Source: an optimization exercise on an open RTL-to-GDS flow (aim: small area and a short achievable clock period). Production flows keep margins and buffers that such runs may drop. Where RTL was checked, it was by simulation tests only, not by an equivalence proof against the original. Not every run is shown, and edits may drop behaviour that the tests do not exercise. Only the layout flow was run in runs 12 to 15; the RTL was not checked for function there.

$ cat design.v
module mas_radix_encoder (
  input  [31:0] in1,
  input  [2:0]  in2,
  output        flag,
  output [32:0] res
);
wire one_n = ~(in2[0] ^ in2[1]);
wire two_n = ~((in2[2] & ~in2[1] & ~in2[0]) | (~in2[2] & in2[1] & in2[0]));
assign flag = in2[2] & ~(in2[1] & in2[0]);
wire [33:0] un;
wire s_n = ~in2[2];
assign un[0]  = s_n;
assign un[33] = s_n;
genvar j;
generate
  for (j = 0; j < 32; j = j + 1) begin : g_x
    mas_radix_xnor x (.a(in1[j]), .b(in2[2]), .y(un[j+1]));
  end
  for (j = 0; j < 33; j = j + 1) begin : g_s
    mas_radix_sel s (.one_n(one_n), .u1_n(un[j+1]), .two_n(two_n), .u2_n(un[j]), .y(res[j]));
  end
endgenerate
endmodule
module mas_radix_xnor (input a, b, output y);
assign y = ~(a ^ b);
endmodule
module mas_radix_sel (input one_n, u1_n, two_n, u2_n, output y);
assign y = ~((one_n | u1_n) & (two_n | u2_n));
endmodule
module mas_radix_adder (
  input  a,
  input  b,
  input  ci,
  output s,
  output co
);
assign s  = a ^ b ^ ci;
assign co = (a & b) | (a & ci) | (b & ci);
endmodule
module mas_radix_pfx_a (input gh, ph, gl, output g);
assign g = ~(gh | (ph & gl));
endmodule
module mas_radix_pfx_ap (input gh, ph, gl, pl, output g, p);
assign g = ~(gh | (ph & gl));
assign p = ~(ph & pl);
endmodule
module mas_radix_pfx_o (input gh, ph, gl, output g);
assign g = ~(gh & (ph | gl));
endmodule
module mas_radix_pfx_op (input gh, ph, gl, pl, output g, p);
assign g = ~(gh & (ph | gl));
assign p = ~(ph | pl);
endmodule
module mas_radix_inv (input a, output y);
assign y = ~a;
endmodule
module mas_radix_ha (
  input  a,
  input  b,
  output s,
  output co
);
assign s  = a ^ b;
assign co = a & b;
endmodule
module mas_mul_radix_top (
  input               clk,
  input               rstn,
  input        [31:0] in1,
  input        [31:0] in2,
  output logic [63:0] res
);
wire ng2;
wire ng4;
wire ng6;
wire ng8;
wire ng10;
wire ng12;
wire ng14;
wire ng16;
wire ng18;
wire ng20;
wire ng22;
wire ng24;
wire ng26;
wire ng28;
wire ng30;
wire ng32;
wire s33;
wire c34;
wire s35;
wire c36;
wire s37;
wire c38;
wire s39;
wire c40;
wire s41;
wire c42;
wire s43;
wire c44;
wire s45;
wire c46;
wire s47;
wire c48;
wire s49;
wire c50;
wire s51;
wire c52;
wire s53;
wire c54;
wire s55;
wire c56;
wire s57;
wire c58;
wire s59;
wire c60;
wire s61;
wire c62;
wire s63;
wire c64;
wire s65;
wire c66;
wire s67;
wire c68;
wire s69;
wire c70;
wire s71;
wire c72;
wire s73;
wire c74;
wire s75;
wire c76;
wire s77;
wire c78;
wire s79;
wire c80;
wire s81;
wire c82;
wire s83;
wire c84;
wire s85;
wire c86;
wire s87;
wire c88;
wire s89;
wire c90;
wire s91;
wire c92;
wire s93;
wire c94;
wire s95;
wire c96;
wire s97;
wire c98;
wire s99;
wire c100;
wire s101;
wire c102;
wire s103;
wire c104;
wire s105;
wire c106;
wire s107;
wire c108;
wire s109;
wire c110;
wire s111;
wire c112;
wire s113;
wire c114;
wire s115;
wire c116;
wire s117;
wire c118;
wire s119;
wire c120;
wire s121;
wire c122;
wire s123;
wire c124;
wire s125;
wire c126;
wire s127;
wire c128;
wire s129;
wire c130;
wire s131;
wire c132;
wire s133;
wire c134;
wire s135;
wire c136;
wire s137;
wire c138;
wire s139;
wire c140;
wire s141;
wire c142;
wire s143;
wire c144;
wire s145;
wire c146;
wire s147;
wire c148;
wire s149;
wire c150;
wire s151;
wire c152;
wire s153;
wire c154;
wire s155;
wire c156;
wire s157;
wire c158;
wire s159;
wire c160;
wire s161;
wire c162;
wire s163;
wire c164;
wire s165;
wire c166;
wire s167;
wire c168;
wire s169;
wire c170;
wire s171;
wire c172;
wire s173;
wire c174;
wire s175;
wire c176;
wire s177;
wire c178;
wire s179;
wire c180;
wire s181;
wire c182;
wire s183;
wire c184;
wire s185;
wire c186;
wire s187;
wire c188;
wire s189;
wire c190;
wire s191;
wire c192;
wire s193;
wire c194;
wire s195;
wire c196;
wire s197;
wire c198;
wire s199;
wire c200;
wire s201;
wire c202;
wire s203;
wire c204;
wire s205;
wire c206;
wire s207;
wire c208;
wire s209;
wire c210;
wire s211;
wire c212;
wire s213;
wire c214;
wire s215;
wire c216;
wire s217;
wire c218;
wire s219;
wire c220;
wire s221;
wire c222;
wire s223;
wire c224;
wire s225;
wire c226;
wire s227;
wire c228;
wire s229;
wire c230;
wire s231;
wire c232;
wire s233;
wire c234;
wire s235;
wire c236;
wire s237;
wire c238;
wire s239;
wire c240;
wire s241;
wire c242;
wire s243;
wire c244;
wire s245;
wire c246;
wire s247;
wire c248;
wire s249;
wire c250;
wire s251;
wire c252;
wire s253;
wire c254;
wire s255;
wire c256;
wire s257;
wire c258;
wire s259;
wire c260;
wire s261;
wire c262;
wire s263;
wire c264;
wire s265;
wire c266;
wire s267;
wire c268;
wire s269;
wire c270;
wire s271;
wire c272;
wire s273;
wire c274;
wire s275;
wire c276;
wire s277;
wire c278;
wire s279;
wire c280;
wire s281;
wire c282;
wire s283;
wire c284;
wire s285;
wire c286;
wire s287;
wire c288;
wire s289;
wire c290;
wire s291;
wire c292;
wire s293;
wire c294;
wire s295;
wire c296;
wire s297;
wire c298;
wire s299;
wire c300;
wire s301;
wire c302;
wire s303;
wire c304;
wire s305;
wire c306;
wire s307;
wire c308;
wire s309;
wire c310;
wire s311;
wire c312;
wire s313;
wire c314;
wire s315;
wire c316;
wire s317;
wire c318;
wire s319;
wire c320;
wire s321;
wire c322;
wire s323;
wire c324;
wire s325;
wire c326;
wire s327;
wire c328;
wire s329;
wire c330;
wire s331;
wire c332;
wire s333;
wire c334;
wire s335;
wire c336;
wire s337;
wire c338;
wire s339;
wire c340;
wire s341;
wire c342;
wire s343;
wire c344;
wire s345;
wire c346;
wire s347;
wire c348;
wire s349;
wire c350;
wire s351;
wire c352;
wire s353;
wire c354;
wire s355;
wire c356;
wire s357;
wire c358;
wire s359;
wire c360;
wire s361;
wire c362;
wire s363;
wire c364;
wire s365;
wire c366;
wire s367;
wire c368;
wire s369;
wire c370;
wire s371;
wire c372;
wire s373;
wire c374;
wire s375;
wire c376;
wire s377;
wire c378;
wire s379;
wire c380;
wire s381;
wire c382;
wire s383;
wire c384;
wire s385;
wire c386;
wire s387;
wire c388;
wire s389;
wire c390;
wire s391;
wire c392;
wire s393;
wire c394;
wire s395;
wire c396;
wire s397;
wire c398;
wire s399;
wire c400;
wire s401;
wire c402;
wire s403;
wire c404;
wire s405;
wire c406;
wire s407;
wire c408;
wire s409;
wire c410;
wire s411;
wire c412;
wire s413;
wire c414;
wire s415;
wire c416;
wire s417;
wire c418;
wire s419;
wire c420;
wire s421;
wire c422;
wire s423;
wire c424;
wire s425;
wire c426;
wire s427;
wire c428;
wire s429;
wire c430;
wire s431;
wire c432;
wire s433;
wire c434;
wire s435;
wire c436;
wire s437;
wire c438;
wire s439;
wire c440;
wire s441;
wire c442;
wire s443;
wire c444;
wire s445;
wire c446;
wire s447;
wire c448;
wire s449;
wire c450;
wire s451;
wire c452;
wire s453;
wire c454;
wire s455;
wire c456;
wire s457;
wire c458;
wire s459;
wire c460;
wire s461;
wire c462;
wire s463;
wire c464;
wire s465;
wire c466;
wire s467;
wire c468;
wire s469;
wire c470;
wire s471;
wire c472;
wire s473;
wire c474;
wire s475;
wire c476;
wire s477;
wire c478;
wire s479;
wire c480;
wire s481;
wire c482;
wire s483;
wire c484;
wire s485;
wire c486;
wire s487;
wire c488;
wire s489;
wire c490;
wire s491;
wire c492;
wire s493;
wire c494;
wire s495;
wire c496;
wire s497;
wire c498;
wire s499;
wire c500;
wire s501;
wire c502;
wire s503;
wire c504;
wire s505;
wire c506;
wire s507;
wire c508;
wire s509;
wire c510;
wire s511;
wire c512;
wire s513;
wire c514;
wire s515;
wire c516;
wire s517;
wire c518;
wire s519;
wire c520;
wire s521;
wire c522;
wire s523;
wire c524;
wire s525;
wire c526;
wire s527;
wire c528;
wire s529;
wire c530;
wire s531;
wire c532;
wire s533;
wire c534;
wire s535;
wire c536;
wire s537;
wire c538;
wire s539;
wire c540;
wire s541;
wire c542;
wire s543;
wire c544;
wire s545;
wire c546;
wire s547;
wire c548;
wire s549;
wire c550;
wire s551;
wire c552;
wire s553;
wire c554;
wire s555;
wire c556;
wire s557;
wire c558;
wire s559;
wire c560;
wire s561;
wire c562;
wire s563;
wire c564;
wire s565;
wire c566;
wire s567;
wire c568;
wire s569;
wire c570;
wire s571;
wire c572;
wire s573;
wire c574;
wire s575;
wire c576;
wire s577;
wire c578;
wire s579;
wire c580;
wire s581;
wire c582;
wire s583;
wire c584;
wire s585;
wire c586;
wire s587;
wire c588;
wire s589;
wire c590;
wire s591;
wire c592;
wire s593;
wire c594;
wire s595;
wire c596;
wire s597;
wire c598;
wire s599;
wire c600;
wire s601;
wire c602;
wire s603;
wire c604;
wire s605;
wire c606;
wire s607;
wire c608;
wire s609;
wire c610;
wire s611;
wire c612;
wire s613;
wire c614;
wire s615;
wire c616;
wire s617;
wire c618;
wire s619;
wire c620;
wire s621;
wire c622;
wire s623;
wire c624;
wire s625;
wire c626;
wire s627;
wire c628;
wire s629;
wire c630;
wire s631;
wire c632;
wire s633;
wire c634;
wire s635;
wire c636;
wire s637;
wire c638;
wire s639;
wire c640;
wire s641;
wire c642;
wire s643;
wire c644;
wire s645;
wire c646;
wire s647;
wire c648;
wire s649;
wire c650;
wire s651;
wire c652;
wire s653;
wire c654;
wire s655;
wire c656;
wire s657;
wire c658;
wire s659;
wire c660;
wire s661;
wire c662;
wire s663;
wire c664;
wire s665;
wire c666;
wire s667;
wire c668;
wire s669;
wire c670;
wire s671;
wire c672;
wire s673;
wire c674;
wire s675;
wire c676;
wire s677;
wire c678;
wire s679;
wire c680;
wire s681;
wire c682;
wire s683;
wire c684;
wire s685;
wire c686;
wire s687;
wire c688;
wire s689;
wire c690;
wire s691;
wire c692;
wire s693;
wire c694;
wire s695;
wire c696;
wire s697;
wire c698;
wire s699;
wire c700;
wire s701;
wire c702;
wire s703;
wire c704;
wire s705;
wire c706;
wire s707;
wire c708;
wire s709;
wire c710;
wire s711;
wire c712;
wire s713;
wire c714;
wire s715;
wire c716;
wire s717;
wire c718;
wire s719;
wire c720;
wire s721;
wire c722;
wire s723;
wire c724;
wire s725;
wire c726;
wire s727;
wire c728;
wire s729;
wire c730;
wire s731;
wire c732;
wire s733;
wire c734;
wire s735;
wire c736;
wire s737;
wire c738;
wire s739;
wire c740;
wire s741;
wire c742;
wire s743;
wire c744;
wire s745;
wire c746;
wire s747;
wire c748;
wire s749;
wire c750;
wire s751;
wire c752;
wire s753;
wire c754;
wire s755;
wire c756;
wire s757;
wire c758;
wire s759;
wire c760;
wire s761;
wire c762;
wire s763;
wire c764;
wire s765;
wire c766;
wire s767;
wire c768;
wire s769;
wire c770;
wire s771;
wire c772;
wire s773;
wire c774;
wire s775;
wire c776;
wire s777;
wire c778;
wire s779;
wire c780;
wire s781;
wire c782;
wire s783;
wire c784;
wire s785;
wire c786;
wire s787;
wire c788;
wire s789;
wire c790;
wire s791;
wire c792;
wire s793;
wire c794;
wire s795;
wire c796;
wire s797;
wire c798;
wire s799;
wire c800;
wire s801;
wire c802;
wire s803;
wire c804;
wire s805;
wire c806;
wire s807;
wire c808;
wire s809;
wire c810;
wire s811;
wire c812;
wire s813;
wire c814;
wire s815;
wire c816;
wire s817;
wire c818;
wire s819;
wire c820;
wire s821;
wire c822;
wire s823;
wire c824;
wire s825;
wire c826;
wire s827;
wire c828;
wire s829;
wire c830;
wire s831;
wire c832;
wire s833;
wire c834;
wire s835;
wire c836;
wire s837;
wire c838;
wire s839;
wire c840;
wire s841;
wire c842;
wire s843;
wire c844;
wire s845;
wire c846;
wire s847;
wire c848;
wire s849;
wire c850;
wire s851;
wire c852;
wire s853;
wire c854;
wire s855;
wire c856;
wire s857;
wire c858;
wire s859;
wire c860;
wire s861;
wire c862;
wire s863;
wire c864;
wire s865;
wire c866;
wire s867;
wire c868;
wire s869;
wire c870;
wire s871;
wire c872;
wire s873;
wire c874;
wire s875;
wire c876;
wire s877;
wire c878;
wire s879;
wire c880;
wire s881;
wire c882;
wire s883;
wire c884;
wire s885;
wire c886;
wire s887;
wire c888;
wire s889;
wire c890;
wire s891;
wire c892;
wire s893;
wire c894;
wire s895;
wire c896;
wire s897;
wire c898;
wire s899;
wire c900;
wire s901;
wire c902;
wire s903;
wire c904;
wire s905;
wire c906;
wire s907;
wire c908;
wire s909;
wire c910;
wire s911;
wire c912;
wire s913;
wire c914;
wire s915;
wire c916;
wire s917;
wire c918;
wire s919;
wire c920;
wire s921;
wire c922;
wire s923;
wire c924;
wire s925;
wire c926;
wire s927;
wire c928;
wire s929;
wire c930;
wire s931;
wire c932;
wire s933;
wire c934;
wire s935;
wire c936;
wire s937;
wire c938;
wire s939;
wire c940;
wire s941;
wire c942;
wire s943;
wire c944;
wire s945;
wire c946;
wire s947;
wire c948;
wire s949;
wire c950;
wire s951;
wire c952;
wire s953;
wire c954;
wire s955;
wire c956;
wire s957;
wire c958;
wire s959;
wire c960;
wire s961;
wire c962;
wire s963;
wire c964;
wire s965;
wire c966;
wire s967;
wire c968;
wire s969;
wire c970;
wire s971;
wire c972;
wire s973;
wire c974;
wire s975;
wire c976;
wire s977;
wire c978;
wire s979;
wire c980;
wire s981;
wire c982;
wire s983;
wire c984;
wire s985;
wire c986;
wire s987;
wire c988;
wire s989;
wire c990;
wire s991;
wire c992;
wire s993;
wire c994;
wire s995;
wire c996;
wire s997;
wire c998;
wire s999;
wire c1000;
wire s1001;
wire c1002;
wire s1003;
wire c1004;
wire s1005;
wire c1006;
wire s1007;
wire c1008;
wire s1009;
wire c1010;
wire s1011;
wire c1012;
wire s1013;
wire c1014;
wire s1015;
wire c1016;
wire s1017;
wire c1018;
wire s1019;
wire c1020;
wire s1021;
wire c1022;
wire s1023;
wire c1024;
wire s1025;
wire c1026;
wire s1027;
wire c1028;
wire s1029;
wire c1030;
wire s1031;
wire c1032;
wire s1033;
wire c1034;
wire s1035;
wire c1036;
wire s1037;
wire c1038;
wire s1039;
wire c1040;
wire s1041;
wire c1042;
wire s1043;
wire c1044;
wire s1045;
wire c1046;
wire s1047;
wire c1048;
wire s1049;
wire c1050;
wire s1051;
wire c1052;
wire s1053;
wire c1054;
wire s1055;
wire c1056;
wire s1057;
wire c1058;
wire s1059;
wire c1060;
wire s1061;
wire c1062;
wire s1063;
wire c1064;
wire s1065;
wire c1066;
wire s1067;
wire c1068;
wire s1069;
wire c1070;
wire s1071;
wire c1072;
wire s1073;
wire c1074;
wire s1075;
wire c1076;
wire s1077;
wire c1078;
wire s1079;
wire c1080;
wire s1081;
wire c1082;
wire s1083;
wire c1084;
wire pg1085;
wire pg1086;
wire pp1087;
wire pg1088;
wire pp1089;
wire pg1090;
wire pp1091;
wire pg1092;
wire pp1093;
wire pg1094;
wire pp1095;
wire pg1096;
wire pp1097;
wire pg1098;
wire pp1099;
wire pg1100;
wire pp1101;
wire pg1102;
wire pp1103;
wire pg1104;
wire pp1105;
wire pg1106;
wire pp1107;
wire pg1108;
wire pp1109;
wire pg1110;
wire pp1111;
wire pg1112;
wire pp1113;
wire pg1114;
wire pp1115;
wire pg1116;
wire pp1117;
wire pg1118;
wire pp1119;
wire pg1120;
wire pp1121;
wire pg1122;
wire pp1123;
wire pg1124;
wire pp1125;
wire pg1126;
wire pp1127;
wire pg1128;
wire pp1129;
wire pg1130;
wire pp1131;
wire pg1132;
wire pp1133;
wire pg1134;
wire pp1135;
wire pg1136;
wire pp1137;
wire pg1138;
wire pp1139;
wire pg1140;
wire pp1141;
wire pg1142;
wire pp1143;
wire pg1144;
wire pp1145;
wire pg1146;
wire pg1147;
wire pp1148;
wire pg1149;
wire pp1150;
wire pg1151;
wire pp1152;
wire pg1153;
wire pp1154;
wire pg1155;
wire pp1156;
wire pg1157;
wire pp1158;
wire pg1159;
wire pp1160;
wire pg1161;
wire pp1162;
wire pg1163;
wire pp1164;
wire pg1165;
wire pp1166;
wire pg1167;
wire pp1168;
wire pg1169;
wire pp1170;
wire pg1171;
wire pp1172;
wire pg1173;
wire pp1174;
wire pg1175;
wire pp1176;
wire pg1177;
wire pp1178;
wire pg1179;
wire pp1180;
wire pg1181;
wire pp1182;
wire pg1183;
wire pp1184;
wire pg1185;
wire pp1186;
wire pg1187;
wire pp1188;
wire pg1189;
wire pp1190;
wire pg1191;
wire pp1192;
wire pg1193;
wire pp1194;
wire pg1195;
wire pp1196;
wire pg1197;
wire pp1198;
wire pg1199;
wire pp1200;
wire pg1201;
wire pp1202;
wire pg1203;
wire pp1204;
wire iv1205;
wire pg1206;
wire pg1207;
wire pg1208;
wire pp1209;
wire pg1210;
wire pp1211;
wire pg1212;
wire pp1213;
wire pg1214;
wire pp1215;
wire pg1216;
wire pp1217;
wire pg1218;
wire pp1219;
wire pg1220;
wire pp1221;
wire pg1222;
wire pp1223;
wire pg1224;
wire pp1225;
wire pg1226;
wire pp1227;
wire pg1228;
wire pp1229;
wire pg1230;
wire pp1231;
wire pg1232;
wire pp1233;
wire pg1234;
wire pp1235;
wire pg1236;
wire pp1237;
wire pg1238;
wire pp1239;
wire pg1240;
wire pp1241;
wire pg1242;
wire pp1243;
wire pg1244;
wire pp1245;
wire pg1246;
wire pp1247;
wire pg1248;
wire pp1249;
wire pg1250;
wire pp1251;
wire pg1252;
wire pp1253;
wire pg1254;
wire pp1255;
wire pg1256;
wire pp1257;
wire pg1258;
wire pp1259;
wire pg1260;
wire pp1261;
wire pg1262;
wire iv1263;
wire pg1264;
wire pg1265;
wire pg1266;
wire pg1267;
wire pp1268;
wire pg1269;
wire pp1270;
wire pg1271;
wire pp1272;
wire pg1273;
wire pp1274;
wire pg1275;
wire pp1276;
wire pg1277;
wire pp1278;
wire pg1279;
wire pp1280;
wire pg1281;
wire pp1282;
wire pg1283;
wire pp1284;
wire pg1285;
wire pp1286;
wire pg1287;
wire pp1288;
wire pg1289;
wire pp1290;
wire pg1291;
wire pp1292;
wire pg1293;
wire pp1294;
wire pg1295;
wire pp1296;
wire pg1297;
wire pp1298;
wire pg1299;
wire pp1300;
wire pg1301;
wire pp1302;
wire pg1303;
wire pp1304;
wire pg1305;
wire pp1306;
wire pg1307;
wire pp1308;
wire pg1309;
wire pp1310;
wire pg1311;
wire pp1312;
wire pg1313;
wire pg1314;
wire iv1315;
wire pg1316;
wire iv1317;
wire pg1318;
wire pg1319;
wire pg1320;
wire pg1321;
wire pg1322;
wire pg1323;
wire pp1324;
wire pg1325;
wire pp1326;
wire pg1327;
wire pp1328;
wire pg1329;
wire pp1330;
wire pg1331;
wire pp1332;
wire pg1333;
wire pp1334;
wire pg1335;
wire pp1336;
wire pg1337;
wire pp1338;
wire pg1339;
wire pp1340;
wire pg1341;
wire pp1342;
wire pg1343;
wire pp1344;
wire pg1345;
wire pp1346;
wire pg1347;
wire pp1348;
wire pg1349;
wire pp1350;
wire pg1351;
wire pp1352;
wire pg1353;
wire pg1354;
wire pg1355;
wire pg1356;
wire iv1357;
wire pg1358;
wire iv1359;
wire pg1360;
wire iv1361;
wire pg1362;
wire iv1363;
wire pg1364;
wire pg1365;
wire pg1366;
wire pg1367;
wire pg1368;
wire pg1369;
wire pg1370;
wire pg1371;
wire pg1372;
wire pg1373;
wire pg1374;
wire pg1375;
wire pg1376;
wire pg1377;
wire pg1378;
wire pg1379;
wire iv1380;
wire pg1381;
wire iv1382;
wire pg1383;
wire iv1384;
wire pg1385;
wire iv1386;
wire pg1387;
wire iv1388;
wire pg1389;
wire iv1390;
wire pg1391;
wire iv1392;
wire pg1393;
wire iv1394;
wire pg1395;
wire pg1396;
wire pg1397;
wire pg1398;
wire pg1399;
wire pg1400;
wire pg1401;
wire pg1402;
wire pg1403;
wire pg1404;
wire pg1405;
wire pg1406;
wire pg1407;
wire pg1408;
wire pg1409;
wire pg1410;
wire [32:0] pp1;
mas_radix_encoder enc0 (.in1(in1), .in2({in2[1],in2[0],1'b0}), .flag(ng2), .res(pp1));
wire [32:0] pp3;
mas_radix_encoder enc1 (.in1(in1), .in2({in2[3],in2[2],in2[1]}), .flag(ng4), .res(pp3));
wire [32:0] pp5;
mas_radix_encoder enc2 (.in1(in1), .in2({in2[5],in2[4],in2[3]}), .flag(ng6), .res(pp5));
wire [32:0] pp7;
mas_radix_encoder enc3 (.in1(in1), .in2({in2[7],in2[6],in2[5]}), .flag(ng8), .res(pp7));
wire [32:0] pp9;
mas_radix_encoder enc4 (.in1(in1), .in2({in2[9],in2[8],in2[7]}), .flag(ng10), .res(pp9));
wire [32:0] pp11;
mas_radix_encoder enc5 (.in1(in1), .in2({in2[11],in2[10],in2[9]}), .flag(ng12), .res(pp11));
wire [32:0] pp13;
mas_radix_encoder enc6 (.in1(in1), .in2({in2[13],in2[12],in2[11]}), .flag(ng14), .res(pp13));
wire [32:0] pp15;
mas_radix_encoder enc7 (.in1(in1), .in2({in2[15],in2[14],in2[13]}), .flag(ng16), .res(pp15));
wire [32:0] pp17;
mas_radix_encoder enc8 (.in1(in1), .in2({in2[17],in2[16],in2[15]}), .flag(ng18), .res(pp17));
wire [32:0] pp19;
mas_radix_encoder enc9 (.in1(in1), .in2({in2[19],in2[18],in2[17]}), .flag(ng20), .res(pp19));
wire [32:0] pp21;
mas_radix_encoder enc10 (.in1(in1), .in2({in2[21],in2[20],in2[19]}), .flag(ng22), .res(pp21));
wire [32:0] pp23;
mas_radix_encoder enc11 (.in1(in1), .in2({in2[23],in2[22],in2[21]}), .flag(ng24), .res(pp23));
wire [32:0] pp25;
mas_radix_encoder enc12 (.in1(in1), .in2({in2[25],in2[24],in2[23]}), .flag(ng26), .res(pp25));
wire [32:0] pp27;
mas_radix_encoder enc13 (.in1(in1), .in2({in2[27],in2[26],in2[25]}), .flag(ng28), .res(pp27));
wire [32:0] pp29;
mas_radix_encoder enc14 (.in1(in1), .in2({in2[29],in2[28],in2[27]}), .flag(ng30), .res(pp29));
wire [32:0] pp31;
mas_radix_encoder enc15 (.in1(in1), .in2({in2[31],in2[30],in2[29]}), .flag(ng32), .res(pp31));
mas_radix_ha ha1 (.a(ng26), .b(pp1[24]), .s(s33), .co(c34));
mas_radix_ha ha2 (.a(pp1[25]), .b(pp3[23]), .s(s35), .co(c36));
mas_radix_adder fa1 (.a(ng28), .b(pp1[26]), .ci(pp3[24]), .s(s37), .co(c38));
mas_radix_ha ha3 (.a(pp5[22]), .b(pp7[20]), .s(s39), .co(c40));
mas_radix_adder fa2 (.a(pp1[27]), .b(pp3[25]), .ci(pp5[23]), .s(s41), .co(c42));
mas_radix_ha ha4 (.a(pp7[21]), .b(pp9[19]), .s(s43), .co(c44));
mas_radix_adder fa3 (.a(ng30), .b(pp1[28]), .ci(pp3[26]), .s(s45), .co(c46));
mas_radix_adder fa4 (.a(pp5[24]), .b(pp7[22]), .ci(pp9[20]), .s(s47), .co(c48));
mas_radix_ha ha5 (.a(pp11[18]), .b(pp13[16]), .s(s49), .co(c50));
mas_radix_adder fa5 (.a(pp1[29]), .b(pp3[27]), .ci(pp5[25]), .s(s51), .co(c52));
mas_radix_adder fa6 (.a(pp7[23]), .b(pp9[21]), .ci(pp11[19]), .s(s53), .co(c54));
mas_radix_ha ha6 (.a(pp13[17]), .b(pp15[15]), .s(s55), .co(c56));
mas_radix_adder fa7 (.a(ng32), .b(pp1[30]), .ci(pp3[28]), .s(s57), .co(c58));
mas_radix_adder fa8 (.a(pp5[26]), .b(pp7[24]), .ci(pp9[22]), .s(s59), .co(c60));
mas_radix_adder fa9 (.a(pp11[20]), .b(pp13[18]), .ci(pp15[16]), .s(s61), .co(c62));
mas_radix_ha ha7 (.a(pp17[14]), .b(pp19[12]), .s(s63), .co(c64));
mas_radix_adder fa10 (.a(pp1[31]), .b(pp3[29]), .ci(pp5[27]), .s(s65), .co(c66));
mas_radix_adder fa11 (.a(pp7[25]), .b(pp9[23]), .ci(pp11[21]), .s(s67), .co(c68));
mas_radix_adder fa12 (.a(pp13[19]), .b(pp15[17]), .ci(pp17[15]), .s(s69), .co(c70));
mas_radix_ha ha8 (.a(pp19[13]), .b(pp21[11]), .s(s71), .co(c72));
mas_radix_adder fa13 (.a((in1[0] & in2[31])), .b(pp1[32]), .ci(pp3[30]), .s(s73), .co(c74));
mas_radix_adder fa14 (.a(pp5[28]), .b(pp7[26]), .ci(pp9[24]), .s(s75), .co(c76));
mas_radix_adder fa15 (.a(pp11[22]), .b(pp13[20]), .ci(pp15[18]), .s(s77), .co(c78));
mas_radix_adder fa16 (.a(pp17[16]), .b(pp19[14]), .ci(pp21[12]), .s(s79), .co(c80));
mas_radix_adder fa17 (.a(1'b1), .b((in1[1] & in2[31])), .ci(~ng2), .s(s81), .co(c82));
mas_radix_adder fa18 (.a(pp3[31]), .b(pp5[29]), .ci(pp7[27]), .s(s83), .co(c84));
mas_radix_adder fa19 (.a(pp9[25]), .b(pp11[23]), .ci(pp13[21]), .s(s85), .co(c86));
mas_radix_adder fa20 (.a(pp15[19]), .b(pp17[17]), .ci(pp19[15]), .s(s87), .co(c88));
mas_radix_ha ha9 (.a(pp21[13]), .b(pp23[11]), .s(s89), .co(c90));
mas_radix_adder fa21 (.a(1'b1), .b((in1[2] & in2[31])), .ci(pp3[32]), .s(s91), .co(c92));
mas_radix_adder fa22 (.a(pp5[30]), .b(pp7[28]), .ci(pp9[26]), .s(s93), .co(c94));
mas_radix_adder fa23 (.a(pp11[24]), .b(pp13[22]), .ci(pp15[20]), .s(s95), .co(c96));
mas_radix_adder fa24 (.a(pp17[18]), .b(pp19[16]), .ci(pp21[14]), .s(s97), .co(c98));
mas_radix_ha ha10 (.a(pp23[12]), .b(pp25[10]), .s(s99), .co(c100));
mas_radix_adder fa25 (.a((in1[3] & in2[31])), .b(~ng4), .ci(pp5[31]), .s(s101), .co(c102));
mas_radix_adder fa26 (.a(pp7[29]), .b(pp9[27]), .ci(pp11[25]), .s(s103), .co(c104));
mas_radix_adder fa27 (.a(pp13[23]), .b(pp15[21]), .ci(pp17[19]), .s(s105), .co(c106));
mas_radix_adder fa28 (.a(pp19[17]), .b(pp21[15]), .ci(pp23[13]), .s(s107), .co(c108));
mas_radix_adder fa29 (.a(1'b1), .b((in1[4] & in2[31])), .ci(pp5[32]), .s(s109), .co(c110));
mas_radix_adder fa30 (.a(pp7[30]), .b(pp9[28]), .ci(pp11[26]), .s(s111), .co(c112));
mas_radix_adder fa31 (.a(pp13[24]), .b(pp15[22]), .ci(pp17[20]), .s(s113), .co(c114));
mas_radix_ha ha11 (.a(pp19[18]), .b(pp21[16]), .s(s115), .co(c116));
mas_radix_adder fa32 (.a((in1[5] & in2[31])), .b(~ng6), .ci(pp7[31]), .s(s117), .co(c118));
mas_radix_adder fa33 (.a(pp9[29]), .b(pp11[27]), .ci(pp13[25]), .s(s119), .co(c120));
mas_radix_adder fa34 (.a(pp15[23]), .b(pp17[21]), .ci(pp19[19]), .s(s121), .co(c122));
mas_radix_adder fa35 (.a(1'b1), .b((in1[6] & in2[31])), .ci(pp7[32]), .s(s123), .co(c124));
mas_radix_adder fa36 (.a(pp9[30]), .b(pp11[28]), .ci(pp13[26]), .s(s125), .co(c126));
mas_radix_ha ha12 (.a(pp15[24]), .b(pp17[22]), .s(s127), .co(c128));
mas_radix_adder fa37 (.a((in1[7] & in2[31])), .b(~ng8), .ci(pp9[31]), .s(s129), .co(c130));
mas_radix_adder fa38 (.a(pp11[29]), .b(pp13[27]), .ci(pp15[25]), .s(s131), .co(c132));
mas_radix_adder fa39 (.a(1'b1), .b((in1[8] & in2[31])), .ci(pp9[32]), .s(s133), .co(c134));
mas_radix_ha ha13 (.a(pp11[30]), .b(pp13[28]), .s(s135), .co(c136));
mas_radix_adder fa40 (.a((in1[9] & in2[31])), .b(~ng10), .ci(pp11[31]), .s(s137), .co(c138));
mas_radix_ha ha14 (.a(1'b1), .b((in1[10] & in2[31])), .s(s139), .co(c140));
mas_radix_ha ha15 (.a(ng18), .b(pp1[16]), .s(s141), .co(c142));
mas_radix_ha ha16 (.a(pp1[17]), .b(pp3[15]), .s(s143), .co(c144));
mas_radix_adder fa41 (.a(ng20), .b(pp1[18]), .ci(pp3[16]), .s(s145), .co(c146));
mas_radix_ha ha17 (.a(pp5[14]), .b(pp7[12]), .s(s147), .co(c148));
mas_radix_adder fa42 (.a(pp1[19]), .b(pp3[17]), .ci(pp5[15]), .s(s149), .co(c150));
mas_radix_ha ha18 (.a(pp7[13]), .b(pp9[11]), .s(s151), .co(c152));
mas_radix_adder fa43 (.a(ng22), .b(pp1[20]), .ci(pp3[18]), .s(s153), .co(c154));
mas_radix_adder fa44 (.a(pp5[16]), .b(pp7[14]), .ci(pp9[12]), .s(s155), .co(c156));
mas_radix_ha ha19 (.a(pp11[10]), .b(pp13[8]), .s(s157), .co(c158));
mas_radix_adder fa45 (.a(pp1[21]), .b(pp3[19]), .ci(pp5[17]), .s(s159), .co(c160));
mas_radix_adder fa46 (.a(pp7[15]), .b(pp9[13]), .ci(pp11[11]), .s(s161), .co(c162));
mas_radix_ha ha20 (.a(pp13[9]), .b(pp15[7]), .s(s163), .co(c164));
mas_radix_adder fa47 (.a(ng24), .b(pp1[22]), .ci(pp3[20]), .s(s165), .co(c166));
mas_radix_adder fa48 (.a(pp5[18]), .b(pp7[16]), .ci(pp9[14]), .s(s167), .co(c168));
mas_radix_adder fa49 (.a(pp11[12]), .b(pp13[10]), .ci(pp15[8]), .s(s169), .co(c170));
mas_radix_ha ha21 (.a(pp17[6]), .b(pp19[4]), .s(s171), .co(c172));
mas_radix_adder fa50 (.a(pp1[23]), .b(pp3[21]), .ci(pp5[19]), .s(s173), .co(c174));
mas_radix_adder fa51 (.a(pp7[17]), .b(pp9[15]), .ci(pp11[13]), .s(s175), .co(c176));
mas_radix_adder fa52 (.a(pp13[11]), .b(pp15[9]), .ci(pp17[7]), .s(s177), .co(c178));
mas_radix_ha ha22 (.a(pp19[5]), .b(pp21[3]), .s(s179), .co(c180));
mas_radix_adder fa53 (.a(pp3[22]), .b(pp5[20]), .ci(pp7[18]), .s(s181), .co(c182));
mas_radix_adder fa54 (.a(pp9[16]), .b(pp11[14]), .ci(pp13[12]), .s(s183), .co(c184));
mas_radix_adder fa55 (.a(pp15[10]), .b(pp17[8]), .ci(pp19[6]), .s(s185), .co(c186));
mas_radix_adder fa56 (.a(pp21[4]), .b(pp23[2]), .ci(pp25[0]), .s(s187), .co(c188));
mas_radix_adder fa57 (.a(pp5[21]), .b(pp7[19]), .ci(pp9[17]), .s(s189), .co(c190));
mas_radix_adder fa58 (.a(pp11[15]), .b(pp13[13]), .ci(pp15[11]), .s(s191), .co(c192));
mas_radix_adder fa59 (.a(pp17[9]), .b(pp19[7]), .ci(pp21[5]), .s(s193), .co(c194));
mas_radix_adder fa60 (.a(pp23[3]), .b(pp25[1]), .ci(c34), .s(s195), .co(c196));
mas_radix_adder fa61 (.a(pp9[18]), .b(pp11[16]), .ci(pp13[14]), .s(s197), .co(c198));
mas_radix_adder fa62 (.a(pp15[12]), .b(pp17[10]), .ci(pp19[8]), .s(s199), .co(c200));
mas_radix_adder fa63 (.a(pp21[6]), .b(pp23[4]), .ci(pp25[2]), .s(s201), .co(c202));
mas_radix_adder fa64 (.a(pp27[0]), .b(c36), .ci(s39), .s(s203), .co(c204));
mas_radix_adder fa65 (.a(pp11[17]), .b(pp13[15]), .ci(pp15[13]), .s(s205), .co(c206));
mas_radix_adder fa66 (.a(pp17[11]), .b(pp19[9]), .ci(pp21[7]), .s(s207), .co(c208));
mas_radix_adder fa67 (.a(pp23[5]), .b(pp25[3]), .ci(pp27[1]), .s(s209), .co(c210));
mas_radix_adder fa68 (.a(c40), .b(s43), .ci(c38), .s(s211), .co(c212));
mas_radix_adder fa69 (.a(pp15[14]), .b(pp17[12]), .ci(pp19[10]), .s(s213), .co(c214));
mas_radix_adder fa70 (.a(pp21[8]), .b(pp23[6]), .ci(pp25[4]), .s(s215), .co(c216));
mas_radix_adder fa71 (.a(pp27[2]), .b(pp29[0]), .ci(c44), .s(s217), .co(c218));
mas_radix_adder fa72 (.a(s49), .b(c42), .ci(s45), .s(s219), .co(c220));
mas_radix_adder fa73 (.a(pp17[13]), .b(pp19[11]), .ci(pp21[9]), .s(s221), .co(c222));
mas_radix_adder fa74 (.a(pp23[7]), .b(pp25[5]), .ci(pp27[3]), .s(s223), .co(c224));
mas_radix_adder fa75 (.a(pp29[1]), .b(c50), .ci(s55), .s(s225), .co(c226));
mas_radix_adder fa76 (.a(c46), .b(c48), .ci(s51), .s(s227), .co(c228));
mas_radix_adder fa77 (.a(pp21[10]), .b(pp23[8]), .ci(pp25[6]), .s(s229), .co(c230));
mas_radix_adder fa78 (.a(pp27[4]), .b(pp29[2]), .ci(pp31[0]), .s(s231), .co(c232));
mas_radix_adder fa79 (.a(c56), .b(s63), .ci(c52), .s(s233), .co(c234));
mas_radix_adder fa80 (.a(c54), .b(s57), .ci(s59), .s(s235), .co(c236));
mas_radix_adder fa81 (.a(pp23[9]), .b(pp25[7]), .ci(pp27[5]), .s(s237), .co(c238));
mas_radix_adder fa82 (.a(pp29[3]), .b(pp31[1]), .ci(c64), .s(s239), .co(c240));
mas_radix_adder fa83 (.a(s71), .b(c58), .ci(c60), .s(s241), .co(c242));
mas_radix_adder fa84 (.a(c62), .b(s65), .ci(s67), .s(s243), .co(c244));
mas_radix_adder fa85 (.a(pp23[10]), .b(pp25[8]), .ci(pp27[6]), .s(s245), .co(c246));
mas_radix_adder fa86 (.a(pp29[4]), .b(pp31[2]), .ci(c72), .s(s247), .co(c248));
mas_radix_adder fa87 (.a(c66), .b(c68), .ci(c70), .s(s249), .co(c250));
mas_radix_adder fa88 (.a(s73), .b(s75), .ci(s77), .s(s251), .co(c252));
mas_radix_adder fa89 (.a(pp25[9]), .b(pp27[7]), .ci(pp29[5]), .s(s253), .co(c254));
mas_radix_adder fa90 (.a(pp31[3]), .b(s81), .ci(s89), .s(s255), .co(c256));
mas_radix_adder fa91 (.a(c74), .b(c76), .ci(c78), .s(s257), .co(c258));
mas_radix_adder fa92 (.a(c80), .b(s83), .ci(s85), .s(s259), .co(c260));
mas_radix_adder fa93 (.a(pp27[8]), .b(pp29[6]), .ci(pp31[4]), .s(s261), .co(c262));
mas_radix_adder fa94 (.a(c82), .b(c90), .ci(s99), .s(s263), .co(c264));
mas_radix_adder fa95 (.a(c84), .b(c86), .ci(c88), .s(s265), .co(c266));
mas_radix_adder fa96 (.a(s91), .b(s93), .ci(s95), .s(s267), .co(c268));
mas_radix_adder fa97 (.a(pp25[11]), .b(pp27[9]), .ci(pp29[7]), .s(s269), .co(c270));
mas_radix_adder fa98 (.a(pp31[5]), .b(c100), .ci(c92), .s(s271), .co(c272));
mas_radix_adder fa99 (.a(c94), .b(c96), .ci(c98), .s(s273), .co(c274));
mas_radix_adder fa100 (.a(s101), .b(s103), .ci(s105), .s(s275), .co(c276));
mas_radix_adder fa101 (.a(pp23[14]), .b(pp25[12]), .ci(pp27[10]), .s(s277), .co(c278));
mas_radix_adder fa102 (.a(pp29[8]), .b(pp31[6]), .ci(s115), .s(s279), .co(c280));
mas_radix_adder fa103 (.a(c102), .b(c104), .ci(c106), .s(s281), .co(c282));
mas_radix_adder fa104 (.a(c108), .b(s109), .ci(s111), .s(s283), .co(c284));
mas_radix_adder fa105 (.a(pp21[17]), .b(pp23[15]), .ci(pp25[13]), .s(s285), .co(c286));
mas_radix_adder fa106 (.a(pp27[11]), .b(pp29[9]), .ci(pp31[7]), .s(s287), .co(c288));
mas_radix_adder fa107 (.a(c116), .b(c110), .ci(c112), .s(s289), .co(c290));
mas_radix_adder fa108 (.a(c114), .b(s117), .ci(s119), .s(s291), .co(c292));
mas_radix_adder fa109 (.a(pp19[20]), .b(pp21[18]), .ci(pp23[16]), .s(s293), .co(c294));
mas_radix_adder fa110 (.a(pp25[14]), .b(pp27[12]), .ci(pp29[10]), .s(s295), .co(c296));
mas_radix_adder fa111 (.a(pp31[8]), .b(s127), .ci(c118), .s(s297), .co(c298));
mas_radix_adder fa112 (.a(c120), .b(c122), .ci(s123), .s(s299), .co(c300));
mas_radix_adder fa113 (.a(pp17[23]), .b(pp19[21]), .ci(pp21[19]), .s(s301), .co(c302));
mas_radix_adder fa114 (.a(pp23[17]), .b(pp25[15]), .ci(pp27[13]), .s(s303), .co(c304));
mas_radix_adder fa115 (.a(pp29[11]), .b(pp31[9]), .ci(c128), .s(s305), .co(c306));
mas_radix_adder fa116 (.a(c124), .b(c126), .ci(s129), .s(s307), .co(c308));
mas_radix_adder fa117 (.a(pp15[26]), .b(pp17[24]), .ci(pp19[22]), .s(s309), .co(c310));
mas_radix_adder fa118 (.a(pp21[20]), .b(pp23[18]), .ci(pp25[16]), .s(s311), .co(c312));
mas_radix_adder fa119 (.a(pp27[14]), .b(pp29[12]), .ci(pp31[10]), .s(s313), .co(c314));
mas_radix_adder fa120 (.a(s135), .b(c130), .ci(c132), .s(s315), .co(c316));
mas_radix_adder fa121 (.a(pp13[29]), .b(pp15[27]), .ci(pp17[25]), .s(s317), .co(c318));
mas_radix_adder fa122 (.a(pp19[23]), .b(pp21[21]), .ci(pp23[19]), .s(s319), .co(c320));
mas_radix_adder fa123 (.a(pp25[17]), .b(pp27[15]), .ci(pp29[13]), .s(s321), .co(c322));
mas_radix_adder fa124 (.a(pp31[11]), .b(c136), .ci(c134), .s(s323), .co(c324));
mas_radix_adder fa125 (.a(s139), .b(pp11[32]), .ci(pp13[30]), .s(s325), .co(c326));
mas_radix_adder fa126 (.a(pp15[28]), .b(pp17[26]), .ci(pp19[24]), .s(s327), .co(c328));
mas_radix_adder fa127 (.a(pp21[22]), .b(pp23[20]), .ci(pp25[18]), .s(s329), .co(c330));
mas_radix_adder fa128 (.a(pp27[16]), .b(pp29[14]), .ci(pp31[12]), .s(s331), .co(c332));
mas_radix_adder fa129 (.a((in1[11] & in2[31])), .b(c140), .ci(~ng12), .s(s333), .co(c334));
mas_radix_adder fa130 (.a(pp13[31]), .b(pp15[29]), .ci(pp17[27]), .s(s335), .co(c336));
mas_radix_adder fa131 (.a(pp19[25]), .b(pp21[23]), .ci(pp23[21]), .s(s337), .co(c338));
mas_radix_adder fa132 (.a(pp25[19]), .b(pp27[17]), .ci(pp29[15]), .s(s339), .co(c340));
mas_radix_adder fa133 (.a(1'b1), .b((in1[12] & in2[31])), .ci(pp13[32]), .s(s341), .co(c342));
mas_radix_adder fa134 (.a(pp15[30]), .b(pp17[28]), .ci(pp19[26]), .s(s343), .co(c344));
mas_radix_adder fa135 (.a(pp21[24]), .b(pp23[22]), .ci(pp25[20]), .s(s345), .co(c346));
mas_radix_ha ha23 (.a(pp27[18]), .b(pp29[16]), .s(s347), .co(c348));
mas_radix_adder fa136 (.a((in1[13] & in2[31])), .b(~ng14), .ci(pp15[31]), .s(s349), .co(c350));
mas_radix_adder fa137 (.a(pp17[29]), .b(pp19[27]), .ci(pp21[25]), .s(s351), .co(c352));
mas_radix_adder fa138 (.a(pp23[23]), .b(pp25[21]), .ci(pp27[19]), .s(s353), .co(c354));
mas_radix_adder fa139 (.a(1'b1), .b((in1[14] & in2[31])), .ci(pp15[32]), .s(s355), .co(c356));
mas_radix_adder fa140 (.a(pp17[30]), .b(pp19[28]), .ci(pp21[26]), .s(s357), .co(c358));
mas_radix_ha ha24 (.a(pp23[24]), .b(pp25[22]), .s(s359), .co(c360));
mas_radix_adder fa141 (.a((in1[15] & in2[31])), .b(~ng16), .ci(pp17[31]), .s(s361), .co(c362));
mas_radix_adder fa142 (.a(pp19[29]), .b(pp21[27]), .ci(pp23[25]), .s(s363), .co(c364));
mas_radix_adder fa143 (.a(1'b1), .b((in1[16] & in2[31])), .ci(pp17[32]), .s(s365), .co(c366));
mas_radix_ha ha25 (.a(pp19[30]), .b(pp21[28]), .s(s367), .co(c368));
mas_radix_adder fa144 (.a((in1[17] & in2[31])), .b(~ng18), .ci(pp19[31]), .s(s369), .co(c370));
mas_radix_ha ha26 (.a(1'b1), .b((in1[18] & in2[31])), .s(s371), .co(c372));
mas_radix_ha ha27 (.a(ng12), .b(pp1[10]), .s(s373), .co(c374));
mas_radix_ha ha28 (.a(pp1[11]), .b(pp3[9]), .s(s375), .co(c376));
mas_radix_adder fa145 (.a(ng14), .b(pp1[12]), .ci(pp3[10]), .s(s377), .co(c378));
mas_radix_ha ha29 (.a(pp5[8]), .b(pp7[6]), .s(s379), .co(c380));
mas_radix_adder fa146 (.a(pp1[13]), .b(pp3[11]), .ci(pp5[9]), .s(s381), .co(c382));
mas_radix_ha ha30 (.a(pp7[7]), .b(pp9[5]), .s(s383), .co(c384));
mas_radix_adder fa147 (.a(ng16), .b(pp1[14]), .ci(pp3[12]), .s(s385), .co(c386));
mas_radix_adder fa148 (.a(pp5[10]), .b(pp7[8]), .ci(pp9[6]), .s(s387), .co(c388));
mas_radix_ha ha31 (.a(pp11[4]), .b(pp13[2]), .s(s389), .co(c390));
mas_radix_adder fa149 (.a(pp1[15]), .b(pp3[13]), .ci(pp5[11]), .s(s391), .co(c392));
mas_radix_adder fa150 (.a(pp7[9]), .b(pp9[7]), .ci(pp11[5]), .s(s393), .co(c394));
mas_radix_ha ha32 (.a(pp13[3]), .b(pp15[1]), .s(s395), .co(c396));
mas_radix_adder fa151 (.a(pp3[14]), .b(pp5[12]), .ci(pp7[10]), .s(s397), .co(c398));
mas_radix_adder fa152 (.a(pp9[8]), .b(pp11[6]), .ci(pp13[4]), .s(s399), .co(c400));
mas_radix_adder fa153 (.a(pp15[2]), .b(pp17[0]), .ci(s141), .s(s401), .co(c402));
mas_radix_adder fa154 (.a(pp5[13]), .b(pp7[11]), .ci(pp9[9]), .s(s403), .co(c404));
mas_radix_adder fa155 (.a(pp11[7]), .b(pp13[5]), .ci(pp15[3]), .s(s405), .co(c406));
mas_radix_adder fa156 (.a(pp17[1]), .b(c142), .ci(s143), .s(s407), .co(c408));
mas_radix_adder fa157 (.a(pp9[10]), .b(pp11[8]), .ci(pp13[6]), .s(s409), .co(c410));
mas_radix_adder fa158 (.a(pp15[4]), .b(pp17[2]), .ci(pp19[0]), .s(s411), .co(c412));
mas_radix_adder fa159 (.a(c144), .b(s147), .ci(s145), .s(s413), .co(c414));
mas_radix_adder fa160 (.a(pp11[9]), .b(pp13[7]), .ci(pp15[5]), .s(s415), .co(c416));
mas_radix_adder fa161 (.a(pp17[3]), .b(pp19[1]), .ci(c148), .s(s417), .co(c418));
mas_radix_adder fa162 (.a(s151), .b(c146), .ci(s149), .s(s419), .co(c420));
mas_radix_adder fa163 (.a(pp15[6]), .b(pp17[4]), .ci(pp19[2]), .s(s421), .co(c422));
mas_radix_adder fa164 (.a(pp21[0]), .b(c152), .ci(s157), .s(s423), .co(c424));
mas_radix_adder fa165 (.a(c150), .b(s153), .ci(s155), .s(s425), .co(c426));
mas_radix_adder fa166 (.a(pp17[5]), .b(pp19[3]), .ci(pp21[1]), .s(s427), .co(c428));
mas_radix_adder fa167 (.a(c158), .b(s163), .ci(c154), .s(s429), .co(c430));
mas_radix_adder fa168 (.a(c156), .b(s159), .ci(s161), .s(s431), .co(c432));
mas_radix_adder fa169 (.a(pp21[2]), .b(pp23[0]), .ci(c164), .s(s433), .co(c434));
mas_radix_adder fa170 (.a(s171), .b(c160), .ci(c162), .s(s435), .co(c436));
mas_radix_adder fa171 (.a(s165), .b(s167), .ci(s169), .s(s437), .co(c438));
mas_radix_adder fa172 (.a(pp23[1]), .b(c172), .ci(s179), .s(s439), .co(c440));
mas_radix_adder fa173 (.a(c166), .b(c168), .ci(c170), .s(s441), .co(c442));
mas_radix_adder fa174 (.a(s173), .b(s175), .ci(s177), .s(s443), .co(c444));
mas_radix_adder fa175 (.a(c180), .b(s33), .ci(c174), .s(s445), .co(c446));
mas_radix_adder fa176 (.a(c176), .b(c178), .ci(s181), .s(s447), .co(c448));
mas_radix_adder fa177 (.a(s183), .b(s185), .ci(s187), .s(s449), .co(c450));
mas_radix_adder fa178 (.a(s35), .b(c182), .ci(c184), .s(s451), .co(c452));
mas_radix_adder fa179 (.a(c186), .b(c188), .ci(s189), .s(s453), .co(c454));
mas_radix_adder fa180 (.a(s191), .b(s193), .ci(s195), .s(s455), .co(c456));
mas_radix_adder fa181 (.a(c190), .b(c192), .ci(c194), .s(s457), .co(c458));
mas_radix_adder fa182 (.a(s37), .b(s197), .ci(s199), .s(s459), .co(c460));
mas_radix_adder fa183 (.a(s201), .b(c196), .ci(s203), .s(s461), .co(c462));
mas_radix_adder fa184 (.a(c198), .b(c200), .ci(c202), .s(s463), .co(c464));
mas_radix_adder fa185 (.a(s205), .b(s207), .ci(s209), .s(s465), .co(c466));
mas_radix_adder fa186 (.a(s41), .b(c204), .ci(s211), .s(s467), .co(c468));
mas_radix_adder fa187 (.a(c206), .b(c208), .ci(c210), .s(s469), .co(c470));
mas_radix_adder fa188 (.a(s213), .b(s215), .ci(s47), .s(s471), .co(c472));
mas_radix_adder fa189 (.a(s217), .b(c212), .ci(s219), .s(s473), .co(c474));
mas_radix_adder fa190 (.a(c214), .b(c216), .ci(s221), .s(s475), .co(c476));
mas_radix_adder fa191 (.a(s223), .b(s53), .ci(c218), .s(s477), .co(c478));
mas_radix_adder fa192 (.a(s225), .b(c220), .ci(s227), .s(s479), .co(c480));
mas_radix_adder fa193 (.a(c222), .b(c224), .ci(s229), .s(s481), .co(c482));
mas_radix_adder fa194 (.a(s231), .b(s61), .ci(c226), .s(s483), .co(c484));
mas_radix_adder fa195 (.a(c228), .b(s233), .ci(s235), .s(s485), .co(c486));
mas_radix_adder fa196 (.a(c230), .b(c232), .ci(s237), .s(s487), .co(c488));
mas_radix_adder fa197 (.a(s69), .b(s239), .ci(c234), .s(s489), .co(c490));
mas_radix_adder fa198 (.a(c236), .b(s241), .ci(s243), .s(s491), .co(c492));
mas_radix_adder fa199 (.a(c238), .b(s245), .ci(s79), .s(s493), .co(c494));
mas_radix_adder fa200 (.a(c240), .b(s247), .ci(c242), .s(s495), .co(c496));
mas_radix_adder fa201 (.a(c244), .b(s249), .ci(s251), .s(s497), .co(c498));
mas_radix_adder fa202 (.a(c246), .b(s253), .ci(s87), .s(s499), .co(c500));
mas_radix_adder fa203 (.a(c248), .b(s255), .ci(c250), .s(s501), .co(c502));
mas_radix_adder fa204 (.a(c252), .b(s257), .ci(s259), .s(s503), .co(c504));
mas_radix_adder fa205 (.a(c254), .b(s261), .ci(s97), .s(s505), .co(c506));
mas_radix_adder fa206 (.a(c256), .b(s263), .ci(c258), .s(s507), .co(c508));
mas_radix_adder fa207 (.a(c260), .b(s265), .ci(s267), .s(s509), .co(c510));
mas_radix_adder fa208 (.a(c262), .b(s269), .ci(s107), .s(s511), .co(c512));
mas_radix_adder fa209 (.a(c264), .b(s271), .ci(c266), .s(s513), .co(c514));
mas_radix_adder fa210 (.a(c268), .b(s273), .ci(s275), .s(s515), .co(c516));
mas_radix_adder fa211 (.a(c270), .b(s277), .ci(s113), .s(s517), .co(c518));
mas_radix_adder fa212 (.a(c272), .b(s279), .ci(c274), .s(s519), .co(c520));
mas_radix_adder fa213 (.a(c276), .b(s281), .ci(s283), .s(s521), .co(c522));
mas_radix_adder fa214 (.a(c278), .b(s285), .ci(s287), .s(s523), .co(c524));
mas_radix_adder fa215 (.a(s121), .b(c280), .ci(c282), .s(s525), .co(c526));
mas_radix_adder fa216 (.a(c284), .b(s289), .ci(s291), .s(s527), .co(c528));
mas_radix_adder fa217 (.a(c286), .b(c288), .ci(s293), .s(s529), .co(c530));
mas_radix_adder fa218 (.a(s295), .b(s125), .ci(c290), .s(s531), .co(c532));
mas_radix_adder fa219 (.a(s297), .b(c292), .ci(s299), .s(s533), .co(c534));
mas_radix_adder fa220 (.a(c294), .b(c296), .ci(s301), .s(s535), .co(c536));
mas_radix_adder fa221 (.a(s303), .b(s131), .ci(s305), .s(s537), .co(c538));
mas_radix_adder fa222 (.a(c298), .b(c300), .ci(s307), .s(s539), .co(c540));
mas_radix_adder fa223 (.a(c302), .b(c304), .ci(s133), .s(s541), .co(c542));
mas_radix_adder fa224 (.a(s309), .b(s311), .ci(s313), .s(s543), .co(c544));
mas_radix_adder fa225 (.a(c306), .b(c308), .ci(s315), .s(s545), .co(c546));
mas_radix_adder fa226 (.a(c310), .b(c312), .ci(c314), .s(s547), .co(c548));
mas_radix_adder fa227 (.a(s137), .b(s317), .ci(s319), .s(s549), .co(c550));
mas_radix_adder fa228 (.a(s321), .b(c316), .ci(s323), .s(s551), .co(c552));
mas_radix_adder fa229 (.a(c138), .b(c318), .ci(c320), .s(s553), .co(c554));
mas_radix_adder fa230 (.a(c322), .b(s325), .ci(s327), .s(s555), .co(c556));
mas_radix_adder fa231 (.a(s329), .b(s331), .ci(c324), .s(s557), .co(c558));
mas_radix_adder fa232 (.a(pp31[13]), .b(s333), .ci(c326), .s(s559), .co(c560));
mas_radix_adder fa233 (.a(c328), .b(c330), .ci(c332), .s(s561), .co(c562));
mas_radix_adder fa234 (.a(s335), .b(s337), .ci(s339), .s(s563), .co(c564));
mas_radix_adder fa235 (.a(pp31[14]), .b(c334), .ci(s347), .s(s565), .co(c566));
mas_radix_adder fa236 (.a(c336), .b(c338), .ci(c340), .s(s567), .co(c568));
mas_radix_adder fa237 (.a(s341), .b(s343), .ci(s345), .s(s569), .co(c570));
mas_radix_adder fa238 (.a(pp29[17]), .b(pp31[15]), .ci(c348), .s(s571), .co(c572));
mas_radix_adder fa239 (.a(c342), .b(c344), .ci(c346), .s(s573), .co(c574));
mas_radix_adder fa240 (.a(s349), .b(s351), .ci(s353), .s(s575), .co(c576));
mas_radix_adder fa241 (.a(pp27[20]), .b(pp29[18]), .ci(pp31[16]), .s(s577), .co(c578));
mas_radix_adder fa242 (.a(s359), .b(c350), .ci(c352), .s(s579), .co(c580));
mas_radix_adder fa243 (.a(c354), .b(s355), .ci(s357), .s(s581), .co(c582));
mas_radix_adder fa244 (.a(pp25[23]), .b(pp27[21]), .ci(pp29[19]), .s(s583), .co(c584));
mas_radix_adder fa245 (.a(pp31[17]), .b(c360), .ci(c356), .s(s585), .co(c586));
mas_radix_adder fa246 (.a(c358), .b(s361), .ci(s363), .s(s587), .co(c588));
mas_radix_adder fa247 (.a(pp23[26]), .b(pp25[24]), .ci(pp27[22]), .s(s589), .co(c590));
mas_radix_adder fa248 (.a(pp29[20]), .b(pp31[18]), .ci(s367), .s(s591), .co(c592));
mas_radix_adder fa249 (.a(c362), .b(c364), .ci(s365), .s(s593), .co(c594));
mas_radix_adder fa250 (.a(pp21[29]), .b(pp23[27]), .ci(pp25[25]), .s(s595), .co(c596));
mas_radix_adder fa251 (.a(pp27[23]), .b(pp29[21]), .ci(pp31[19]), .s(s597), .co(c598));
mas_radix_adder fa252 (.a(c368), .b(c366), .ci(s369), .s(s599), .co(c600));
mas_radix_adder fa253 (.a(s371), .b(pp19[32]), .ci(pp21[30]), .s(s601), .co(c602));
mas_radix_adder fa254 (.a(pp23[28]), .b(pp25[26]), .ci(pp27[24]), .s(s603), .co(c604));
mas_radix_adder fa255 (.a(pp29[22]), .b(pp31[20]), .ci(c370), .s(s605), .co(c606));
mas_radix_adder fa256 (.a((in1[19] & in2[31])), .b(c372), .ci(~ng20), .s(s607), .co(c608));
mas_radix_adder fa257 (.a(pp21[31]), .b(pp23[29]), .ci(pp25[27]), .s(s609), .co(c610));
mas_radix_adder fa258 (.a(pp27[25]), .b(pp29[23]), .ci(pp31[21]), .s(s611), .co(c612));
mas_radix_adder fa259 (.a(1'b1), .b((in1[20] & in2[31])), .ci(pp21[32]), .s(s613), .co(c614));
mas_radix_adder fa260 (.a(pp23[30]), .b(pp25[28]), .ci(pp27[26]), .s(s615), .co(c616));
mas_radix_ha ha33 (.a(pp29[24]), .b(pp31[22]), .s(s617), .co(c618));
mas_radix_adder fa261 (.a((in1[21] & in2[31])), .b(~ng22), .ci(pp23[31]), .s(s619), .co(c620));
mas_radix_adder fa262 (.a(pp25[29]), .b(pp27[27]), .ci(pp29[25]), .s(s621), .co(c622));
mas_radix_adder fa263 (.a(1'b1), .b((in1[22] & in2[31])), .ci(pp23[32]), .s(s623), .co(c624));
mas_radix_ha ha34 (.a(pp25[30]), .b(pp27[28]), .s(s625), .co(c626));
mas_radix_adder fa264 (.a((in1[23] & in2[31])), .b(~ng24), .ci(pp25[31]), .s(s627), .co(c628));
mas_radix_ha ha35 (.a(1'b1), .b((in1[24] & in2[31])), .s(s629), .co(c630));
mas_radix_ha ha36 (.a(ng8), .b(pp1[6]), .s(s631), .co(c632));
mas_radix_ha ha37 (.a(pp1[7]), .b(pp3[5]), .s(s633), .co(c634));
mas_radix_adder fa265 (.a(ng10), .b(pp1[8]), .ci(pp3[6]), .s(s635), .co(c636));
mas_radix_ha ha38 (.a(pp5[4]), .b(pp7[2]), .s(s637), .co(c638));
mas_radix_adder fa266 (.a(pp1[9]), .b(pp3[7]), .ci(pp5[5]), .s(s639), .co(c640));
mas_radix_ha ha39 (.a(pp7[3]), .b(pp9[1]), .s(s641), .co(c642));
mas_radix_adder fa267 (.a(pp3[8]), .b(pp5[6]), .ci(pp7[4]), .s(s643), .co(c644));
mas_radix_adder fa268 (.a(pp9[2]), .b(pp11[0]), .ci(s373), .s(s645), .co(c646));
mas_radix_adder fa269 (.a(pp5[7]), .b(pp7[5]), .ci(pp9[3]), .s(s647), .co(c648));
mas_radix_adder fa270 (.a(pp11[1]), .b(c374), .ci(s375), .s(s649), .co(c650));
mas_radix_adder fa271 (.a(pp9[4]), .b(pp11[2]), .ci(pp13[0]), .s(s651), .co(c652));
mas_radix_adder fa272 (.a(c376), .b(s379), .ci(s377), .s(s653), .co(c654));
mas_radix_adder fa273 (.a(pp11[3]), .b(pp13[1]), .ci(c380), .s(s655), .co(c656));
mas_radix_adder fa274 (.a(s383), .b(c378), .ci(s381), .s(s657), .co(c658));
mas_radix_adder fa275 (.a(pp15[0]), .b(c384), .ci(s389), .s(s659), .co(c660));
mas_radix_adder fa276 (.a(c382), .b(s385), .ci(s387), .s(s661), .co(c662));
mas_radix_adder fa277 (.a(c390), .b(s395), .ci(c386), .s(s663), .co(c664));
mas_radix_adder fa278 (.a(c388), .b(s391), .ci(s393), .s(s665), .co(c666));
mas_radix_adder fa279 (.a(c396), .b(c392), .ci(c394), .s(s667), .co(c668));
mas_radix_adder fa280 (.a(s397), .b(s399), .ci(s401), .s(s669), .co(c670));
mas_radix_adder fa281 (.a(c398), .b(c400), .ci(s403), .s(s671), .co(c672));
mas_radix_adder fa282 (.a(s405), .b(c402), .ci(s407), .s(s673), .co(c674));
mas_radix_adder fa283 (.a(c404), .b(c406), .ci(s409), .s(s675), .co(c676));
mas_radix_adder fa284 (.a(s411), .b(c408), .ci(s413), .s(s677), .co(c678));
mas_radix_adder fa285 (.a(c410), .b(c412), .ci(s415), .s(s679), .co(c680));
mas_radix_adder fa286 (.a(s417), .b(c414), .ci(s419), .s(s681), .co(c682));
mas_radix_adder fa287 (.a(c416), .b(s421), .ci(c418), .s(s683), .co(c684));
mas_radix_adder fa288 (.a(s423), .b(c420), .ci(s425), .s(s685), .co(c686));
mas_radix_adder fa289 (.a(c422), .b(s427), .ci(c424), .s(s687), .co(c688));
mas_radix_adder fa290 (.a(s429), .b(c426), .ci(s431), .s(s689), .co(c690));
mas_radix_adder fa291 (.a(c428), .b(s433), .ci(c430), .s(s691), .co(c692));
mas_radix_adder fa292 (.a(c432), .b(s435), .ci(s437), .s(s693), .co(c694));
mas_radix_adder fa293 (.a(c434), .b(s439), .ci(c436), .s(s695), .co(c696));
mas_radix_adder fa294 (.a(c438), .b(s441), .ci(s443), .s(s697), .co(c698));
mas_radix_adder fa295 (.a(c440), .b(c442), .ci(s445), .s(s699), .co(c700));
mas_radix_adder fa296 (.a(c444), .b(s447), .ci(s449), .s(s701), .co(c702));
mas_radix_adder fa297 (.a(c446), .b(c448), .ci(s451), .s(s703), .co(c704));
mas_radix_adder fa298 (.a(c450), .b(s453), .ci(s455), .s(s705), .co(c706));
mas_radix_adder fa299 (.a(c452), .b(c454), .ci(s457), .s(s707), .co(c708));
mas_radix_adder fa300 (.a(s459), .b(c456), .ci(s461), .s(s709), .co(c710));
mas_radix_adder fa301 (.a(c458), .b(c460), .ci(s463), .s(s711), .co(c712));
mas_radix_adder fa302 (.a(s465), .b(c462), .ci(s467), .s(s713), .co(c714));
mas_radix_adder fa303 (.a(c464), .b(c466), .ci(s469), .s(s715), .co(c716));
mas_radix_adder fa304 (.a(s471), .b(c468), .ci(s473), .s(s717), .co(c718));
mas_radix_adder fa305 (.a(c470), .b(c472), .ci(s475), .s(s719), .co(c720));
mas_radix_adder fa306 (.a(s477), .b(c474), .ci(s479), .s(s721), .co(c722));
mas_radix_adder fa307 (.a(c476), .b(s481), .ci(c478), .s(s723), .co(c724));
mas_radix_adder fa308 (.a(s483), .b(c480), .ci(s485), .s(s725), .co(c726));
mas_radix_adder fa309 (.a(c482), .b(s487), .ci(c484), .s(s727), .co(c728));
mas_radix_adder fa310 (.a(s489), .b(c486), .ci(s491), .s(s729), .co(c730));
mas_radix_adder fa311 (.a(c488), .b(s493), .ci(c490), .s(s731), .co(c732));
mas_radix_adder fa312 (.a(s495), .b(c492), .ci(s497), .s(s733), .co(c734));
mas_radix_adder fa313 (.a(c494), .b(s499), .ci(c496), .s(s735), .co(c736));
mas_radix_adder fa314 (.a(s501), .b(c498), .ci(s503), .s(s737), .co(c738));
mas_radix_adder fa315 (.a(c500), .b(s505), .ci(c502), .s(s739), .co(c740));
mas_radix_adder fa316 (.a(s507), .b(c504), .ci(s509), .s(s741), .co(c742));
mas_radix_adder fa317 (.a(c506), .b(s511), .ci(c508), .s(s743), .co(c744));
mas_radix_adder fa318 (.a(s513), .b(c510), .ci(s515), .s(s745), .co(c746));
mas_radix_adder fa319 (.a(c512), .b(s517), .ci(c514), .s(s747), .co(c748));
mas_radix_adder fa320 (.a(s519), .b(c516), .ci(s521), .s(s749), .co(c750));
mas_radix_adder fa321 (.a(c518), .b(s523), .ci(c520), .s(s751), .co(c752));
mas_radix_adder fa322 (.a(s525), .b(c522), .ci(s527), .s(s753), .co(c754));
mas_radix_adder fa323 (.a(c524), .b(s529), .ci(c526), .s(s755), .co(c756));
mas_radix_adder fa324 (.a(s531), .b(c528), .ci(s533), .s(s757), .co(c758));
mas_radix_adder fa325 (.a(c530), .b(s535), .ci(s537), .s(s759), .co(c760));
mas_radix_adder fa326 (.a(c532), .b(c534), .ci(s539), .s(s761), .co(c762));
mas_radix_adder fa327 (.a(c536), .b(s541), .ci(s543), .s(s763), .co(c764));
mas_radix_adder fa328 (.a(c538), .b(c540), .ci(s545), .s(s765), .co(c766));
mas_radix_adder fa329 (.a(c542), .b(c544), .ci(s547), .s(s767), .co(c768));
mas_radix_adder fa330 (.a(s549), .b(c546), .ci(s551), .s(s769), .co(c770));
mas_radix_adder fa331 (.a(c548), .b(c550), .ci(s553), .s(s771), .co(c772));
mas_radix_adder fa332 (.a(s555), .b(c552), .ci(s557), .s(s773), .co(c774));
mas_radix_adder fa333 (.a(c554), .b(s559), .ci(c556), .s(s775), .co(c776));
mas_radix_adder fa334 (.a(s561), .b(s563), .ci(c558), .s(s777), .co(c778));
mas_radix_adder fa335 (.a(s565), .b(c560), .ci(c562), .s(s779), .co(c780));
mas_radix_adder fa336 (.a(c564), .b(s567), .ci(s569), .s(s781), .co(c782));
mas_radix_adder fa337 (.a(s571), .b(c566), .ci(c568), .s(s783), .co(c784));
mas_radix_adder fa338 (.a(c570), .b(s573), .ci(s575), .s(s785), .co(c786));
mas_radix_adder fa339 (.a(s577), .b(c572), .ci(c574), .s(s787), .co(c788));
mas_radix_adder fa340 (.a(s579), .b(c576), .ci(s581), .s(s789), .co(c790));
mas_radix_adder fa341 (.a(c578), .b(s583), .ci(c580), .s(s791), .co(c792));
mas_radix_adder fa342 (.a(s585), .b(c582), .ci(s587), .s(s793), .co(c794));
mas_radix_adder fa343 (.a(c584), .b(s589), .ci(c586), .s(s795), .co(c796));
mas_radix_adder fa344 (.a(s591), .b(c588), .ci(s593), .s(s797), .co(c798));
mas_radix_adder fa345 (.a(c590), .b(s595), .ci(s597), .s(s799), .co(c800));
mas_radix_adder fa346 (.a(c592), .b(c594), .ci(s599), .s(s801), .co(c802));
mas_radix_adder fa347 (.a(c596), .b(c598), .ci(s601), .s(s803), .co(c804));
mas_radix_adder fa348 (.a(s603), .b(c600), .ci(s605), .s(s805), .co(c806));
mas_radix_adder fa349 (.a(s607), .b(c602), .ci(c604), .s(s807), .co(c808));
mas_radix_adder fa350 (.a(s609), .b(s611), .ci(c606), .s(s809), .co(c810));
mas_radix_adder fa351 (.a(c608), .b(s617), .ci(c610), .s(s811), .co(c812));
mas_radix_adder fa352 (.a(c612), .b(s613), .ci(s615), .s(s813), .co(c814));
mas_radix_adder fa353 (.a(pp31[23]), .b(c618), .ci(c614), .s(s815), .co(c816));
mas_radix_adder fa354 (.a(c616), .b(s619), .ci(s621), .s(s817), .co(c818));
mas_radix_adder fa355 (.a(pp29[26]), .b(pp31[24]), .ci(s625), .s(s819), .co(c820));
mas_radix_adder fa356 (.a(c620), .b(c622), .ci(s623), .s(s821), .co(c822));
mas_radix_adder fa357 (.a(pp27[29]), .b(pp29[27]), .ci(pp31[25]), .s(s823), .co(c824));
mas_radix_adder fa358 (.a(c626), .b(c624), .ci(s627), .s(s825), .co(c826));
mas_radix_adder fa359 (.a(s629), .b(pp25[32]), .ci(pp27[30]), .s(s827), .co(c828));
mas_radix_adder fa360 (.a(pp29[28]), .b(pp31[26]), .ci(c628), .s(s829), .co(c830));
mas_radix_adder fa361 (.a((in1[25] & in2[31])), .b(c630), .ci(~ng26), .s(s831), .co(c832));
mas_radix_adder fa362 (.a(pp27[31]), .b(pp29[29]), .ci(pp31[27]), .s(s833), .co(c834));
mas_radix_adder fa363 (.a(1'b1), .b((in1[26] & in2[31])), .ci(pp27[32]), .s(s835), .co(c836));
mas_radix_ha ha40 (.a(pp29[30]), .b(pp31[28]), .s(s837), .co(c838));
mas_radix_adder fa364 (.a((in1[27] & in2[31])), .b(~ng28), .ci(pp29[31]), .s(s839), .co(c840));
mas_radix_ha ha41 (.a(1'b1), .b((in1[28] & in2[31])), .s(s841), .co(c842));
mas_radix_ha ha42 (.a(ng6), .b(pp1[4]), .s(s843), .co(c844));
mas_radix_ha ha43 (.a(pp1[5]), .b(pp3[3]), .s(s845), .co(c846));
mas_radix_adder fa365 (.a(pp3[4]), .b(pp5[2]), .ci(pp7[0]), .s(s847), .co(c848));
mas_radix_adder fa366 (.a(pp5[3]), .b(pp7[1]), .ci(c632), .s(s849), .co(c850));
mas_radix_adder fa367 (.a(pp9[0]), .b(c634), .ci(s637), .s(s851), .co(c852));
mas_radix_adder fa368 (.a(c638), .b(s641), .ci(c636), .s(s853), .co(c854));
mas_radix_adder fa369 (.a(c642), .b(c640), .ci(s643), .s(s855), .co(c856));
mas_radix_adder fa370 (.a(c644), .b(s647), .ci(c646), .s(s857), .co(c858));
mas_radix_adder fa371 (.a(c648), .b(s651), .ci(c650), .s(s859), .co(c860));
mas_radix_adder fa372 (.a(c652), .b(s655), .ci(c654), .s(s861), .co(c862));
mas_radix_adder fa373 (.a(c656), .b(s659), .ci(c658), .s(s863), .co(c864));
mas_radix_adder fa374 (.a(c660), .b(s663), .ci(c662), .s(s865), .co(c866));
mas_radix_adder fa375 (.a(c664), .b(c666), .ci(s667), .s(s867), .co(c868));
mas_radix_adder fa376 (.a(c668), .b(s671), .ci(c670), .s(s869), .co(c870));
mas_radix_adder fa377 (.a(c672), .b(s675), .ci(c674), .s(s871), .co(c872));
mas_radix_adder fa378 (.a(c676), .b(s679), .ci(c678), .s(s873), .co(c874));
mas_radix_adder fa379 (.a(c680), .b(s683), .ci(c682), .s(s875), .co(c876));
mas_radix_adder fa380 (.a(c684), .b(s687), .ci(c686), .s(s877), .co(c878));
mas_radix_adder fa381 (.a(c688), .b(s691), .ci(c690), .s(s879), .co(c880));
mas_radix_adder fa382 (.a(c692), .b(s695), .ci(c694), .s(s881), .co(c882));
mas_radix_adder fa383 (.a(c696), .b(s699), .ci(c698), .s(s883), .co(c884));
mas_radix_adder fa384 (.a(c700), .b(s703), .ci(c702), .s(s885), .co(c886));
mas_radix_adder fa385 (.a(c704), .b(s707), .ci(c706), .s(s887), .co(c888));
mas_radix_adder fa386 (.a(c708), .b(s711), .ci(c710), .s(s889), .co(c890));
mas_radix_adder fa387 (.a(c712), .b(s715), .ci(c714), .s(s891), .co(c892));
mas_radix_adder fa388 (.a(c716), .b(s719), .ci(c718), .s(s893), .co(c894));
mas_radix_adder fa389 (.a(c720), .b(s723), .ci(c722), .s(s895), .co(c896));
mas_radix_adder fa390 (.a(c724), .b(s727), .ci(c726), .s(s897), .co(c898));
mas_radix_adder fa391 (.a(c728), .b(s731), .ci(c730), .s(s899), .co(c900));
mas_radix_adder fa392 (.a(c732), .b(s735), .ci(c734), .s(s901), .co(c902));
mas_radix_adder fa393 (.a(c736), .b(s739), .ci(c738), .s(s903), .co(c904));
mas_radix_adder fa394 (.a(c740), .b(s743), .ci(c742), .s(s905), .co(c906));
mas_radix_adder fa395 (.a(c744), .b(s747), .ci(c746), .s(s907), .co(c908));
mas_radix_adder fa396 (.a(c748), .b(s751), .ci(c750), .s(s909), .co(c910));
mas_radix_adder fa397 (.a(c752), .b(s755), .ci(c754), .s(s911), .co(c912));
mas_radix_adder fa398 (.a(s759), .b(c756), .ci(c758), .s(s913), .co(c914));
mas_radix_adder fa399 (.a(s763), .b(c760), .ci(c762), .s(s915), .co(c916));
mas_radix_adder fa400 (.a(c764), .b(s767), .ci(c766), .s(s917), .co(c918));
mas_radix_adder fa401 (.a(c768), .b(s771), .ci(c770), .s(s919), .co(c920));
mas_radix_adder fa402 (.a(c772), .b(s775), .ci(s777), .s(s921), .co(c922));
mas_radix_adder fa403 (.a(c776), .b(s779), .ci(s781), .s(s923), .co(c924));
mas_radix_adder fa404 (.a(c780), .b(s783), .ci(c782), .s(s925), .co(c926));
mas_radix_adder fa405 (.a(c784), .b(s787), .ci(c786), .s(s927), .co(c928));
mas_radix_adder fa406 (.a(c788), .b(s791), .ci(c790), .s(s929), .co(c930));
mas_radix_adder fa407 (.a(c792), .b(s795), .ci(c794), .s(s931), .co(c932));
mas_radix_adder fa408 (.a(s799), .b(c796), .ci(c798), .s(s933), .co(c934));
mas_radix_adder fa409 (.a(c800), .b(s803), .ci(c802), .s(s935), .co(c936));
mas_radix_adder fa410 (.a(c804), .b(s807), .ci(s809), .s(s937), .co(c938));
mas_radix_adder fa411 (.a(c808), .b(s811), .ci(s813), .s(s939), .co(c940));
mas_radix_adder fa412 (.a(c812), .b(s815), .ci(c814), .s(s941), .co(c942));
mas_radix_adder fa413 (.a(c816), .b(s819), .ci(c818), .s(s943), .co(c944));
mas_radix_adder fa414 (.a(s823), .b(c820), .ci(c822), .s(s945), .co(c946));
mas_radix_adder fa415 (.a(c824), .b(s827), .ci(c826), .s(s947), .co(c948));
mas_radix_adder fa416 (.a(s831), .b(c828), .ci(s833), .s(s949), .co(c950));
mas_radix_adder fa417 (.a(c832), .b(s837), .ci(c834), .s(s951), .co(c952));
mas_radix_adder fa418 (.a(pp31[29]), .b(c838), .ci(c836), .s(s953), .co(c954));
mas_radix_adder fa419 (.a(s841), .b(pp29[32]), .ci(pp31[30]), .s(s955), .co(c956));
mas_radix_adder fa420 (.a((in1[29] & in2[31])), .b(c842), .ci(~ng30), .s(s957), .co(c958));
mas_radix_ha ha44 (.a(1'b1), .b((in1[30] & in2[31])), .s(s959), .co(c960));
mas_radix_ha ha45 (.a(ng4), .b(pp1[2]), .s(s961), .co(c962));
mas_radix_ha ha46 (.a(pp1[3]), .b(pp3[1]), .s(s963), .co(c964));
mas_radix_adder fa421 (.a(pp3[2]), .b(pp5[0]), .ci(s843), .s(s965), .co(c966));
mas_radix_adder fa422 (.a(pp5[1]), .b(c844), .ci(s845), .s(s967), .co(c968));
mas_radix_adder fa423 (.a(c846), .b(s631), .ci(s847), .s(s969), .co(c970));
mas_radix_adder fa424 (.a(s633), .b(c848), .ci(s849), .s(s971), .co(c972));
mas_radix_adder fa425 (.a(s635), .b(c850), .ci(s851), .s(s973), .co(c974));
mas_radix_adder fa426 (.a(s639), .b(c852), .ci(s853), .s(s975), .co(c976));
mas_radix_adder fa427 (.a(s645), .b(c854), .ci(s855), .s(s977), .co(c978));
mas_radix_adder fa428 (.a(s649), .b(c856), .ci(s857), .s(s979), .co(c980));
mas_radix_adder fa429 (.a(s653), .b(c858), .ci(s859), .s(s981), .co(c982));
mas_radix_adder fa430 (.a(s657), .b(c860), .ci(s861), .s(s983), .co(c984));
mas_radix_adder fa431 (.a(s661), .b(c862), .ci(s863), .s(s985), .co(c986));
mas_radix_adder fa432 (.a(s665), .b(c864), .ci(s865), .s(s987), .co(c988));
mas_radix_adder fa433 (.a(s669), .b(c866), .ci(s867), .s(s989), .co(c990));
mas_radix_adder fa434 (.a(s673), .b(c868), .ci(s869), .s(s991), .co(c992));
mas_radix_adder fa435 (.a(s677), .b(c870), .ci(s871), .s(s993), .co(c994));
mas_radix_adder fa436 (.a(s681), .b(c872), .ci(s873), .s(s995), .co(c996));
mas_radix_adder fa437 (.a(s685), .b(c874), .ci(s875), .s(s997), .co(c998));
mas_radix_adder fa438 (.a(s689), .b(c876), .ci(s877), .s(s999), .co(c1000));
mas_radix_adder fa439 (.a(s693), .b(c878), .ci(s879), .s(s1001), .co(c1002));
mas_radix_adder fa440 (.a(s697), .b(c880), .ci(s881), .s(s1003), .co(c1004));
mas_radix_adder fa441 (.a(s701), .b(c882), .ci(s883), .s(s1005), .co(c1006));
mas_radix_adder fa442 (.a(s705), .b(c884), .ci(s885), .s(s1007), .co(c1008));
mas_radix_adder fa443 (.a(s709), .b(c886), .ci(s887), .s(s1009), .co(c1010));
mas_radix_adder fa444 (.a(s713), .b(c888), .ci(s889), .s(s1011), .co(c1012));
mas_radix_adder fa445 (.a(s717), .b(c890), .ci(s891), .s(s1013), .co(c1014));
mas_radix_adder fa446 (.a(s721), .b(c892), .ci(s893), .s(s1015), .co(c1016));
mas_radix_adder fa447 (.a(s725), .b(c894), .ci(s895), .s(s1017), .co(c1018));
mas_radix_adder fa448 (.a(s729), .b(c896), .ci(s897), .s(s1019), .co(c1020));
mas_radix_adder fa449 (.a(s733), .b(c898), .ci(s899), .s(s1021), .co(c1022));
mas_radix_adder fa450 (.a(s737), .b(c900), .ci(s901), .s(s1023), .co(c1024));
mas_radix_adder fa451 (.a(s741), .b(c902), .ci(s903), .s(s1025), .co(c1026));
mas_radix_adder fa452 (.a(s745), .b(c904), .ci(s905), .s(s1027), .co(c1028));
mas_radix_adder fa453 (.a(s749), .b(c906), .ci(s907), .s(s1029), .co(c1030));
mas_radix_adder fa454 (.a(s753), .b(c908), .ci(s909), .s(s1031), .co(c1032));
mas_radix_adder fa455 (.a(s757), .b(c910), .ci(s911), .s(s1033), .co(c1034));
mas_radix_adder fa456 (.a(s761), .b(c912), .ci(s913), .s(s1035), .co(c1036));
mas_radix_adder fa457 (.a(s765), .b(c914), .ci(s915), .s(s1037), .co(c1038));
mas_radix_adder fa458 (.a(s769), .b(c916), .ci(s917), .s(s1039), .co(c1040));
mas_radix_adder fa459 (.a(s773), .b(c918), .ci(s919), .s(s1041), .co(c1042));
mas_radix_adder fa460 (.a(c774), .b(s921), .ci(c920), .s(s1043), .co(c1044));
mas_radix_adder fa461 (.a(c778), .b(s923), .ci(c922), .s(s1045), .co(c1046));
mas_radix_adder fa462 (.a(s785), .b(c924), .ci(s925), .s(s1047), .co(c1048));
mas_radix_adder fa463 (.a(s789), .b(c926), .ci(s927), .s(s1049), .co(c1050));
mas_radix_adder fa464 (.a(s793), .b(c928), .ci(s929), .s(s1051), .co(c1052));
mas_radix_adder fa465 (.a(s797), .b(c930), .ci(s931), .s(s1053), .co(c1054));
mas_radix_adder fa466 (.a(s801), .b(c932), .ci(s933), .s(s1055), .co(c1056));
mas_radix_adder fa467 (.a(s805), .b(c934), .ci(s935), .s(s1057), .co(c1058));
mas_radix_adder fa468 (.a(c806), .b(c936), .ci(s937), .s(s1059), .co(c1060));
mas_radix_adder fa469 (.a(c810), .b(s939), .ci(c938), .s(s1061), .co(c1062));
mas_radix_adder fa470 (.a(s817), .b(c940), .ci(s941), .s(s1063), .co(c1064));
mas_radix_adder fa471 (.a(s821), .b(c942), .ci(s943), .s(s1065), .co(c1066));
mas_radix_adder fa472 (.a(s825), .b(c944), .ci(s945), .s(s1067), .co(c1068));
mas_radix_adder fa473 (.a(s829), .b(c946), .ci(s947), .s(s1069), .co(c1070));
mas_radix_adder fa474 (.a(c830), .b(s949), .ci(c948), .s(s1071), .co(c1072));
mas_radix_adder fa475 (.a(s835), .b(c950), .ci(s951), .s(s1073), .co(c1074));
mas_radix_adder fa476 (.a(s839), .b(c952), .ci(s953), .s(s1075), .co(c1076));
mas_radix_adder fa477 (.a(c840), .b(s955), .ci(c954), .s(s1077), .co(c1078));
mas_radix_adder fa478 (.a(pp31[31]), .b(s957), .ci(c956), .s(s1079), .co(c1080));
mas_radix_adder fa479 (.a(s959), .b(pp31[32]), .ci(c958), .s(s1081), .co(c1082));
mas_radix_adder fa480 (.a((in1[31] & in2[31])), .b(c960), .ci(~ng32), .s(s1083), .co(c1084));
wire [63:0] opx = {c1082, c1080, c1078, c1076, c1074, c1072, c1070, c1068, c1066, c1064, c1062, c1060, c1058, c1056, c1054, c1052, c1050, c1048, c1046, c1044, c1042, c1040, c1038, c1036, c1034, c1032, c1030, c1028, c1026, c1024, c1022, c1020, c1018, c1016, c1014, c1012, c1010, c1008, c1006, c1004, c1002, c1000, c998, c996, c994, c992, c990, c988, c986, c984, c982, c980, c978, c976, c974, c972, c970, c968, c966, c964, c962, s961, pp1[1], ng2};
wire [63:0] opy = {s1083, s1081, s1079, s1077, s1075, s1073, s1071, s1069, s1067, s1065, s1063, s1061, s1059, s1057, s1055, s1053, s1051, s1049, s1047, s1045, s1043, s1041, s1039, s1037, s1035, s1033, s1031, s1029, s1027, s1025, s1023, s1021, s1019, s1017, s1015, s1013, s1011, s1009, s1007, s1005, s1003, s1001, s999, s997, s995, s993, s991, s989, s987, s985, s983, s981, s979, s977, s975, s973, s971, s969, s967, s965, s963, pp3[0], 1'b0, pp1[0]};
wire [63:0] g0, p0;
mas_radix_ha pg0 (.a(ng2), .b(pp1[0]), .s(p0[0]), .co(g0[0]));
assign g0[1] = 1'b0; assign p0[1] = pp1[1];
mas_radix_ha pg2 (.a(s961), .b(pp3[0]), .s(p0[2]), .co(g0[2]));
mas_radix_ha pg3 (.a(c962), .b(s963), .s(p0[3]), .co(g0[3]));
mas_radix_ha pg4 (.a(c964), .b(s965), .s(p0[4]), .co(g0[4]));
mas_radix_ha pg5 (.a(c966), .b(s967), .s(p0[5]), .co(g0[5]));
mas_radix_ha pg6 (.a(c968), .b(s969), .s(p0[6]), .co(g0[6]));
mas_radix_ha pg7 (.a(c970), .b(s971), .s(p0[7]), .co(g0[7]));
mas_radix_ha pg8 (.a(c972), .b(s973), .s(p0[8]), .co(g0[8]));
mas_radix_ha pg9 (.a(c974), .b(s975), .s(p0[9]), .co(g0[9]));
mas_radix_ha pg10 (.a(c976), .b(s977), .s(p0[10]), .co(g0[10]));
mas_radix_ha pg11 (.a(c978), .b(s979), .s(p0[11]), .co(g0[11]));
mas_radix_ha pg12 (.a(c980), .b(s981), .s(p0[12]), .co(g0[12]));
mas_radix_ha pg13 (.a(c982), .b(s983), .s(p0[13]), .co(g0[13]));
mas_radix_ha pg14 (.a(c984), .b(s985), .s(p0[14]), .co(g0[14]));
mas_radix_ha pg15 (.a(c986), .b(s987), .s(p0[15]), .co(g0[15]));
mas_radix_ha pg16 (.a(c988), .b(s989), .s(p0[16]), .co(g0[16]));
mas_radix_ha pg17 (.a(c990), .b(s991), .s(p0[17]), .co(g0[17]));
mas_radix_ha pg18 (.a(c992), .b(s993), .s(p0[18]), .co(g0[18]));
mas_radix_ha pg19 (.a(c994), .b(s995), .s(p0[19]), .co(g0[19]));
mas_radix_ha pg20 (.a(c996), .b(s997), .s(p0[20]), .co(g0[20]));
mas_radix_ha pg21 (.a(c998), .b(s999), .s(p0[21]), .co(g0[21]));
mas_radix_ha pg22 (.a(c1000), .b(s1001), .s(p0[22]), .co(g0[22]));
mas_radix_ha pg23 (.a(c1002), .b(s1003), .s(p0[23]), .co(g0[23]));
mas_radix_ha pg24 (.a(c1004), .b(s1005), .s(p0[24]), .co(g0[24]));
mas_radix_ha pg25 (.a(c1006), .b(s1007), .s(p0[25]), .co(g0[25]));
mas_radix_ha pg26 (.a(c1008), .b(s1009), .s(p0[26]), .co(g0[26]));
mas_radix_ha pg27 (.a(c1010), .b(s1011), .s(p0[27]), .co(g0[27]));
mas_radix_ha pg28 (.a(c1012), .b(s1013), .s(p0[28]), .co(g0[28]));
mas_radix_ha pg29 (.a(c1014), .b(s1015), .s(p0[29]), .co(g0[29]));
mas_radix_ha pg30 (.a(c1016), .b(s1017), .s(p0[30]), .co(g0[30]));
mas_radix_ha pg31 (.a(c1018), .b(s1019), .s(p0[31]), .co(g0[31]));
mas_radix_ha pg32 (.a(c1020), .b(s1021), .s(p0[32]), .co(g0[32]));
mas_radix_ha pg33 (.a(c1022), .b(s1023), .s(p0[33]), .co(g0[33]));
mas_radix_ha pg34 (.a(c1024), .b(s1025), .s(p0[34]), .co(g0[34]));
mas_radix_ha pg35 (.a(c1026), .b(s1027), .s(p0[35]), .co(g0[35]));
mas_radix_ha pg36 (.a(c1028), .b(s1029), .s(p0[36]), .co(g0[36]));
mas_radix_ha pg37 (.a(c1030), .b(s1031), .s(p0[37]), .co(g0[37]));
mas_radix_ha pg38 (.a(c1032), .b(s1033), .s(p0[38]), .co(g0[38]));
mas_radix_ha pg39 (.a(c1034), .b(s1035), .s(p0[39]), .co(g0[39]));
mas_radix_ha pg40 (.a(c1036), .b(s1037), .s(p0[40]), .co(g0[40]));
mas_radix_ha pg41 (.a(c1038), .b(s1039), .s(p0[41]), .co(g0[41]));
mas_radix_ha pg42 (.a(c1040), .b(s1041), .s(p0[42]), .co(g0[42]));
mas_radix_ha pg43 (.a(c1042), .b(s1043), .s(p0[43]), .co(g0[43]));
mas_radix_ha pg44 (.a(c1044), .b(s1045), .s(p0[44]), .co(g0[44]));
mas_radix_ha pg45 (.a(c1046), .b(s1047), .s(p0[45]), .co(g0[45]));
mas_radix_ha pg46 (.a(c1048), .b(s1049), .s(p0[46]), .co(g0[46]));
mas_radix_ha pg47 (.a(c1050), .b(s1051), .s(p0[47]), .co(g0[47]));
mas_radix_ha pg48 (.a(c1052), .b(s1053), .s(p0[48]), .co(g0[48]));
mas_radix_ha pg49 (.a(c1054), .b(s1055), .s(p0[49]), .co(g0[49]));
mas_radix_ha pg50 (.a(c1056), .b(s1057), .s(p0[50]), .co(g0[50]));
mas_radix_ha pg51 (.a(c1058), .b(s1059), .s(p0[51]), .co(g0[51]));
mas_radix_ha pg52 (.a(c1060), .b(s1061), .s(p0[52]), .co(g0[52]));
mas_radix_ha pg53 (.a(c1062), .b(s1063), .s(p0[53]), .co(g0[53]));
mas_radix_ha pg54 (.a(c1064), .b(s1065), .s(p0[54]), .co(g0[54]));
mas_radix_ha pg55 (.a(c1066), .b(s1067), .s(p0[55]), .co(g0[55]));
mas_radix_ha pg56 (.a(c1068), .b(s1069), .s(p0[56]), .co(g0[56]));
mas_radix_ha pg57 (.a(c1070), .b(s1071), .s(p0[57]), .co(g0[57]));
mas_radix_ha pg58 (.a(c1072), .b(s1073), .s(p0[58]), .co(g0[58]));
mas_radix_ha pg59 (.a(c1074), .b(s1075), .s(p0[59]), .co(g0[59]));
mas_radix_ha pg60 (.a(c1076), .b(s1077), .s(p0[60]), .co(g0[60]));
mas_radix_ha pg61 (.a(c1078), .b(s1079), .s(p0[61]), .co(g0[61]));
mas_radix_ha pg62 (.a(c1080), .b(s1081), .s(p0[62]), .co(g0[62]));
mas_radix_ha pg63 (.a(c1082), .b(s1083), .s(p0[63]), .co(g0[63]));
mas_radix_pfx_a npg1085 (.gh(g0[1]), .ph(p0[1]), .gl(g0[0]), .g(pg1085));
mas_radix_pfx_ap npg1086 (.gh(g0[3]), .ph(p0[3]), .gl(g0[2]), .pl(p0[2]), .g(pg1086), .p(pp1087));
mas_radix_pfx_ap npg1088 (.gh(g0[5]), .ph(p0[5]), .gl(g0[4]), .pl(p0[4]), .g(pg1088), .p(pp1089));
mas_radix_pfx_ap npg1090 (.gh(g0[7]), .ph(p0[7]), .gl(g0[6]), .pl(p0[6]), .g(pg1090), .p(pp1091));
mas_radix_pfx_ap npg1092 (.gh(g0[9]), .ph(p0[9]), .gl(g0[8]), .pl(p0[8]), .g(pg1092), .p(pp1093));
mas_radix_pfx_ap npg1094 (.gh(g0[11]), .ph(p0[11]), .gl(g0[10]), .pl(p0[10]), .g(pg1094), .p(pp1095));
mas_radix_pfx_ap npg1096 (.gh(g0[13]), .ph(p0[13]), .gl(g0[12]), .pl(p0[12]), .g(pg1096), .p(pp1097));
mas_radix_pfx_ap npg1098 (.gh(g0[15]), .ph(p0[15]), .gl(g0[14]), .pl(p0[14]), .g(pg1098), .p(pp1099));
mas_radix_pfx_ap npg1100 (.gh(g0[17]), .ph(p0[17]), .gl(g0[16]), .pl(p0[16]), .g(pg1100), .p(pp1101));
mas_radix_pfx_ap npg1102 (.gh(g0[19]), .ph(p0[19]), .gl(g0[18]), .pl(p0[18]), .g(pg1102), .p(pp1103));
mas_radix_pfx_ap npg1104 (.gh(g0[21]), .ph(p0[21]), .gl(g0[20]), .pl(p0[20]), .g(pg1104), .p(pp1105));
mas_radix_pfx_ap npg1106 (.gh(g0[23]), .ph(p0[23]), .gl(g0[22]), .pl(p0[22]), .g(pg1106), .p(pp1107));
mas_radix_pfx_ap npg1108 (.gh(g0[25]), .ph(p0[25]), .gl(g0[24]), .pl(p0[24]), .g(pg1108), .p(pp1109));
mas_radix_pfx_ap npg1110 (.gh(g0[27]), .ph(p0[27]), .gl(g0[26]), .pl(p0[26]), .g(pg1110), .p(pp1111));
mas_radix_pfx_ap npg1112 (.gh(g0[29]), .ph(p0[29]), .gl(g0[28]), .pl(p0[28]), .g(pg1112), .p(pp1113));
mas_radix_pfx_ap npg1114 (.gh(g0[31]), .ph(p0[31]), .gl(g0[30]), .pl(p0[30]), .g(pg1114), .p(pp1115));
mas_radix_pfx_ap npg1116 (.gh(g0[33]), .ph(p0[33]), .gl(g0[32]), .pl(p0[32]), .g(pg1116), .p(pp1117));
mas_radix_pfx_ap npg1118 (.gh(g0[35]), .ph(p0[35]), .gl(g0[34]), .pl(p0[34]), .g(pg1118), .p(pp1119));
mas_radix_pfx_ap npg1120 (.gh(g0[37]), .ph(p0[37]), .gl(g0[36]), .pl(p0[36]), .g(pg1120), .p(pp1121));
mas_radix_pfx_ap npg1122 (.gh(g0[39]), .ph(p0[39]), .gl(g0[38]), .pl(p0[38]), .g(pg1122), .p(pp1123));
mas_radix_pfx_ap npg1124 (.gh(g0[41]), .ph(p0[41]), .gl(g0[40]), .pl(p0[40]), .g(pg1124), .p(pp1125));
mas_radix_pfx_ap npg1126 (.gh(g0[43]), .ph(p0[43]), .gl(g0[42]), .pl(p0[42]), .g(pg1126), .p(pp1127));
mas_radix_pfx_ap npg1128 (.gh(g0[45]), .ph(p0[45]), .gl(g0[44]), .pl(p0[44]), .g(pg1128), .p(pp1129));
mas_radix_pfx_ap npg1130 (.gh(g0[47]), .ph(p0[47]), .gl(g0[46]), .pl(p0[46]), .g(pg1130), .p(pp1131));
mas_radix_pfx_ap npg1132 (.gh(g0[49]), .ph(p0[49]), .gl(g0[48]), .pl(p0[48]), .g(pg1132), .p(pp1133));
mas_radix_pfx_ap npg1134 (.gh(g0[51]), .ph(p0[51]), .gl(g0[50]), .pl(p0[50]), .g(pg1134), .p(pp1135));
mas_radix_pfx_ap npg1136 (.gh(g0[53]), .ph(p0[53]), .gl(g0[52]), .pl(p0[52]), .g(pg1136), .p(pp1137));
mas_radix_pfx_ap npg1138 (.gh(g0[55]), .ph(p0[55]), .gl(g0[54]), .pl(p0[54]), .g(pg1138), .p(pp1139));
mas_radix_pfx_ap npg1140 (.gh(g0[57]), .ph(p0[57]), .gl(g0[56]), .pl(p0[56]), .g(pg1140), .p(pp1141));
mas_radix_pfx_ap npg1142 (.gh(g0[59]), .ph(p0[59]), .gl(g0[58]), .pl(p0[58]), .g(pg1142), .p(pp1143));
mas_radix_pfx_ap npg1144 (.gh(g0[61]), .ph(p0[61]), .gl(g0[60]), .pl(p0[60]), .g(pg1144), .p(pp1145));
mas_radix_pfx_o npg1146 (.gh(pg1086), .ph(pp1087), .gl(pg1085), .g(pg1146));
mas_radix_pfx_op npg1147 (.gh(pg1088), .ph(pp1089), .gl(pg1086), .pl(pp1087), .g(pg1147), .p(pp1148));
mas_radix_pfx_op npg1149 (.gh(pg1090), .ph(pp1091), .gl(pg1088), .pl(pp1089), .g(pg1149), .p(pp1150));
mas_radix_pfx_op npg1151 (.gh(pg1092), .ph(pp1093), .gl(pg1090), .pl(pp1091), .g(pg1151), .p(pp1152));
mas_radix_pfx_op npg1153 (.gh(pg1094), .ph(pp1095), .gl(pg1092), .pl(pp1093), .g(pg1153), .p(pp1154));
mas_radix_pfx_op npg1155 (.gh(pg1096), .ph(pp1097), .gl(pg1094), .pl(pp1095), .g(pg1155), .p(pp1156));
mas_radix_pfx_op npg1157 (.gh(pg1098), .ph(pp1099), .gl(pg1096), .pl(pp1097), .g(pg1157), .p(pp1158));
mas_radix_pfx_op npg1159 (.gh(pg1100), .ph(pp1101), .gl(pg1098), .pl(pp1099), .g(pg1159), .p(pp1160));
mas_radix_pfx_op npg1161 (.gh(pg1102), .ph(pp1103), .gl(pg1100), .pl(pp1101), .g(pg1161), .p(pp1162));
mas_radix_pfx_op npg1163 (.gh(pg1104), .ph(pp1105), .gl(pg1102), .pl(pp1103), .g(pg1163), .p(pp1164));
mas_radix_pfx_op npg1165 (.gh(pg1106), .ph(pp1107), .gl(pg1104), .pl(pp1105), .g(pg1165), .p(pp1166));
mas_radix_pfx_op npg1167 (.gh(pg1108), .ph(pp1109), .gl(pg1106), .pl(pp1107), .g(pg1167), .p(pp1168));
mas_radix_pfx_op npg1169 (.gh(pg1110), .ph(pp1111), .gl(pg1108), .pl(pp1109), .g(pg1169), .p(pp1170));
mas_radix_pfx_op npg1171 (.gh(pg1112), .ph(pp1113), .gl(pg1110), .pl(pp1111), .g(pg1171), .p(pp1172));
mas_radix_pfx_op npg1173 (.gh(pg1114), .ph(pp1115), .gl(pg1112), .pl(pp1113), .g(pg1173), .p(pp1174));
mas_radix_pfx_op npg1175 (.gh(pg1116), .ph(pp1117), .gl(pg1114), .pl(pp1115), .g(pg1175), .p(pp1176));
mas_radix_pfx_op npg1177 (.gh(pg1118), .ph(pp1119), .gl(pg1116), .pl(pp1117), .g(pg1177), .p(pp1178));
mas_radix_pfx_op npg1179 (.gh(pg1120), .ph(pp1121), .gl(pg1118), .pl(pp1119), .g(pg1179), .p(pp1180));
mas_radix_pfx_op npg1181 (.gh(pg1122), .ph(pp1123), .gl(pg1120), .pl(pp1121), .g(pg1181), .p(pp1182));
mas_radix_pfx_op npg1183 (.gh(pg1124), .ph(pp1125), .gl(pg1122), .pl(pp1123), .g(pg1183), .p(pp1184));
mas_radix_pfx_op npg1185 (.gh(pg1126), .ph(pp1127), .gl(pg1124), .pl(pp1125), .g(pg1185), .p(pp1186));
mas_radix_pfx_op npg1187 (.gh(pg1128), .ph(pp1129), .gl(pg1126), .pl(pp1127), .g(pg1187), .p(pp1188));
mas_radix_pfx_op npg1189 (.gh(pg1130), .ph(pp1131), .gl(pg1128), .pl(pp1129), .g(pg1189), .p(pp1190));
mas_radix_pfx_op npg1191 (.gh(pg1132), .ph(pp1133), .gl(pg1130), .pl(pp1131), .g(pg1191), .p(pp1192));
mas_radix_pfx_op npg1193 (.gh(pg1134), .ph(pp1135), .gl(pg1132), .pl(pp1133), .g(pg1193), .p(pp1194));
mas_radix_pfx_op npg1195 (.gh(pg1136), .ph(pp1137), .gl(pg1134), .pl(pp1135), .g(pg1195), .p(pp1196));
mas_radix_pfx_op npg1197 (.gh(pg1138), .ph(pp1139), .gl(pg1136), .pl(pp1137), .g(pg1197), .p(pp1198));
mas_radix_pfx_op npg1199 (.gh(pg1140), .ph(pp1141), .gl(pg1138), .pl(pp1139), .g(pg1199), .p(pp1200));
mas_radix_pfx_op npg1201 (.gh(pg1142), .ph(pp1143), .gl(pg1140), .pl(pp1141), .g(pg1201), .p(pp1202));
mas_radix_pfx_op npg1203 (.gh(pg1144), .ph(pp1145), .gl(pg1142), .pl(pp1143), .g(pg1203), .p(pp1204));
mas_radix_inv iiv1205 (.a(pg1085), .y(iv1205));
mas_radix_pfx_a npg1206 (.gh(pg1147), .ph(pp1148), .gl(iv1205), .g(pg1206));
mas_radix_pfx_a npg1207 (.gh(pg1149), .ph(pp1150), .gl(pg1146), .g(pg1207));
mas_radix_pfx_ap npg1208 (.gh(pg1151), .ph(pp1152), .gl(pg1147), .pl(pp1148), .g(pg1208), .p(pp1209));
mas_radix_pfx_ap npg1210 (.gh(pg1153), .ph(pp1154), .gl(pg1149), .pl(pp1150), .g(pg1210), .p(pp1211));
mas_radix_pfx_ap npg1212 (.gh(pg1155), .ph(pp1156), .gl(pg1151), .pl(pp1152), .g(pg1212), .p(pp1213));
mas_radix_pfx_ap npg1214 (.gh(pg1157), .ph(pp1158), .gl(pg1153), .pl(pp1154), .g(pg1214), .p(pp1215));
mas_radix_pfx_ap npg1216 (.gh(pg1159), .ph(pp1160), .gl(pg1155), .pl(pp1156), .g(pg1216), .p(pp1217));
mas_radix_pfx_ap npg1218 (.gh(pg1161), .ph(pp1162), .gl(pg1157), .pl(pp1158), .g(pg1218), .p(pp1219));
mas_radix_pfx_ap npg1220 (.gh(pg1163), .ph(pp1164), .gl(pg1159), .pl(pp1160), .g(pg1220), .p(pp1221));
mas_radix_pfx_ap npg1222 (.gh(pg1165), .ph(pp1166), .gl(pg1161), .pl(pp1162), .g(pg1222), .p(pp1223));
mas_radix_pfx_ap npg1224 (.gh(pg1167), .ph(pp1168), .gl(pg1163), .pl(pp1164), .g(pg1224), .p(pp1225));
mas_radix_pfx_ap npg1226 (.gh(pg1169), .ph(pp1170), .gl(pg1165), .pl(pp1166), .g(pg1226), .p(pp1227));
mas_radix_pfx_ap npg1228 (.gh(pg1171), .ph(pp1172), .gl(pg1167), .pl(pp1168), .g(pg1228), .p(pp1229));
mas_radix_pfx_ap npg1230 (.gh(pg1173), .ph(pp1174), .gl(pg1169), .pl(pp1170), .g(pg1230), .p(pp1231));
mas_radix_pfx_ap npg1232 (.gh(pg1175), .ph(pp1176), .gl(pg1171), .pl(pp1172), .g(pg1232), .p(pp1233));
mas_radix_pfx_ap npg1234 (.gh(pg1177), .ph(pp1178), .gl(pg1173), .pl(pp1174), .g(pg1234), .p(pp1235));
mas_radix_pfx_ap npg1236 (.gh(pg1179), .ph(pp1180), .gl(pg1175), .pl(pp1176), .g(pg1236), .p(pp1237));
mas_radix_pfx_ap npg1238 (.gh(pg1181), .ph(pp1182), .gl(pg1177), .pl(pp1178), .g(pg1238), .p(pp1239));
mas_radix_pfx_ap npg1240 (.gh(pg1183), .ph(pp1184), .gl(pg1179), .pl(pp1180), .g(pg1240), .p(pp1241));
mas_radix_pfx_ap npg1242 (.gh(pg1185), .ph(pp1186), .gl(pg1181), .pl(pp1182), .g(pg1242), .p(pp1243));
mas_radix_pfx_ap npg1244 (.gh(pg1187), .ph(pp1188), .gl(pg1183), .pl(pp1184), .g(pg1244), .p(pp1245));
mas_radix_pfx_ap npg1246 (.gh(pg1189), .ph(pp1190), .gl(pg1185), .pl(pp1186), .g(pg1246), .p(pp1247));
mas_radix_pfx_ap npg1248 (.gh(pg1191), .ph(pp1192), .gl(pg1187), .pl(pp1188), .g(pg1248), .p(pp1249));
mas_radix_pfx_ap npg1250 (.gh(pg1193), .ph(pp1194), .gl(pg1189), .pl(pp1190), .g(pg1250), .p(pp1251));
mas_radix_pfx_ap npg1252 (.gh(pg1195), .ph(pp1196), .gl(pg1191), .pl(pp1192), .g(pg1252), .p(pp1253));
mas_radix_pfx_ap npg1254 (.gh(pg1197), .ph(pp1198), .gl(pg1193), .pl(pp1194), .g(pg1254), .p(pp1255));
mas_radix_pfx_ap npg1256 (.gh(pg1199), .ph(pp1200), .gl(pg1195), .pl(pp1196), .g(pg1256), .p(pp1257));
mas_radix_pfx_ap npg1258 (.gh(pg1201), .ph(pp1202), .gl(pg1197), .pl(pp1198), .g(pg1258), .p(pp1259));
mas_radix_pfx_ap npg1260 (.gh(pg1203), .ph(pp1204), .gl(pg1199), .pl(pp1200), .g(pg1260), .p(pp1261));
mas_radix_pfx_o npg1262 (.gh(pg1208), .ph(pp1209), .gl(pg1085), .g(pg1262));
mas_radix_inv iiv1263 (.a(pg1146), .y(iv1263));
mas_radix_pfx_o npg1264 (.gh(pg1210), .ph(pp1211), .gl(iv1263), .g(pg1264));
mas_radix_pfx_o npg1265 (.gh(pg1212), .ph(pp1213), .gl(pg1206), .g(pg1265));
mas_radix_pfx_o npg1266 (.gh(pg1214), .ph(pp1215), .gl(pg1207), .g(pg1266));
mas_radix_pfx_op npg1267 (.gh(pg1216), .ph(pp1217), .gl(pg1208), .pl(pp1209), .g(pg1267), .p(pp1268));
mas_radix_pfx_op npg1269 (.gh(pg1218), .ph(pp1219), .gl(pg1210), .pl(pp1211), .g(pg1269), .p(pp1270));
mas_radix_pfx_op npg1271 (.gh(pg1220), .ph(pp1221), .gl(pg1212), .pl(pp1213), .g(pg1271), .p(pp1272));
mas_radix_pfx_op npg1273 (.gh(pg1222), .ph(pp1223), .gl(pg1214), .pl(pp1215), .g(pg1273), .p(pp1274));
mas_radix_pfx_op npg1275 (.gh(pg1224), .ph(pp1225), .gl(pg1216), .pl(pp1217), .g(pg1275), .p(pp1276));
mas_radix_pfx_op npg1277 (.gh(pg1226), .ph(pp1227), .gl(pg1218), .pl(pp1219), .g(pg1277), .p(pp1278));
mas_radix_pfx_op npg1279 (.gh(pg1228), .ph(pp1229), .gl(pg1220), .pl(pp1221), .g(pg1279), .p(pp1280));
mas_radix_pfx_op npg1281 (.gh(pg1230), .ph(pp1231), .gl(pg1222), .pl(pp1223), .g(pg1281), .p(pp1282));
mas_radix_pfx_op npg1283 (.gh(pg1232), .ph(pp1233), .gl(pg1224), .pl(pp1225), .g(pg1283), .p(pp1284));
mas_radix_pfx_op npg1285 (.gh(pg1234), .ph(pp1235), .gl(pg1226), .pl(pp1227), .g(pg1285), .p(pp1286));
mas_radix_pfx_op npg1287 (.gh(pg1236), .ph(pp1237), .gl(pg1228), .pl(pp1229), .g(pg1287), .p(pp1288));
mas_radix_pfx_op npg1289 (.gh(pg1238), .ph(pp1239), .gl(pg1230), .pl(pp1231), .g(pg1289), .p(pp1290));
mas_radix_pfx_op npg1291 (.gh(pg1240), .ph(pp1241), .gl(pg1232), .pl(pp1233), .g(pg1291), .p(pp1292));
mas_radix_pfx_op npg1293 (.gh(pg1242), .ph(pp1243), .gl(pg1234), .pl(pp1235), .g(pg1293), .p(pp1294));
mas_radix_pfx_op npg1295 (.gh(pg1244), .ph(pp1245), .gl(pg1236), .pl(pp1237), .g(pg1295), .p(pp1296));
mas_radix_pfx_op npg1297 (.gh(pg1246), .ph(pp1247), .gl(pg1238), .pl(pp1239), .g(pg1297), .p(pp1298));
mas_radix_pfx_op npg1299 (.gh(pg1248), .ph(pp1249), .gl(pg1240), .pl(pp1241), .g(pg1299), .p(pp1300));
mas_radix_pfx_op npg1301 (.gh(pg1250), .ph(pp1251), .gl(pg1242), .pl(pp1243), .g(pg1301), .p(pp1302));
mas_radix_pfx_op npg1303 (.gh(pg1252), .ph(pp1253), .gl(pg1244), .pl(pp1245), .g(pg1303), .p(pp1304));
mas_radix_pfx_op npg1305 (.gh(pg1254), .ph(pp1255), .gl(pg1246), .pl(pp1247), .g(pg1305), .p(pp1306));
mas_radix_pfx_op npg1307 (.gh(pg1256), .ph(pp1257), .gl(pg1248), .pl(pp1249), .g(pg1307), .p(pp1308));
mas_radix_pfx_op npg1309 (.gh(pg1258), .ph(pp1259), .gl(pg1250), .pl(pp1251), .g(pg1309), .p(pp1310));
mas_radix_pfx_op npg1311 (.gh(pg1260), .ph(pp1261), .gl(pg1252), .pl(pp1253), .g(pg1311), .p(pp1312));
mas_radix_pfx_a npg1313 (.gh(pg1267), .ph(pp1268), .gl(iv1205), .g(pg1313));
mas_radix_pfx_a npg1314 (.gh(pg1269), .ph(pp1270), .gl(pg1146), .g(pg1314));
mas_radix_inv iiv1315 (.a(pg1206), .y(iv1315));
mas_radix_pfx_a npg1316 (.gh(pg1271), .ph(pp1272), .gl(iv1315), .g(pg1316));
mas_radix_inv iiv1317 (.a(pg1207), .y(iv1317));
mas_radix_pfx_a npg1318 (.gh(pg1273), .ph(pp1274), .gl(iv1317), .g(pg1318));
mas_radix_pfx_a npg1319 (.gh(pg1275), .ph(pp1276), .gl(pg1262), .g(pg1319));
mas_radix_pfx_a npg1320 (.gh(pg1277), .ph(pp1278), .gl(pg1264), .g(pg1320));
mas_radix_pfx_a npg1321 (.gh(pg1279), .ph(pp1280), .gl(pg1265), .g(pg1321));
mas_radix_pfx_a npg1322 (.gh(pg1281), .ph(pp1282), .gl(pg1266), .g(pg1322));
mas_radix_pfx_ap npg1323 (.gh(pg1283), .ph(pp1284), .gl(pg1267), .pl(pp1268), .g(pg1323), .p(pp1324));
mas_radix_pfx_ap npg1325 (.gh(pg1285), .ph(pp1286), .gl(pg1269), .pl(pp1270), .g(pg1325), .p(pp1326));
mas_radix_pfx_ap npg1327 (.gh(pg1287), .ph(pp1288), .gl(pg1271), .pl(pp1272), .g(pg1327), .p(pp1328));
mas_radix_pfx_ap npg1329 (.gh(pg1289), .ph(pp1290), .gl(pg1273), .pl(pp1274), .g(pg1329), .p(pp1330));
mas_radix_pfx_ap npg1331 (.gh(pg1291), .ph(pp1292), .gl(pg1275), .pl(pp1276), .g(pg1331), .p(pp1332));
mas_radix_pfx_ap npg1333 (.gh(pg1293), .ph(pp1294), .gl(pg1277), .pl(pp1278), .g(pg1333), .p(pp1334));
mas_radix_pfx_ap npg1335 (.gh(pg1295), .ph(pp1296), .gl(pg1279), .pl(pp1280), .g(pg1335), .p(pp1336));
mas_radix_pfx_ap npg1337 (.gh(pg1297), .ph(pp1298), .gl(pg1281), .pl(pp1282), .g(pg1337), .p(pp1338));
mas_radix_pfx_ap npg1339 (.gh(pg1299), .ph(pp1300), .gl(pg1283), .pl(pp1284), .g(pg1339), .p(pp1340));
mas_radix_pfx_ap npg1341 (.gh(pg1301), .ph(pp1302), .gl(pg1285), .pl(pp1286), .g(pg1341), .p(pp1342));
mas_radix_pfx_ap npg1343 (.gh(pg1303), .ph(pp1304), .gl(pg1287), .pl(pp1288), .g(pg1343), .p(pp1344));
mas_radix_pfx_ap npg1345 (.gh(pg1305), .ph(pp1306), .gl(pg1289), .pl(pp1290), .g(pg1345), .p(pp1346));
mas_radix_pfx_ap npg1347 (.gh(pg1307), .ph(pp1308), .gl(pg1291), .pl(pp1292), .g(pg1347), .p(pp1348));
mas_radix_pfx_ap npg1349 (.gh(pg1309), .ph(pp1310), .gl(pg1293), .pl(pp1294), .g(pg1349), .p(pp1350));
mas_radix_pfx_ap npg1351 (.gh(pg1311), .ph(pp1312), .gl(pg1295), .pl(pp1296), .g(pg1351), .p(pp1352));
mas_radix_pfx_o npg1353 (.gh(pg1323), .ph(pp1324), .gl(pg1085), .g(pg1353));
mas_radix_pfx_o npg1354 (.gh(pg1325), .ph(pp1326), .gl(iv1263), .g(pg1354));
mas_radix_pfx_o npg1355 (.gh(pg1327), .ph(pp1328), .gl(pg1206), .g(pg1355));
mas_radix_pfx_o npg1356 (.gh(pg1329), .ph(pp1330), .gl(pg1207), .g(pg1356));
mas_radix_inv iiv1357 (.a(pg1262), .y(iv1357));
mas_radix_pfx_o npg1358 (.gh(pg1331), .ph(pp1332), .gl(iv1357), .g(pg1358));
mas_radix_inv iiv1359 (.a(pg1264), .y(iv1359));
mas_radix_pfx_o npg1360 (.gh(pg1333), .ph(pp1334), .gl(iv1359), .g(pg1360));
mas_radix_inv iiv1361 (.a(pg1265), .y(iv1361));
mas_radix_pfx_o npg1362 (.gh(pg1335), .ph(pp1336), .gl(iv1361), .g(pg1362));
mas_radix_inv iiv1363 (.a(pg1266), .y(iv1363));
mas_radix_pfx_o npg1364 (.gh(pg1337), .ph(pp1338), .gl(iv1363), .g(pg1364));
mas_radix_pfx_o npg1365 (.gh(pg1339), .ph(pp1340), .gl(pg1313), .g(pg1365));
mas_radix_pfx_o npg1366 (.gh(pg1341), .ph(pp1342), .gl(pg1314), .g(pg1366));
mas_radix_pfx_o npg1367 (.gh(pg1343), .ph(pp1344), .gl(pg1316), .g(pg1367));
mas_radix_pfx_o npg1368 (.gh(pg1345), .ph(pp1346), .gl(pg1318), .g(pg1368));
mas_radix_pfx_o npg1369 (.gh(pg1347), .ph(pp1348), .gl(pg1319), .g(pg1369));
mas_radix_pfx_o npg1370 (.gh(pg1349), .ph(pp1350), .gl(pg1320), .g(pg1370));
mas_radix_pfx_o npg1371 (.gh(pg1351), .ph(pp1352), .gl(pg1321), .g(pg1371));
mas_radix_pfx_a npg1372 (.gh(g0[2]), .ph(p0[2]), .gl(iv1205), .g(pg1372));
mas_radix_pfx_a npg1373 (.gh(g0[4]), .ph(p0[4]), .gl(pg1146), .g(pg1373));
mas_radix_pfx_a npg1374 (.gh(g0[6]), .ph(p0[6]), .gl(iv1315), .g(pg1374));
mas_radix_pfx_a npg1375 (.gh(g0[8]), .ph(p0[8]), .gl(iv1317), .g(pg1375));
mas_radix_pfx_a npg1376 (.gh(g0[10]), .ph(p0[10]), .gl(pg1262), .g(pg1376));
mas_radix_pfx_a npg1377 (.gh(g0[12]), .ph(p0[12]), .gl(pg1264), .g(pg1377));
mas_radix_pfx_a npg1378 (.gh(g0[14]), .ph(p0[14]), .gl(pg1265), .g(pg1378));
mas_radix_pfx_a npg1379 (.gh(g0[16]), .ph(p0[16]), .gl(pg1266), .g(pg1379));
mas_radix_inv iiv1380 (.a(pg1313), .y(iv1380));
mas_radix_pfx_a npg1381 (.gh(g0[18]), .ph(p0[18]), .gl(iv1380), .g(pg1381));
mas_radix_inv iiv1382 (.a(pg1314), .y(iv1382));
mas_radix_pfx_a npg1383 (.gh(g0[20]), .ph(p0[20]), .gl(iv1382), .g(pg1383));
mas_radix_inv iiv1384 (.a(pg1316), .y(iv1384));
mas_radix_pfx_a npg1385 (.gh(g0[22]), .ph(p0[22]), .gl(iv1384), .g(pg1385));
mas_radix_inv iiv1386 (.a(pg1318), .y(iv1386));
mas_radix_pfx_a npg1387 (.gh(g0[24]), .ph(p0[24]), .gl(iv1386), .g(pg1387));
mas_radix_inv iiv1388 (.a(pg1319), .y(iv1388));
mas_radix_pfx_a npg1389 (.gh(g0[26]), .ph(p0[26]), .gl(iv1388), .g(pg1389));
mas_radix_inv iiv1390 (.a(pg1320), .y(iv1390));
mas_radix_pfx_a npg1391 (.gh(g0[28]), .ph(p0[28]), .gl(iv1390), .g(pg1391));
mas_radix_inv iiv1392 (.a(pg1321), .y(iv1392));
mas_radix_pfx_a npg1393 (.gh(g0[30]), .ph(p0[30]), .gl(iv1392), .g(pg1393));
mas_radix_inv iiv1394 (.a(pg1322), .y(iv1394));
mas_radix_pfx_a npg1395 (.gh(g0[32]), .ph(p0[32]), .gl(iv1394), .g(pg1395));
mas_radix_pfx_a npg1396 (.gh(g0[34]), .ph(p0[34]), .gl(pg1353), .g(pg1396));
mas_radix_pfx_a npg1397 (.gh(g0[36]), .ph(p0[36]), .gl(pg1354), .g(pg1397));
mas_radix_pfx_a npg1398 (.gh(g0[38]), .ph(p0[38]), .gl(pg1355), .g(pg1398));
mas_radix_pfx_a npg1399 (.gh(g0[40]), .ph(p0[40]), .gl(pg1356), .g(pg1399));
mas_radix_pfx_a npg1400 (.gh(g0[42]), .ph(p0[42]), .gl(pg1358), .g(pg1400));
mas_radix_pfx_a npg1401 (.gh(g0[44]), .ph(p0[44]), .gl(pg1360), .g(pg1401));
mas_radix_pfx_a npg1402 (.gh(g0[46]), .ph(p0[46]), .gl(pg1362), .g(pg1402));
mas_radix_pfx_a npg1403 (.gh(g0[48]), .ph(p0[48]), .gl(pg1364), .g(pg1403));
mas_radix_pfx_a npg1404 (.gh(g0[50]), .ph(p0[50]), .gl(pg1365), .g(pg1404));
mas_radix_pfx_a npg1405 (.gh(g0[52]), .ph(p0[52]), .gl(pg1366), .g(pg1405));
mas_radix_pfx_a npg1406 (.gh(g0[54]), .ph(p0[54]), .gl(pg1367), .g(pg1406));
mas_radix_pfx_a npg1407 (.gh(g0[56]), .ph(p0[56]), .gl(pg1368), .g(pg1407));
mas_radix_pfx_a npg1408 (.gh(g0[58]), .ph(p0[58]), .gl(pg1369), .g(pg1408));
mas_radix_pfx_a npg1409 (.gh(g0[60]), .ph(p0[60]), .gl(pg1370), .g(pg1409));
mas_radix_pfx_a npg1410 (.gh(g0[62]), .ph(p0[62]), .gl(pg1371), .g(pg1410));
wire [63:0] res_w;
assign res_w[0] = p0[0];
assign res_w[1] = p0[1] ^ g0[0];
assign res_w[2] = ~p0[2] ^ pg1085;
assign res_w[3] = ~p0[3] ^ pg1372;
assign res_w[4] = p0[4] ^ pg1146;
assign res_w[5] = ~p0[5] ^ pg1373;
assign res_w[6] = ~p0[6] ^ pg1206;
assign res_w[7] = ~p0[7] ^ pg1374;
assign res_w[8] = ~p0[8] ^ pg1207;
assign res_w[9] = ~p0[9] ^ pg1375;
assign res_w[10] = p0[10] ^ pg1262;
assign res_w[11] = ~p0[11] ^ pg1376;
assign res_w[12] = p0[12] ^ pg1264;
assign res_w[13] = ~p0[13] ^ pg1377;
assign res_w[14] = p0[14] ^ pg1265;
assign res_w[15] = ~p0[15] ^ pg1378;
assign res_w[16] = p0[16] ^ pg1266;
assign res_w[17] = ~p0[17] ^ pg1379;
assign res_w[18] = ~p0[18] ^ pg1313;
assign res_w[19] = ~p0[19] ^ pg1381;
assign res_w[20] = ~p0[20] ^ pg1314;
assign res_w[21] = ~p0[21] ^ pg1383;
assign res_w[22] = ~p0[22] ^ pg1316;
assign res_w[23] = ~p0[23] ^ pg1385;
assign res_w[24] = ~p0[24] ^ pg1318;
assign res_w[25] = ~p0[25] ^ pg1387;
assign res_w[26] = ~p0[26] ^ pg1319;
assign res_w[27] = ~p0[27] ^ pg1389;
assign res_w[28] = ~p0[28] ^ pg1320;
assign res_w[29] = ~p0[29] ^ pg1391;
assign res_w[30] = ~p0[30] ^ pg1321;
assign res_w[31] = ~p0[31] ^ pg1393;
assign res_w[32] = ~p0[32] ^ pg1322;
assign res_w[33] = ~p0[33] ^ pg1395;
assign res_w[34] = p0[34] ^ pg1353;
assign res_w[35] = ~p0[35] ^ pg1396;
assign res_w[36] = p0[36] ^ pg1354;
assign res_w[37] = ~p0[37] ^ pg1397;
assign res_w[38] = p0[38] ^ pg1355;
assign res_w[39] = ~p0[39] ^ pg1398;
assign res_w[40] = p0[40] ^ pg1356;
assign res_w[41] = ~p0[41] ^ pg1399;
assign res_w[42] = p0[42] ^ pg1358;
assign res_w[43] = ~p0[43] ^ pg1400;
assign res_w[44] = p0[44] ^ pg1360;
assign res_w[45] = ~p0[45] ^ pg1401;
assign res_w[46] = p0[46] ^ pg1362;
assign res_w[47] = ~p0[47] ^ pg1402;
assign res_w[48] = p0[48] ^ pg1364;
assign res_w[49] = ~p0[49] ^ pg1403;
assign res_w[50] = p0[50] ^ pg1365;
assign res_w[51] = ~p0[51] ^ pg1404;
assign res_w[52] = p0[52] ^ pg1366;
assign res_w[53] = ~p0[53] ^ pg1405;
assign res_w[54] = p0[54] ^ pg1367;
assign res_w[55] = ~p0[55] ^ pg1406;
assign res_w[56] = p0[56] ^ pg1368;
assign res_w[57] = ~p0[57] ^ pg1407;
assign res_w[58] = p0[58] ^ pg1369;
assign res_w[59] = ~p0[59] ^ pg1408;
assign res_w[60] = p0[60] ^ pg1370;
assign res_w[61] = ~p0[61] ^ pg1409;
assign res_w[62] = p0[62] ^ pg1371;
assign res_w[63] = ~p0[63] ^ pg1410;
always_ff @(posedge clk, negedge rstn) begin
  if (!rstn) res <= '0;
  else       res <= res_w;
end
endmodule
$ cat flow/run.sh
#!/bin/bash
# Own layout flow: the standard synthesis and layout, with the port
# buffers made from plain buffers (buffer_ports -buffer_cell) instead of the
# cell buffer_ports picks by itself.  Each tool's output goes to a log here.
set -euo pipefail
bash standard.sh synth > synth.log 2>&1
bash standard.sh "BUFFER_PORTS_ARGS=-buffer_cell sky130_fd_sc_hd__buf_2" finish > layout.log 2>&1
$ cat standard.sh
#!/bin/bash
# synth_recipe.tcl (not shown) runs the flow's synth.tcl, then flattens the netlist and writes it again
# the make line also repeats each setting of config.mk as NAME=value (left out here)
make -C /OpenROAD-flow-scripts/flow DESIGN_CONFIG=/design/flow/config.mk WORK_HOME=/design/flow/orfs CLKGATE_MAP_FILE= SYNTH_SCRIPT=/design/flow/synth_recipe.tcl "${@:-finish}"
$ cat config.mk
export PLATFORM = sky130hd
export DESIGN_NAME = mas_mul_radix_top
export DESIGN_NICKNAME = mas_mul_radix_top
export VERILOG_FILES = /design/flow/design.v
export SDC_FILE = /design/flow/constraint.sdc
export NUM_CORES = 4
export LEC_CHECK = 0
export CAP_MARGIN = 30
export CORE_MARGIN = 2
export CORE_UTILIZATION = 55
export SETUP_SLACK_MARGIN = 5
export SLEW_MARGIN = 50
export SYNTH_HIERARCHICAL = 1
export SYNTH_MINIMUM_KEEP_SIZE = 0
$ cat constraint.sdc
create_clock -name core_clock -period 13.5 [get_ports {clk}]
set_input_delay 2.7000 -clock core_clock [delete_from_list [all_inputs] [get_ports {clk}]]
set_output_delay 2.7000 -clock core_clock [all_outputs]
set_load 0.01 [all_outputs]
Figure 1. Placed standard cells (run 1).
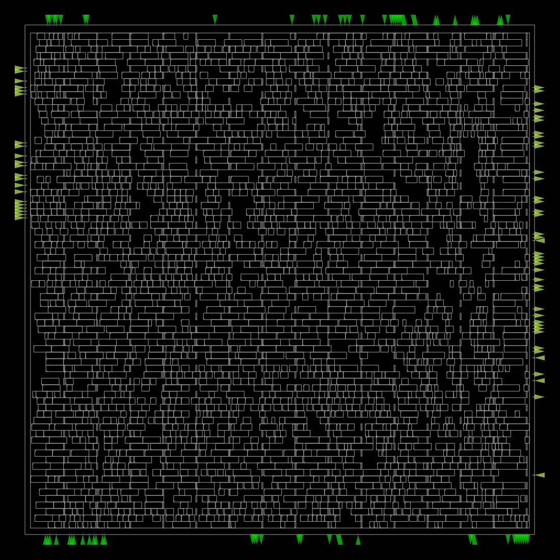
utilization after layout: 62.3%
num rows: 76

Figure 2. Gate-type map (run 1).
The bar under the picture is 50 microns long.
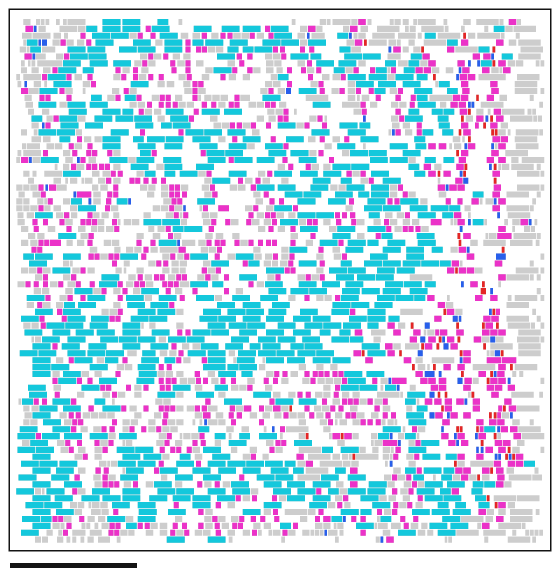
family	color	cells	most used	where
nor cells	blue	84	nor2_1	all over the die
fa/ha/maj cells	cyan	605	fa_1	all over the die
aoi and oai cells	magenta	730	o22ai_1	all over the die
nand cells	red	72	nand2_1	a vertical strip on the right

Figure 3. Metal 2 (run 1).
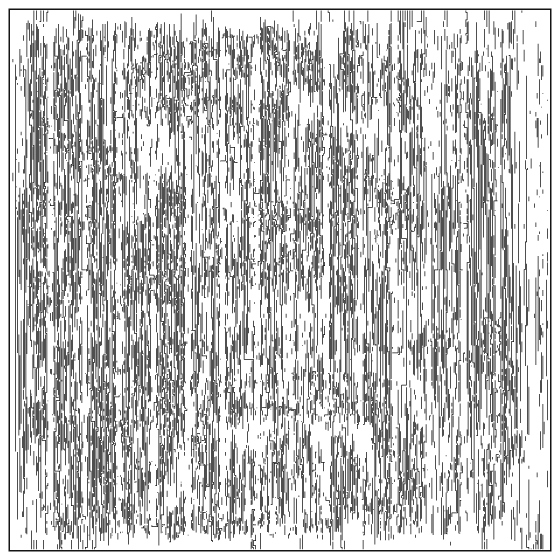
longest straight run	152 microns
nets with wire on the layer	2817
wire length on this layer	39.5 mm
share of all routed wire	42%
main direction	vertical

Figure 4. Wiring by layer (run 1).
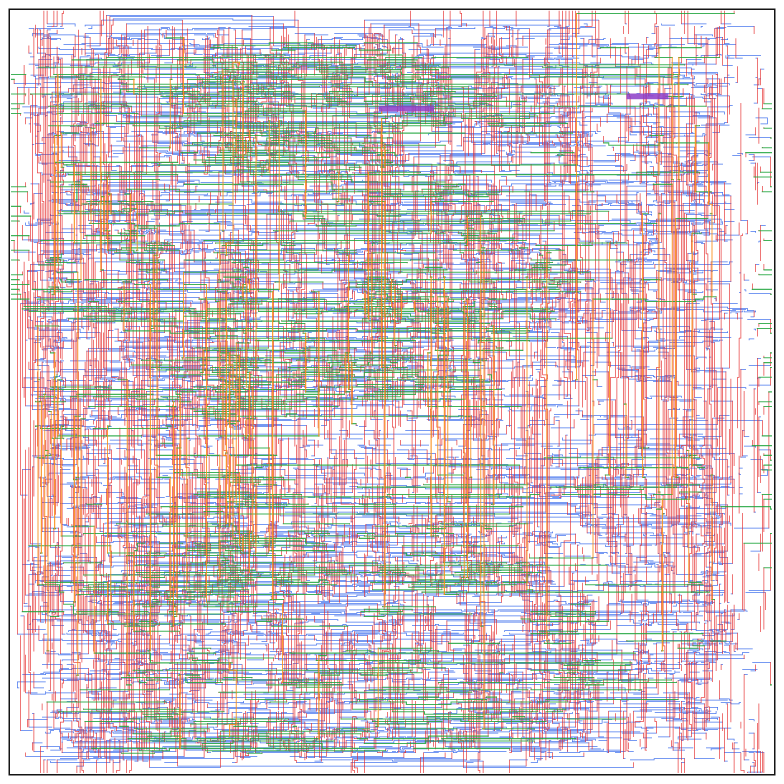
layer	color	wire length
M4	orange	4880 microns
M5	purple	23.9 microns
M3	green	14500 microns
M2	red	39.5 mm
M1	blue	36.3 mm

==> summary.txt, run 1 <==
Job
  • Max-cap violation count: 0

GRT
  • Grt ovf: 0
  • First-pass GRT wire length: roughly 140000 microns
  • Vias in the first global route: about 21000
  • Antenna violations before repair: 3

Layout
  • #MultiIn Comb: between 2000 and 2500
  • Number of flip-flops in the largest register: 64
  • Nets: 3136
  • Non-clk buf share: about 5.6%
  • Area-dominant class: multi-input gates
  • Multi-input gate share of the layout cell area: a little over four fifths
  • N_diodes: 2
  • Fill cells: ~3700
  • Sequential share of cell area: under 10%
  • Share of cells above drive strength 1: a little under a fifth
  • Commonest cells after routing, fill and taps aside: 553 x xnor2_1, 525 x o22ai_1, 480 x fa_1
  • Area delta synth->final: 11.9%
  • Clk cell area share: around 1.1%
  • Top Registers: res: 64 flops
  • Seq Cell Count: 64
  • Commonest non-fill, non-tap cell in the layout: xnor2_1
  • Buffers excl. clock: 192
  • Clock buffer count: 10
  • Multi-input gate area: approximately 22000 sq um

Clocking
  • Clk root buf: clkbuf_16
  • Post-CTS Setup Bufs: 7
  • CTS Buf Count: 9
  • Clock buffer depth: 2
  • Hold buffers post-CTS: 0
  • Resized cells post-CTS: 57
  • Num Clock Sinks: 64
  • CTS tree: yes
  • Max H-tree Level: 3

Synthesis
  • Post-synthesis cell area: approximately 24000 sq um
  • Post-Synth XOR/XNOR Area: about a fifth
  • Synth Area in Simple Gates: under 10%
  • Largest family of logic cells by synthesized area: adder cells
  • Post-synthesis adder-cell area fraction: around 47%
  • Seq/Total Area, Yosys: between 6 and 7%
  • Synth warn: 7
  • Commonest cells post-synth: 554 x xnor2_1, 528 x o22ai_1, 480 x fa_1
  • Most common cell in the netlist: xnor2_1
  • Top_reg_cell synth: dfrtp_1
  • Number of flops mapped to enable cells by yosys: 0
  • Area fraction of the dominant cell type after synthesis: approximately two fifths
  • Leading post-synthesis cells by cell area: fa_1 40%, xnor2_1 20%, o22ai_1 14%, dfrtp_1 6.7%, ha_1 6.5%
  • Largest area contributor in the netlist: fa_1
  • Mux cell area share after synthesis: 0%
  • Asr flop ratio synth: 100%
  • Syn avg cell area: about 11 sq um

Placed design
  • Dpl ws: between 3 and 4 ns
  • Port Buf Inserts: 129

Drt
  • Total number of vias: ~21000
  • Drc violations: 0
  • Per-cell routed wire length: ~31 microns
  • Drt total wl: 95200 microns
  • Post-DRT Antenna Nets: 0

Critical path
  • Critical path class: in -> reg
  • Crit path max fanout: 38
  • CP arrival: 8.73 ns
  • Worst setup SP type: input pin

Status
  • Status: complete, no violations

Timing
  • Final max-slew violation count: 0
  • Max Clock Freq: around 120 MHz
  • Worst-Margin Slew: 0.813 ns
  • Final worst setup slack: around 5 ns
  • Unrepaired setup endpoints after global routing: yes
  • Setup TNS: 0 ns
  • Min Tclk post-route: 8.48 ns
  • Fin crit share: 62.8%
  • Final hold viol count: 0

Floorplanning
  • N_taps: around 590
  • Full die area: around 45000 sq um
  • Core footprint: between 40000 and 50000 sq um
  • Die width: between 200 and 250 microns
  • Die height: 213 microns
  • Initial Util: between 50% and 60%

Worst hold path
  • Hold crit path type: in -> async
==> run 1: Yosys stat by module, one instance, submodules excluded, a selection <==
module / flops+latches / cell area, sq um
mas_radix_encoder: 0 / 41.3
mas_radix_sel: 0 / 6.26
mas_radix_ha: 0 / 12.5
mas_radix_pfx_op: 0 / 12.5
mas_radix_pfx_o: 0 / 5.00
mas_radix_adder: 0 / 20.0
mas_radix_pfx_a: 0 / 8.76
mas_radix_inv: 0 / 3.75
mas_mul_radix_top: 64 / 2480
mas_radix_xnor: 0 / 8.76
==> run 1: per-stage QoR <==
stage	instance area (sq um)	instances	hold slack, ns
3_3_place_gp	25800	3026	2.92
2_1_floorplan	24100	2265	2.40
3_5_place_dp	25900	3026	2.82
4_1_cts	26500	3049	2.45
5_1_grt	26800	3055	2.49
6_report	26800	3057	2.43
==> run 1: worst max-delay path, cell delays in order <==
cell and delay [ns]:
buf_2 0.10, buf_12 0.26, ha_1 0.28, inv_1 0.08, buf_8 0.28, o22ai_1 0.15, fa_1 0.61, fa_1 0.46
fa_1 0.47, fa_1 0.40, fa_1 0.54, fa_1 0.48, ha_2 0.43, nand2_1 0.17, nor2_4 0.17, nand2_1 0.13
nor2_2 0.23, nand2_1 0.12, o21ai_4 0.25, a21oi_2 0.09, xnor2_1 0.26
==> run 1: per-layer routing <==
layer  up-vias  routed length, microns  GRT usage, %
met5         -                      23             0
met4         4                    4880          18.9
met3       288                   14500          16.4
met2      1685                   39500          61.0
met1     10500                   36300          57.9
li1       8617                       -             -
==> run 1: worst max-delay path by stage <==
stage	endpoint	cells after the start	start	slack [ns]
floorplan	res[53]	18	in2[23]	5.10
global placement	res[35]	21	in2[11]	3.86
detailed placement	res[35]	21	in2[5]	3.77
CTS	res[35]	21	in2[3]	4.96
global route	res[43]	21	in2[11]	4.91
finish	res[43]	21	in2[7]	5.02
==> run 1: cells by family (layout without fill, tap and decap cells) <==
group                      after synthesis  in the layout
adders and majority gates              605            605
AOI/OAI and AO/OA                      730            730
and+or+nand+nor                        204            204
other                                    2             22
xor gates and xnor gates               575            575
buffers and inverters                   67            272
DFF                                     64             64
--- run 2 (diff from run 1) ---
--- a/config.mk
+++ b/config.mk
@@ -6,9 +6,8 @@
 export NUM_CORES = 4
 export LEC_CHECK = 0
-export CAP_MARGIN = 30
+export CAP_MARGIN = 20
 export CORE_MARGIN = 2
-export CORE_UTILIZATION = 55
-export SETUP_SLACK_MARGIN = 5
-export SLEW_MARGIN = 50
+export CORE_UTILIZATION = 60
+export SLEW_MARGIN = 20
 export SYNTH_HIERARCHICAL = 1
 export SYNTH_MINIMUM_KEEP_SIZE = 0
==> summary.txt, run 2 <==
Critical path
  • Worst setup SP type: input pin
  • Critical path class: in -> reg
  • Most used cell, CP: fa_1
  • CP arrival: between 9 and 10 ns
  • Slowest-stage cell, CP: inv_1

Synthesis
  • Top_reg_cell synth: dfrtp_1
  • Leading post-synthesis cells by cell area: fa_1 40%, xnor2_1 20%, o22ai_1 14%, dfrtp_1 6.7%, ha_1 6.5%
  • Syn avg cell area: approximately 11 sq um
  • Largest area contributor in the netlist: fa_1

GRT
  • Met1 usage in global routing: around 60%
  • Antenna violations before repair: 1
  • GR peak layer: met2
  • Met2 Usage GRT: approximately 63%
  • First-pass GRT wire length: about 140000 microns

Placed design
  • DP Area: 25700 sq um
  • Dpl ws: 3.72 ns
  • Port Buf Inserts: between 100 and 150

Layout
  • Area delta synth->final: 8.60%
  • Multi-input gate area: around 22000 sq um
  • Share of cells above drive strength 1: between 15 and 20%
  • Nets: about 3100
  • Top Registers: res: 64 flops
  • Commonest cells after routing, fill and taps aside: 554 x xnor2_1, 528 x o22ai_1, 480 x fa_1
  • Commonest non-fill, non-tap cell in the layout: xnor2_1

Timing
  • Final hold viol count: 0
  • Unrepaired setup endpoints after global routing: no
  • Fin crit share: 71.4%
  • Final max-slew violation count: 0

Worst hold path
  • Hold crit path type: in -> async

Clocking
  • Num Clock Sinks: between 60 and 70
  • Clk root buf: clkbuf_16

Status
  • Status: complete, no violations

Drt
  • Drc violations: 0

Floorplanning
  • Full die area: 41600 sq um
  • Num rows: 73
  • Die height: between 200 and 250 microns
  • Core footprint: between 30000 and 40000 sq um
  • Die width: about 200 microns
run 2: routing by layer:
layer / routed length [microns] / vias to the layer above
li1: - / 8546
met1: 34100 / 10300
met2: 38000 / 1706
met3: 14500 / 300
met4: 5550 / 4
met5: 103 / -
run 2: cell families after synthesis:
family,Yosys count,synth area share [%]
xor gates and xnor gates,575,21.0
AOI/OAI and AO/OA,730,20.6
buffers and inverters,67,1.06
adders and majority gates,605,46.6
DFF,64,6.68
and+or+nand+nor,204,4.03
other,2,0.0313
run 2: worst paths after layout:
kind | to | slack (ns) | cells past startpoint | from
setup / recovery | res[43] | 3.86 | 20 | in2[5]
hold / removal | res[43] | 2.52 | 2 | rstn
max in group asynchronous | res[14] | 10.43 | 2 | rstn
min in group core_clock | res[63] | 3.30 | 7 | in2[30]
run 2: cell type report:
class / instances / area share (%)
flip-flops and latches: 64 / 6.15
clock inverters: 7 / 0.274
repair buffers: 175 / 3.81
well taps: 525 / 2.52
clock buffers: 9 / 0.865
multi-input cells: 2134 / 85.4
inverters: 64 / 0.923
diodes: 2 / 0.0192
run 2: per-module statistics from Yosys, one instance, submodules excluded, a selection:
module / area [sq um] / flops+latches / times used / cells inside
mas_mul_radix_top: 2480 / 64 / 1 / 180
mas_radix_encoder: 41.3 / 0 / 16 / 7
mas_radix_adder: 20.0 / 0 / 480 / 1
mas_radix_pfx_op: 12.5 / 0 / 52 / 2
mas_radix_pfx_ap: 12.5 / 0 / 72 / 2
mas_radix_pfx_a: 8.76 / 0 / 42 / 1
mas_radix_xnor: 8.76 / 0 / 512 / 1
mas_radix_sel: 6.26 / 0 / 528 / 1
mas_radix_pfx_o: 5.00 / 0 / 20 / 1
mas_radix_inv: 3.75 / 0 / 16 / 1
run 2: stage by stage:
step / util (%) / cells
2_1_floorplan: - / 2265
3_3_place_gp: 65.1 / 2962
3_5_place_dp: 65.1 / 2962
6_report: 65.8 / 2980
5_1_grt: 65.8 / 2978
4_1_cts: 65.8 / 2978
Figure 5. Gate-type map (run 2).
The bar under the picture is 50 microns long.
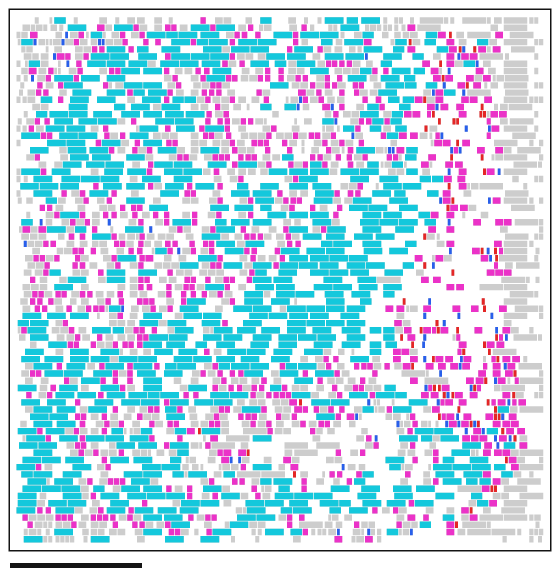
family	color	cells	most used	where
aoi and oai cells	magenta	730	o22ai_1	all over the die
fa/ha/maj cells	cyan	605	fa_1	all over the die
nor cells	blue	84	nor2_1	all over the die
nand cells	red	72	nand2_1	a vertical strip on the right

Figure 6. Metal 2 (run 2).
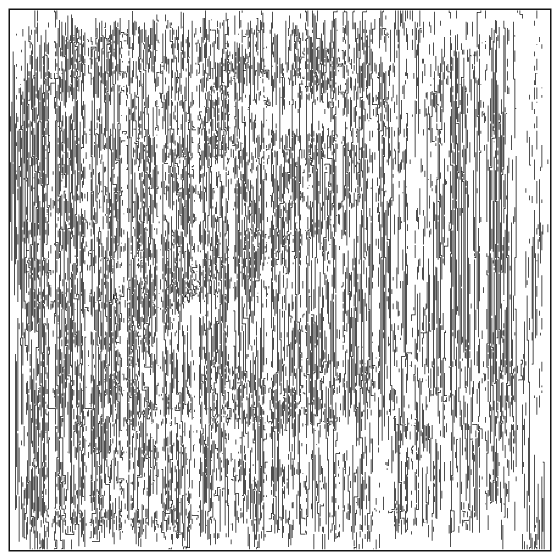
wire length on this layer	38.0 mm
longest straight run	114 microns

Figure 7. Routed clock nets over the placement (run 2).
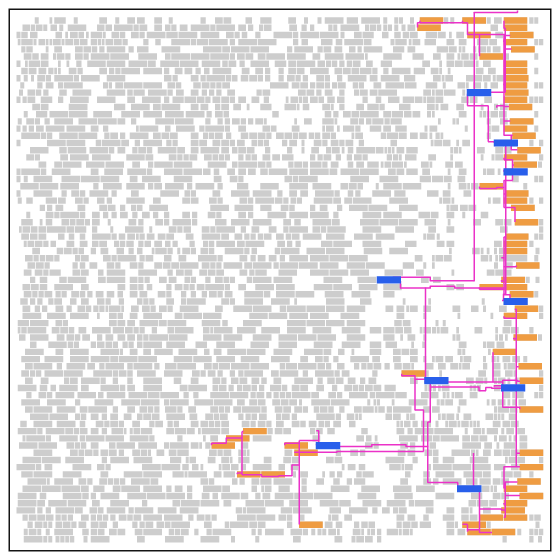
[clock-net drivers] blue | count: 9
[flip-flops] orange | count: 64
[clock wires] magenta | length: 1140 microns
routed clock nets	10

--- run 3 (diff from run 2) ---
--- a/config.mk
+++ b/config.mk
@@ -9,4 +9,5 @@
 export CORE_MARGIN = 2
 export CORE_UTILIZATION = 60
+export SETUP_SLACK_MARGIN = 3
 export SLEW_MARGIN = 20
 export SYNTH_HIERARCHICAL = 1
Figure 8. Wiring by layer (run 3).
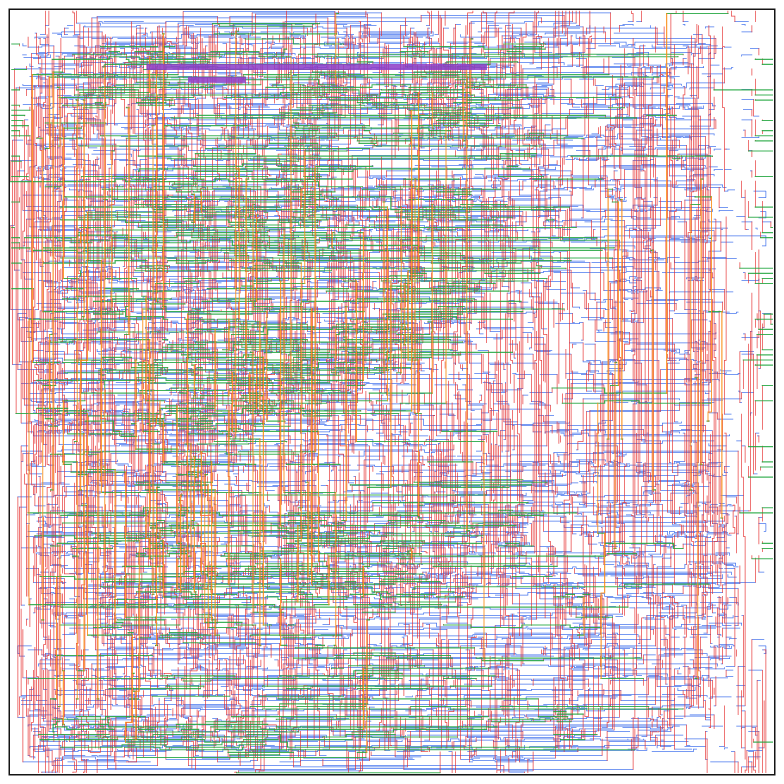
layer	color	wire length
M3	green	14500 microns
M1	blue	34.1 mm
M5	purple	103 microns
M2	red	38.0 mm
M4	orange	5550 microns

Figure 9. Placed standard cells (run 3).
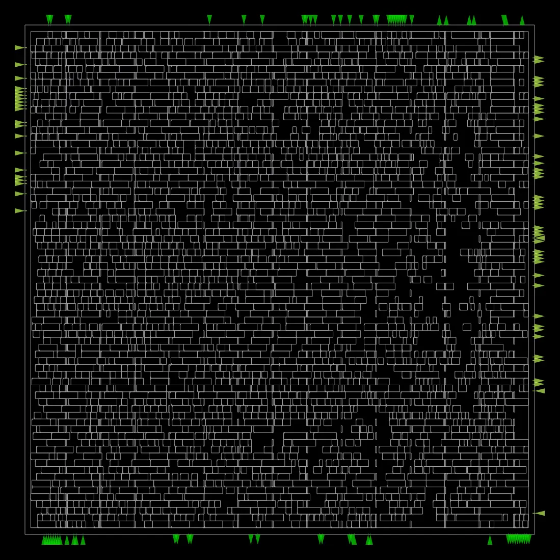
final cell count without fillers: 2980
core footprint: 39500 sq um

==> summary.txt, run 3 <==
Clocking
  • CTS tree: yes
  • Reg clk slew, reported paths: about 0.070 ns
  • CTS Buf Count: 9
  • Resized cells post-CTS: 0
  • Clock buffer depth: 2
  • Clk root buf: clkbuf_16
  • Post-CTS Setup Bufs: 0
  • Max H-tree Level: 3
  • Num Clock Sinks: 64
  • Hold buffers post-CTS: 0

GRT
  • First-pass GRT wire length: roughly 140000 microns
  • Grt met3 use: 18.3%
  • Antenna violations before repair: 1
  • Met1 usage in global routing: between 50% and 60%
  • Largest net degree at the start of global routing: 65
  • Vias in the first global route: between 20000 and 25000
  • Met2 Usage GRT: a little over three fifths
  • Grt ovf: 0
  • GR peak layer: met2

Synthesis
  • Post-Synth XOR/XNOR Area: a little over a fifth
  • Asr flop ratio synth: 100%
  • Synth Area in Simple Gates: under 10%
  • Post-synthesis register bit count: 64
  • Post-synthesis adder-cell area fraction: 46.6%
  • Synth warn: 7
  • Unique masters post-synth: 17
  • Largest area contributor in the netlist: fa_1
  • Leading post-synthesis cells by cell area: fa_1 40%, xnor2_1 20%, o22ai_1 14%, dfrtp_1 6.7%, ha_1 6.5%
  • Largest family of logic cells by synthesized area: adder cells
  • Mux cell area share after synthesis: 0%
  • Most common cell in the netlist: xnor2_1
  • Commonest cells post-synth: 554 x xnor2_1, 528 x o22ai_1, 480 x fa_1
  • Seq/Total Area, Yosys: 6.68%
  • Synth Area in Compound Gates: roughly 21%
  • Syn avg cell area: 10.7 sq um
  • Area fraction of the dominant cell type after synthesis: about two fifths
  • Post-synthesis cell area: 24000 sq um
  • Top_reg_cell synth: dfrtp_1
  • Number of flops mapped to enable cells by yosys: 0

Timing
  • Setup TNS: 0 ns
  • Worst-Margin Slew: 1.15 ns
  • Final max-slew violation count: 0
  • Min Tclk post-route: slightly below 10 ns
  • Final hold viol count: 0
  • Max Clock Freq: just over 100 MHz
  • Unrepaired setup endpoints after global routing: no
  • Final worst setup slack: about 3.9 ns
  • Fin crit share: 71.4%

Critical path
  • Worst-path cell chain: buf_2 -> buf_4 -> ha_1 -> inv_1 -> o22ai_1 -> fa_1 -> fa_1 -> fa_1 -> fa_1 -> fa_1 -> fa_1 -> ha_1 -> nand2_1 -> nor2_1 -> nand2_1 -> nor2_1 -> nand2_1 -> o21ai_1 -> a21oi_2 -> xnor2_1
  • Worst setup SP type: input pin
  • Critical path class: in -> reg
  • Top Family by Delay on Critical Path: adder cells
  • Crit path max fanout: 38
  • Most used cell, CP: fa_1
  • CP arrival: around 10 ns
  • Crit path capture type: flop
  • CP max stage delay: around 0.83 ns
  • Crit path buf inv count: 3
  • Slowest-stage cell, CP: inv_1

Floorplanning
  • Die height: between 200 and 250 microns
  • Initial Util: between 60% and 70%
  • Die width: about 200 microns
  • Full die area: roughly 42000 sq um
  • Num rows: 73

Layout
  • Multi-input gate area: about 22000 sq um
  • Commonest cells after routing, fill and taps aside: 554 x xnor2_1, 528 x o22ai_1, 480 x fa_1
  • Commonest non-fill, non-tap cell in the layout: xnor2_1
  • Fill cells: roughly 3200
  • Top Registers: res: 64 flops
  • Nets: a little over 3000
  • Utilization after layout: ~66%
  • Seq. cell area: between 1500 and 2000 sq um
  • Area delta synth->final: 8.60%
  • Number of flip-flops in the largest register: between 60 and 70
  • Share of cells above drive strength 1: between 10% and 20%

Drt
  • Via/cell ratio: 6.99
  • Drt total wl: approximately 92000 microns
  • Post-DRT Antenna Nets: 0
  • Total number of vias: roughly 21000
  • DR pass1 iterations: 8
  • Per-cell routed wire length: 31.0 microns
  • Drc violations: 0

Placed design
  • Placed Cells: ~3000
  • Dpl ws: 3.72 ns
  • Routability cong.: 1.02
  • Port Buf Inserts: ~130

Worst hold path
  • Hold crit path type: in -> async

Status
  • Status: complete, no violations

Job
  • Max-cap violation count: 0
## run 3: cell counts after synthesis
No cell type changed its count.
## run 3: how the worst max path moves through the flow
stage          startpoint  endpoint  slack (ns)  cells after the start
6_report           in2[5]   res[43]        3.86                     20
5_1_grt            in2[5]   res[47]        3.72                     20
4_1_cts            in2[5]   res[47]        4.08                     20
3_5_place_dp       in2[5]   res[47]        3.72                     20
3_3_place_gp       in2[5]   res[47]        3.80                     20
2_1_floorplan      in2[3]   res[55]        4.86                     18
## run 3: kinds of logic after synthesis
| group | count (synthesis) |
|---|---|
| compound gates | 730 |
| fa+ha+maj | 605 |
| xor+xnor | 575 |
| simple gates | 204 |
| buf+inv | 67 |
| flops | 64 |
| other cells | 2 |
## run 3: area by class of cell
cell class	instances	share of cell area, %
Tap cell	525	2.52
Sequential cell	64	6.15
Inverter	64	0.923
Antenna cell	2	0.0192
Timing Repair Buffer	175	3.81
Clock buffer	9	0.865
Clock inverter	7	0.274
Multi-Input combinational cell	2134	85.4
## run 3: modules after synthesis (local to each module, per instance)
module	flops+latches	times used	cells inside	cell area, sq um
mas_radix_adder	0	480	1	20.0
mas_radix_pfx_o	0	20	1	5.00
mas_mul_radix_top	64	1	180	2480
mas_radix_pfx_a	0	42	1	8.76
mas_radix_ha	0	109	1	12.5
mas_radix_pfx_ap	0	72	2	12.5
mas_radix_xnor	0	512	1	8.76
mas_radix_inv	0	16	1	3.75
mas_radix_sel	0	528	1	6.26
mas_radix_pfx_op	0	52	2	12.5
mas_radix_encoder	0	16	7	41.3
## run 3: stage by stage
stage	hold slack, ns	cell area (sq um)
2_1_floorplan	2.40	24000
3_3_place_gp	2.91	25700
3_5_place_dp	2.93	25700
4_1_cts	2.54	26000
5_1_grt	2.60	26000
6_report	2.52	26000
## run 3: routing by layer
layer	vias to the layer above	share of wire, %
met2	1706	41
met5	-	0.11
met1	10300	37
li1	8546	-
met3	300	16
met4	4	6.0
--- run 4 (diff from run 3) ---
--- a/config.mk
+++ b/config.mk
@@ -9,5 +9,5 @@
 export CORE_MARGIN = 2
 export CORE_UTILIZATION = 60
-export SETUP_SLACK_MARGIN = 3
+export SETUP_SLACK_MARGIN = 5
 export SLEW_MARGIN = 20
 export SYNTH_HIERARCHICAL = 1
==> summary.txt, run 4 <==
Status
  • Status: complete, no violations

Timing
  • Max Clock Freq: approximately 120 MHz
  • Final max-slew violation count: 0
  • Final hold viol count: 0
  • Final worst setup slack: roughly 5.0 ns
  • Setup TNS: 0 ns
  • Unrepaired setup endpoints after global routing: yes
  • Fin crit share: 62.9%
  • Min Tclk post-route: 8.49 ns
  • Final setup vio count: 0
  • Max transition margin: 36.1%
  • Worst hold margin: roughly 2.5 ns
  • Worst-Margin Slew: ~0.96 ns

GRT
  • Vias in the first global route: 21200
  • Largest net degree at the start of global routing: between 60 and 70
  • Grt ovf: 0
  • First-pass GRT wire length: between 100000 and 150000 microns
  • Antenna violations before repair: 2
  • Tot GR Track Use: 44.8%

Synthesis
  • Top_reg_cell synth: dfrtp_1
  • Synth warn: 7
  • Cell count after synthesis: 2247
  • Seq/Total Area, Yosys: between 6 and 7%
  • Post-synthesis cell area: between 20000 and 25000 sq um
  • Syn avg cell area: ~11 sq um
  • Leading post-synthesis cells by cell area: fa_1 40%, xnor2_1 20%, o22ai_1 14%, dfrtp_1 6.7%, ha_1 6.5%
  • Largest area contributor in the netlist: fa_1
  • Post-synthesis register bit count: 64
  • Most common cell in the netlist: xnor2_1
  • Commonest cells post-synth: 554 x xnor2_1, 528 x o22ai_1, 480 x fa_1
  • Number of flops mapped to enable cells by yosys: 0
  • Unique masters post-synth: 17
  • Asr flop ratio synth: 100%
  • Area fraction of the dominant cell type after synthesis: 40.1%

Layout
  • Number of flip-flops in the largest register: 64
  • Nets: 3133
  • Utilization after layout: 67.4%
  • Commonest non-fill, non-tap cell in the layout: xnor2_1
  • Share of cells above drive strength 1: 18.6%
  • Fill cells: 3195
  • Area delta synth->final: 11.2%
  • Commonest cells after routing, fill and taps aside: 554 x xnor2_1, 525 x o22ai_1, 480 x fa_1
  • Largest Register: res
  • Post-route cell area: 26700 sq um
  • Top Registers: res: 64 flops

Clocking
  • Num Clock Sinks: 64
  • CTS tree: yes
  • Clock buffer depth: 2
  • Reg clk slew, reported paths: around 0.07 ns
  • Hold buffers post-CTS: 0
  • CTS Buf Count: 9
  • Clk root buf: clkbuf_16
  • Max H-tree Level: 3
  • Post-CTS Setup Bufs: 0
  • Resized cells post-CTS: 39

Drt
  • Drt total wl: about 91000 microns
  • Per-cell routed wire length: approximately 30 microns
  • Post-DRT Antenna Nets: 0
  • DR pass1 iterations: 6
  • Total number of vias: between 20000 and 25000
  • DR iter-0 viols: 2525
  • Drc violations: 0
  • Via/cell ratio: 6.95

Critical path
  • Required time worst endpoint: ~14 ns
  • Crit path capture type: flop
  • Crit path max fanout: 38
  • Critical path class: in -> reg
  • Worst setup SP type: input pin
  • CP arrival: 8.73 ns

Floorplanning
  • Die width: 204 microns
  • Num rows: 73
  • I/O pin count: between 100 and 150
  • Full die area: just over 40000 sq um
  • Initial Util: around three fifths
  • Die height: approximately 200 microns
  • Core footprint: 39500 sq um

Worst hold path
  • Hold crit path type: in -> async

Placed design
  • DP Area: ~26000 sq um
  • Placed Cells: roughly 3000
  • Port Buf Inserts: roughly 130
  • Routability cong.: between 1 and 1.5
  • Dpl ws: 3.97 ns
  • Detailed placement HPWL: 69900 microns

Job
  • Max-cap violation count: 0
## run 4: layer usage
metal	track usage [%]	vias to the layer above	wire length (microns)
met5	0	-	86
met4	19.4	2	5180
met1	60.8	10200	33900
met2	63.6	1712	37300
met3	17.5	288	14800
li1	-	8591	-
## run 4: cells by family after synthesis
| logic type | count (synthesis) | synth area share (%) |
|---|---|---|
| XOR/XNOR | 575 | 21.0 |
| AND/OR/NAND/NOR | 204 | 4.03 |
| flip-flops | 64 | 6.68 |
| buffers and inverters | 67 | 1.06 |
| other | 2 | 0.0313 |
| AO/OA/AOI/OAI | 730 | 20.6 |
| adder cells (fa/ha/maj) | 605 | 46.6 |
## run 4: modules after synthesis, one instance, submodules excluded
module	times used	flip-flops and latches	cells inside	area, sq um
mas_mul_radix_top	1	64	180	2480
mas_radix_encoder	16	0	7	41.3
mas_radix_adder	480	0	1	20.0
mas_radix_ha	109	0	1	12.5
mas_radix_pfx_ap	72	0	2	12.5
mas_radix_pfx_op	52	0	2	12.5
mas_radix_pfx_a	42	0	1	8.76
mas_radix_xnor	512	0	1	8.76
mas_radix_sel	528	0	1	6.26
mas_radix_pfx_o	20	0	1	5.00
mas_radix_inv	16	0	1	3.75
## run 4: how the worst max path moves through the flow
stage / to / cells past startpoint / slack (ns) / from
3_3_place_gp: res[47] / 21 / 4.01 / in2[11]
5_1_grt: res[35] / 18 / 4.98 / in1[28]
2_1_floorplan: res[53] / 18 / 5.10 / in2[23]
3_5_place_dp: res[35] / 21 / 3.97 / in2[3]
6_report: res[49] / 19 / 5.01 / in2[9]
4_1_cts: res[35] / 21 / 4.92 / in2[3]
## run 4: layout make-up
cell class,instances,area (sq um),area share (%)
inverter,64,248,0.929
multi-input combinational,2134,22400,84.0
sequential,64,1600,6.01
antenna,2,5.00,0.0188
timing repair buffer,189,1420,5.32
clock inverter,6,91.3,0.343
clock buffer,10,239,0.896
tap,525,657,2.46
## run 4: worst max-delay path, stage by stage
cell and delay (ns):
buf_2 0.10, buf_12 0.27, inv_1 0.26, nor2_1 0.62
inv_1 0.25, fa_1 0.57, fa_1 0.47, fa_1 0.45
fa_1 0.58, fa_1 0.43, ha_1 0.50, nand2_1 0.22
nor2_1 0.26, nand2_1 0.15, nor2_1 0.24, nand2_1 0.10
o21ai_2 0.28, a21oi_2 0.10, xnor2_1 0.13
Figure 10. Placed standard cells (run 4).
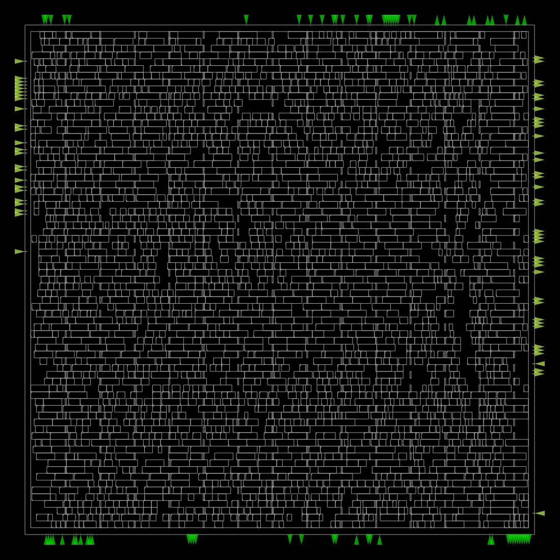
final cell count without fillers: 2994
Seq Cell Count: 64

Figure 11. Gate-type map (run 4).
The bar under the picture is 50 microns long.
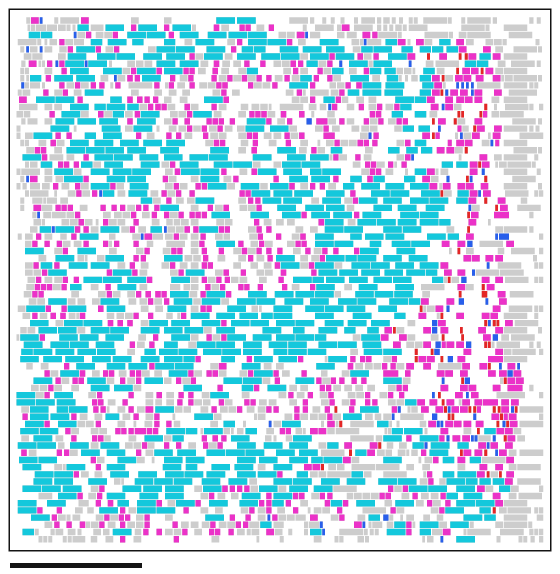
family	color	cells	most used	where
fa/ha/maj cells	cyan	605	fa_1	all over the die
nor cells	blue	84	nor2_1	all over the die
nand cells	red	72	nand2_1	a vertical strip on the right
aoi and oai cells	magenta	730	o22ai_1	all over the die

Figure 12. Metal 2 (run 4).
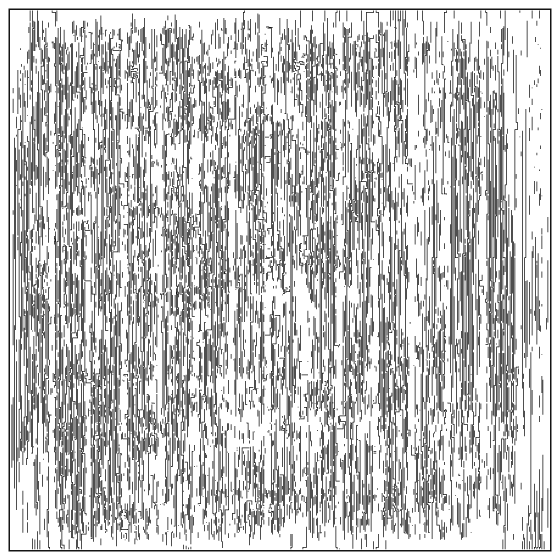
longest straight run	97.2 microns
wire length on this layer	37.3 mm

--- run 5 (diff from run 4) ---
--- a/config.mk
+++ b/config.mk
@@ -10,5 +10,5 @@
 export CORE_UTILIZATION = 60
 export SETUP_SLACK_MARGIN = 5
-export SLEW_MARGIN = 20
+export SLEW_MARGIN = 35
 export SYNTH_HIERARCHICAL = 1
 export SYNTH_MINIMUM_KEEP_SIZE = 0
Figure 13. Wiring by layer (run 5).
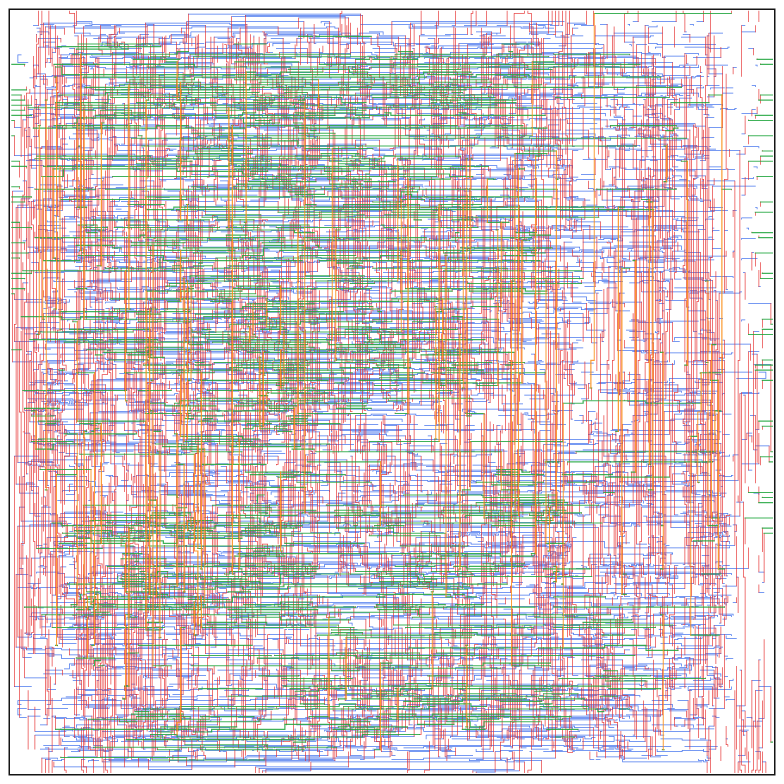
layer	color	wire length
M1	blue	34.2 mm
M3	green	14600 microns
M2	red	38.0 mm
M4	orange	4940 microns

Figure 14. Gate-type map (run 5).
The bar under the picture is 50 microns long.
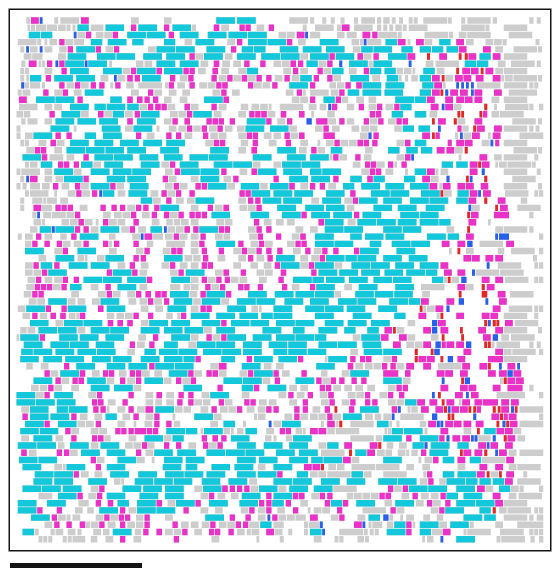
family	color	cells	most used	where
fa/ha/maj cells	cyan	605	fa_1	all over the die
nand cells	red	72	nand2_1	a vertical strip on the right
aoi and oai cells	magenta	730	o22ai_1	all over the die
nor cells	blue	84	nor2_1	all over the die

==> summary.txt, run 5 <==
GRT
  • Grt ovf: 0
  • Largest net degree at the start of global routing: 65
  • Vias in the first global route: around 21000

Critical path
  • Slowest-stage cell, CP: nor2_1
  • Crit path capture type: flop
  • Worst-path cell chain: buf_2 -> buf_12 -> inv_1 -> nor2_1 -> inv_1 -> fa_1 -> fa_1 -> fa_1 -> fa_1 -> fa_1 -> ha_1 -> nand2_1 -> nor2_1 -> nand2_1 -> nor2_1 -> nand2_1 -> o21ai_2 -> a21oi_2 -> xnor2_1
  • CP arrival: 8.74 ns
  • Required time worst endpoint: 13.74 ns

Clocking
  • Max H-tree Level: 3
  • Clk root buf: clkbuf_16
  • CTS Buf Count: 9
  • CTS tree: yes
  • Reg clk slew, reported paths: 0.07 ns

Synthesis
  • Leading post-synthesis cells by cell area: fa_1 40%, xnor2_1 20%, o22ai_1 14%, dfrtp_1 6.7%, ha_1 6.5%
  • Most common cell in the netlist: xnor2_1
  • Cell count after synthesis: ~2200
  • Post-synthesis cell area: approximately 24000 sq um
  • Top_reg_cell synth: dfrtp_1
  • Post-Synth XOR/XNOR Area: between 20% and 30%
  • Post-synthesis register bit count: 64
  • Number of flops mapped to enable cells by yosys: 0
  • Commonest cells post-synth: 554 x xnor2_1, 528 x o22ai_1, 480 x fa_1
  • Synth Area in Simple Gates: 4.03%
  • Seq/Total Area, Yosys: about 6.7%
  • Synth warn: 7
  • Mux cell area share after synthesis: 0%
  • Synth Area in Compound Gates: between 20% and 30%
  • Largest family of logic cells by synthesized area: adder cells

Placed design
  • Port Buf Inserts: 129

Worst hold path
  • Hold crit path type: in -> async

Drt
  • Per-cell routed wire length: 30.6 microns
  • Routed wl met3: 14600 microns
  • M1 WL: about 34000 microns
  • Drt total wl: 91700 microns
  • DR pass1 iterations: 5
  • Total number of vias: 21000

Floorplanning
  • Num rows: 73
  • Die height: roughly 200 microns
  • Core footprint: a little under 40000 sq um
  • Die width: between 200 and 250 microns
  • Full die area: approximately 42000 sq um
  • Initial Util: 60.6%

Layout
  • Number of flip-flops in the largest register: 64
  • Fill cells: 3192
  • Top Registers: res: 64 flops
  • Share of cells above drive strength 1: roughly 19%
  • Nets: about 3100

Timing
  • Fin crit share: roughly 63%
  • Final worst setup slack: 4.99 ns
  • Min Tclk post-route: around 8.5 ns
  • Max Clock Freq: roughly 120 MHz

Status
  • Status: complete, no violations
Figure 15. Routed clock nets over the placement (run 5).
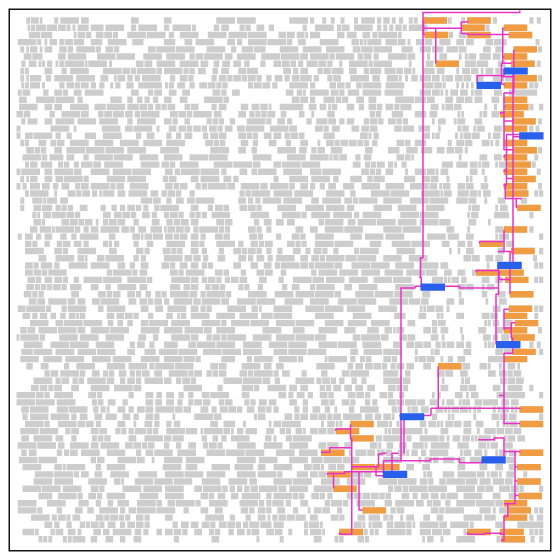
[flip-flops] orange | count: 64
[clock-net drivers] blue | count: 9
[clock wires] magenta | length: 1050 microns
routed clock nets	10

-- run 5: per-layer routing --
layer | vias up | track usage [%]
met4 | 0 | 19.4
met3 | 273 | 17.5
met5 | - | 0
li1 | 8604 | -
met1 | 10400 | 60.8
met2 | 1716 | 63.6
-- run 5: metrics by stage --
stage | cell area [sq um] | hold slack [ns] | cells
2_1_floorplan | 24100 | 2.40 | 2265
3_3_place_gp | 25800 | 2.90 | 2969
3_5_place_dp | 25800 | 2.93 | 2969
4_1_cts | 26300 | 2.55 | 2985
5_1_grt | 26700 | 2.32 | 2993
6_report | 26700 | 2.30 | 2995
-- run 5: worst paths after layout --
check | start | endpoint | slack (ns) | cells past startpoint
max | in2[9] | res[49] | 4.99 | 19
min | rstn | res[48] | 2.30 | 2
max in group asynchronous | rstn | res[14] | 10.67 | 3
min in group core_clock | in2[1] | res[0] | 3.24 | 5
-- run 5: cell type report --
| type | count | area (sq um) | share of cell area [%] |
|---|---|---|---|
| Multi-Input combinational cell | 2134 | 22400 | 83.9 |
| Sequential cell | 64 | 1600 | 6.00 |
| Timing Repair Buffer | 190 | 1450 | 5.41 |
| Tap cell | 525 | 657 | 2.46 |
| Inverter | 64 | 248 | 0.928 |
| Clock buffer | 10 | 239 | 0.895 |
| Clock inverter | 6 | 91.3 | 0.342 |
| Antenna cell | 2 | 5.00 | 0.0188 |
-- run 5: modules after synthesis, one instance, submodules excluded --
| module | flops+latches | cell area, sq um | cells inside | times used |
|---|---|---|---|---|
| mas_mul_radix_top | 64 | 2480 | 180 | 1 |
| mas_radix_pfx_o | 0 | 5.00 | 1 | 20 |
| mas_radix_pfx_op | 0 | 12.5 | 2 | 52 |
| mas_radix_ha | 0 | 12.5 | 1 | 109 |
| mas_radix_pfx_a | 0 | 8.76 | 1 | 42 |
| mas_radix_pfx_ap | 0 | 12.5 | 2 | 72 |
| mas_radix_inv | 0 | 3.75 | 1 | 16 |
| mas_radix_sel | 0 | 6.26 | 1 | 528 |
| mas_radix_encoder | 0 | 41.3 | 7 | 16 |
| mas_radix_xnor | 0 | 8.76 | 1 | 512 |
| mas_radix_adder | 0 | 20.0 | 1 | 480 |
-- run 5: repair_timing --
item / CTS / global route
setup endpoints to repair: 31 / 34
pin swaps: 0 / 1
cloned: 0 / 2
resized for setup: 39 / 82
setup buffers: 0 / 5
--- run 6 (diff from run 5) ---
==> flow/run.sh (replaced) <==
#!/bin/bash
# Own layout flow: the standard synthesis, then the standard layout
# with port buffers made from plain buffers (buffer_ports -buffer_cell) and
# a larger setup margin for ORFS's timing repair.  Each tool's output goes
# to a log file here.
set -euo pipefail
bash standard.sh synth > synth.log 2>&1
bash standard.sh "BUFFER_PORTS_ARGS=-buffer_cell sky130_fd_sc_hd__buf_2" SETUP_SLACK_MARGIN=5.5  finish > layout.log 2>&1
--- a/config.mk
+++ b/config.mk
@@ -6,9 +6,8 @@
 export NUM_CORES = 4
 export LEC_CHECK = 0
-export CAP_MARGIN = 20
+export CAP_MARGIN = 50
 export CORE_MARGIN = 2
 export CORE_UTILIZATION = 60
-export SETUP_SLACK_MARGIN = 5
-export SLEW_MARGIN = 35
+export SLEW_MARGIN = 75
 export SYNTH_HIERARCHICAL = 1
 export SYNTH_MINIMUM_KEEP_SIZE = 0
Figure 16. Placed standard cells (run 6).
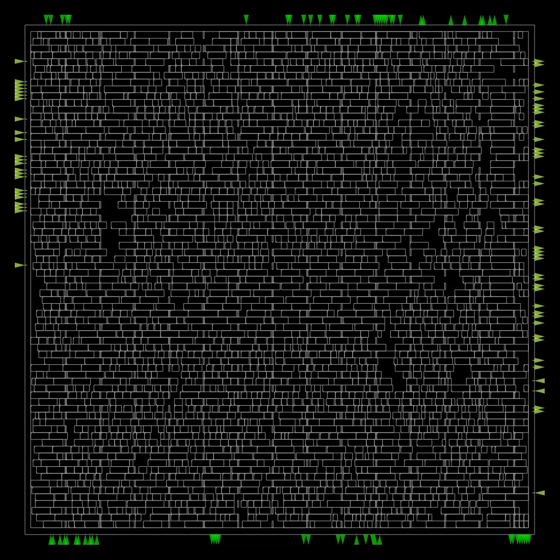
utilization after layout: 76.7%
num rows: 73

Figure 17. Routed clock nets over the placement (run 6).
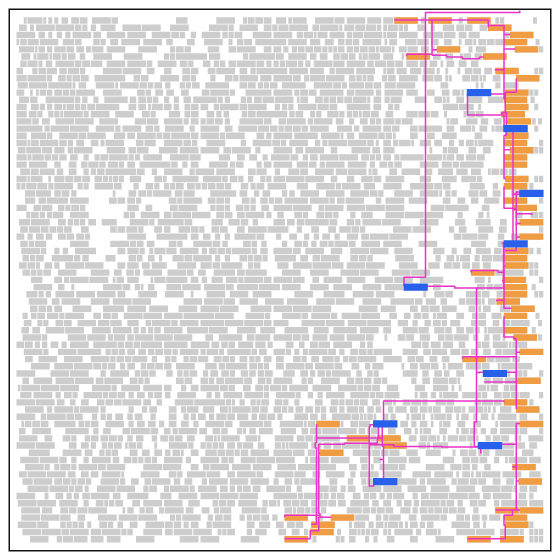
[clock wires] magenta | length: 1120 microns
[flip-flops] orange | count: 64
[clock-net drivers] blue | count: 9
routed clock nets	10

Figure 18. Metal 2 (run 6).
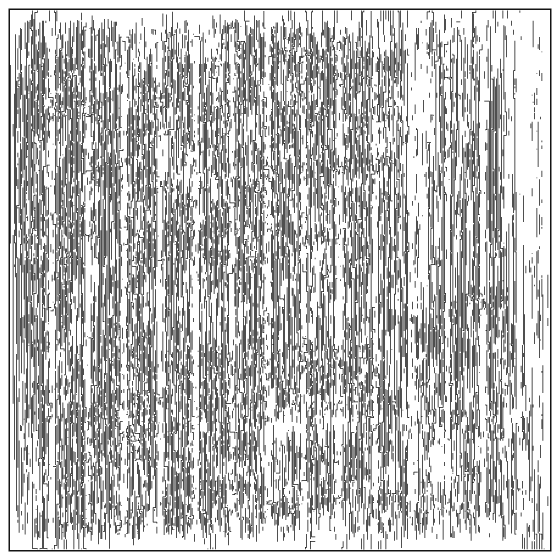
longest straight run	81.6 microns
main direction	vertical
nets with wire on the layer	3003
wire length on this layer	42.4 mm
share of all routed wire	41%

==> summary.txt, run 6 <==
Synthesis
  • Synth Area in Simple Gates: 4.03%
  • Largest family of logic cells by synthesized area: adder cells
  • Leading post-synthesis cells by cell area: fa_1 40%, xnor2_1 20%, o22ai_1 14%, dfrtp_1 6.7%, ha_1 6.5%
  • Syn avg cell area: ~11 sq um
  • Unique masters post-synth: 17
  • Synth Area in Compound Gates: approximately a fifth
  • Commonest cells post-synth: 554 x xnor2_1, 528 x o22ai_1, 480 x fa_1
  • Post-synthesis cell area: 24000 sq um
  • Post-synthesis adder-cell area fraction: a little under half
  • Mux cell area share after synthesis: 0%
  • Top_reg_cell synth: dfrtp_1
  • Seq/Total Area, Yosys: around 6.7%
  • Most common cell in the netlist: xnor2_1
  • Number of flops mapped to enable cells by yosys: 0
  • Cell count after synthesis: approximately 2200
  • Area fraction of the dominant cell type after synthesis: 40.1%
  • Largest area contributor in the netlist: fa_1
  • Post-synthesis register bit count: 64
  • Asr flop ratio synth: 100%
  • Post-Synth XOR/XNOR Area: a little over a fifth
  • Synth warn: 7

Job
  • Max-cap violation count: 0

Floorplanning
  • I/O pin count: between 100 and 150
  • Full die area: 41600 sq um
  • Die width: 204 microns
  • Die height: 204 microns
  • Core footprint: ~40000 sq um
  • Initial Util: between 60% and 70%

Clocking
  • Clock buffer depth: 2
  • Max H-tree Level: 3
  • CTS tree: yes
  • Num Clock Sinks: 64
  • CTS Buf Count: 9
  • Hold buffers post-CTS: 0
  • Reg clk slew, reported paths: ~0.070 ns
  • Clk root buf: clkbuf_16

Critical path
  • Crit path capture type: flop
  • Crit path max fanout: 11
  • CP arrival: roughly 8.3 ns
  • Required time worst endpoint: roughly 14 ns
  • Critical path class: in -> reg
  • Worst setup SP type: input pin

Timing
  • Worst hold margin: 2.25 ns
  • Final worst setup slack: ~5.4 ns
  • Final max-slew violation count: 0
  • Fin crit share: approximately three fifths
  • Setup TNS: 0 ns
  • Max Clock Freq: 124 MHz
  • Final setup vio count: 0
  • Min Tclk post-route: about 8.1 ns
  • Unrepaired setup endpoints after global routing: yes
  • Final hold viol count: 0

Layout
  • Area delta synth->final: 26.4%
  • Commonest non-fill, non-tap cell in the layout: xnor2_1
  • Number of flip-flops in the largest register: 64
  • Commonest cells after routing, fill and taps aside: 543 x xnor2_1, 479 x o22ai_1, 455 x fa_1
  • N_diodes: 0
  • Largest Register: res
  • Top Registers: res: 64 flops
  • Nets: between 3000 and 4000
  • Share of cells above drive strength 1: a little under a third
  • Fill cells: between 2000 and 3000

Placed design
  • Dpl ws: 4.12 ns
  • Port Buf Inserts: between 100 and 150
  • Routability cong.: 1.03
  • Detailed placement HPWL: between 70000 and 80000 microns

Worst hold path
  • Hold crit path type: in -> async

Drt
  • DR iter-0 viols: about 3200
  • Per-cell routed wire length: around 33 microns
  • Post-DRT Antenna Nets: 0
  • DR pass1 iterations: 7
  • Total number of vias: ~23000
  • Drc violations: 0
  • Via/cell ratio: between 7 and 8
  • Drt total wl: approximately 100000 microns

Status
  • Status: complete, no violations

GRT
  • Antenna violations before repair: 1
  • Vias in the first global route: roughly 23000
  • First-pass GRT wire length: roughly 140000 microns
  • Tot GR Track Use: a little under half
  • Grt ovf: 0
  • Largest net degree at the start of global routing: 39
run 6: cell count changes in the layout (fill, tap and decap cells not counted), sizes merged:
cell	previous run	this run
buf	183	307
bufbuf	0	10
clkbuf	17	25
clkinv	0	6
clkinvlp	5	3
diode	2	0
dlymetal6s2s	0	1
inv	63	61
run 6: area by class of cell:
cell class	count	area (sq um)	share of cell area [%]
timing repair buffer	333	3480	11.5
clock inverter	6	68.8	0.227
clock buffer	10	229	0.755
sequential	64	1600	5.28
timing repair inverter	2	17.5	0.0578
multi-input combinational	2134	23900	79.0
inverter	64	313	1.03
tap	525	657	2.17
run 6: through the flow:
| stage | utilization (%) | area, sq um | cells |
|---|---|---|---|
| after floorplan | - | 24200 | 2265 |
| after global placement | 65.2 | 25800 | 2958 |
| after detailed placement | 67.6 | 26700 | 2986 |
| after CTS | 71.6 | 28300 | 3039 |
| after global routing | 76.7 | 30300 | 3138 |
| final | 76.7 | 30300 | 3138 |
run 6: repair_timing:
action / 4_1_cts / 5_1_grt
gates resized for setup: 159 / 188
cloned: 11 / 15
buffers inserted: 26 / 83
endpoints found under the setup margin: 40 / 37
pin swaps: 29 / 54
run 6: routing by layer:
metal,GRT usage [%],wire length (microns),vias up
met1,60.9,35600,11100
met2,68.2,42400,2226
met5,0,103,-
li1,-,-,8901
met4,26.8,8010,6
met3,19.6,17400,564
run 6: how the worst max path moves through the flow:
stage                    to  cells after the start  slack, ns  startpoint
floorplan           res[51]                     18       5.52      in2[0]
global placement    res[35]                     19       3.49     in2[15]
detailed placement  res[37]                     23       4.12      in2[5]
CTS                 res[37]                     22       5.49     in2[17]
global route        res[37]                     22       5.37      in2[5]
finish              res[55]                     21       5.42     in2[17]
run 6: critical path: stages:
cell     delay (ns)
buf_2          0.17
buf_12         0.15
and3b_1        0.20
a21oi_4        0.15
buf_6          0.16
buf_4          0.19
o22ai_1        0.14
fa_1           0.63
fa_1           0.47
fa_1           0.41
fa_1           0.53
fa_1           0.43
ha_1           0.39
nand2_1        0.22
nor2_1         0.36
nand2_1        0.21
nor2_2         0.22
nand2_1        0.12
o21ai_4        0.21
a21oi_2        0.08
xnor2_1        0.19
--- run 7 (diff from run 6) ---
==> flow/run.sh (replaced) <==
#!/bin/bash
# Own layout flow: the standard synthesis, then the standard layout
# with port buffers made from plain buffers (buffer_ports -buffer_cell), a
# setup margin for ORFS's timing repair, and timing repair limited to
# resizing and pin swaps.  Each tool's output goes to a log file here.
set -euo pipefail
bash standard.sh synth > synth.log 2>&1
bash standard.sh "BUFFER_PORTS_ARGS=-buffer_cell sky130_fd_sc_hd__buf_2" SETUP_SLACK_MARGIN=5.3 "SETUP_MOVE_SEQUENCE=unbuffer,sizeup,swap" finish > layout.log 2>&1
--- a/config.mk
+++ b/config.mk
@@ -6,8 +6,8 @@
 export NUM_CORES = 4
 export LEC_CHECK = 0
-export CAP_MARGIN = 50
+export CAP_MARGIN = 30
 export CORE_MARGIN = 2
 export CORE_UTILIZATION = 60
-export SLEW_MARGIN = 75
+export SLEW_MARGIN = 50
 export SYNTH_HIERARCHICAL = 1
 export SYNTH_MINIMUM_KEEP_SIZE = 0
==> summary.txt, run 7 <==
Timing
  • Fin crit share: between 60% and 70%
  • Setup TNS: 0 ns
  • Max Clock Freq: around 120 MHz
  • Min Tclk post-route: about 8.3 ns
  • Final worst setup slack: approximately 5.2 ns
  • Final max-slew violation count: 0
  • Final setup vio count: 0
  • Unrepaired setup endpoints after global routing: yes
  • Max transition margin: 44.8%
  • Worst-Margin Slew: ~0.83 ns
  • Final hold viol count: 0

GRT
  • Vias in the first global route: 21900
  • Tot GR Track Use: roughly 46%
  • Antenna violations before repair: 3
  • Largest net degree at the start of global routing: 65
  • First-pass GRT wire length: between 100000 and 150000 microns

Clocking
  • Clock buffer depth: 2
  • Max H-tree Level: 3
  • CTS Buf Count: 9
  • Clk root buf: clkbuf_16
  • Hold buffers post-CTS: 0
  • CTS tree: yes
  • Reg clk slew, reported paths: 0.07 ns

Critical path
  • Crit path capture type: flop
  • CP arrival: around 8.5 ns
  • Critical path class: in -> reg
  • Most used cell, CP: fa_1
  • Worst-path cell chain: buf_2 -> buf_12 -> and3b_2 -> a21oi_4 -> o22ai_2 -> fa_1 -> fa_1 -> fa_1 -> fa_2 -> fa_1 -> fa_2 -> ha_4 -> nand2_4 -> nor2_4 -> nand2_4 -> nor2_4 -> nand2_2 -> o21ai_4 -> a21oi_2 -> xnor2_2
  • Worst setup SP type: input pin
  • CP max stage delay: roughly 0.56 ns
  • Slowest-stage cell, CP: fa_1
  • Required time worst endpoint: 13.73 ns
  • Top Family by Delay on Critical Path: adder cells

Drt
  • Total number of vias: 21200
  • Post-DRT Antenna Nets: 0
  • Drt total wl: between 90000 and 100000 microns
  • M1 WL: approximately 35000 microns
  • DR iter-0 viols: approximately 2600
  • WL met2: between 30000 and 40000 microns
  • Routed wl met3: 14800 microns
  • DR pass1 iterations: 5

Layout
  • Largest Register: res
  • Share of cells above drive strength 1: a little under a quarter
  • Nets: approximately 3100
  • Commonest cells after routing, fill and taps aside: 552 x xnor2_1, 511 x o22ai_1, 454 x fa_1
  • Area delta synth->final: 15.3%
  • Number of flip-flops in the largest register: between 60 and 70
  • Commonest non-fill, non-tap cell in the layout: xnor2_1
  • Final cell count without fillers: between 2000 and 3000

Floorplanning
  • Core footprint: roughly 40000 sq um
  • Die width: 204 microns
  • Full die area: 41600 sq um
  • Num rows: 73
  • Initial Util: around 61%
  • I/O pin count: 130

Synthesis
  • Unique masters post-synth: 17
  • Top_reg_cell synth: dfrtp_1
  • Leading post-synthesis cells by cell area: fa_1 40%, xnor2_1 20%, o22ai_1 14%, dfrtp_1 6.7%, ha_1 6.5%
  • Synth warn: 7
  • Seq/Total Area, Yosys: 6.68%
  • Post-synthesis register bit count: 64
  • Asr flop ratio synth: 100%
  • Post-synthesis cell area: 24000 sq um
  • Number of flops mapped to enable cells by yosys: 0
  • Commonest cells post-synth: 554 x xnor2_1, 528 x o22ai_1, 480 x fa_1
  • Area fraction of the dominant cell type after synthesis: 40.1%

Placed design
  • Port Buf Inserts: 129
  • Detailed placement HPWL: 72400 microns
  • Routability cong.: roughly 1.0

Status
  • Status: complete, no violations

Job
  • Max-cap violation count: 0

Worst hold path
  • Hold crit path type: in -> async
-- run 7: cell counts after synthesis --
Identical to the previous run, type by type.
-- run 7: layout make-up --
| cell class | instances | area (sq um) | share of cell area (%) |
|---|---|---|---|
| inverters | 64 | 251 | 0.910 |
| repair buffers | 185 | 1520 | 5.51 |
| well taps | 525 | 657 | 2.38 |
| flip-flops and latches | 64 | 1600 | 5.80 |
| diodes | 2 | 5.00 | 0.0181 |
| clock buffers | 10 | 239 | 0.865 |
| multi-input cells | 2134 | 23300 | 84.2 |
| clock inverters | 6 | 91.3 | 0.331 |
-- run 7: what timing repair did --
action | 4_1_cts | 5_1_grt
setup buffers | 0 | 0
resized for setup | 180 | 108
endpoints found under the setup margin | 47 | 37
pin swaps | 14 | 48
-- run 7: Yosys stat by module (local to each module, per instance), a selection --
module,cells inside,flip-flops and latches
mas_radix_sel,1,0
mas_mul_radix_top,180,64
mas_radix_encoder,7,0
mas_radix_inv,1,0
mas_radix_pfx_op,2,0
mas_radix_ha,1,0
mas_radix_adder,1,0
mas_radix_pfx_ap,2,0
-- run 7: cells by family after synthesis --
family / synth area share [%]
AOI/OAI and AO/OA: 20.6
xor gates and xnor gates: 21.0
adders and majority gates: 46.6
buffers and inverters: 1.06
DFF: 6.68
other: 0.0313
and+or+nand+nor: 4.03
-- run 7: metrics by stage --
step	hold slack (ns)	instance area (sq um)
global placement	2.90	25800
detailed placement	2.81	25900
CTS	2.44	27100
global route	2.48	27600
floorplan	2.40	24100
finish	2.41	27600
-- run 7: routing by layer --
layer,global-route usage (%),vias up
li1,-,8603
met1,61.3,10400
met2,65.8,1809
met3,16.9,344
met4,22.9,6
met5,1.43,-
-- run 7: path summary, 6_finish.rpt --
path | startpoint | to | depth (start not counted)
max | in2[13] | res[37] | 20
min | rstn | res[48] | 2
max in group asynchronous | rstn | res[11] | 2
min in group core_clock | in1[0] | res[0] | 4
Figure 19. Placed standard cells (run 7).
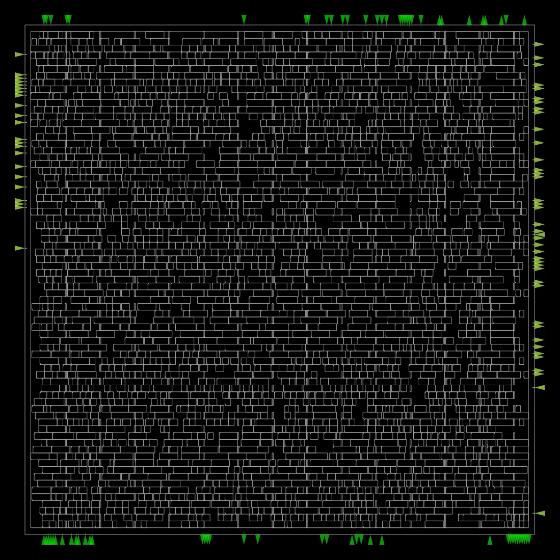
sequential share of cell area: 5.80%
Fill cells: 3042
utilization after layout: 69.9%

Figure 20. Routed clock nets over the placement (run 7).
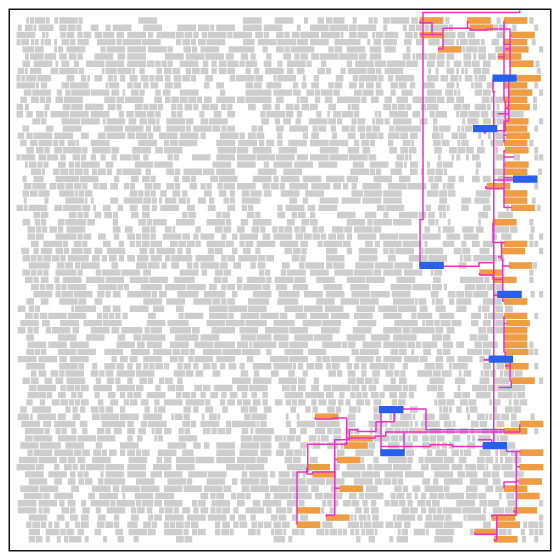
[clock wires] magenta | length: 1050 microns
[flip-flops] orange | count: 64
[clock-net drivers] blue | count: 9
routed clock nets	10

Figure 21. Wiring by layer (run 7).
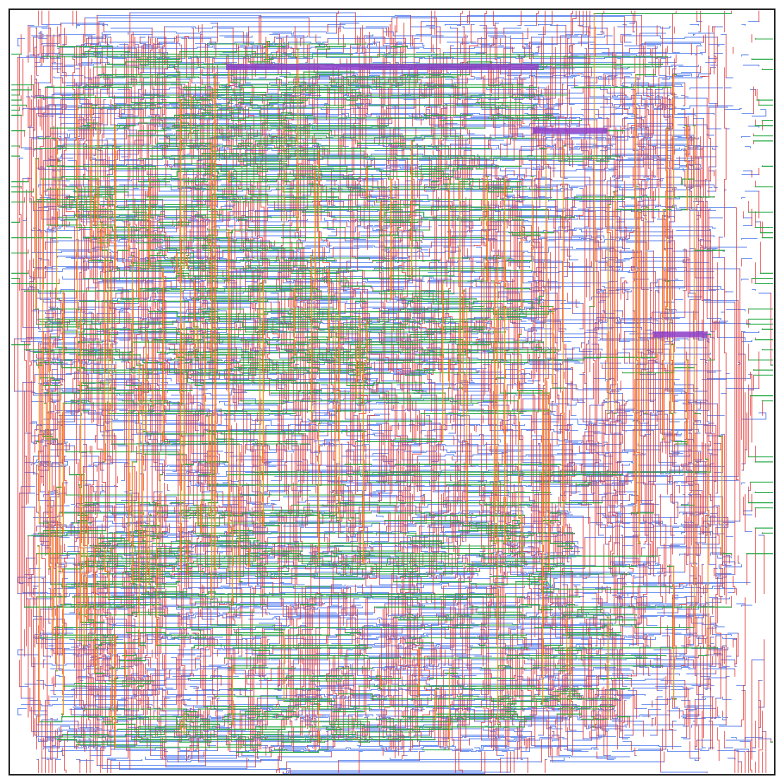
layer	color	wire length
M4	orange	5240 microns
M2	red	39.1 mm
M5	purple	113 microns
M1	blue	34.7 mm
M3	green	14800 microns

--- run 8 (diff from run 7) ---
==> flow/run.sh (replaced) <==
#!/bin/bash
# Own layout flow: the standard synthesis, then the standard layout
# with port buffers made from plain buffers (buffer_ports -buffer_cell), a
# setup margin for ORFS's timing repair, and no gate cloning in that repair.
# Each tool's output goes to a log file here.
set -euo pipefail
bash standard.sh synth > synth.log 2>&1
bash standard.sh "BUFFER_PORTS_ARGS=-buffer_cell sky130_fd_sc_hd__buf_2" SETUP_SLACK_MARGIN=5.3 SKIP_GATE_CLONING=1 finish > layout.log 2>&1
Figure 22. Gate-type map (run 8).
The bar under the picture is 50 microns long.
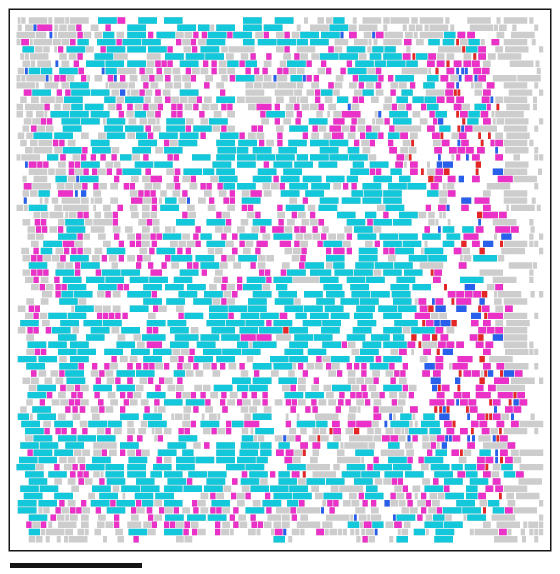
family	color	cells	most used	where
nor cells	blue	84	nor2_1	all over the die
aoi and oai cells	magenta	730	o22ai_1	all over the die
nand cells	red	72	nand2_1	a vertical strip on the right
fa/ha/maj cells	cyan	605	fa_1	all over the die

Figure 23. Placed standard cells (run 8).
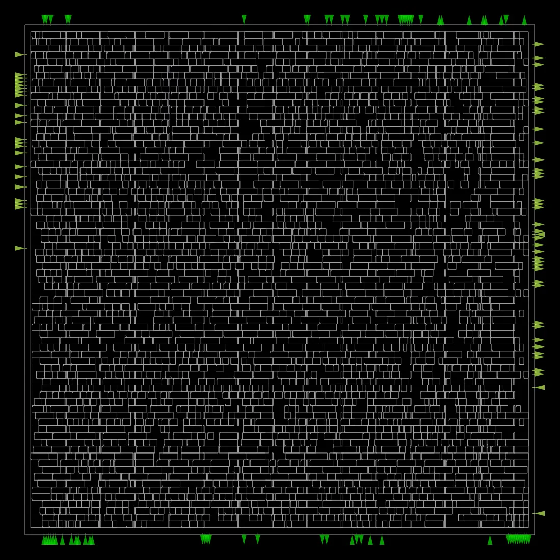
sequential share of cell area: 5.75%
n_taps: 525
utilization after layout: 70.4%

Figure 24. Metal 2 (run 8).
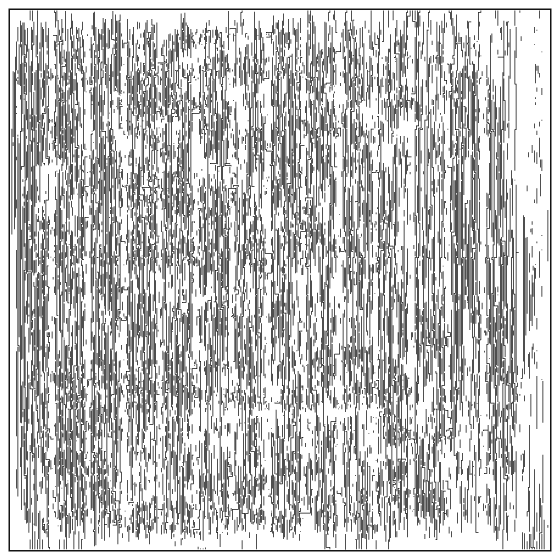
wire length on this layer	39.9 mm
nets with wire on the layer	2859

==> summary.txt, run 8 <==
Placed design
  • Detailed placement HPWL: around 72000 microns
  • Routability cong.: ~1.0
  • Dpl ws: about 3.5 ns
  • Port Buf Inserts: 129

Floorplanning
  • Num rows: between 70 and 80
  • Die height: ~200 microns
  • Core footprint: around 40000 sq um
  • Full die area: just over 40000 sq um
  • Die width: roughly 200 microns
  • I/O pin count: 130
  • Initial Util: 60.6%

Timing
  • Worst-Margin Slew: approximately 0.82 ns
  • Max Clock Freq: 122 MHz
  • Unrepaired setup endpoints after global routing: yes
  • Setup TNS: 0 ns
  • Final max-slew violation count: 0
  • Final worst setup slack: around 5.3 ns
  • Final setup vio count: 0
  • Fin crit share: 60.6%
  • Final hold viol count: 0
  • Max transition margin: a little under half
  • Min Tclk post-route: a little over 8 ns

Synthesis
  • Unique masters post-synth: 17
  • Syn avg cell area: ~11 sq um
  • Commonest cells post-synth: 554 x xnor2_1, 528 x o22ai_1, 480 x fa_1
  • Synth warn: 7
  • Cell count after synthesis: roughly 2200
  • Post-synthesis cell area: 24000 sq um
  • Leading post-synthesis cells by cell area: fa_1 40%, xnor2_1 20%, o22ai_1 14%, dfrtp_1 6.7%, ha_1 6.5%
  • Area fraction of the dominant cell type after synthesis: around two fifths
  • Asr flop ratio synth: 100%
  • Most common cell in the netlist: xnor2_1
  • Largest area contributor in the netlist: fa_1
  • Top_reg_cell synth: dfrtp_1
  • Post-synthesis register bit count: 64
  • Seq/Total Area, Yosys: under 10%
  • Number of flops mapped to enable cells by yosys: 0

Layout
  • Commonest cells after routing, fill and taps aside: 552 x xnor2_1, 515 x o22ai_1, 478 x fa_1
  • Share of cells above drive strength 1: 22.0%
  • Area delta synth->final: 16.2%
  • Fill cells: 3018
  • Top Registers: res: 64 flops
  • Number of flip-flops in the largest register: between 60 and 70
  • Commonest non-fill, non-tap cell in the layout: xnor2_1
  • Largest Register: res
  • Nets: approximately 3200
  • N_diodes: 0

Critical path
  • Crit path capture type: flop
  • Worst-path cell chain: buf_2 -> buf_12 -> ha_1 -> nor2_1 -> inv_1 -> fa_1 -> fa_1 -> fa_1 -> fa_1 -> fa_1 -> fa_1 -> ha_1 -> nand2_2 -> nor2_2 -> nand2_1 -> nor2_2 -> nand2_1 -> o21ai_4 -> a21oi_2 -> xnor2_1
  • Required time worst endpoint: approximately 14 ns
  • CP arrival: 8.45 ns
  • Crit path max fanout: 20
  • Critical path class: in -> reg
  • Slowest-stage cell, CP: fa_1
  • Most used cell, CP: fa_1
  • Worst setup SP type: input pin
  • CP max stage delay: ~0.56 ns
  • Top Family by Delay on Critical Path: adder cells
  • Crit path buf inv count: 3
  • Critical Path Start: in2[5]

GRT
  • Tot GR Track Use: 46.2%
  • Antenna violations before repair: 2
  • Vias in the first global route: roughly 22000
  • Grt ovf: 0
  • Largest net degree at the start of global routing: 65

Job
  • Max-cap violation count: 0

Drt
  • Total number of vias: between 20000 and 25000
  • DR iter-0 viols: between 2000 and 3000
  • Per-cell routed wire length: roughly 32 microns
  • Drc violations: 0
  • Via/cell ratio: roughly 7
  • Post-DRT Antenna Nets: 0
  • Drt total wl: 96800 microns
  • DR pass1 iterations: 8

Clocking
  • CTS Buf Count: 9
  • Clk root buf: clkbuf_16
  • Clock buffer depth: 2
  • Reg clk slew, reported paths: 0.07 ns
  • Num Clock Sinks: 64
  • Max H-tree Level: 3

Status
  • Status: complete, no violations

Worst hold path
  • Hold crit path type: in -> async
[run 8: metal layers]
layer	GRT usage, %	wire length, microns	vias up
li1	-	-	8691
met1	60.5	35000	10600
met2	66.3	39900	1878
met3	18.8	15700	368
met4	23.1	6050	2
met5	0	18	-
[run 8: logic make-up after synthesis]
group | share of synthesized area [%]
AO/OA/AOI/OAI | 20.6
XOR/XNOR | 21.0
adder cells (fa/ha/maj) | 46.6
buffers and inverters | 1.06
flip-flops | 6.68
other | 0.0313
AND/OR/NAND/NOR | 4.03
[run 8: layout make-up]
type / count / area, sq um / area share (%)
Tap cell: 525 / 657 / 2.36
Inverter: 64 / 255 / 0.916
Clock buffer: 10 / 239 / 0.858
Timing Repair Buffer: 224 / 2080 / 7.47
Clock inverter: 6 / 91.3 / 0.328
Sequential cell: 64 / 1600 / 5.75
Multi-Input combinational cell: 2134 / 22900 / 82.3
[run 8: repair_timing]
| action | 4_1_cts | 5_1_grt |
|---|---|---|
| hold buffers | 0 | 0 |
| gates resized for setup | 129 | 108 |
| endpoints found under the setup margin | 47 | 35 |
| buffers inserted | 18 | 20 |
| pin swaps | 1 | 6 |
[run 8: stage by stage]
step / hold WS (ns) / std cells / utilization (%) / instance area (sq um)
after floorplan: 2.40 / 2265 / - / 24100
after global placement: 2.90 / 2967 / 65.2 / 25800
after detailed placement: 2.81 / 2972 / 65.6 / 25900
after CTS: 2.44 / 3006 / 68.3 / 27000
after global routing: 2.48 / 3027 / 70.4 / 27900
final: 2.42 / 3027 / 70.4 / 27900
[run 8: path summary, 6_finish.rpt]
check | slack [ns] | depth (start not counted) | endpoint
hold / removal | 2.42 | 2 | res[52]
min in group core_clock | 3.15 | 5 | res[0]
setup / recovery | 5.32 | 20 | res[45]
max in group asynchronous | 10.65 | 2 | res[11]
Figure 25. Routed clock nets over the placement (run 8).
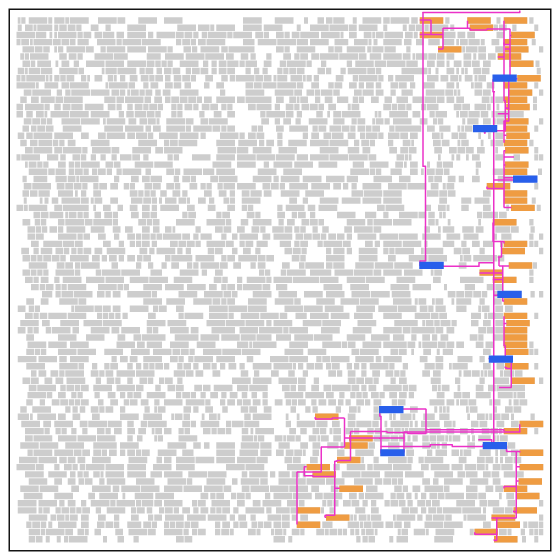

--- run 9 (diff from run 8) ---
==> flow/run.sh (replaced) <==
#!/bin/bash
# Own layout flow: the standard synthesis, then the standard layout
# with port buffers made from plain buffers (buffer_ports -buffer_cell) and a
# setup margin for ORFS's timing repair.
# Each tool's output goes to a log file here.
set -euo pipefail
bash standard.sh synth > synth.log 2>&1
bash standard.sh "BUFFER_PORTS_ARGS=-buffer_cell sky130_fd_sc_hd__buf_2" SETUP_SLACK_MARGIN=5.15 finish > layout.log 2>&1
Figure 26. Routed clock nets over the placement (run 9).
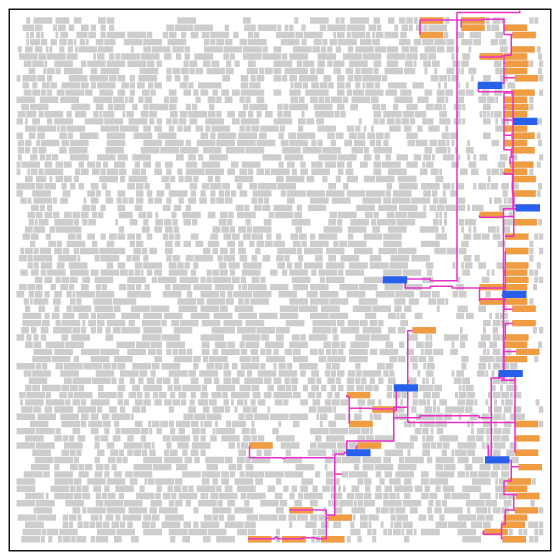
[clock wires] magenta | length: 1070 microns
[flip-flops] orange | count: 64
[clock-net drivers] blue | count: 9
routed clock nets	10

Figure 27. Metal 2 (run 9).
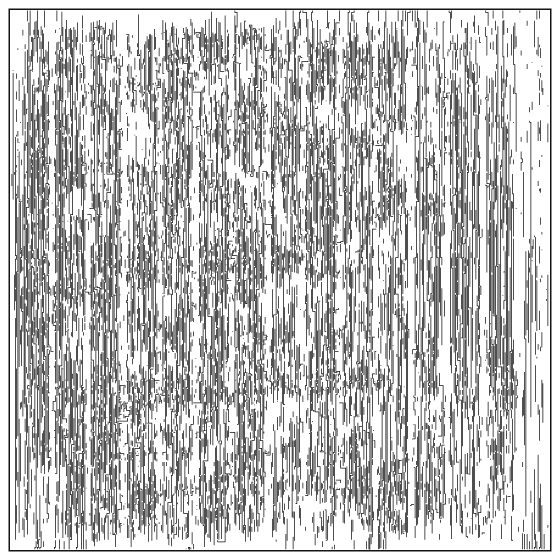
wire length on this layer	39.1 mm
main direction	vertical
longest straight run	111 microns
share of all routed wire	42%

==> summary.txt, run 9 <==
Drt
  • DR pass1 iterations: 8
  • WL met2: roughly 39000 microns
  • Routed wl met3: about 14000 microns
  • Top layer reached by signal wires: met4
  • M1 WL: between 30000 and 40000 microns
  • Total number of vias: 21100
  • Drt total wl: about 94000 microns
  • Post-DRT Antenna Nets: 0
  • Drc violations: 0
  • Per-cell routed wire length: around 31 microns
  • Via/cell ratio: between 7 and 8
  • DR iter-0 viols: approximately 2600

Timing
  • Max transition margin: 45.2%
  • Max Clock Freq: 121 MHz
  • Setup TNS: 0 ns
  • Final hold viol count: 0
  • Min Tclk post-route: ~8.3 ns
  • Unrepaired setup endpoints after global routing: yes
  • Worst hold margin: between 2 and 2.5 ns
  • Fin crit share: approximately three fifths
  • Final worst setup slack: around 5.2 ns
  • Final max-slew violation count: 0
  • Final setup vio count: 0
  • Worst-Margin Slew: between 0.8 and 0.9 ns

GRT
  • Antenna violations before repair: 0
  • Tot GR Track Use: between 40% and 50%
  • Grt ovf: 0
  • Largest net degree at the start of global routing: 65
  • First-pass GRT wire length: 138000 microns
  • Vias in the first global route: about 22000

Layout
  • Commonest non-fill, non-tap cell in the layout: xnor2_1
  • Final cell count without fillers: between 2000 and 3000
  • Top Registers: res: 64 flops
  • Nets: approximately 3100
  • Commonest cells after routing, fill and taps aside: 552 x xnor2_1, 520 x o22ai_1, 480 x fa_1
  • Post-route cell area: 27000 sq um
  • Number of flip-flops in the largest register: 64
  • Utilization after layout: 68.4%
  • Area delta synth->final: 12.7%
  • Largest Register: res
  • Share of cells above drive strength 1: around 20%
  • Fill cells: between 3000 and 4000

Synthesis
  • Commonest cells post-synth: 554 x xnor2_1, 528 x o22ai_1, 480 x fa_1
  • Largest area contributor in the netlist: fa_1
  • Synth warn: 7
  • Syn avg cell area: approximately 11 sq um
  • Leading post-synthesis cells by cell area: fa_1 40%, xnor2_1 20%, o22ai_1 14%, dfrtp_1 6.7%, ha_1 6.5%
  • Number of flops mapped to enable cells by yosys: 0
  • Asr flop ratio synth: 100%
  • Cell count after synthesis: between 2000 and 2500
  • Post-synthesis register bit count: 64
  • Top_reg_cell synth: dfrtp_1
  • Post-synthesis cell area: about 24000 sq um
  • Seq/Total Area, Yosys: between 6 and 7%
  • Area fraction of the dominant cell type after synthesis: roughly 40%
  • Most common cell in the netlist: xnor2_1
  • Unique masters post-synth: 17

Placed design
  • Dpl ws: ~3.7 ns
  • Placed Cells: approximately 3000
  • Port Buf Inserts: approximately 130
  • Detailed placement HPWL: ~72000 microns
  • DP Area: between 20000 and 30000 sq um
  • Routability cong.: 1.01

Critical path
  • Crit path capture type: flop
  • Critical path class: in -> reg
  • CP arrival: around 8.5 ns
  • Worst setup SP type: input pin
  • Crit path max fanout: 33
  • Required time worst endpoint: around 14 ns

Worst hold path
  • Hold crit path type: in -> async

Clocking
  • Num Clock Sinks: 64
  • Clock buffer depth: 2
  • CTS tree: yes
  • CTS Buf Count: 9
  • Clk root buf: clkbuf_16
  • Max H-tree Level: 3
  • Reg clk slew, reported paths: around 0.060 ns

Floorplanning
  • Initial Util: between 60% and 70%
  • Core footprint: a little under 40000 sq um
  • I/O pin count: 130
  • Num rows: between 70 and 80
  • Full die area: between 40000 and 50000 sq um
  • Die width: roughly 200 microns
  • Die height: ~200 microns

Status
  • Status: complete, no violations

Job
  • Max-cap violation count: 0
Figure 28. Wiring by layer (run 9).
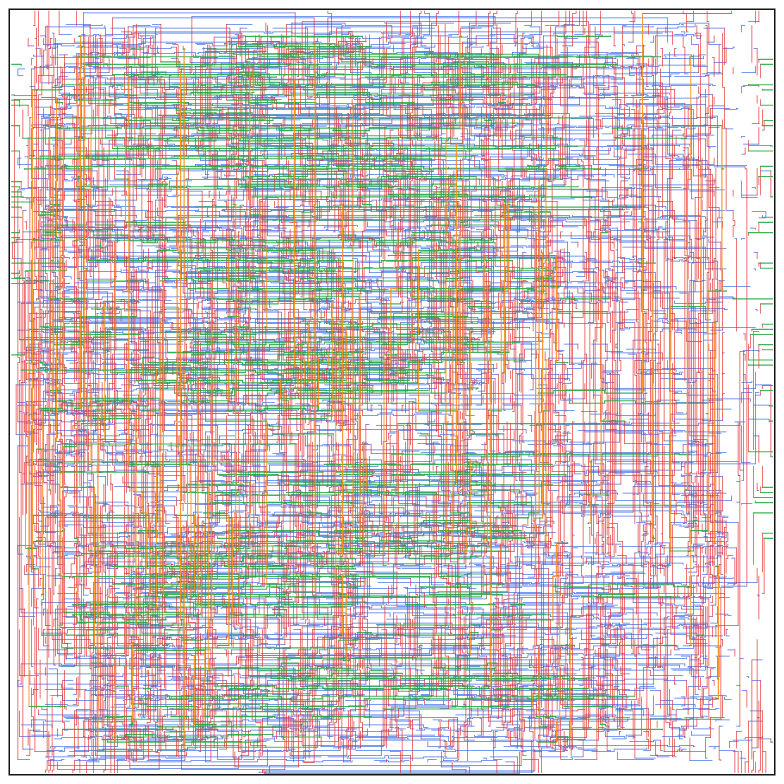
layer	color	wire length
M1	blue	34.4 mm
M4	orange	6050 microns
M3	green	14500 microns
M2	red	39.1 mm

[run 9: cell counts after synthesis]
No cell type changed its count.
[run 9: cell families (layout without fill, tap and decap cells)]
logic type | after synthesis | after routing | share of synthesized area [%]
compound gates | 730 | 731 | 20.6
xor+xnor | 575 | 575 | 21.0
fa+ha+maj | 605 | 605 | 46.6
buf+inv | 67 | 270 | 1.06
flops | 64 | 64 | 6.68
other cells | 2 | 21 | 0.0313
simple gates | 204 | 204 | 4.03
[run 9: area by class of cell]
cell class / count / area, sq um / share of cell area [%]
antenna: 1 / 2.50 / 0.00926
timing repair buffer: 190 / 1590 / 5.89
sequential: 64 / 1600 / 5.92
clock buffer: 9 / 225 / 0.833
clock inverter: 7 / 47.5 / 0.176
inverter: 64 / 267 / 0.986
multi-input combinational: 2135 / 22600 / 83.7
tap: 525 / 657 / 2.43
[run 9: critical path, cell delays in order]
cell and delay [ns]:
buf_2 0.17, buf_12 0.21, ha_1 0.26, inv_1 0.11
buf_8 0.26, o22ai_1 0.16, fa_1 0.50, fa_1 0.58
fa_1 0.45, fa_1 0.42, fa_1 0.52, fa_1 0.41
ha_1 0.37, nand2_2 0.14, nor2_4 0.16, nand2_1 0.14
nor2_2 0.19, nand2_1 0.11, o21ai_4 0.25, a21oi_2 0.11
xnor2_2 0.25
[run 9: metal layers]
metal  GRT usage [%]  vias to the layer above
met5               0                        -
met4            22.7                        0
met1            61.0                    10400
li1                -                     8611
met3            16.5                      361
met2            65.5                     1761
[run 9: worst paths after layout]
path	startpoint	endpoint	slack, ns
max in group asynchronous	rstn	res[18]	10.64
worst max-delay path	in2[1]	res[37]	5.23
min in group core_clock	in2[1]	res[0]	3.23
worst min-delay path	rstn	res[51]	2.43
[run 9: repair_timing]
item,4_1_cts,5_1_grt
hold buffers,0,0
gates resized for setup,84,87
setup endpoints to repair,41,32
pin swaps,0,3
buffers inserted,5,3
cloned,1,5
endpoints found under the hold margin,0,0
Figure 29. Gate-type map (run 9).
The bar under the picture is 50 microns long.
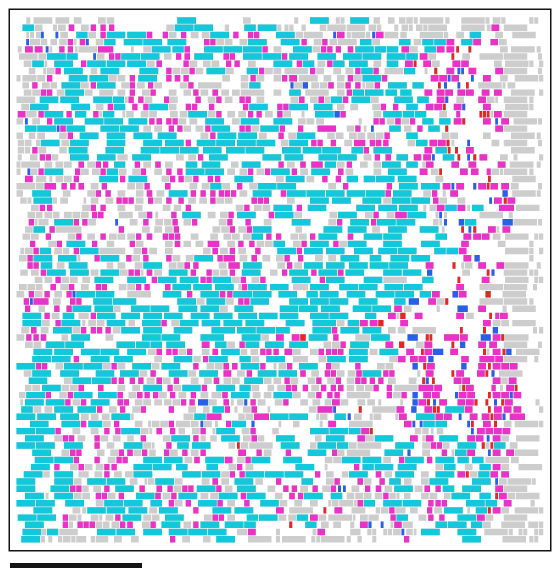

--- run 10 (diff from run 9) ---
==> flow/run.sh (replaced) <==
#!/bin/bash
# Own layout flow: the standard flow's synthesis script with ABC told to expect a light
# output load (ABC_LOAD_IN_FF=1, so it does not upsize the small gates), then
# the standard layout with port buffers made from plain buffers
# (buffer_ports -buffer_cell) and a setup margin for ORFS's timing repair.
# Each tool's output goes to a log file here.
set -euo pipefail
bash standard.sh ABC_LOAD_IN_FF=1 synth > synth.log 2>&1
bash standard.sh "BUFFER_PORTS_ARGS=-buffer_cell sky130_fd_sc_hd__buf_2" SETUP_SLACK_MARGIN=5.15 finish > layout.log 2>&1
Figure 30. Gate-type map (run 10).
The bar under the picture is 50 microns long.
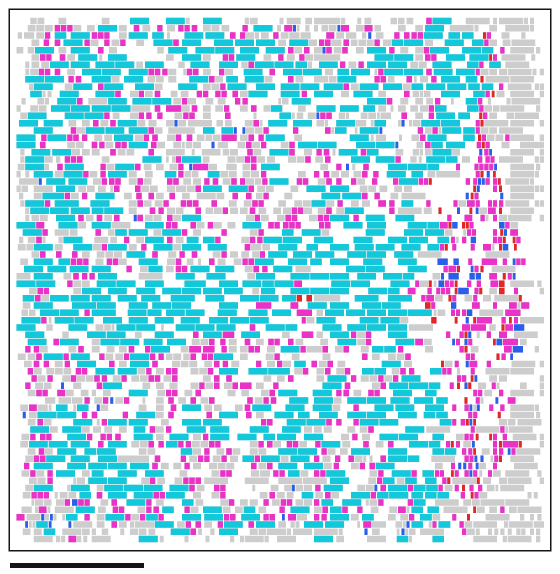
family	color	cells	most used
aoi and oai cells	magenta	730	o22ai_1
nor cells	blue	84	nor2_1
fa/ha/maj cells	cyan	605	fa_1
nand cells	red	72	nand2_1

Figure 31. Routed clock nets over the placement (run 10).
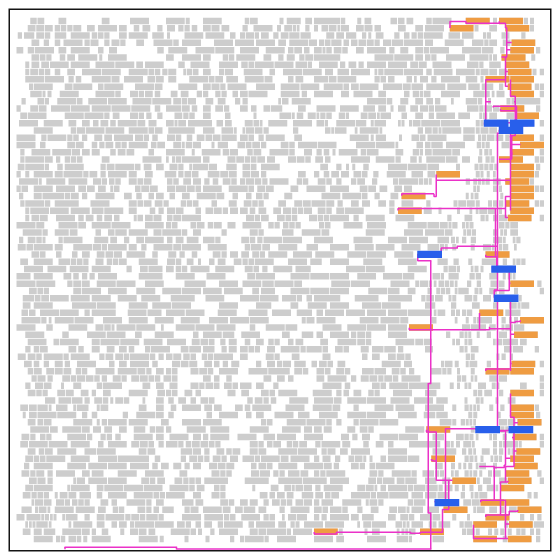
[clock wires] magenta | length: 1160 microns
[clock-net drivers] blue | count: 9
[flip-flops] orange | count: 64
routed clock nets	10
flops lie	a vertical strip on the right

Figure 32. Wiring by layer (run 10).
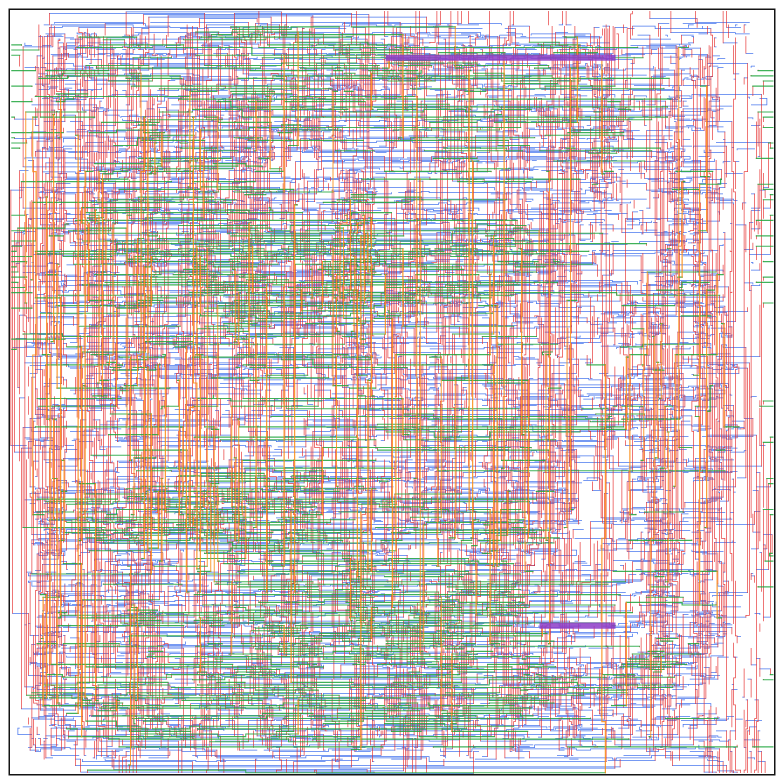
layer	color	wire length
M4	orange	6590 microns
M5	purple	77.3 microns
M3	green	16000 microns
M1	blue	34.3 mm
M2	red	39.6 mm

==> summary.txt, run 10 <==
Status
  • Status: complete, no violations

Clocking
  • Clk root buf: clkbuf_16
  • Max H-tree Level: 3
  • CTS Buf Count: 9
  • CTS tree: yes
  • Reg clk slew, reported paths: about 0.06 ns
  • Clock buffer depth: 2
  • Hold buffers post-CTS: 0
  • Num Clock Sinks: 64

Floorplanning
  • I/O pin count: between 100 and 150
  • Die height: between 200 and 250 microns
  • Num rows: between 70 and 80
  • Core footprint: between 30000 and 40000 sq um
  • Full die area: approximately 40000 sq um
  • Die width: a little over 200 microns
  • Initial Util: roughly 61%

Layout
  • Multi-input gate area: around 22000 sq um
  • Share of cells above drive strength 1: between 10% and 20%
  • Seq. cell area: roughly 1600 sq um
  • Top Registers: res: 64 flops
  • Largest Register: res
  • Nets: roughly 3100
  • Commonest non-fill, non-tap cell in the layout: xnor2_1
  • Area delta synth->final: 14.3%
  • Number of flip-flops in the largest register: 64
  • Post-route cell area: 26700 sq um
  • Fill cells: just over 3000
  • Commonest cells after routing, fill and taps aside: 553 x xnor2_1, 523 x o22ai_1, 477 x fa_1

Drt
  • Via/cell ratio: roughly 7.1
  • Post-DRT Antenna Nets: 0
  • DR iter-0 viols: between 2000 and 3000
  • Total number of vias: ~21000
  • Drc violations: 0
  • Drt total wl: slightly below 100000 microns
  • Per-cell routed wire length: between 30 and 40 microns
  • DR pass1 iterations: 7

Timing
  • Min Tclk post-route: 8.36 ns
  • Fin crit share: between 60% and 70%
  • Setup TNS: 0 ns
  • Final hold viol count: 0
  • Unrepaired setup endpoints after global routing: yes
  • Final max-slew violation count: 0
  • Max transition margin: between 40% and 50%
  • Max Clock Freq: 120 MHz
  • Worst-Margin Slew: a little over 0.8 ns
  • Final setup vio count: 0

Job
  • Max-cap violation count: 0

GRT
  • Grt ovf: 0
  • Tot GR Track Use: approximately 48%
  • First-pass GRT wire length: roughly 140000 microns
  • Vias in the first global route: 22100
  • Largest net degree at the start of global routing: 65
  • Antenna violations before repair: 4

Critical path
  • Most used cell, CP: fa_1
  • Crit path max fanout: 41
  • Crit path capture type: flop
  • Worst-path cell chain: buf_4 -> buf_12 -> and3b_1 -> a21oi_2 -> buf_6 -> o22ai_1 -> fa_1 -> fa_1 -> fa_1 -> fa_1 -> fa_1 -> ha_2 -> nand2_1 -> nor2_1 -> nand2_1 -> nor2_2 -> nand2_1 -> o21ai_1 -> a21oi_1 -> xnor2_1
  • Crit path buf inv count: 3
  • CP arrival: roughly 8.6 ns
  • Worst setup SP type: input pin
  • Critical path class: in -> reg
  • Slowest-stage cell, CP: fa_1
  • Critical Path Start: in2[31]
  • Top Family by Delay on Critical Path: adder cells
  • Required time worst endpoint: between 10 and 15 ns
  • CP max stage delay: just under 0.6 ns

Placed design
  • Routability cong.: between 1 and 1.5
  • Port Buf Inserts: between 100 and 150
  • Detailed placement HPWL: around 74000 microns
  • DP Area: about 25000 sq um

Synthesis
  • Unique masters post-synth: 15
  • Synth warn: 7
  • Area fraction of the dominant cell type after synthesis: between 40% and 50%
  • Number of flops mapped to enable cells by yosys: 0
  • Seq/Total Area, Yosys: under 10%
  • Commonest cells post-synth: 554 x xnor2_1, 528 x o22ai_1, 480 x fa_1
  • Most common cell in the netlist: xnor2_1
  • Post-synthesis cell area: about 23000 sq um
  • Leading post-synthesis cells by cell area: fa_1 41%, xnor2_1 21%, o22ai_1 14%, dfrtp_1 6.9%, ha_1 6.7%
  • Post-synthesis register bit count: 64
  • Asr flop ratio synth: 100%
  • Largest area contributor in the netlist: fa_1
  • Cell count after synthesis: approximately 2200
  • Top_reg_cell synth: dfrtp_1
  • Syn avg cell area: ~10 sq um

Worst hold path
  • Hold crit path type: in -> async
## run 10: cell types whose count changed in the layout (fill, tap and decap cells not counted), sizes merged, moves of 2 or more
| cell | delta |
|---|---|
| clkinv | -2 |
| buf | +11 |
| clkinvlp | +2 |
| clkbuf | +2 |
| inv | -2 |
## run 10: cell families after synthesis
family | share of synthesized area [%]
xor+xnor | 21.6
simple gates | 4.14
compound gates | 18.5
buf+inv | 1.09
fa+ha+maj | 47.8
other cells | 0.0322
flops | 6.86
## run 10: metrics by stage
| stage | util [%] | cells | hold slack (ns) | worst slack [ns] |
|---|---|---|---|---|
| 3_5_place_dp | 65.3 | 2957 | 2.72 | 3.73 |
| 3_3_place_gp | 65.1 | 2955 | 2.83 | 3.79 |
| 5_1_grt | 69.2 | 3000 | 2.38 | 5.09 |
| 2_1_floorplan | - | 2265 | 2.40 | 5.24 |
| 6_report | 69.2 | 3000 | 2.34 | 5.14 |
| 4_1_cts | 67.4 | 2986 | 2.36 | 5.13 |
## run 10: per-layer routing
layer  GRT usage, %  share of wire, %  up-vias
li1               -                 -     8634
met1           62.0                36    10400
met2           68.5                41     1862
met3           19.1                17      387
met4           24.4               6.8        4
met5              0             0.080        -
## run 10: layout make-up
class / count / area share [%]
clock buffer: 10 / 0.858
clock inverter: 6 / 0.262
inverter: 64 / 0.956
sequential: 64 / 6.00
timing repair buffer: 203 / 6.76
antenna: 1 / 0.00937
tap: 518 / 2.43
multi-input combinational: 2134 / 82.7
## run 10: timing repair
action / in CTS / in global routing
buffers inserted: 12 / 5
gates cloned: 1 / 6
endpoints found under the setup margin: 38 / 33
resized for setup: 87 / 100
endpoints found under the hold margin: 0 / 0
pin swaps: 2 / 9
## run 10: path summary, 6_finish.rpt
path,endpoint,cells past startpoint
worst max-delay path,res[47],20
worst min-delay path,res[12],1
max in group asynchronous,res[53],1
min in group core_clock,res[1],5
--- run 11 (diff from run 10) ---
--- a/flow/run.sh
+++ b/flow/run.sh
@@ -7,3 +7,3 @@
 set -euo pipefail
 bash standard.sh ABC_LOAD_IN_FF=1 synth > synth.log 2>&1
-bash standard.sh "BUFFER_PORTS_ARGS=-buffer_cell sky130_fd_sc_hd__buf_2" SETUP_SLACK_MARGIN=5.15 finish > layout.log 2>&1
+bash standard.sh "BUFFER_PORTS_ARGS=-buffer_cell sky130_fd_sc_hd__buf_2" SETUP_SLACK_MARGIN=5 finish > layout.log 2>&1
Figure 33. Wiring by layer (run 11).
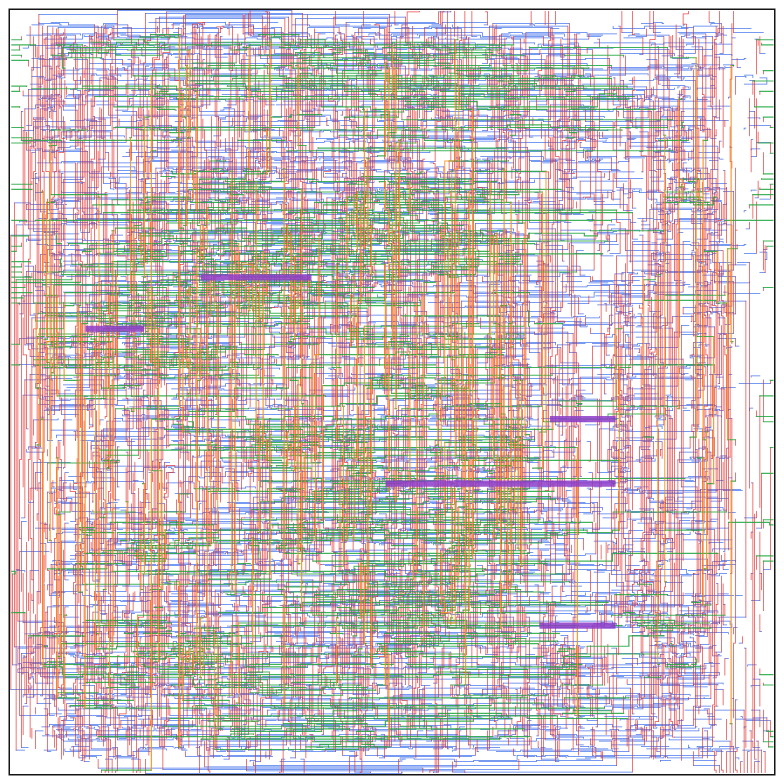
layer	color	wire length
M5	purple	134 microns
M3	green	15400 microns
M1	blue	33.4 mm
M4	orange	7340 microns
M2	red	41.0 mm

Figure 34. Gate-type map (run 11).
The bar under the picture is 50 microns long.
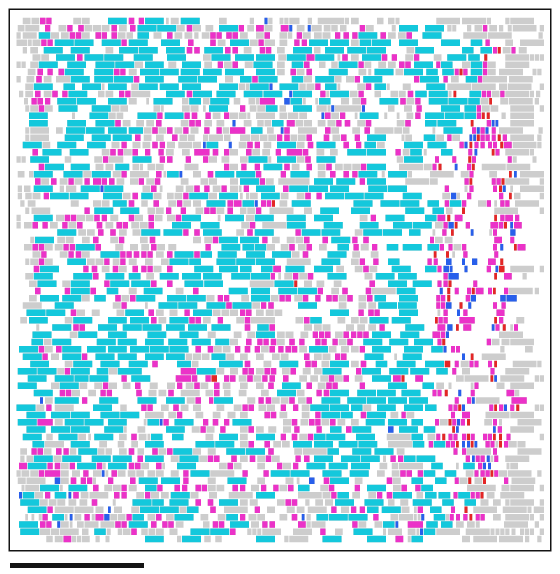
family	color	cells	most used
fa/ha/maj cells	cyan	605	fa_1
nor cells	blue	84	nor2_1
nand cells	red	72	nand2_1
aoi and oai cells	magenta	732	o22ai_1

Figure 35. Metal 2 (run 11).
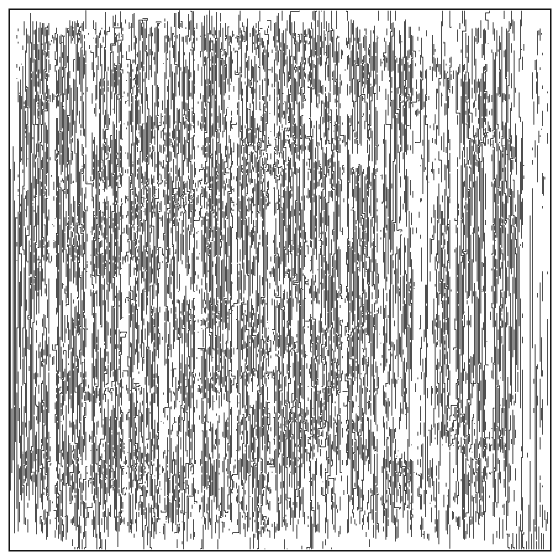
share of all routed wire	42%
nets with wire on the layer	2851
longest straight run	120 microns
main direction	vertical
wire length on this layer	41.0 mm

==> summary.txt, run 11 <==
Status
  • Status: complete, no violations

Synthesis
  • Unique masters post-synth: 15
  • Cell count after synthesis: 2247
  • Mux cell area share after synthesis: 0%
  • Synth Area in Simple Gates: under 10%
  • Leading post-synthesis cells by cell area: fa_1 41%, xnor2_1 21%, o22ai_1 14%, dfrtp_1 6.9%, ha_1 6.7%
  • Seq/Total Area, Yosys: 6.86%
  • Syn avg cell area: approximately 10 sq um
  • Synth Area in Compound Gates: a little under a fifth
  • Largest area contributor in the netlist: fa_1

Critical path
  • CP Depth: 21
  • Crit path capture type: flop
  • Slowest-stage cell, CP: fa_1
  • Crit path max fanout: 22
  • Critical path class: in -> reg
  • Crit path buf inv count: 4
  • Worst setup SP type: input pin
  • Worst-path cell chain: buf_2 -> buf_12 -> ha_1 -> inv_4 -> buf_8 -> o22ai_1 -> fa_1 -> fa_1 -> fa_1 -> fa_1 -> fa_1 -> fa_1 -> ha_1 -> nand2_2 -> nor2_2 -> nand2_1 -> nor2_1 -> nand2_1 -> o21ai_2 -> a21oi_1 -> xnor2_1
  • Top Family by Delay on Critical Path: adder cells

Timing
  • Unrepaired setup endpoints after global routing: yes
  • Fin crit share: a little over three fifths
  • Max Clock Freq: approximately 120 MHz
  • Final worst setup slack: around 5.1 ns
  • Final hold viol count: 0
  • Max transition margin: 44.3%

Drt
  • DR pass1 iterations: 9
  • Via/cell ratio: slightly above 7
  • Drt total wl: a little under 100000 microns
  • DR iter-0 viols: approximately 3000
  • Post-DRT Antenna Nets: 0

Job
  • Max-cap violation count: 0

Clocking
  • CTS tree: yes
  • Max H-tree Level: 3
  • Hold buffers post-CTS: 0
  • Reg clk slew, reported paths: around 0.070 ns

Placed design
  • Port Buf Inserts: 129
  • Routability cong.: between 1 and 1.5

Layout
  • Number of flip-flops in the largest register: 64
  • Largest Register: res
  • Top Registers: res: 64 flops
  • Commonest cells after routing, fill and taps aside: 554 x xnor2_1, 528 x o22ai_1, 480 x fa_1
  • Nets: 3150

GRT
  • Vias in the first global route: around 22000
  • Tot GR Track Use: between 40% and 50%
  • Largest net degree at the start of global routing: 65

Worst hold path
  • Hold crit path type: in -> async
## run 11: cell count changes in the layout (fill, tap and decap cells not counted), sizes merged
cell,before,now
clkinv,2,3
buf,195,197
clkbuf,17,16
inv,60,59
a21oi,130,132
## run 11: area by class of cell
type | count | area, sq um
Multi-Input combinational cell | 2136 | 21900
Fill cell | 3101 | 12000
Timing Repair Buffer | 204 | 1840
Sequential cell | 64 | 1600
Tap cell | 518 | 648
Inverter | 64 | 262
Clock buffer | 10 | 229
Clock inverter | 6 | 60.1
Antenna cell | 1 | 2.50
## run 11: metrics by stage
step	instance area, sq um	utilization, %
detailed placement	25200	65.4
finish	26600	68.9
CTS	26000	67.4
floorplan	23400	-
global placement	25100	65.2
global route	26600	68.9
## run 11: per-layer routing
layer  GRT usage [%]  part of all wire [%]
met1            59.5                    34
met3            18.6                    16
met2            71.5                    42
met5               0                  0.14
met4            27.5                   7.5
## run 11: repair_timing
item                                    CTS  global route
pin swaps                                 0             2
cloned                                    3             6
endpoints found under the setup margin   37            34
buffers inserted                          8            10
gates resized for setup                  89            83
## run 11: logic make-up (layout without fill, tap and decap cells)
family	after synthesis	after routing
compound gates	730	732
xor+xnor	575	575
other cells	2	21
simple gates	204	204
fa+ha+maj	605	605
buf+inv	67	284
flops	64	64
## run 11: how the worst max path moves through the flow
| stage | start | to | slack [ns] |
|---|---|---|---|
| global route | in2[5] | res[39] | 4.94 |
| finish | in2[17] | res[43] | 5.07 |
| detailed placement | in2[19] | res[39] | 3.78 |
| global placement | in2[23] | res[39] | 3.74 |
| floorplan | in2[5] | res[59] | 5.00 |
| CTS | in2[19] | res[57] | 4.97 |
## run 11: Yosys stat by module, one instance, submodules excluded
module / cells / flip-flops and latches
mas_mul_radix_top: 180 / 64
mas_radix_adder: 1 / 0
mas_radix_encoder: 7 / 0
mas_radix_ha: 1 / 0
mas_radix_inv: 1 / 0
mas_radix_pfx_a: 1 / 0
mas_radix_pfx_ap: 2 / 0
mas_radix_pfx_o: 1 / 0
mas_radix_pfx_op: 2 / 0
mas_radix_sel: 1 / 0
mas_radix_xnor: 1 / 0
Figure 36. Placed standard cells (run 11).
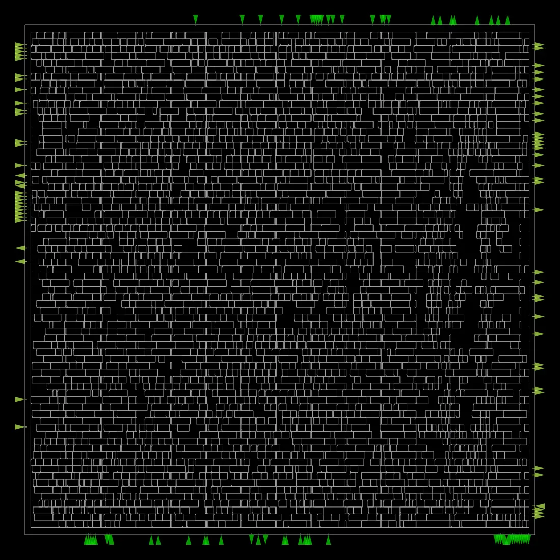

--- run 12 (diff from run 11) ---
--- a/design.v
+++ b/design.v
@@ -5,15 +5,16 @@
   output [32:0] res
 );
-wire one_n = ~(in2[0] ^ in2[1]);
-wire two_n = ~((in2[2] & ~in2[1] & ~in2[0]) | (~in2[2] & in2[1] & in2[0]));
-assign flag = in2[2] & ~(in2[1] & in2[0]);
+wire one_n, two_n, neg_n;
+mas_radix_xnor d1 (.a(in2[0]), .b(in2[1]), .y(one_n));
+mas_radix_two  d2 (.b2(in2[2]), .b1(in2[1]), .one_n(one_n), .y(two_n));
+mas_radix_neg  d3 (.b(in2), .y(flag));
+mas_radix_inv  d4 (.a(flag), .y(neg_n));
 wire [33:0] un;
-wire s_n = ~in2[2];
-assign un[0]  = s_n;
-assign un[33] = s_n;
+assign un[0]  = neg_n;
+assign un[33] = neg_n;
 genvar j;
 generate
   for (j = 0; j < 32; j = j + 1) begin : g_x
-    mas_radix_xnor x (.a(in1[j]), .b(in2[2]), .y(un[j+1]));
+    mas_radix_xnor x (.a(in1[j]), .b(flag), .y(un[j+1]));
   end
   for (j = 0; j < 33; j = j + 1) begin : g_s
@@ -22,4 +23,10 @@
 endgenerate
 endmodule
+module mas_radix_two (input b2, b1, one_n, output y);
+assign y = ~(one_n & (b2 ^ b1));
+endmodule
+module mas_radix_neg (input [2:0] b, output y);
+assign y = b[2] & ~(b[1] & b[0]);
+endmodule
 module mas_radix_xnor (input a, b, output y);
 assign y = ~(a ^ b);
==> flow/run.sh (replaced) <==
#!/bin/bash
# Own layout flow: the standard synthesis and layout, with the port
# buffers made from plain buffers (buffer_ports -buffer_cell) instead of the
# cell buffer_ports picks by itself.  Each tool's output goes to a log here.
set -euo pipefail
bash standard.sh synth > synth.log 2>&1
bash standard.sh "BUFFER_PORTS_ARGS=-buffer_cell sky130_fd_sc_hd__buf_2" finish > layout.log 2>&1
--- a/config.mk
+++ b/config.mk
@@ -6,8 +6,9 @@
 export NUM_CORES = 4
 export LEC_CHECK = 0
-export CAP_MARGIN = 30
+export CAP_MARGIN = 50
 export CORE_MARGIN = 2
 export CORE_UTILIZATION = 60
-export SLEW_MARGIN = 50
+export SETUP_SLACK_MARGIN = 4.5
+export SLEW_MARGIN = 75
 export SYNTH_HIERARCHICAL = 1
 export SYNTH_MINIMUM_KEEP_SIZE = 0
Figure 37. Placed standard cells (run 12).
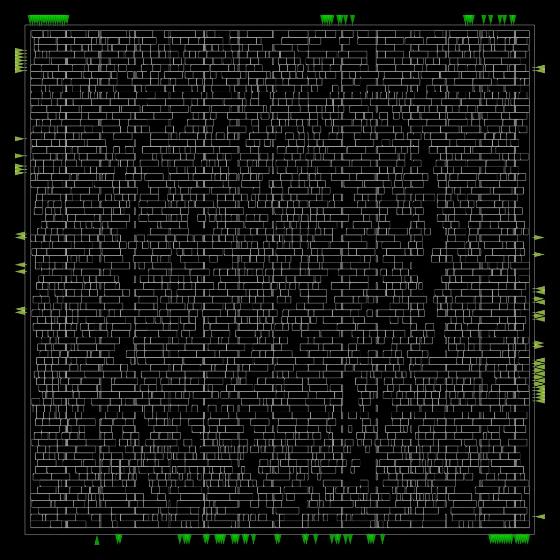
sequential share of cell area: 5.86%
utilization after layout: 69.2%
Fill cells: 3073
final cell count without fillers: 2963

Figure 38. Metal 2 (run 12).
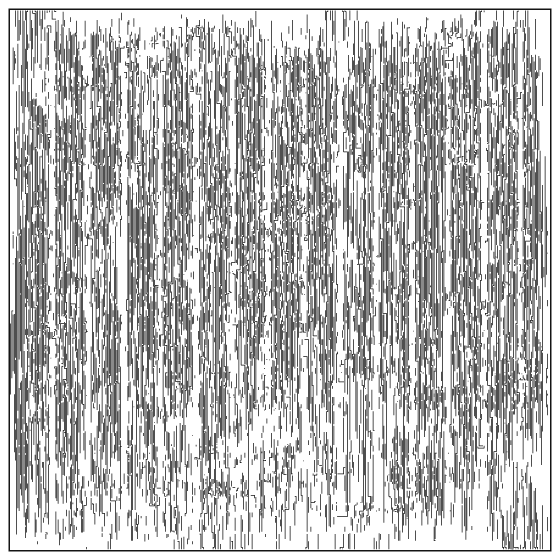
wire length on this layer	42.8 mm
longest straight run	81.1 microns
main direction	vertical
nets with wire on the layer	2816

Figure 39. Wiring by layer (run 12).
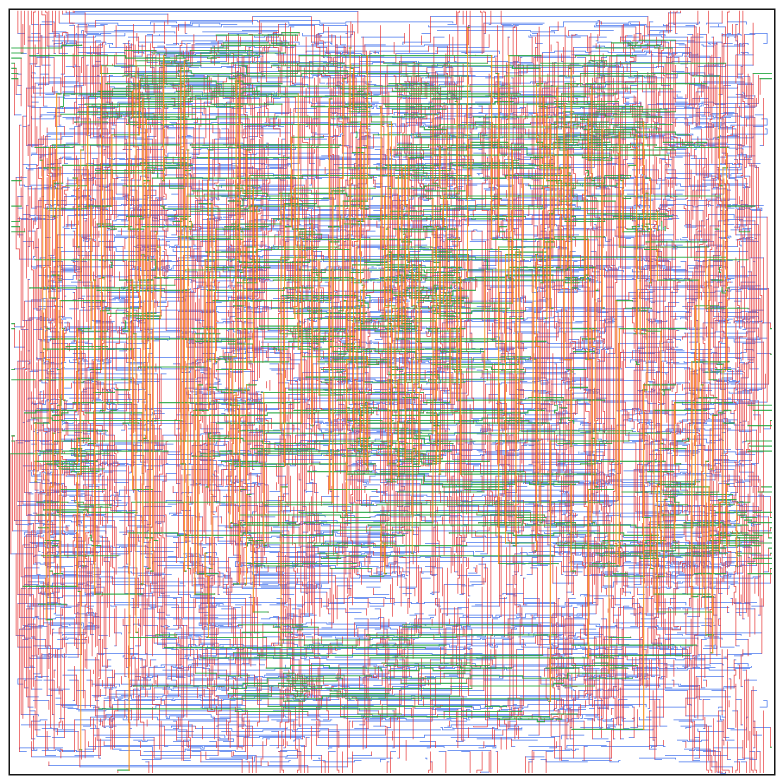
layer	color	wire length
M1	blue	32.1 mm
M3	green	11700 microns
M4	orange	8050 microns
M2	red	42.8 mm

==> summary.txt, run 12 <==
Clocking
  • Num Clock Sinks: between 60 and 70
  • Resized cells post-CTS: 0
  • CTS tree: yes
  • CTS Buf Count: 9
  • Hold buffers post-CTS: 0
  • Clock buffer depth: 2

Layout
  • Area delta synth->final: 14.5%
  • Commonest non-fill, non-tap cell in the layout: xnor2_1
  • Nets: slightly above 3000
  • Share of cells above drive strength 1: between 10% and 20%
  • N_diodes: 0

Floorplanning
  • Die height: 204 microns
  • Core footprint: 39500 sq um
  • Die width: 204 microns
  • I/O pin count: 130
  • Full die area: around 41000 sq um

Placed design
  • Port Buf Inserts: 129

Critical path
  • Top Family by Delay on Critical Path: adder cells
  • Crit path max fanout: 19
  • Slowest-stage cell, CP: fa_1
  • Crit path capture type: flop
  • Critical path class: in -> reg
  • CP max stage delay: approximately 0.54 ns
  • Crit path buf inv count: 4
  • Required time worst endpoint: ~14 ns
  • CP arrival: around 9 ns
  • Most used cell, CP: fa_1

Timing
  • Unrepaired setup endpoints after global routing: no
  • Final max-slew violation count: 0
  • Min Tclk post-route: 8.86 ns
  • Final setup vio count: 0
  • Setup TNS: 0 ns

Synthesis
  • Unique masters post-synth: 16
  • Commonest cells post-synth: 570 x xnor2_1, 528 x o22ai_1, 480 x fa_1
  • Most common cell in the netlist: xnor2_1
  • Asr flop ratio synth: 100%
  • Top_reg_cell synth: dfrtp_1
  • Syn avg cell area: around 11 sq um
  • Leading post-synthesis cells by cell area: fa_1 40%, xnor2_1 21%, o22ai_1 14%, dfrtp_1 6.7%, ha_1 5.7%
  • Post-synthesis cell area: 23900 sq um
  • Cell count after synthesis: 2215

Drt
  • Total number of vias: 21200
  • Drt total wl: 94700 microns
  • DR pass1 iterations: 7
  • Per-cell routed wire length: 31.9 microns
  • Drc violations: 0

Status
  • Status: complete, no violations

GRT
  • Largest net degree at the start of global routing: 36
-- run 12: cell types whose count changed in the layout (fill, tap and decap cells not counted), moves of 19 or more --
cell	before	now
nor2_1	67	48
buf_6	10	62
a21oi_2	23	106
o21ai_2	8	61
a21oi_1	100	0
o21ai_1	62	6
buf_4	43	1
-- run 12: worst max path at each step --
stage,slack (ns),end,cells after the start,from
6_report,4.64,res[47],21,in2[5]
5_1_grt,4.50,res[47],21,in2[2]
4_1_cts,4.86,res[47],21,in2[5]
3_5_place_dp,4.51,res[47],21,in2[5]
3_3_place_gp,4.12,res[39],20,in2[5]
2_1_floorplan,4.61,res[51],18,in2[0]
-- run 12: final cells by class --
class | instances | area [sq um] | area share [%]
clock buffers | 9 | 225 | 0.823
well taps | 525 | 657 | 2.40
flip-flops and latches | 64 | 1600 | 5.86
repair buffers | 194 | 1790 | 6.53
multi-input cells | 2117 | 22800 | 83.4
clock inverters | 6 | 85.1 | 0.311
inverters | 48 | 180 | 0.659
-- run 12: kinds of logic (layout without fill, tap and decap cells) --
kind of cell	count (synthesis)	in the layout	synth area share [%]
AO/OA/AOI/OAI	730	730	21.1
XOR/XNOR	607	607	22.2
adder cells (fa/ha/maj)	589	589	45.9
AND/OR/NAND/NOR	172	172	3.20
flip-flops	64	64	6.70
buffers and inverters	51	257	0.817
other	2	19	0.0314
-- run 12: through the flow --
step | cell area (sq um) | hold WS (ns) | std cells | setup WS, ns
final | 27400 | 2.28 | 2963 | 4.64
after floorplan | 24100 | 2.40 | 2232 | 4.61
after global routing | 27400 | 2.28 | 2963 | 4.50
after detailed placement | 26900 | 2.65 | 2943 | 4.51
after CTS | 27200 | 2.27 | 2958 | 4.86
after global placement | 25900 | 2.92 | 2931 | 4.12
-- run 12: routing by layer --
metal  global-route usage (%)  vias up  share of wire [%]
met5                        0        -                  0
met4                     31.1        0                8.5
met3                     13.9      536                 12
met2                     72.7     1575                 45
met1                     55.1    10600                 34
li1                         -     8499                  -
--- run 13 (diff from run 12) ---
--- a/config.mk
+++ b/config.mk
@@ -6,9 +6,9 @@
 export NUM_CORES = 4
 export LEC_CHECK = 0
-export CAP_MARGIN = 50
+export CAP_MARGIN = 60
 export CORE_MARGIN = 2
-export CORE_UTILIZATION = 60
+export CORE_UTILIZATION = 70
 export SETUP_SLACK_MARGIN = 4.5
-export SLEW_MARGIN = 75
+export SLEW_MARGIN = 85
 export SYNTH_HIERARCHICAL = 1
 export SYNTH_MINIMUM_KEEP_SIZE = 0
==> summary.txt, run 13 <==
Status
  • Status: did not finish
  • Stopping stage: detailed placement
  • Err: Error: detail_place.tcl, 38 bad optional access

Synthesis
  • Seq/Total Area, Yosys: about 6.7%
  • Asr flop ratio synth: 100%
  • Synth warn: 7
  • Number of flops mapped to enable cells by yosys: 0
  • Most common cell in the netlist: xnor2_1
  • Post-synthesis register bit count: 64
  • Post-synthesis cell area: about 24000 sq um
  • Top_reg_cell synth: dfrtp_1
  • Area fraction of the dominant cell type after synthesis: 40.2%
  • Leading post-synthesis cells by cell area: fa_1 40%, xnor2_1 21%, o22ai_1 14%, dfrtp_1 6.7%, ha_1 5.7%
  • Cell count after synthesis: 2215
  • Largest area contributor in the netlist: fa_1
  • Unique masters post-synth: 16
  • Syn avg cell area: about 11 sq um
  • Commonest cells post-synth: 570 x xnor2_1, 528 x o22ai_1, 480 x fa_1

Floorplanning
  • I/O pin count: 130
  • Num rows: between 60 and 70
  • Initial Util: ~71%
  • Die height: ~190 microns
  • Die width: around 190 microns

Placed design
  • Port Buf Inserts: roughly 130
  • Routability cong.: 1.04
-- run 13: Yosys stat by module, one instance, submodules excluded, excerpt --
| module | cells inside | flops+latches | cell area (sq um) | times used |
|---|---|---|---|---|
| mas_mul_radix_top | 180 | 64 | 2480 | 1 |
| mas_radix_adder | 1 | 0 | 20.0 | 480 |
| mas_radix_ha | 1 | 0 | 12.5 | 109 |
| mas_radix_inv | 1 | 0 | 3.75 | 32 |
| mas_radix_neg | 1 | 0 | 11.3 | 16 |
| mas_radix_pfx_a | 1 | 0 | 8.76 | 42 |
| mas_radix_pfx_ap | 2 | 0 | 12.5 | 72 |
| mas_radix_pfx_o | 1 | 0 | 5.00 | 20 |
| mas_radix_pfx_op | 2 | 0 | 12.5 | 52 |
| mas_radix_sel | 1 | 0 | 6.26 | 528 |
| mas_radix_two | 2 | 0 | 12.5 | 16 |
-- run 13: kinds of logic after synthesis --
logic type               after synthesis  share of synthesized area [%]
XOR/XNOR                             607                           22.2
AND/OR/NAND/NOR                      172                           3.20
other                                  2                         0.0314
flip-flops                            64                           6.70
adder cells (fa/ha/maj)              589                           45.9
AO/OA/AOI/OAI                        730                           21.1
buffers and inverters                 51                          0.817
-- run 13: worst max-delay path by stage --
| stage | cells after the start | start | endpoint | slack, ns |
|---|---|---|---|---|
| global placement | 20 | in2[9] | res[37] | 4.26 |
| floorplan | 18 | in2[0] | res[51] | 4.61 |
-- run 13: per-stage QoR --
stage	worst slack, ns	instances	instance area (sq um)
floorplan	4.61	2232	24100
global placement	4.26	2855	25800
--- run 14 (diff from run 13) ---
--- a/design.v
+++ b/design.v
@@ -5,33 +5,9 @@
   output [32:0] res
 );
-wire one_n, two_n, neg_n;
-mas_radix_xnor d1 (.a(in2[0]), .b(in2[1]), .y(one_n));
-mas_radix_two  d2 (.b2(in2[2]), .b1(in2[1]), .one_n(one_n), .y(two_n));
-mas_radix_neg  d3 (.b(in2), .y(flag));
-mas_radix_inv  d4 (.a(flag), .y(neg_n));
-wire [33:0] un;
-assign un[0]  = neg_n;
-assign un[33] = neg_n;
-genvar j;
-generate
-  for (j = 0; j < 32; j = j + 1) begin : g_x
-    mas_radix_xnor x (.a(in1[j]), .b(flag), .y(un[j+1]));
-  end
-  for (j = 0; j < 33; j = j + 1) begin : g_s
-    mas_radix_sel s (.one_n(one_n), .u1_n(un[j+1]), .two_n(two_n), .u2_n(un[j]), .y(res[j]));
-  end
-endgenerate
-endmodule
-module mas_radix_two (input b2, b1, one_n, output y);
-assign y = ~(one_n & (b2 ^ b1));
-endmodule
-module mas_radix_neg (input [2:0] b, output y);
-assign y = b[2] & ~(b[1] & b[0]);
-endmodule
-module mas_radix_xnor (input a, b, output y);
-assign y = ~(a ^ b);
-endmodule
-module mas_radix_sel (input one_n, u1_n, two_n, u2_n, output y);
-assign y = ~((one_n | u1_n) & (two_n | u2_n));
+wire one = in2[0] ^ in2[1];
+wire two = (in2[2] & ~in2[1] & ~in2[0]) | (~in2[2] & in2[1] & in2[0]);
+assign flag = in2[2] & ~(in2[1] & in2[0]);
+wire [33:0] u = {{1'b0, in1} ^ {33{flag}}, flag};
+assign res = ({33{one}} & u[33:1]) | ({33{two}} & u[32:0]);
 endmodule
 module mas_radix_adder (
--- a/config.mk
+++ b/config.mk
@@ -6,9 +6,8 @@
 export NUM_CORES = 4
 export LEC_CHECK = 0
-export CAP_MARGIN = 60
+export CAP_MARGIN = 20
 export CORE_MARGIN = 2
-export CORE_UTILIZATION = 70
-export SETUP_SLACK_MARGIN = 4.5
-export SLEW_MARGIN = 85
+export CORE_UTILIZATION = 45
+export SLEW_MARGIN = 20
 export SYNTH_HIERARCHICAL = 1
 export SYNTH_MINIMUM_KEEP_SIZE = 0
==> summary.txt, run 14 <==
Critical path
  • Crit path max fanout: 36
  • Worst setup SP type: input pin
  • Critical path class: in -> reg
  • Required time worst endpoint: 13.74 ns
  • Crit path capture type: flop
  • Critical Path Sink: res[41]
  • CP arrival: ~9.6 ns
  • Critical Path Start: in2[5]

GRT
  • Largest net degree at the start of global routing: 65
  • Grt ovf: 0
  • Tot GR Track Use: 33.3%
  • Antenna violations before repair: 5
  • Vias in the first global route: roughly 23000
  • First-pass GRT wire length: around 150000 microns

Clocking
  • Clk root buf: clkbuf_16
  • Hold buffers post-CTS: 0
  • Reg clk slew, reported paths: about 0.06 ns
  • CTS tree: yes
  • Clock buffer depth: 2
  • CTS Buf Count: 9
  • Resized cells post-CTS: 0
  • Max H-tree Level: 3
  • Post-CTS Setup Bufs: 0
  • Num Clock Sinks: 64

Placed design
  • Dpl ws: between 3 and 4 ns
  • Routability cong.: approximately 0.97
  • DP Area: between 20000 and 30000 sq um
  • Detailed placement HPWL: roughly 73000 microns
  • Placed Cells: ~3300

Layout
  • Post-route cell area: ~27000 sq um
  • Largest Register: res
  • Number of flip-flops in the largest register: 64
  • Nets: 3195
  • Utilization after layout: 48.0%
  • Top Registers: res: 64 flops
  • Share of cells above drive strength 1: about 17%
  • Area delta synth->final: 5.93%
  • Final cell count without fillers: 3286
  • Commonest non-fill, non-tap cell in the layout: xnor2_1
  • Commonest cells after routing, fill and taps aside: 554 x xnor2_1, 512 x o22ai_1, 480 x fa_1

Synthesis
  • Most common cell in the netlist: xnor2_1
  • Post-synthesis register bit count: 64
  • Number of flops mapped to enable cells by yosys: 0
  • Commonest cells post-synth: 554 x xnor2_1, 512 x o22ai_1, 480 x fa_1
  • Top_reg_cell synth: dfrtp_1
  • Asr flop ratio synth: 100%
  • Largest area contributor in the netlist: fa_1
  • Synth warn: 7
  • Leading post-synthesis cells by cell area: fa_1 38%, xnor2_1 19%, o22ai_1 13%, dfrtp_1 6.3%, ha_1 6.2%
  • Area fraction of the dominant cell type after synthesis: between 30% and 40%
  • Seq/Total Area, Yosys: 6.31%
  • Unique masters post-synth: 25
  • Post-synthesis cell area: 25400 sq um
  • Cell count after synthesis: ~2500

Timing
  • Min Tclk post-route: between 9 and 10 ns
  • Worst hold margin: roughly 2.5 ns
  • Final hold viol count: 0
  • Final setup vio count: 0
  • Setup TNS: 0 ns
  • Max transition margin: 31.5%
  • Fin crit share: approximately 69%
  • Final max-slew violation count: 0
  • Final worst setup slack: approximately 4.2 ns
  • Worst-Margin Slew: roughly 1.0 ns
  • Unrepaired setup endpoints after global routing: no
  • Max Clock Freq: 107 MHz

Drt
  • Per-cell routed wire length: a little under 30 microns
  • Drt total wl: 97100 microns
  • Post-DRT Antenna Nets: 0
  • Drc violations: 0
  • Via/cell ratio: about 6.5
  • Total number of vias: roughly 21000
  • DR pass1 iterations: 8
  • DR iter-0 viols: roughly 2400

Floorplanning
  • Num rows: slightly below 90
  • Core footprint: ~56000 sq um
  • Full die area: a little under 60000 sq um
  • Initial Util: a little under half
  • Die height: 242 microns
  • I/O pin count: between 100 and 150

Worst hold path
  • Hold crit path type: in -> async

Status
  • Status: complete, no violations

Job
  • Max-cap violation count: 0
[run 14: Yosys stat by module, one instance, submodules excluded, a selection]
module             flops+latches  cells inside  times used  cell area (sq um)
mas_mul_radix_top             64           180           1               2480
mas_radix_adder                0             1         480               20.0
mas_radix_ha                   0             1         109               12.5
mas_radix_pfx_a                0             1          42               8.76
mas_radix_pfx_ap               0             2          72               12.5
mas_radix_pfx_o                0             1          20               5.00
mas_radix_pfx_op               0             2          52               12.5
[run 14: cell families after synthesis]
logic type               synth area share, %
adder cells (fa/ha/maj)                 44.0
flip-flops                              6.31
buffers and inverters                   5.50
other                                 0.0296
AND/OR/NAND/NOR                         4.28
XOR/XNOR                                19.8
AO/OA/AOI/OAI                           20.1
[run 14: how the worst min path moves through the flow]
| stage | end | slack [ns] | depth (start not counted) |
|---|---|---|---|
| after global routing | res[51] | 2.61 | 2 |
| after global placement | res[49] | 2.91 | 2 |
| after floorplan | res[0] | 2.40 | 0 |
| after detailed placement | res[49] | 2.94 | 2 |
| final | res[51] | 2.52 | 2 |
| after CTS | res[49] | 2.56 | 2 |
[run 14: cell type report]
| class | count | area (sq um) |
|---|---|---|
| sequential | 64 | 1600 |
| inverter | 80 | 300 |
| clock buffer | 9 | 225 |
| antenna | 1 | 2.50 |
| fill | 5247 | 29200 |
| clock inverter | 7 | 103 |
| timing repair buffer | 186 | 1070 |
| multi-input combinational | 2183 | 22700 |
| tap | 756 | 946 |
[run 14: metal layers]
layer | track usage [%] | vias to the layer above | part of all wire [%]
met5 | 0 | - | 0.026
met4 | 19.3 | 6 | 7.2
met3 | 9.45 | 400 | 11
met2 | 52.2 | 1452 | 45
met1 | 41.1 | 10800 | 37
li1 | - | 8835 | -
[run 14: worst max-delay path, stage by stage]
cell and delay, ns:
buf_2 0.15, ha_1 0.25, nor2b_4 0.11, buf_4 0.53, o21ai_0 0.18, o21ai_0 0.39
fa_1 0.57, fa_1 0.51, fa_1 0.45, fa_1 0.40, fa_1 0.57, fa_1 0.44
ha_1 0.38, nand2_1 0.13, nor2_1 0.29, nand2_1 0.16, nor2_1 0.48, nand2_1 0.10
o21ai_1 0.49, a21oi_2 0.12, xnor2_1 0.15
Figure 40. Wiring by layer (run 14).
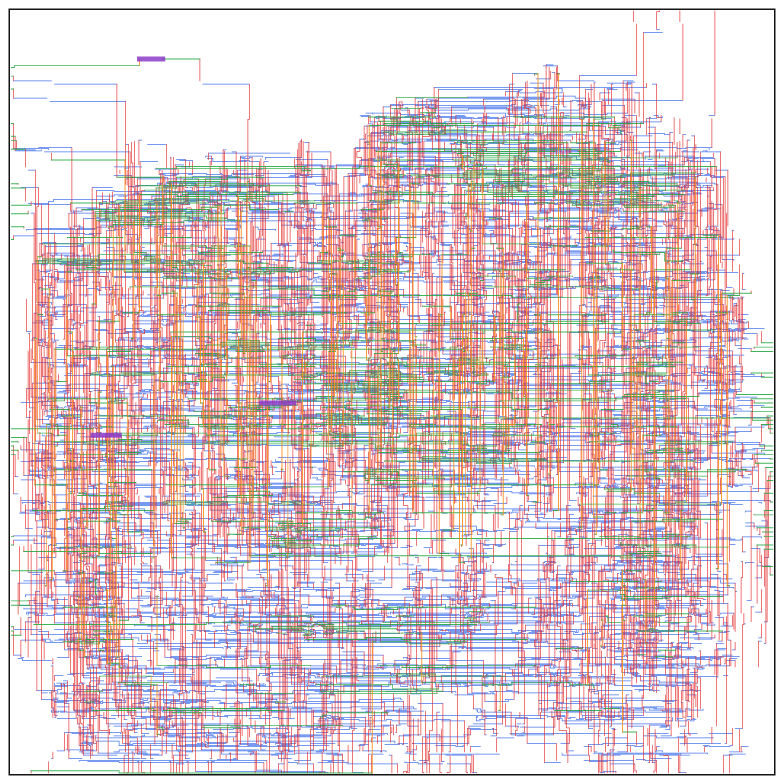
layer	color	wire length
M1	blue	35.5 mm
M2	red	43.4 mm
M5	purple	25.8 microns
M3	green	11100 microns
M4	orange	6960 microns

Figure 41. Gate-type map (run 14).
The bar under the picture is 50 microns long.
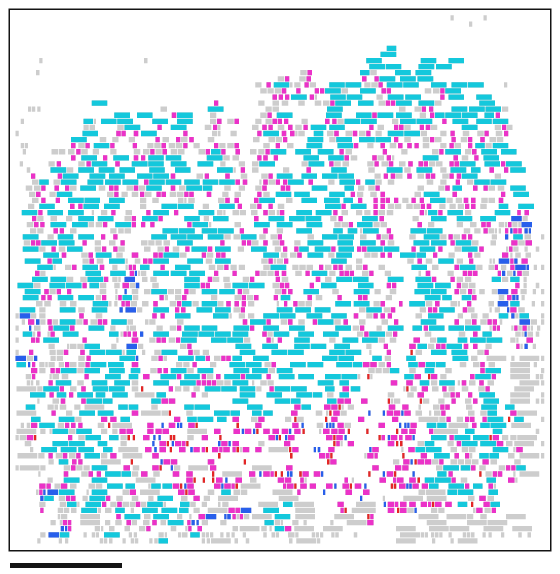
family	color	cells	most used
aoi and oai cells	magenta	762	o22ai_1
nor cells	blue	100	nor2_1
nand cells	red	72	nand2_1
fa/ha/maj cells	cyan	605	fa_1

Figure 42. Metal 2 (run 14).
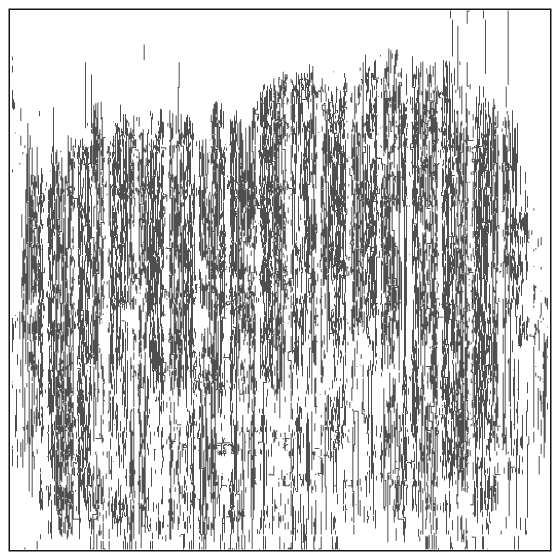
wire length on this layer	43.4 mm
nets with wire on the layer	2858
main direction	vertical
longest straight run	129 microns

--- run 15 (diff from run 14) ---
==> run.sh (new file) <==
#!/bin/bash
# synth_recipe.tcl (not shown) runs the flow's synth.tcl, then flattens the netlist and writes it again
# the make line also repeats each setting of config.mk as NAME=value (left out here)
make -C /OpenROAD-flow-scripts/flow DESIGN_CONFIG=/design/flow/config.mk WORK_HOME=/design/flow/orfs CLKGATE_MAP_FILE= SYNTH_SCRIPT=/design/flow/synth_recipe.tcl finish
removed: flow/run.sh
removed: standard.sh
Figure 43. Wiring by layer (run 15).
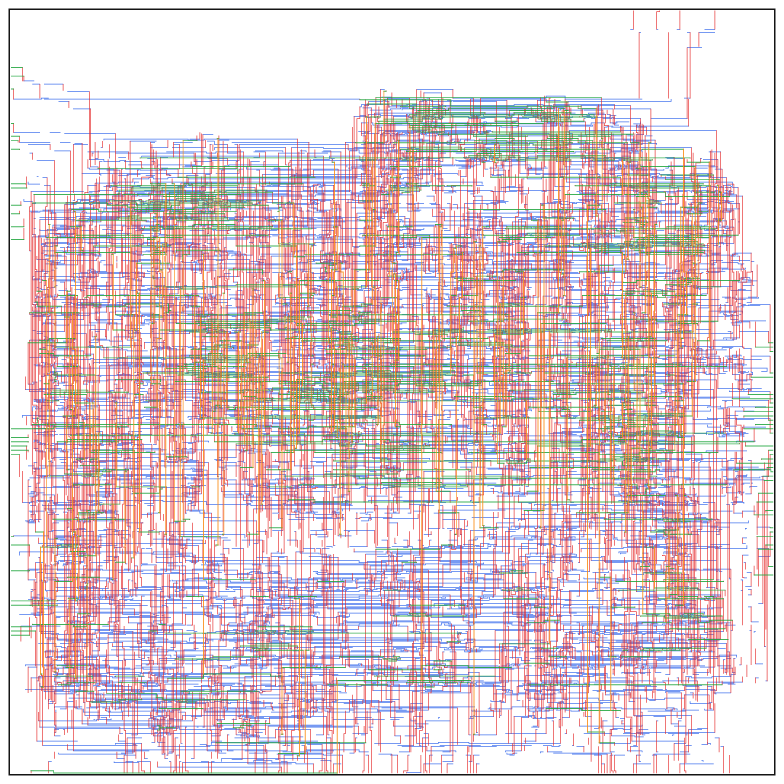
layer	color	wire length
M1	blue	36.5 mm
M4	orange	7800 microns
M2	red	43.8 mm
M3	green	11000 microns

Figure 44. Routed clock nets over the placement (run 15).
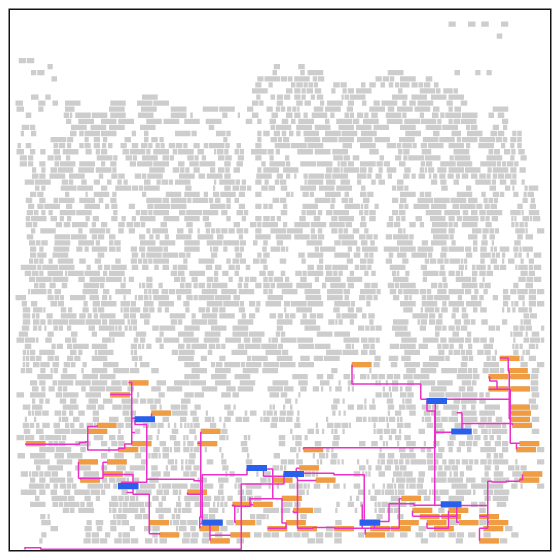
[clock wires] magenta | length: 1320 microns
[clock-net drivers] blue | count: 9
[flip-flops] orange | count: 64
routed clock nets	10

Figure 45. Placed standard cells (run 15).
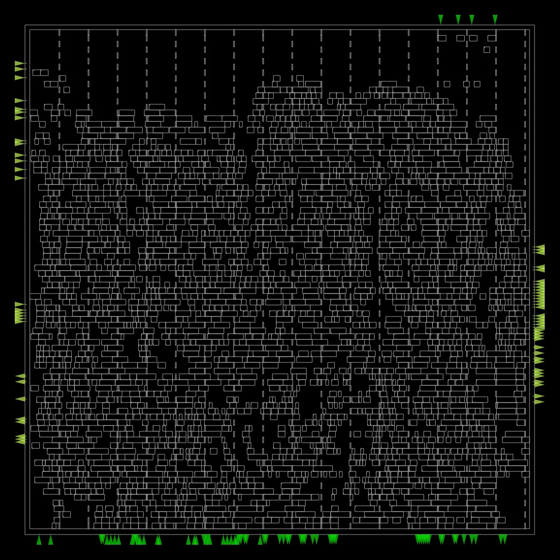
core footprint: 56100 sq um
n_taps: 756
sequential share of cell area: 5.79%
Fill cells: 5262
num rows: 87

==> summary.txt, run 15 <==
Critical path
  • CP arrival: about 10 ns
  • Crit path max fanout: 26
  • Crit path capture type: flop
  • Critical path class: in -> reg
  • Worst setup SP type: input pin
  • Required time worst endpoint: roughly 14 ns

Timing
  • Final max-slew violation count: 0
  • Worst-Margin Slew: roughly 1.2 ns
  • Fin crit share: between 70 and 80%
  • Final setup vio count: 0
  • Min Tclk post-route: 9.89 ns
  • Max Clock Freq: 101 MHz
  • Unrepaired setup endpoints after global routing: no
  • Max transition margin: between 10% and 20%

Drt
  • Via/cell ratio: between 6 and 7
  • Top layer reached by signal wires: met4
  • WL met2: 43800 microns
  • Total number of vias: approximately 22000
  • Drt total wl: ~99000 microns
  • Post-DRT Antenna Nets: 0
  • DR iter-0 viols: roughly 2300
  • Drc violations: 0
  • DR pass1 iterations: 5
  • Routed wl met3: 11000 microns

Clocking
  • Hold buffers post-CTS: 0
  • Reg clk slew, reported paths: about 0.060 ns
  • CTS Buf Count: 9
  • Clock buffer depth: 2
  • Clk root buf: clkbuf_16
  • Num Clock Sinks: 64
  • Max H-tree Level: 3

Layout
  • Largest Register: res
  • Nets: 3222
  • Area delta synth->final: 8.96%
  • Share of cells above drive strength 1: 13.1%
  • Commonest cells after routing, fill and taps aside: 554 x xnor2_1, 512 x o22ai_1, 480 x fa_1
  • Commonest non-fill, non-tap cell in the layout: xnor2_1
  • Final cell count without fillers: ~3300

GRT
  • Grt met3 use: under 10%
  • Antenna violations before repair: 2
  • Met2 Usage GRT: about 53%
  • Tot GR Track Use: about a third
  • Vias in the first global route: roughly 24000
  • GR peak layer: met2
  • First-pass GRT wire length: roughly 150000 microns
  • Met1 usage in global routing: between 40% and 50%
  • Grt ovf: 0
  • Largest net degree at the start of global routing: between 60 and 70

Floorplanning
  • I/O pin count: 130
  • Die height: about 240 microns
  • Initial Util: between 40 and 50%
  • Die width: ~240 microns
  • Full die area: 58400 sq um

Synthesis
  • Unique masters post-synth: 25
  • Commonest cells post-synth: 554 x xnor2_1, 512 x o22ai_1, 480 x fa_1
  • Post-synthesis cell area: 25400 sq um
  • Largest area contributor in the netlist: fa_1
  • Most common cell in the netlist: xnor2_1
  • Seq/Total Area, Yosys: around 6.3%
  • Area fraction of the dominant cell type after synthesis: about 38%
  • Leading post-synthesis cells by cell area: fa_1 38%, xnor2_1 19%, o22ai_1 13%, dfrtp_1 6.3%, ha_1 6.2%
  • Syn avg cell area: a little over 10 sq um
  • Number of flops mapped to enable cells by yosys: 0
  • Top_reg_cell synth: dfrtp_1
  • Cell count after synthesis: ~2500

Job
  • Max-cap violation count: 0

Worst hold path
  • Hold crit path type: in -> async

Status
  • Status: complete, no violations

Placed design
  • Routability cong.: around 0.97
  • Placed Cells: 3296
  • Port Buf Inserts: 129
  • Detailed placement HPWL: between 70000 and 80000 microns
-- run 15: stage by stage --
step / hold slack [ns] / area (sq um) / setup slack (ns)
CTS: 2.58 / 27700 / 3.80
global placement: 2.94 / 27400 / 3.44
finish: 2.54 / 27700 / 3.61
detailed placement: 2.96 / 27400 / 3.44
global route: 2.64 / 27700 / 3.41
floorplan: 2.40 / 25500 / 5.63
-- run 15: modules after synthesis, one instance, submodules excluded --
module,area [sq um],cells inside,flip-flops and latches
mas_radix_inv,3.75,1,0
mas_radix_pfx_a,8.76,1,0
mas_mul_radix_top,2480,180,64
mas_radix_ha,12.5,1,0
mas_radix_pfx_op,12.5,2,0
mas_radix_pfx_ap,12.5,2,0
mas_radix_pfx_o,5.00,1,0
mas_radix_adder,20.0,1,0
mas_radix_encoder,617,86,0
-- run 15: final timing paths --
kind,from,to,slack (ns),cells after the start
max,in2[7],res[47],3.61,21
min,rstn,res[48],2.54,2
max in group asynchronous,rstn,res[16],10.35,2
min in group core_clock,in1[0],res[0],3.57,5
-- run 15: layout make-up --
cell class              count  area, sq um
clock buffers               9          225
multi-input cells        2183        22700
clock inverters             7         55.1
inverters                  80          300
flip-flops and latches     64         1600
well taps                 756          946
repair buffers            213         1890
fillers                  5262        28400
diodes                      1         2.50
-- run 15: critical path, cell delays in order --
cell,delay (ns)
clkdlybuf4s50_1,0.54
ha_1,0.31
nor2b_4,0.37
buf_4,0.55
xnor2_1,0.16
o22ai_1,0.27
fa_1,0.51
fa_1,0.55
fa_1,0.44
fa_1,0.41
fa_1,0.64
fa_1,0.46
ha_1,0.38
nand2_1,0.13
nor2_1,0.28
nand2_1,0.19
nor2_1,0.28
nand2_1,0.10
o21ai_1,0.56
a21oi_2,0.11
xnor2_1,0.15
-- run 15: kinds of logic (layout without fill, tap and decap cells) --
group,count (synthesis),after routing,synth area share (%)
XOR/XNOR,575,575,19.8
AO/OA/AOI/OAI,762,762,20.1
buffers and inverters,243,309,5.50
flip-flops,64,64,6.31
adder cells (fa/ha/maj),605,605,44.0
other,2,22,0.0296
AND/OR/NAND/NOR,220,220,4.28

==> screenshots <==
Metal 2.
(a)
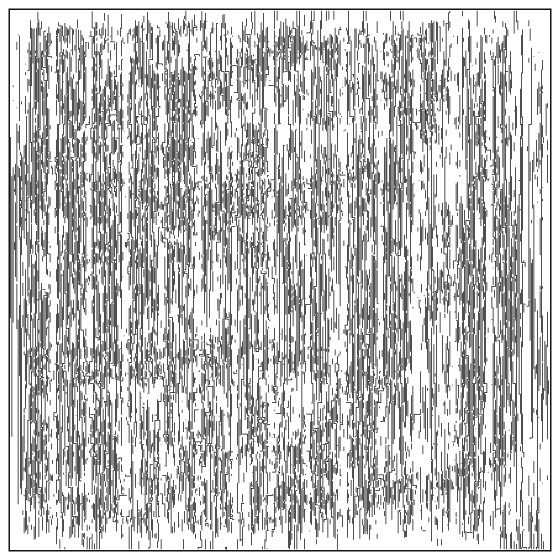
(b)
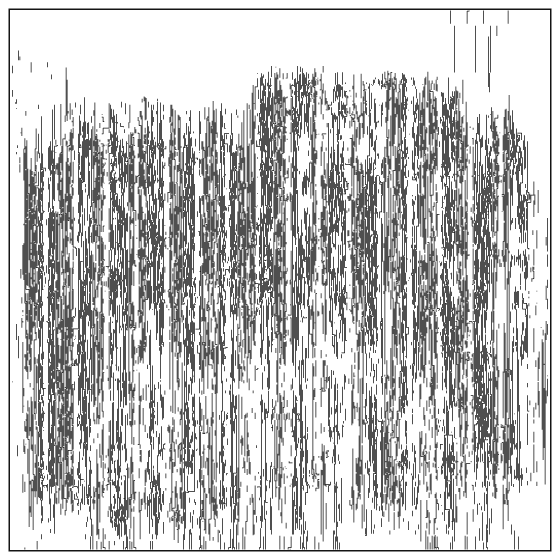
(c)
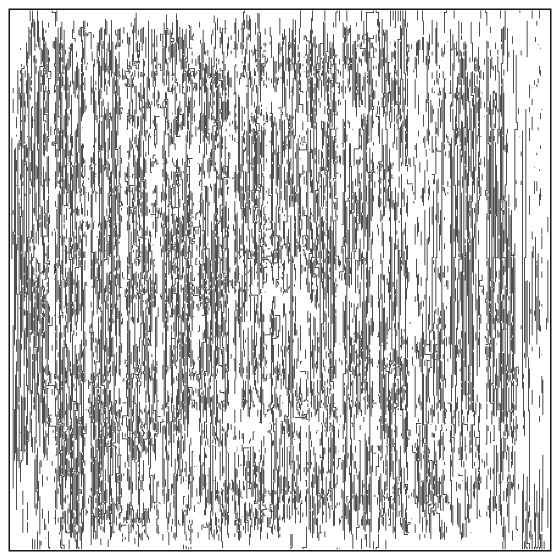
Run 10 is (a).
Run 15 is (b).
Run 5 is (c).


==> screenshots <==
Gate-type map.
The bar under the picture is 50 microns long.
panel A
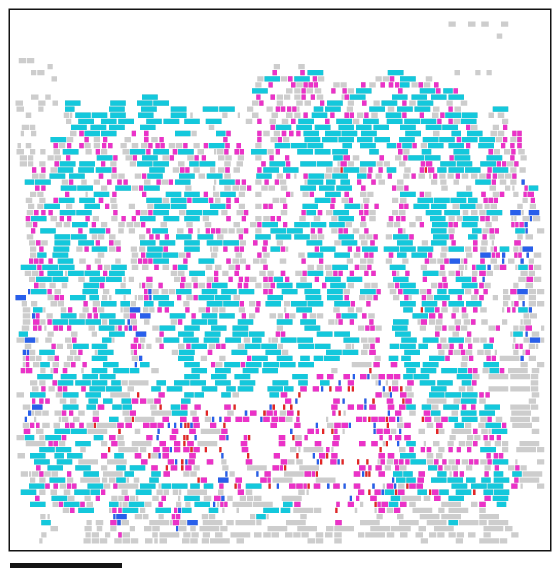
panel B
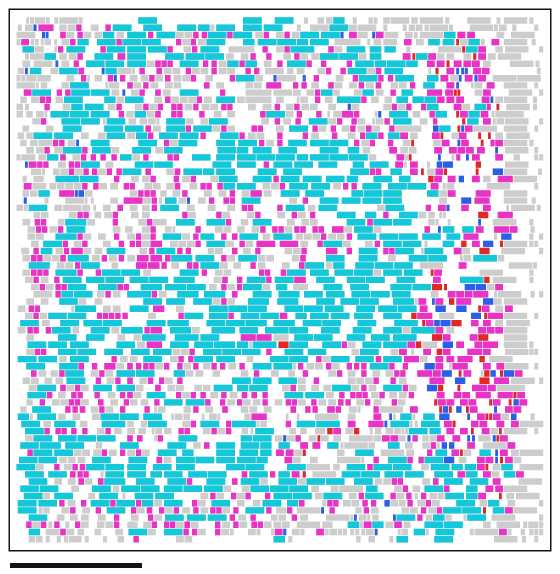
panel C
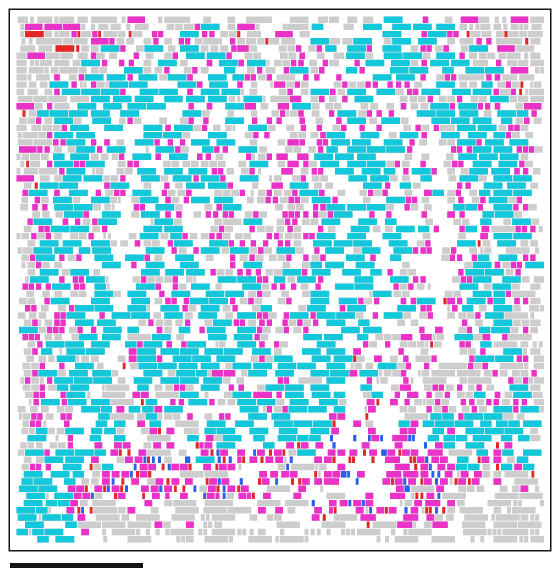
Panel B is run 7.
Panel C is run 12.
Panel A is run 15.
The one with the largest die is panel A.

Key to panel B:
family	color	cells	most used	where
fa/ha/maj cells	cyan	605	fa_1	all over the die
nor cells	blue	84	nor2_1	all over the die
nand cells	red	72	nand2_1	a vertical strip on the right
aoi and oai cells	magenta	730	o22ai_1	all over the die

==> port drivers added, routing unchanged <==
The results above use ideal ports. As a check the final layouts listed here were re-extracted and re-timed, cells and wires unchanged.
Step 1 sets driving cells, clkbuf_16 on the clock port and buf_2 on the other inputs (assumed; they add their load-dependent delay and slew).
Step 2 also shifts input and output timing later by t, the mid clock arrival at the registers, as if the neighbouring blocks saw the same clock.
Three values: ideal ports, drivers, drivers and shift; two values: the first two.
run | shift t [ns] | setup WS [ns] | worst data-port slew with drivers (ns) | pins driven straight from the clock port
run 1 | 0.399 | 5.016 / 5.045 / 4.646 | 0.06 | 1
run 2 | 0.402 | 3.864 / 3.881 / 3.479 | 0.10 | 1
run 3 | 0.402 | 3.864 / 3.881 / 3.479 | 0.10 | 1
run 4 | 0.395 | 5.009 / 5.034 / 4.640 | 0.05 | 1
run 5 | 0.395 | 4.994 / 5.019 / 4.624 | 0.05 | 1
run 6 | 0.396 | 5.418 / 5.427 / 5.031 | 0.09 | 1
run 7 | 0.396 | 5.201 / 5.215 / 4.819 | 0.09 | 1
run 8 | 0.397 | 5.324 / 5.336 / 4.939 | 0.06 | 1
run 9 | 0.406 | 5.229 / 5.258 / 4.852 | 0.06 | 1
run 10 | 0.408 | 5.144 / 5.188 / 4.780 | 0.09 | 1
run 11 | 0.420 | 5.065 / 5.107 / 4.687 | 0.10 | 1
run 12 | 0.399 | 4.636 / 4.665 / 4.266 | 0.06 | 1
run 14 | 0.391 | 4.168 / 4.187 / 3.796 | 0.19 | 1
run 15 | 0.404 | 3.610 / 3.628 / 3.224 | 0.10 | 1
After both steps every run listed still meets setup and hold. For run 6, which loses most, drivers alone change the setup slack by +0.009 ns; drivers and shift together by -0.387 ns.
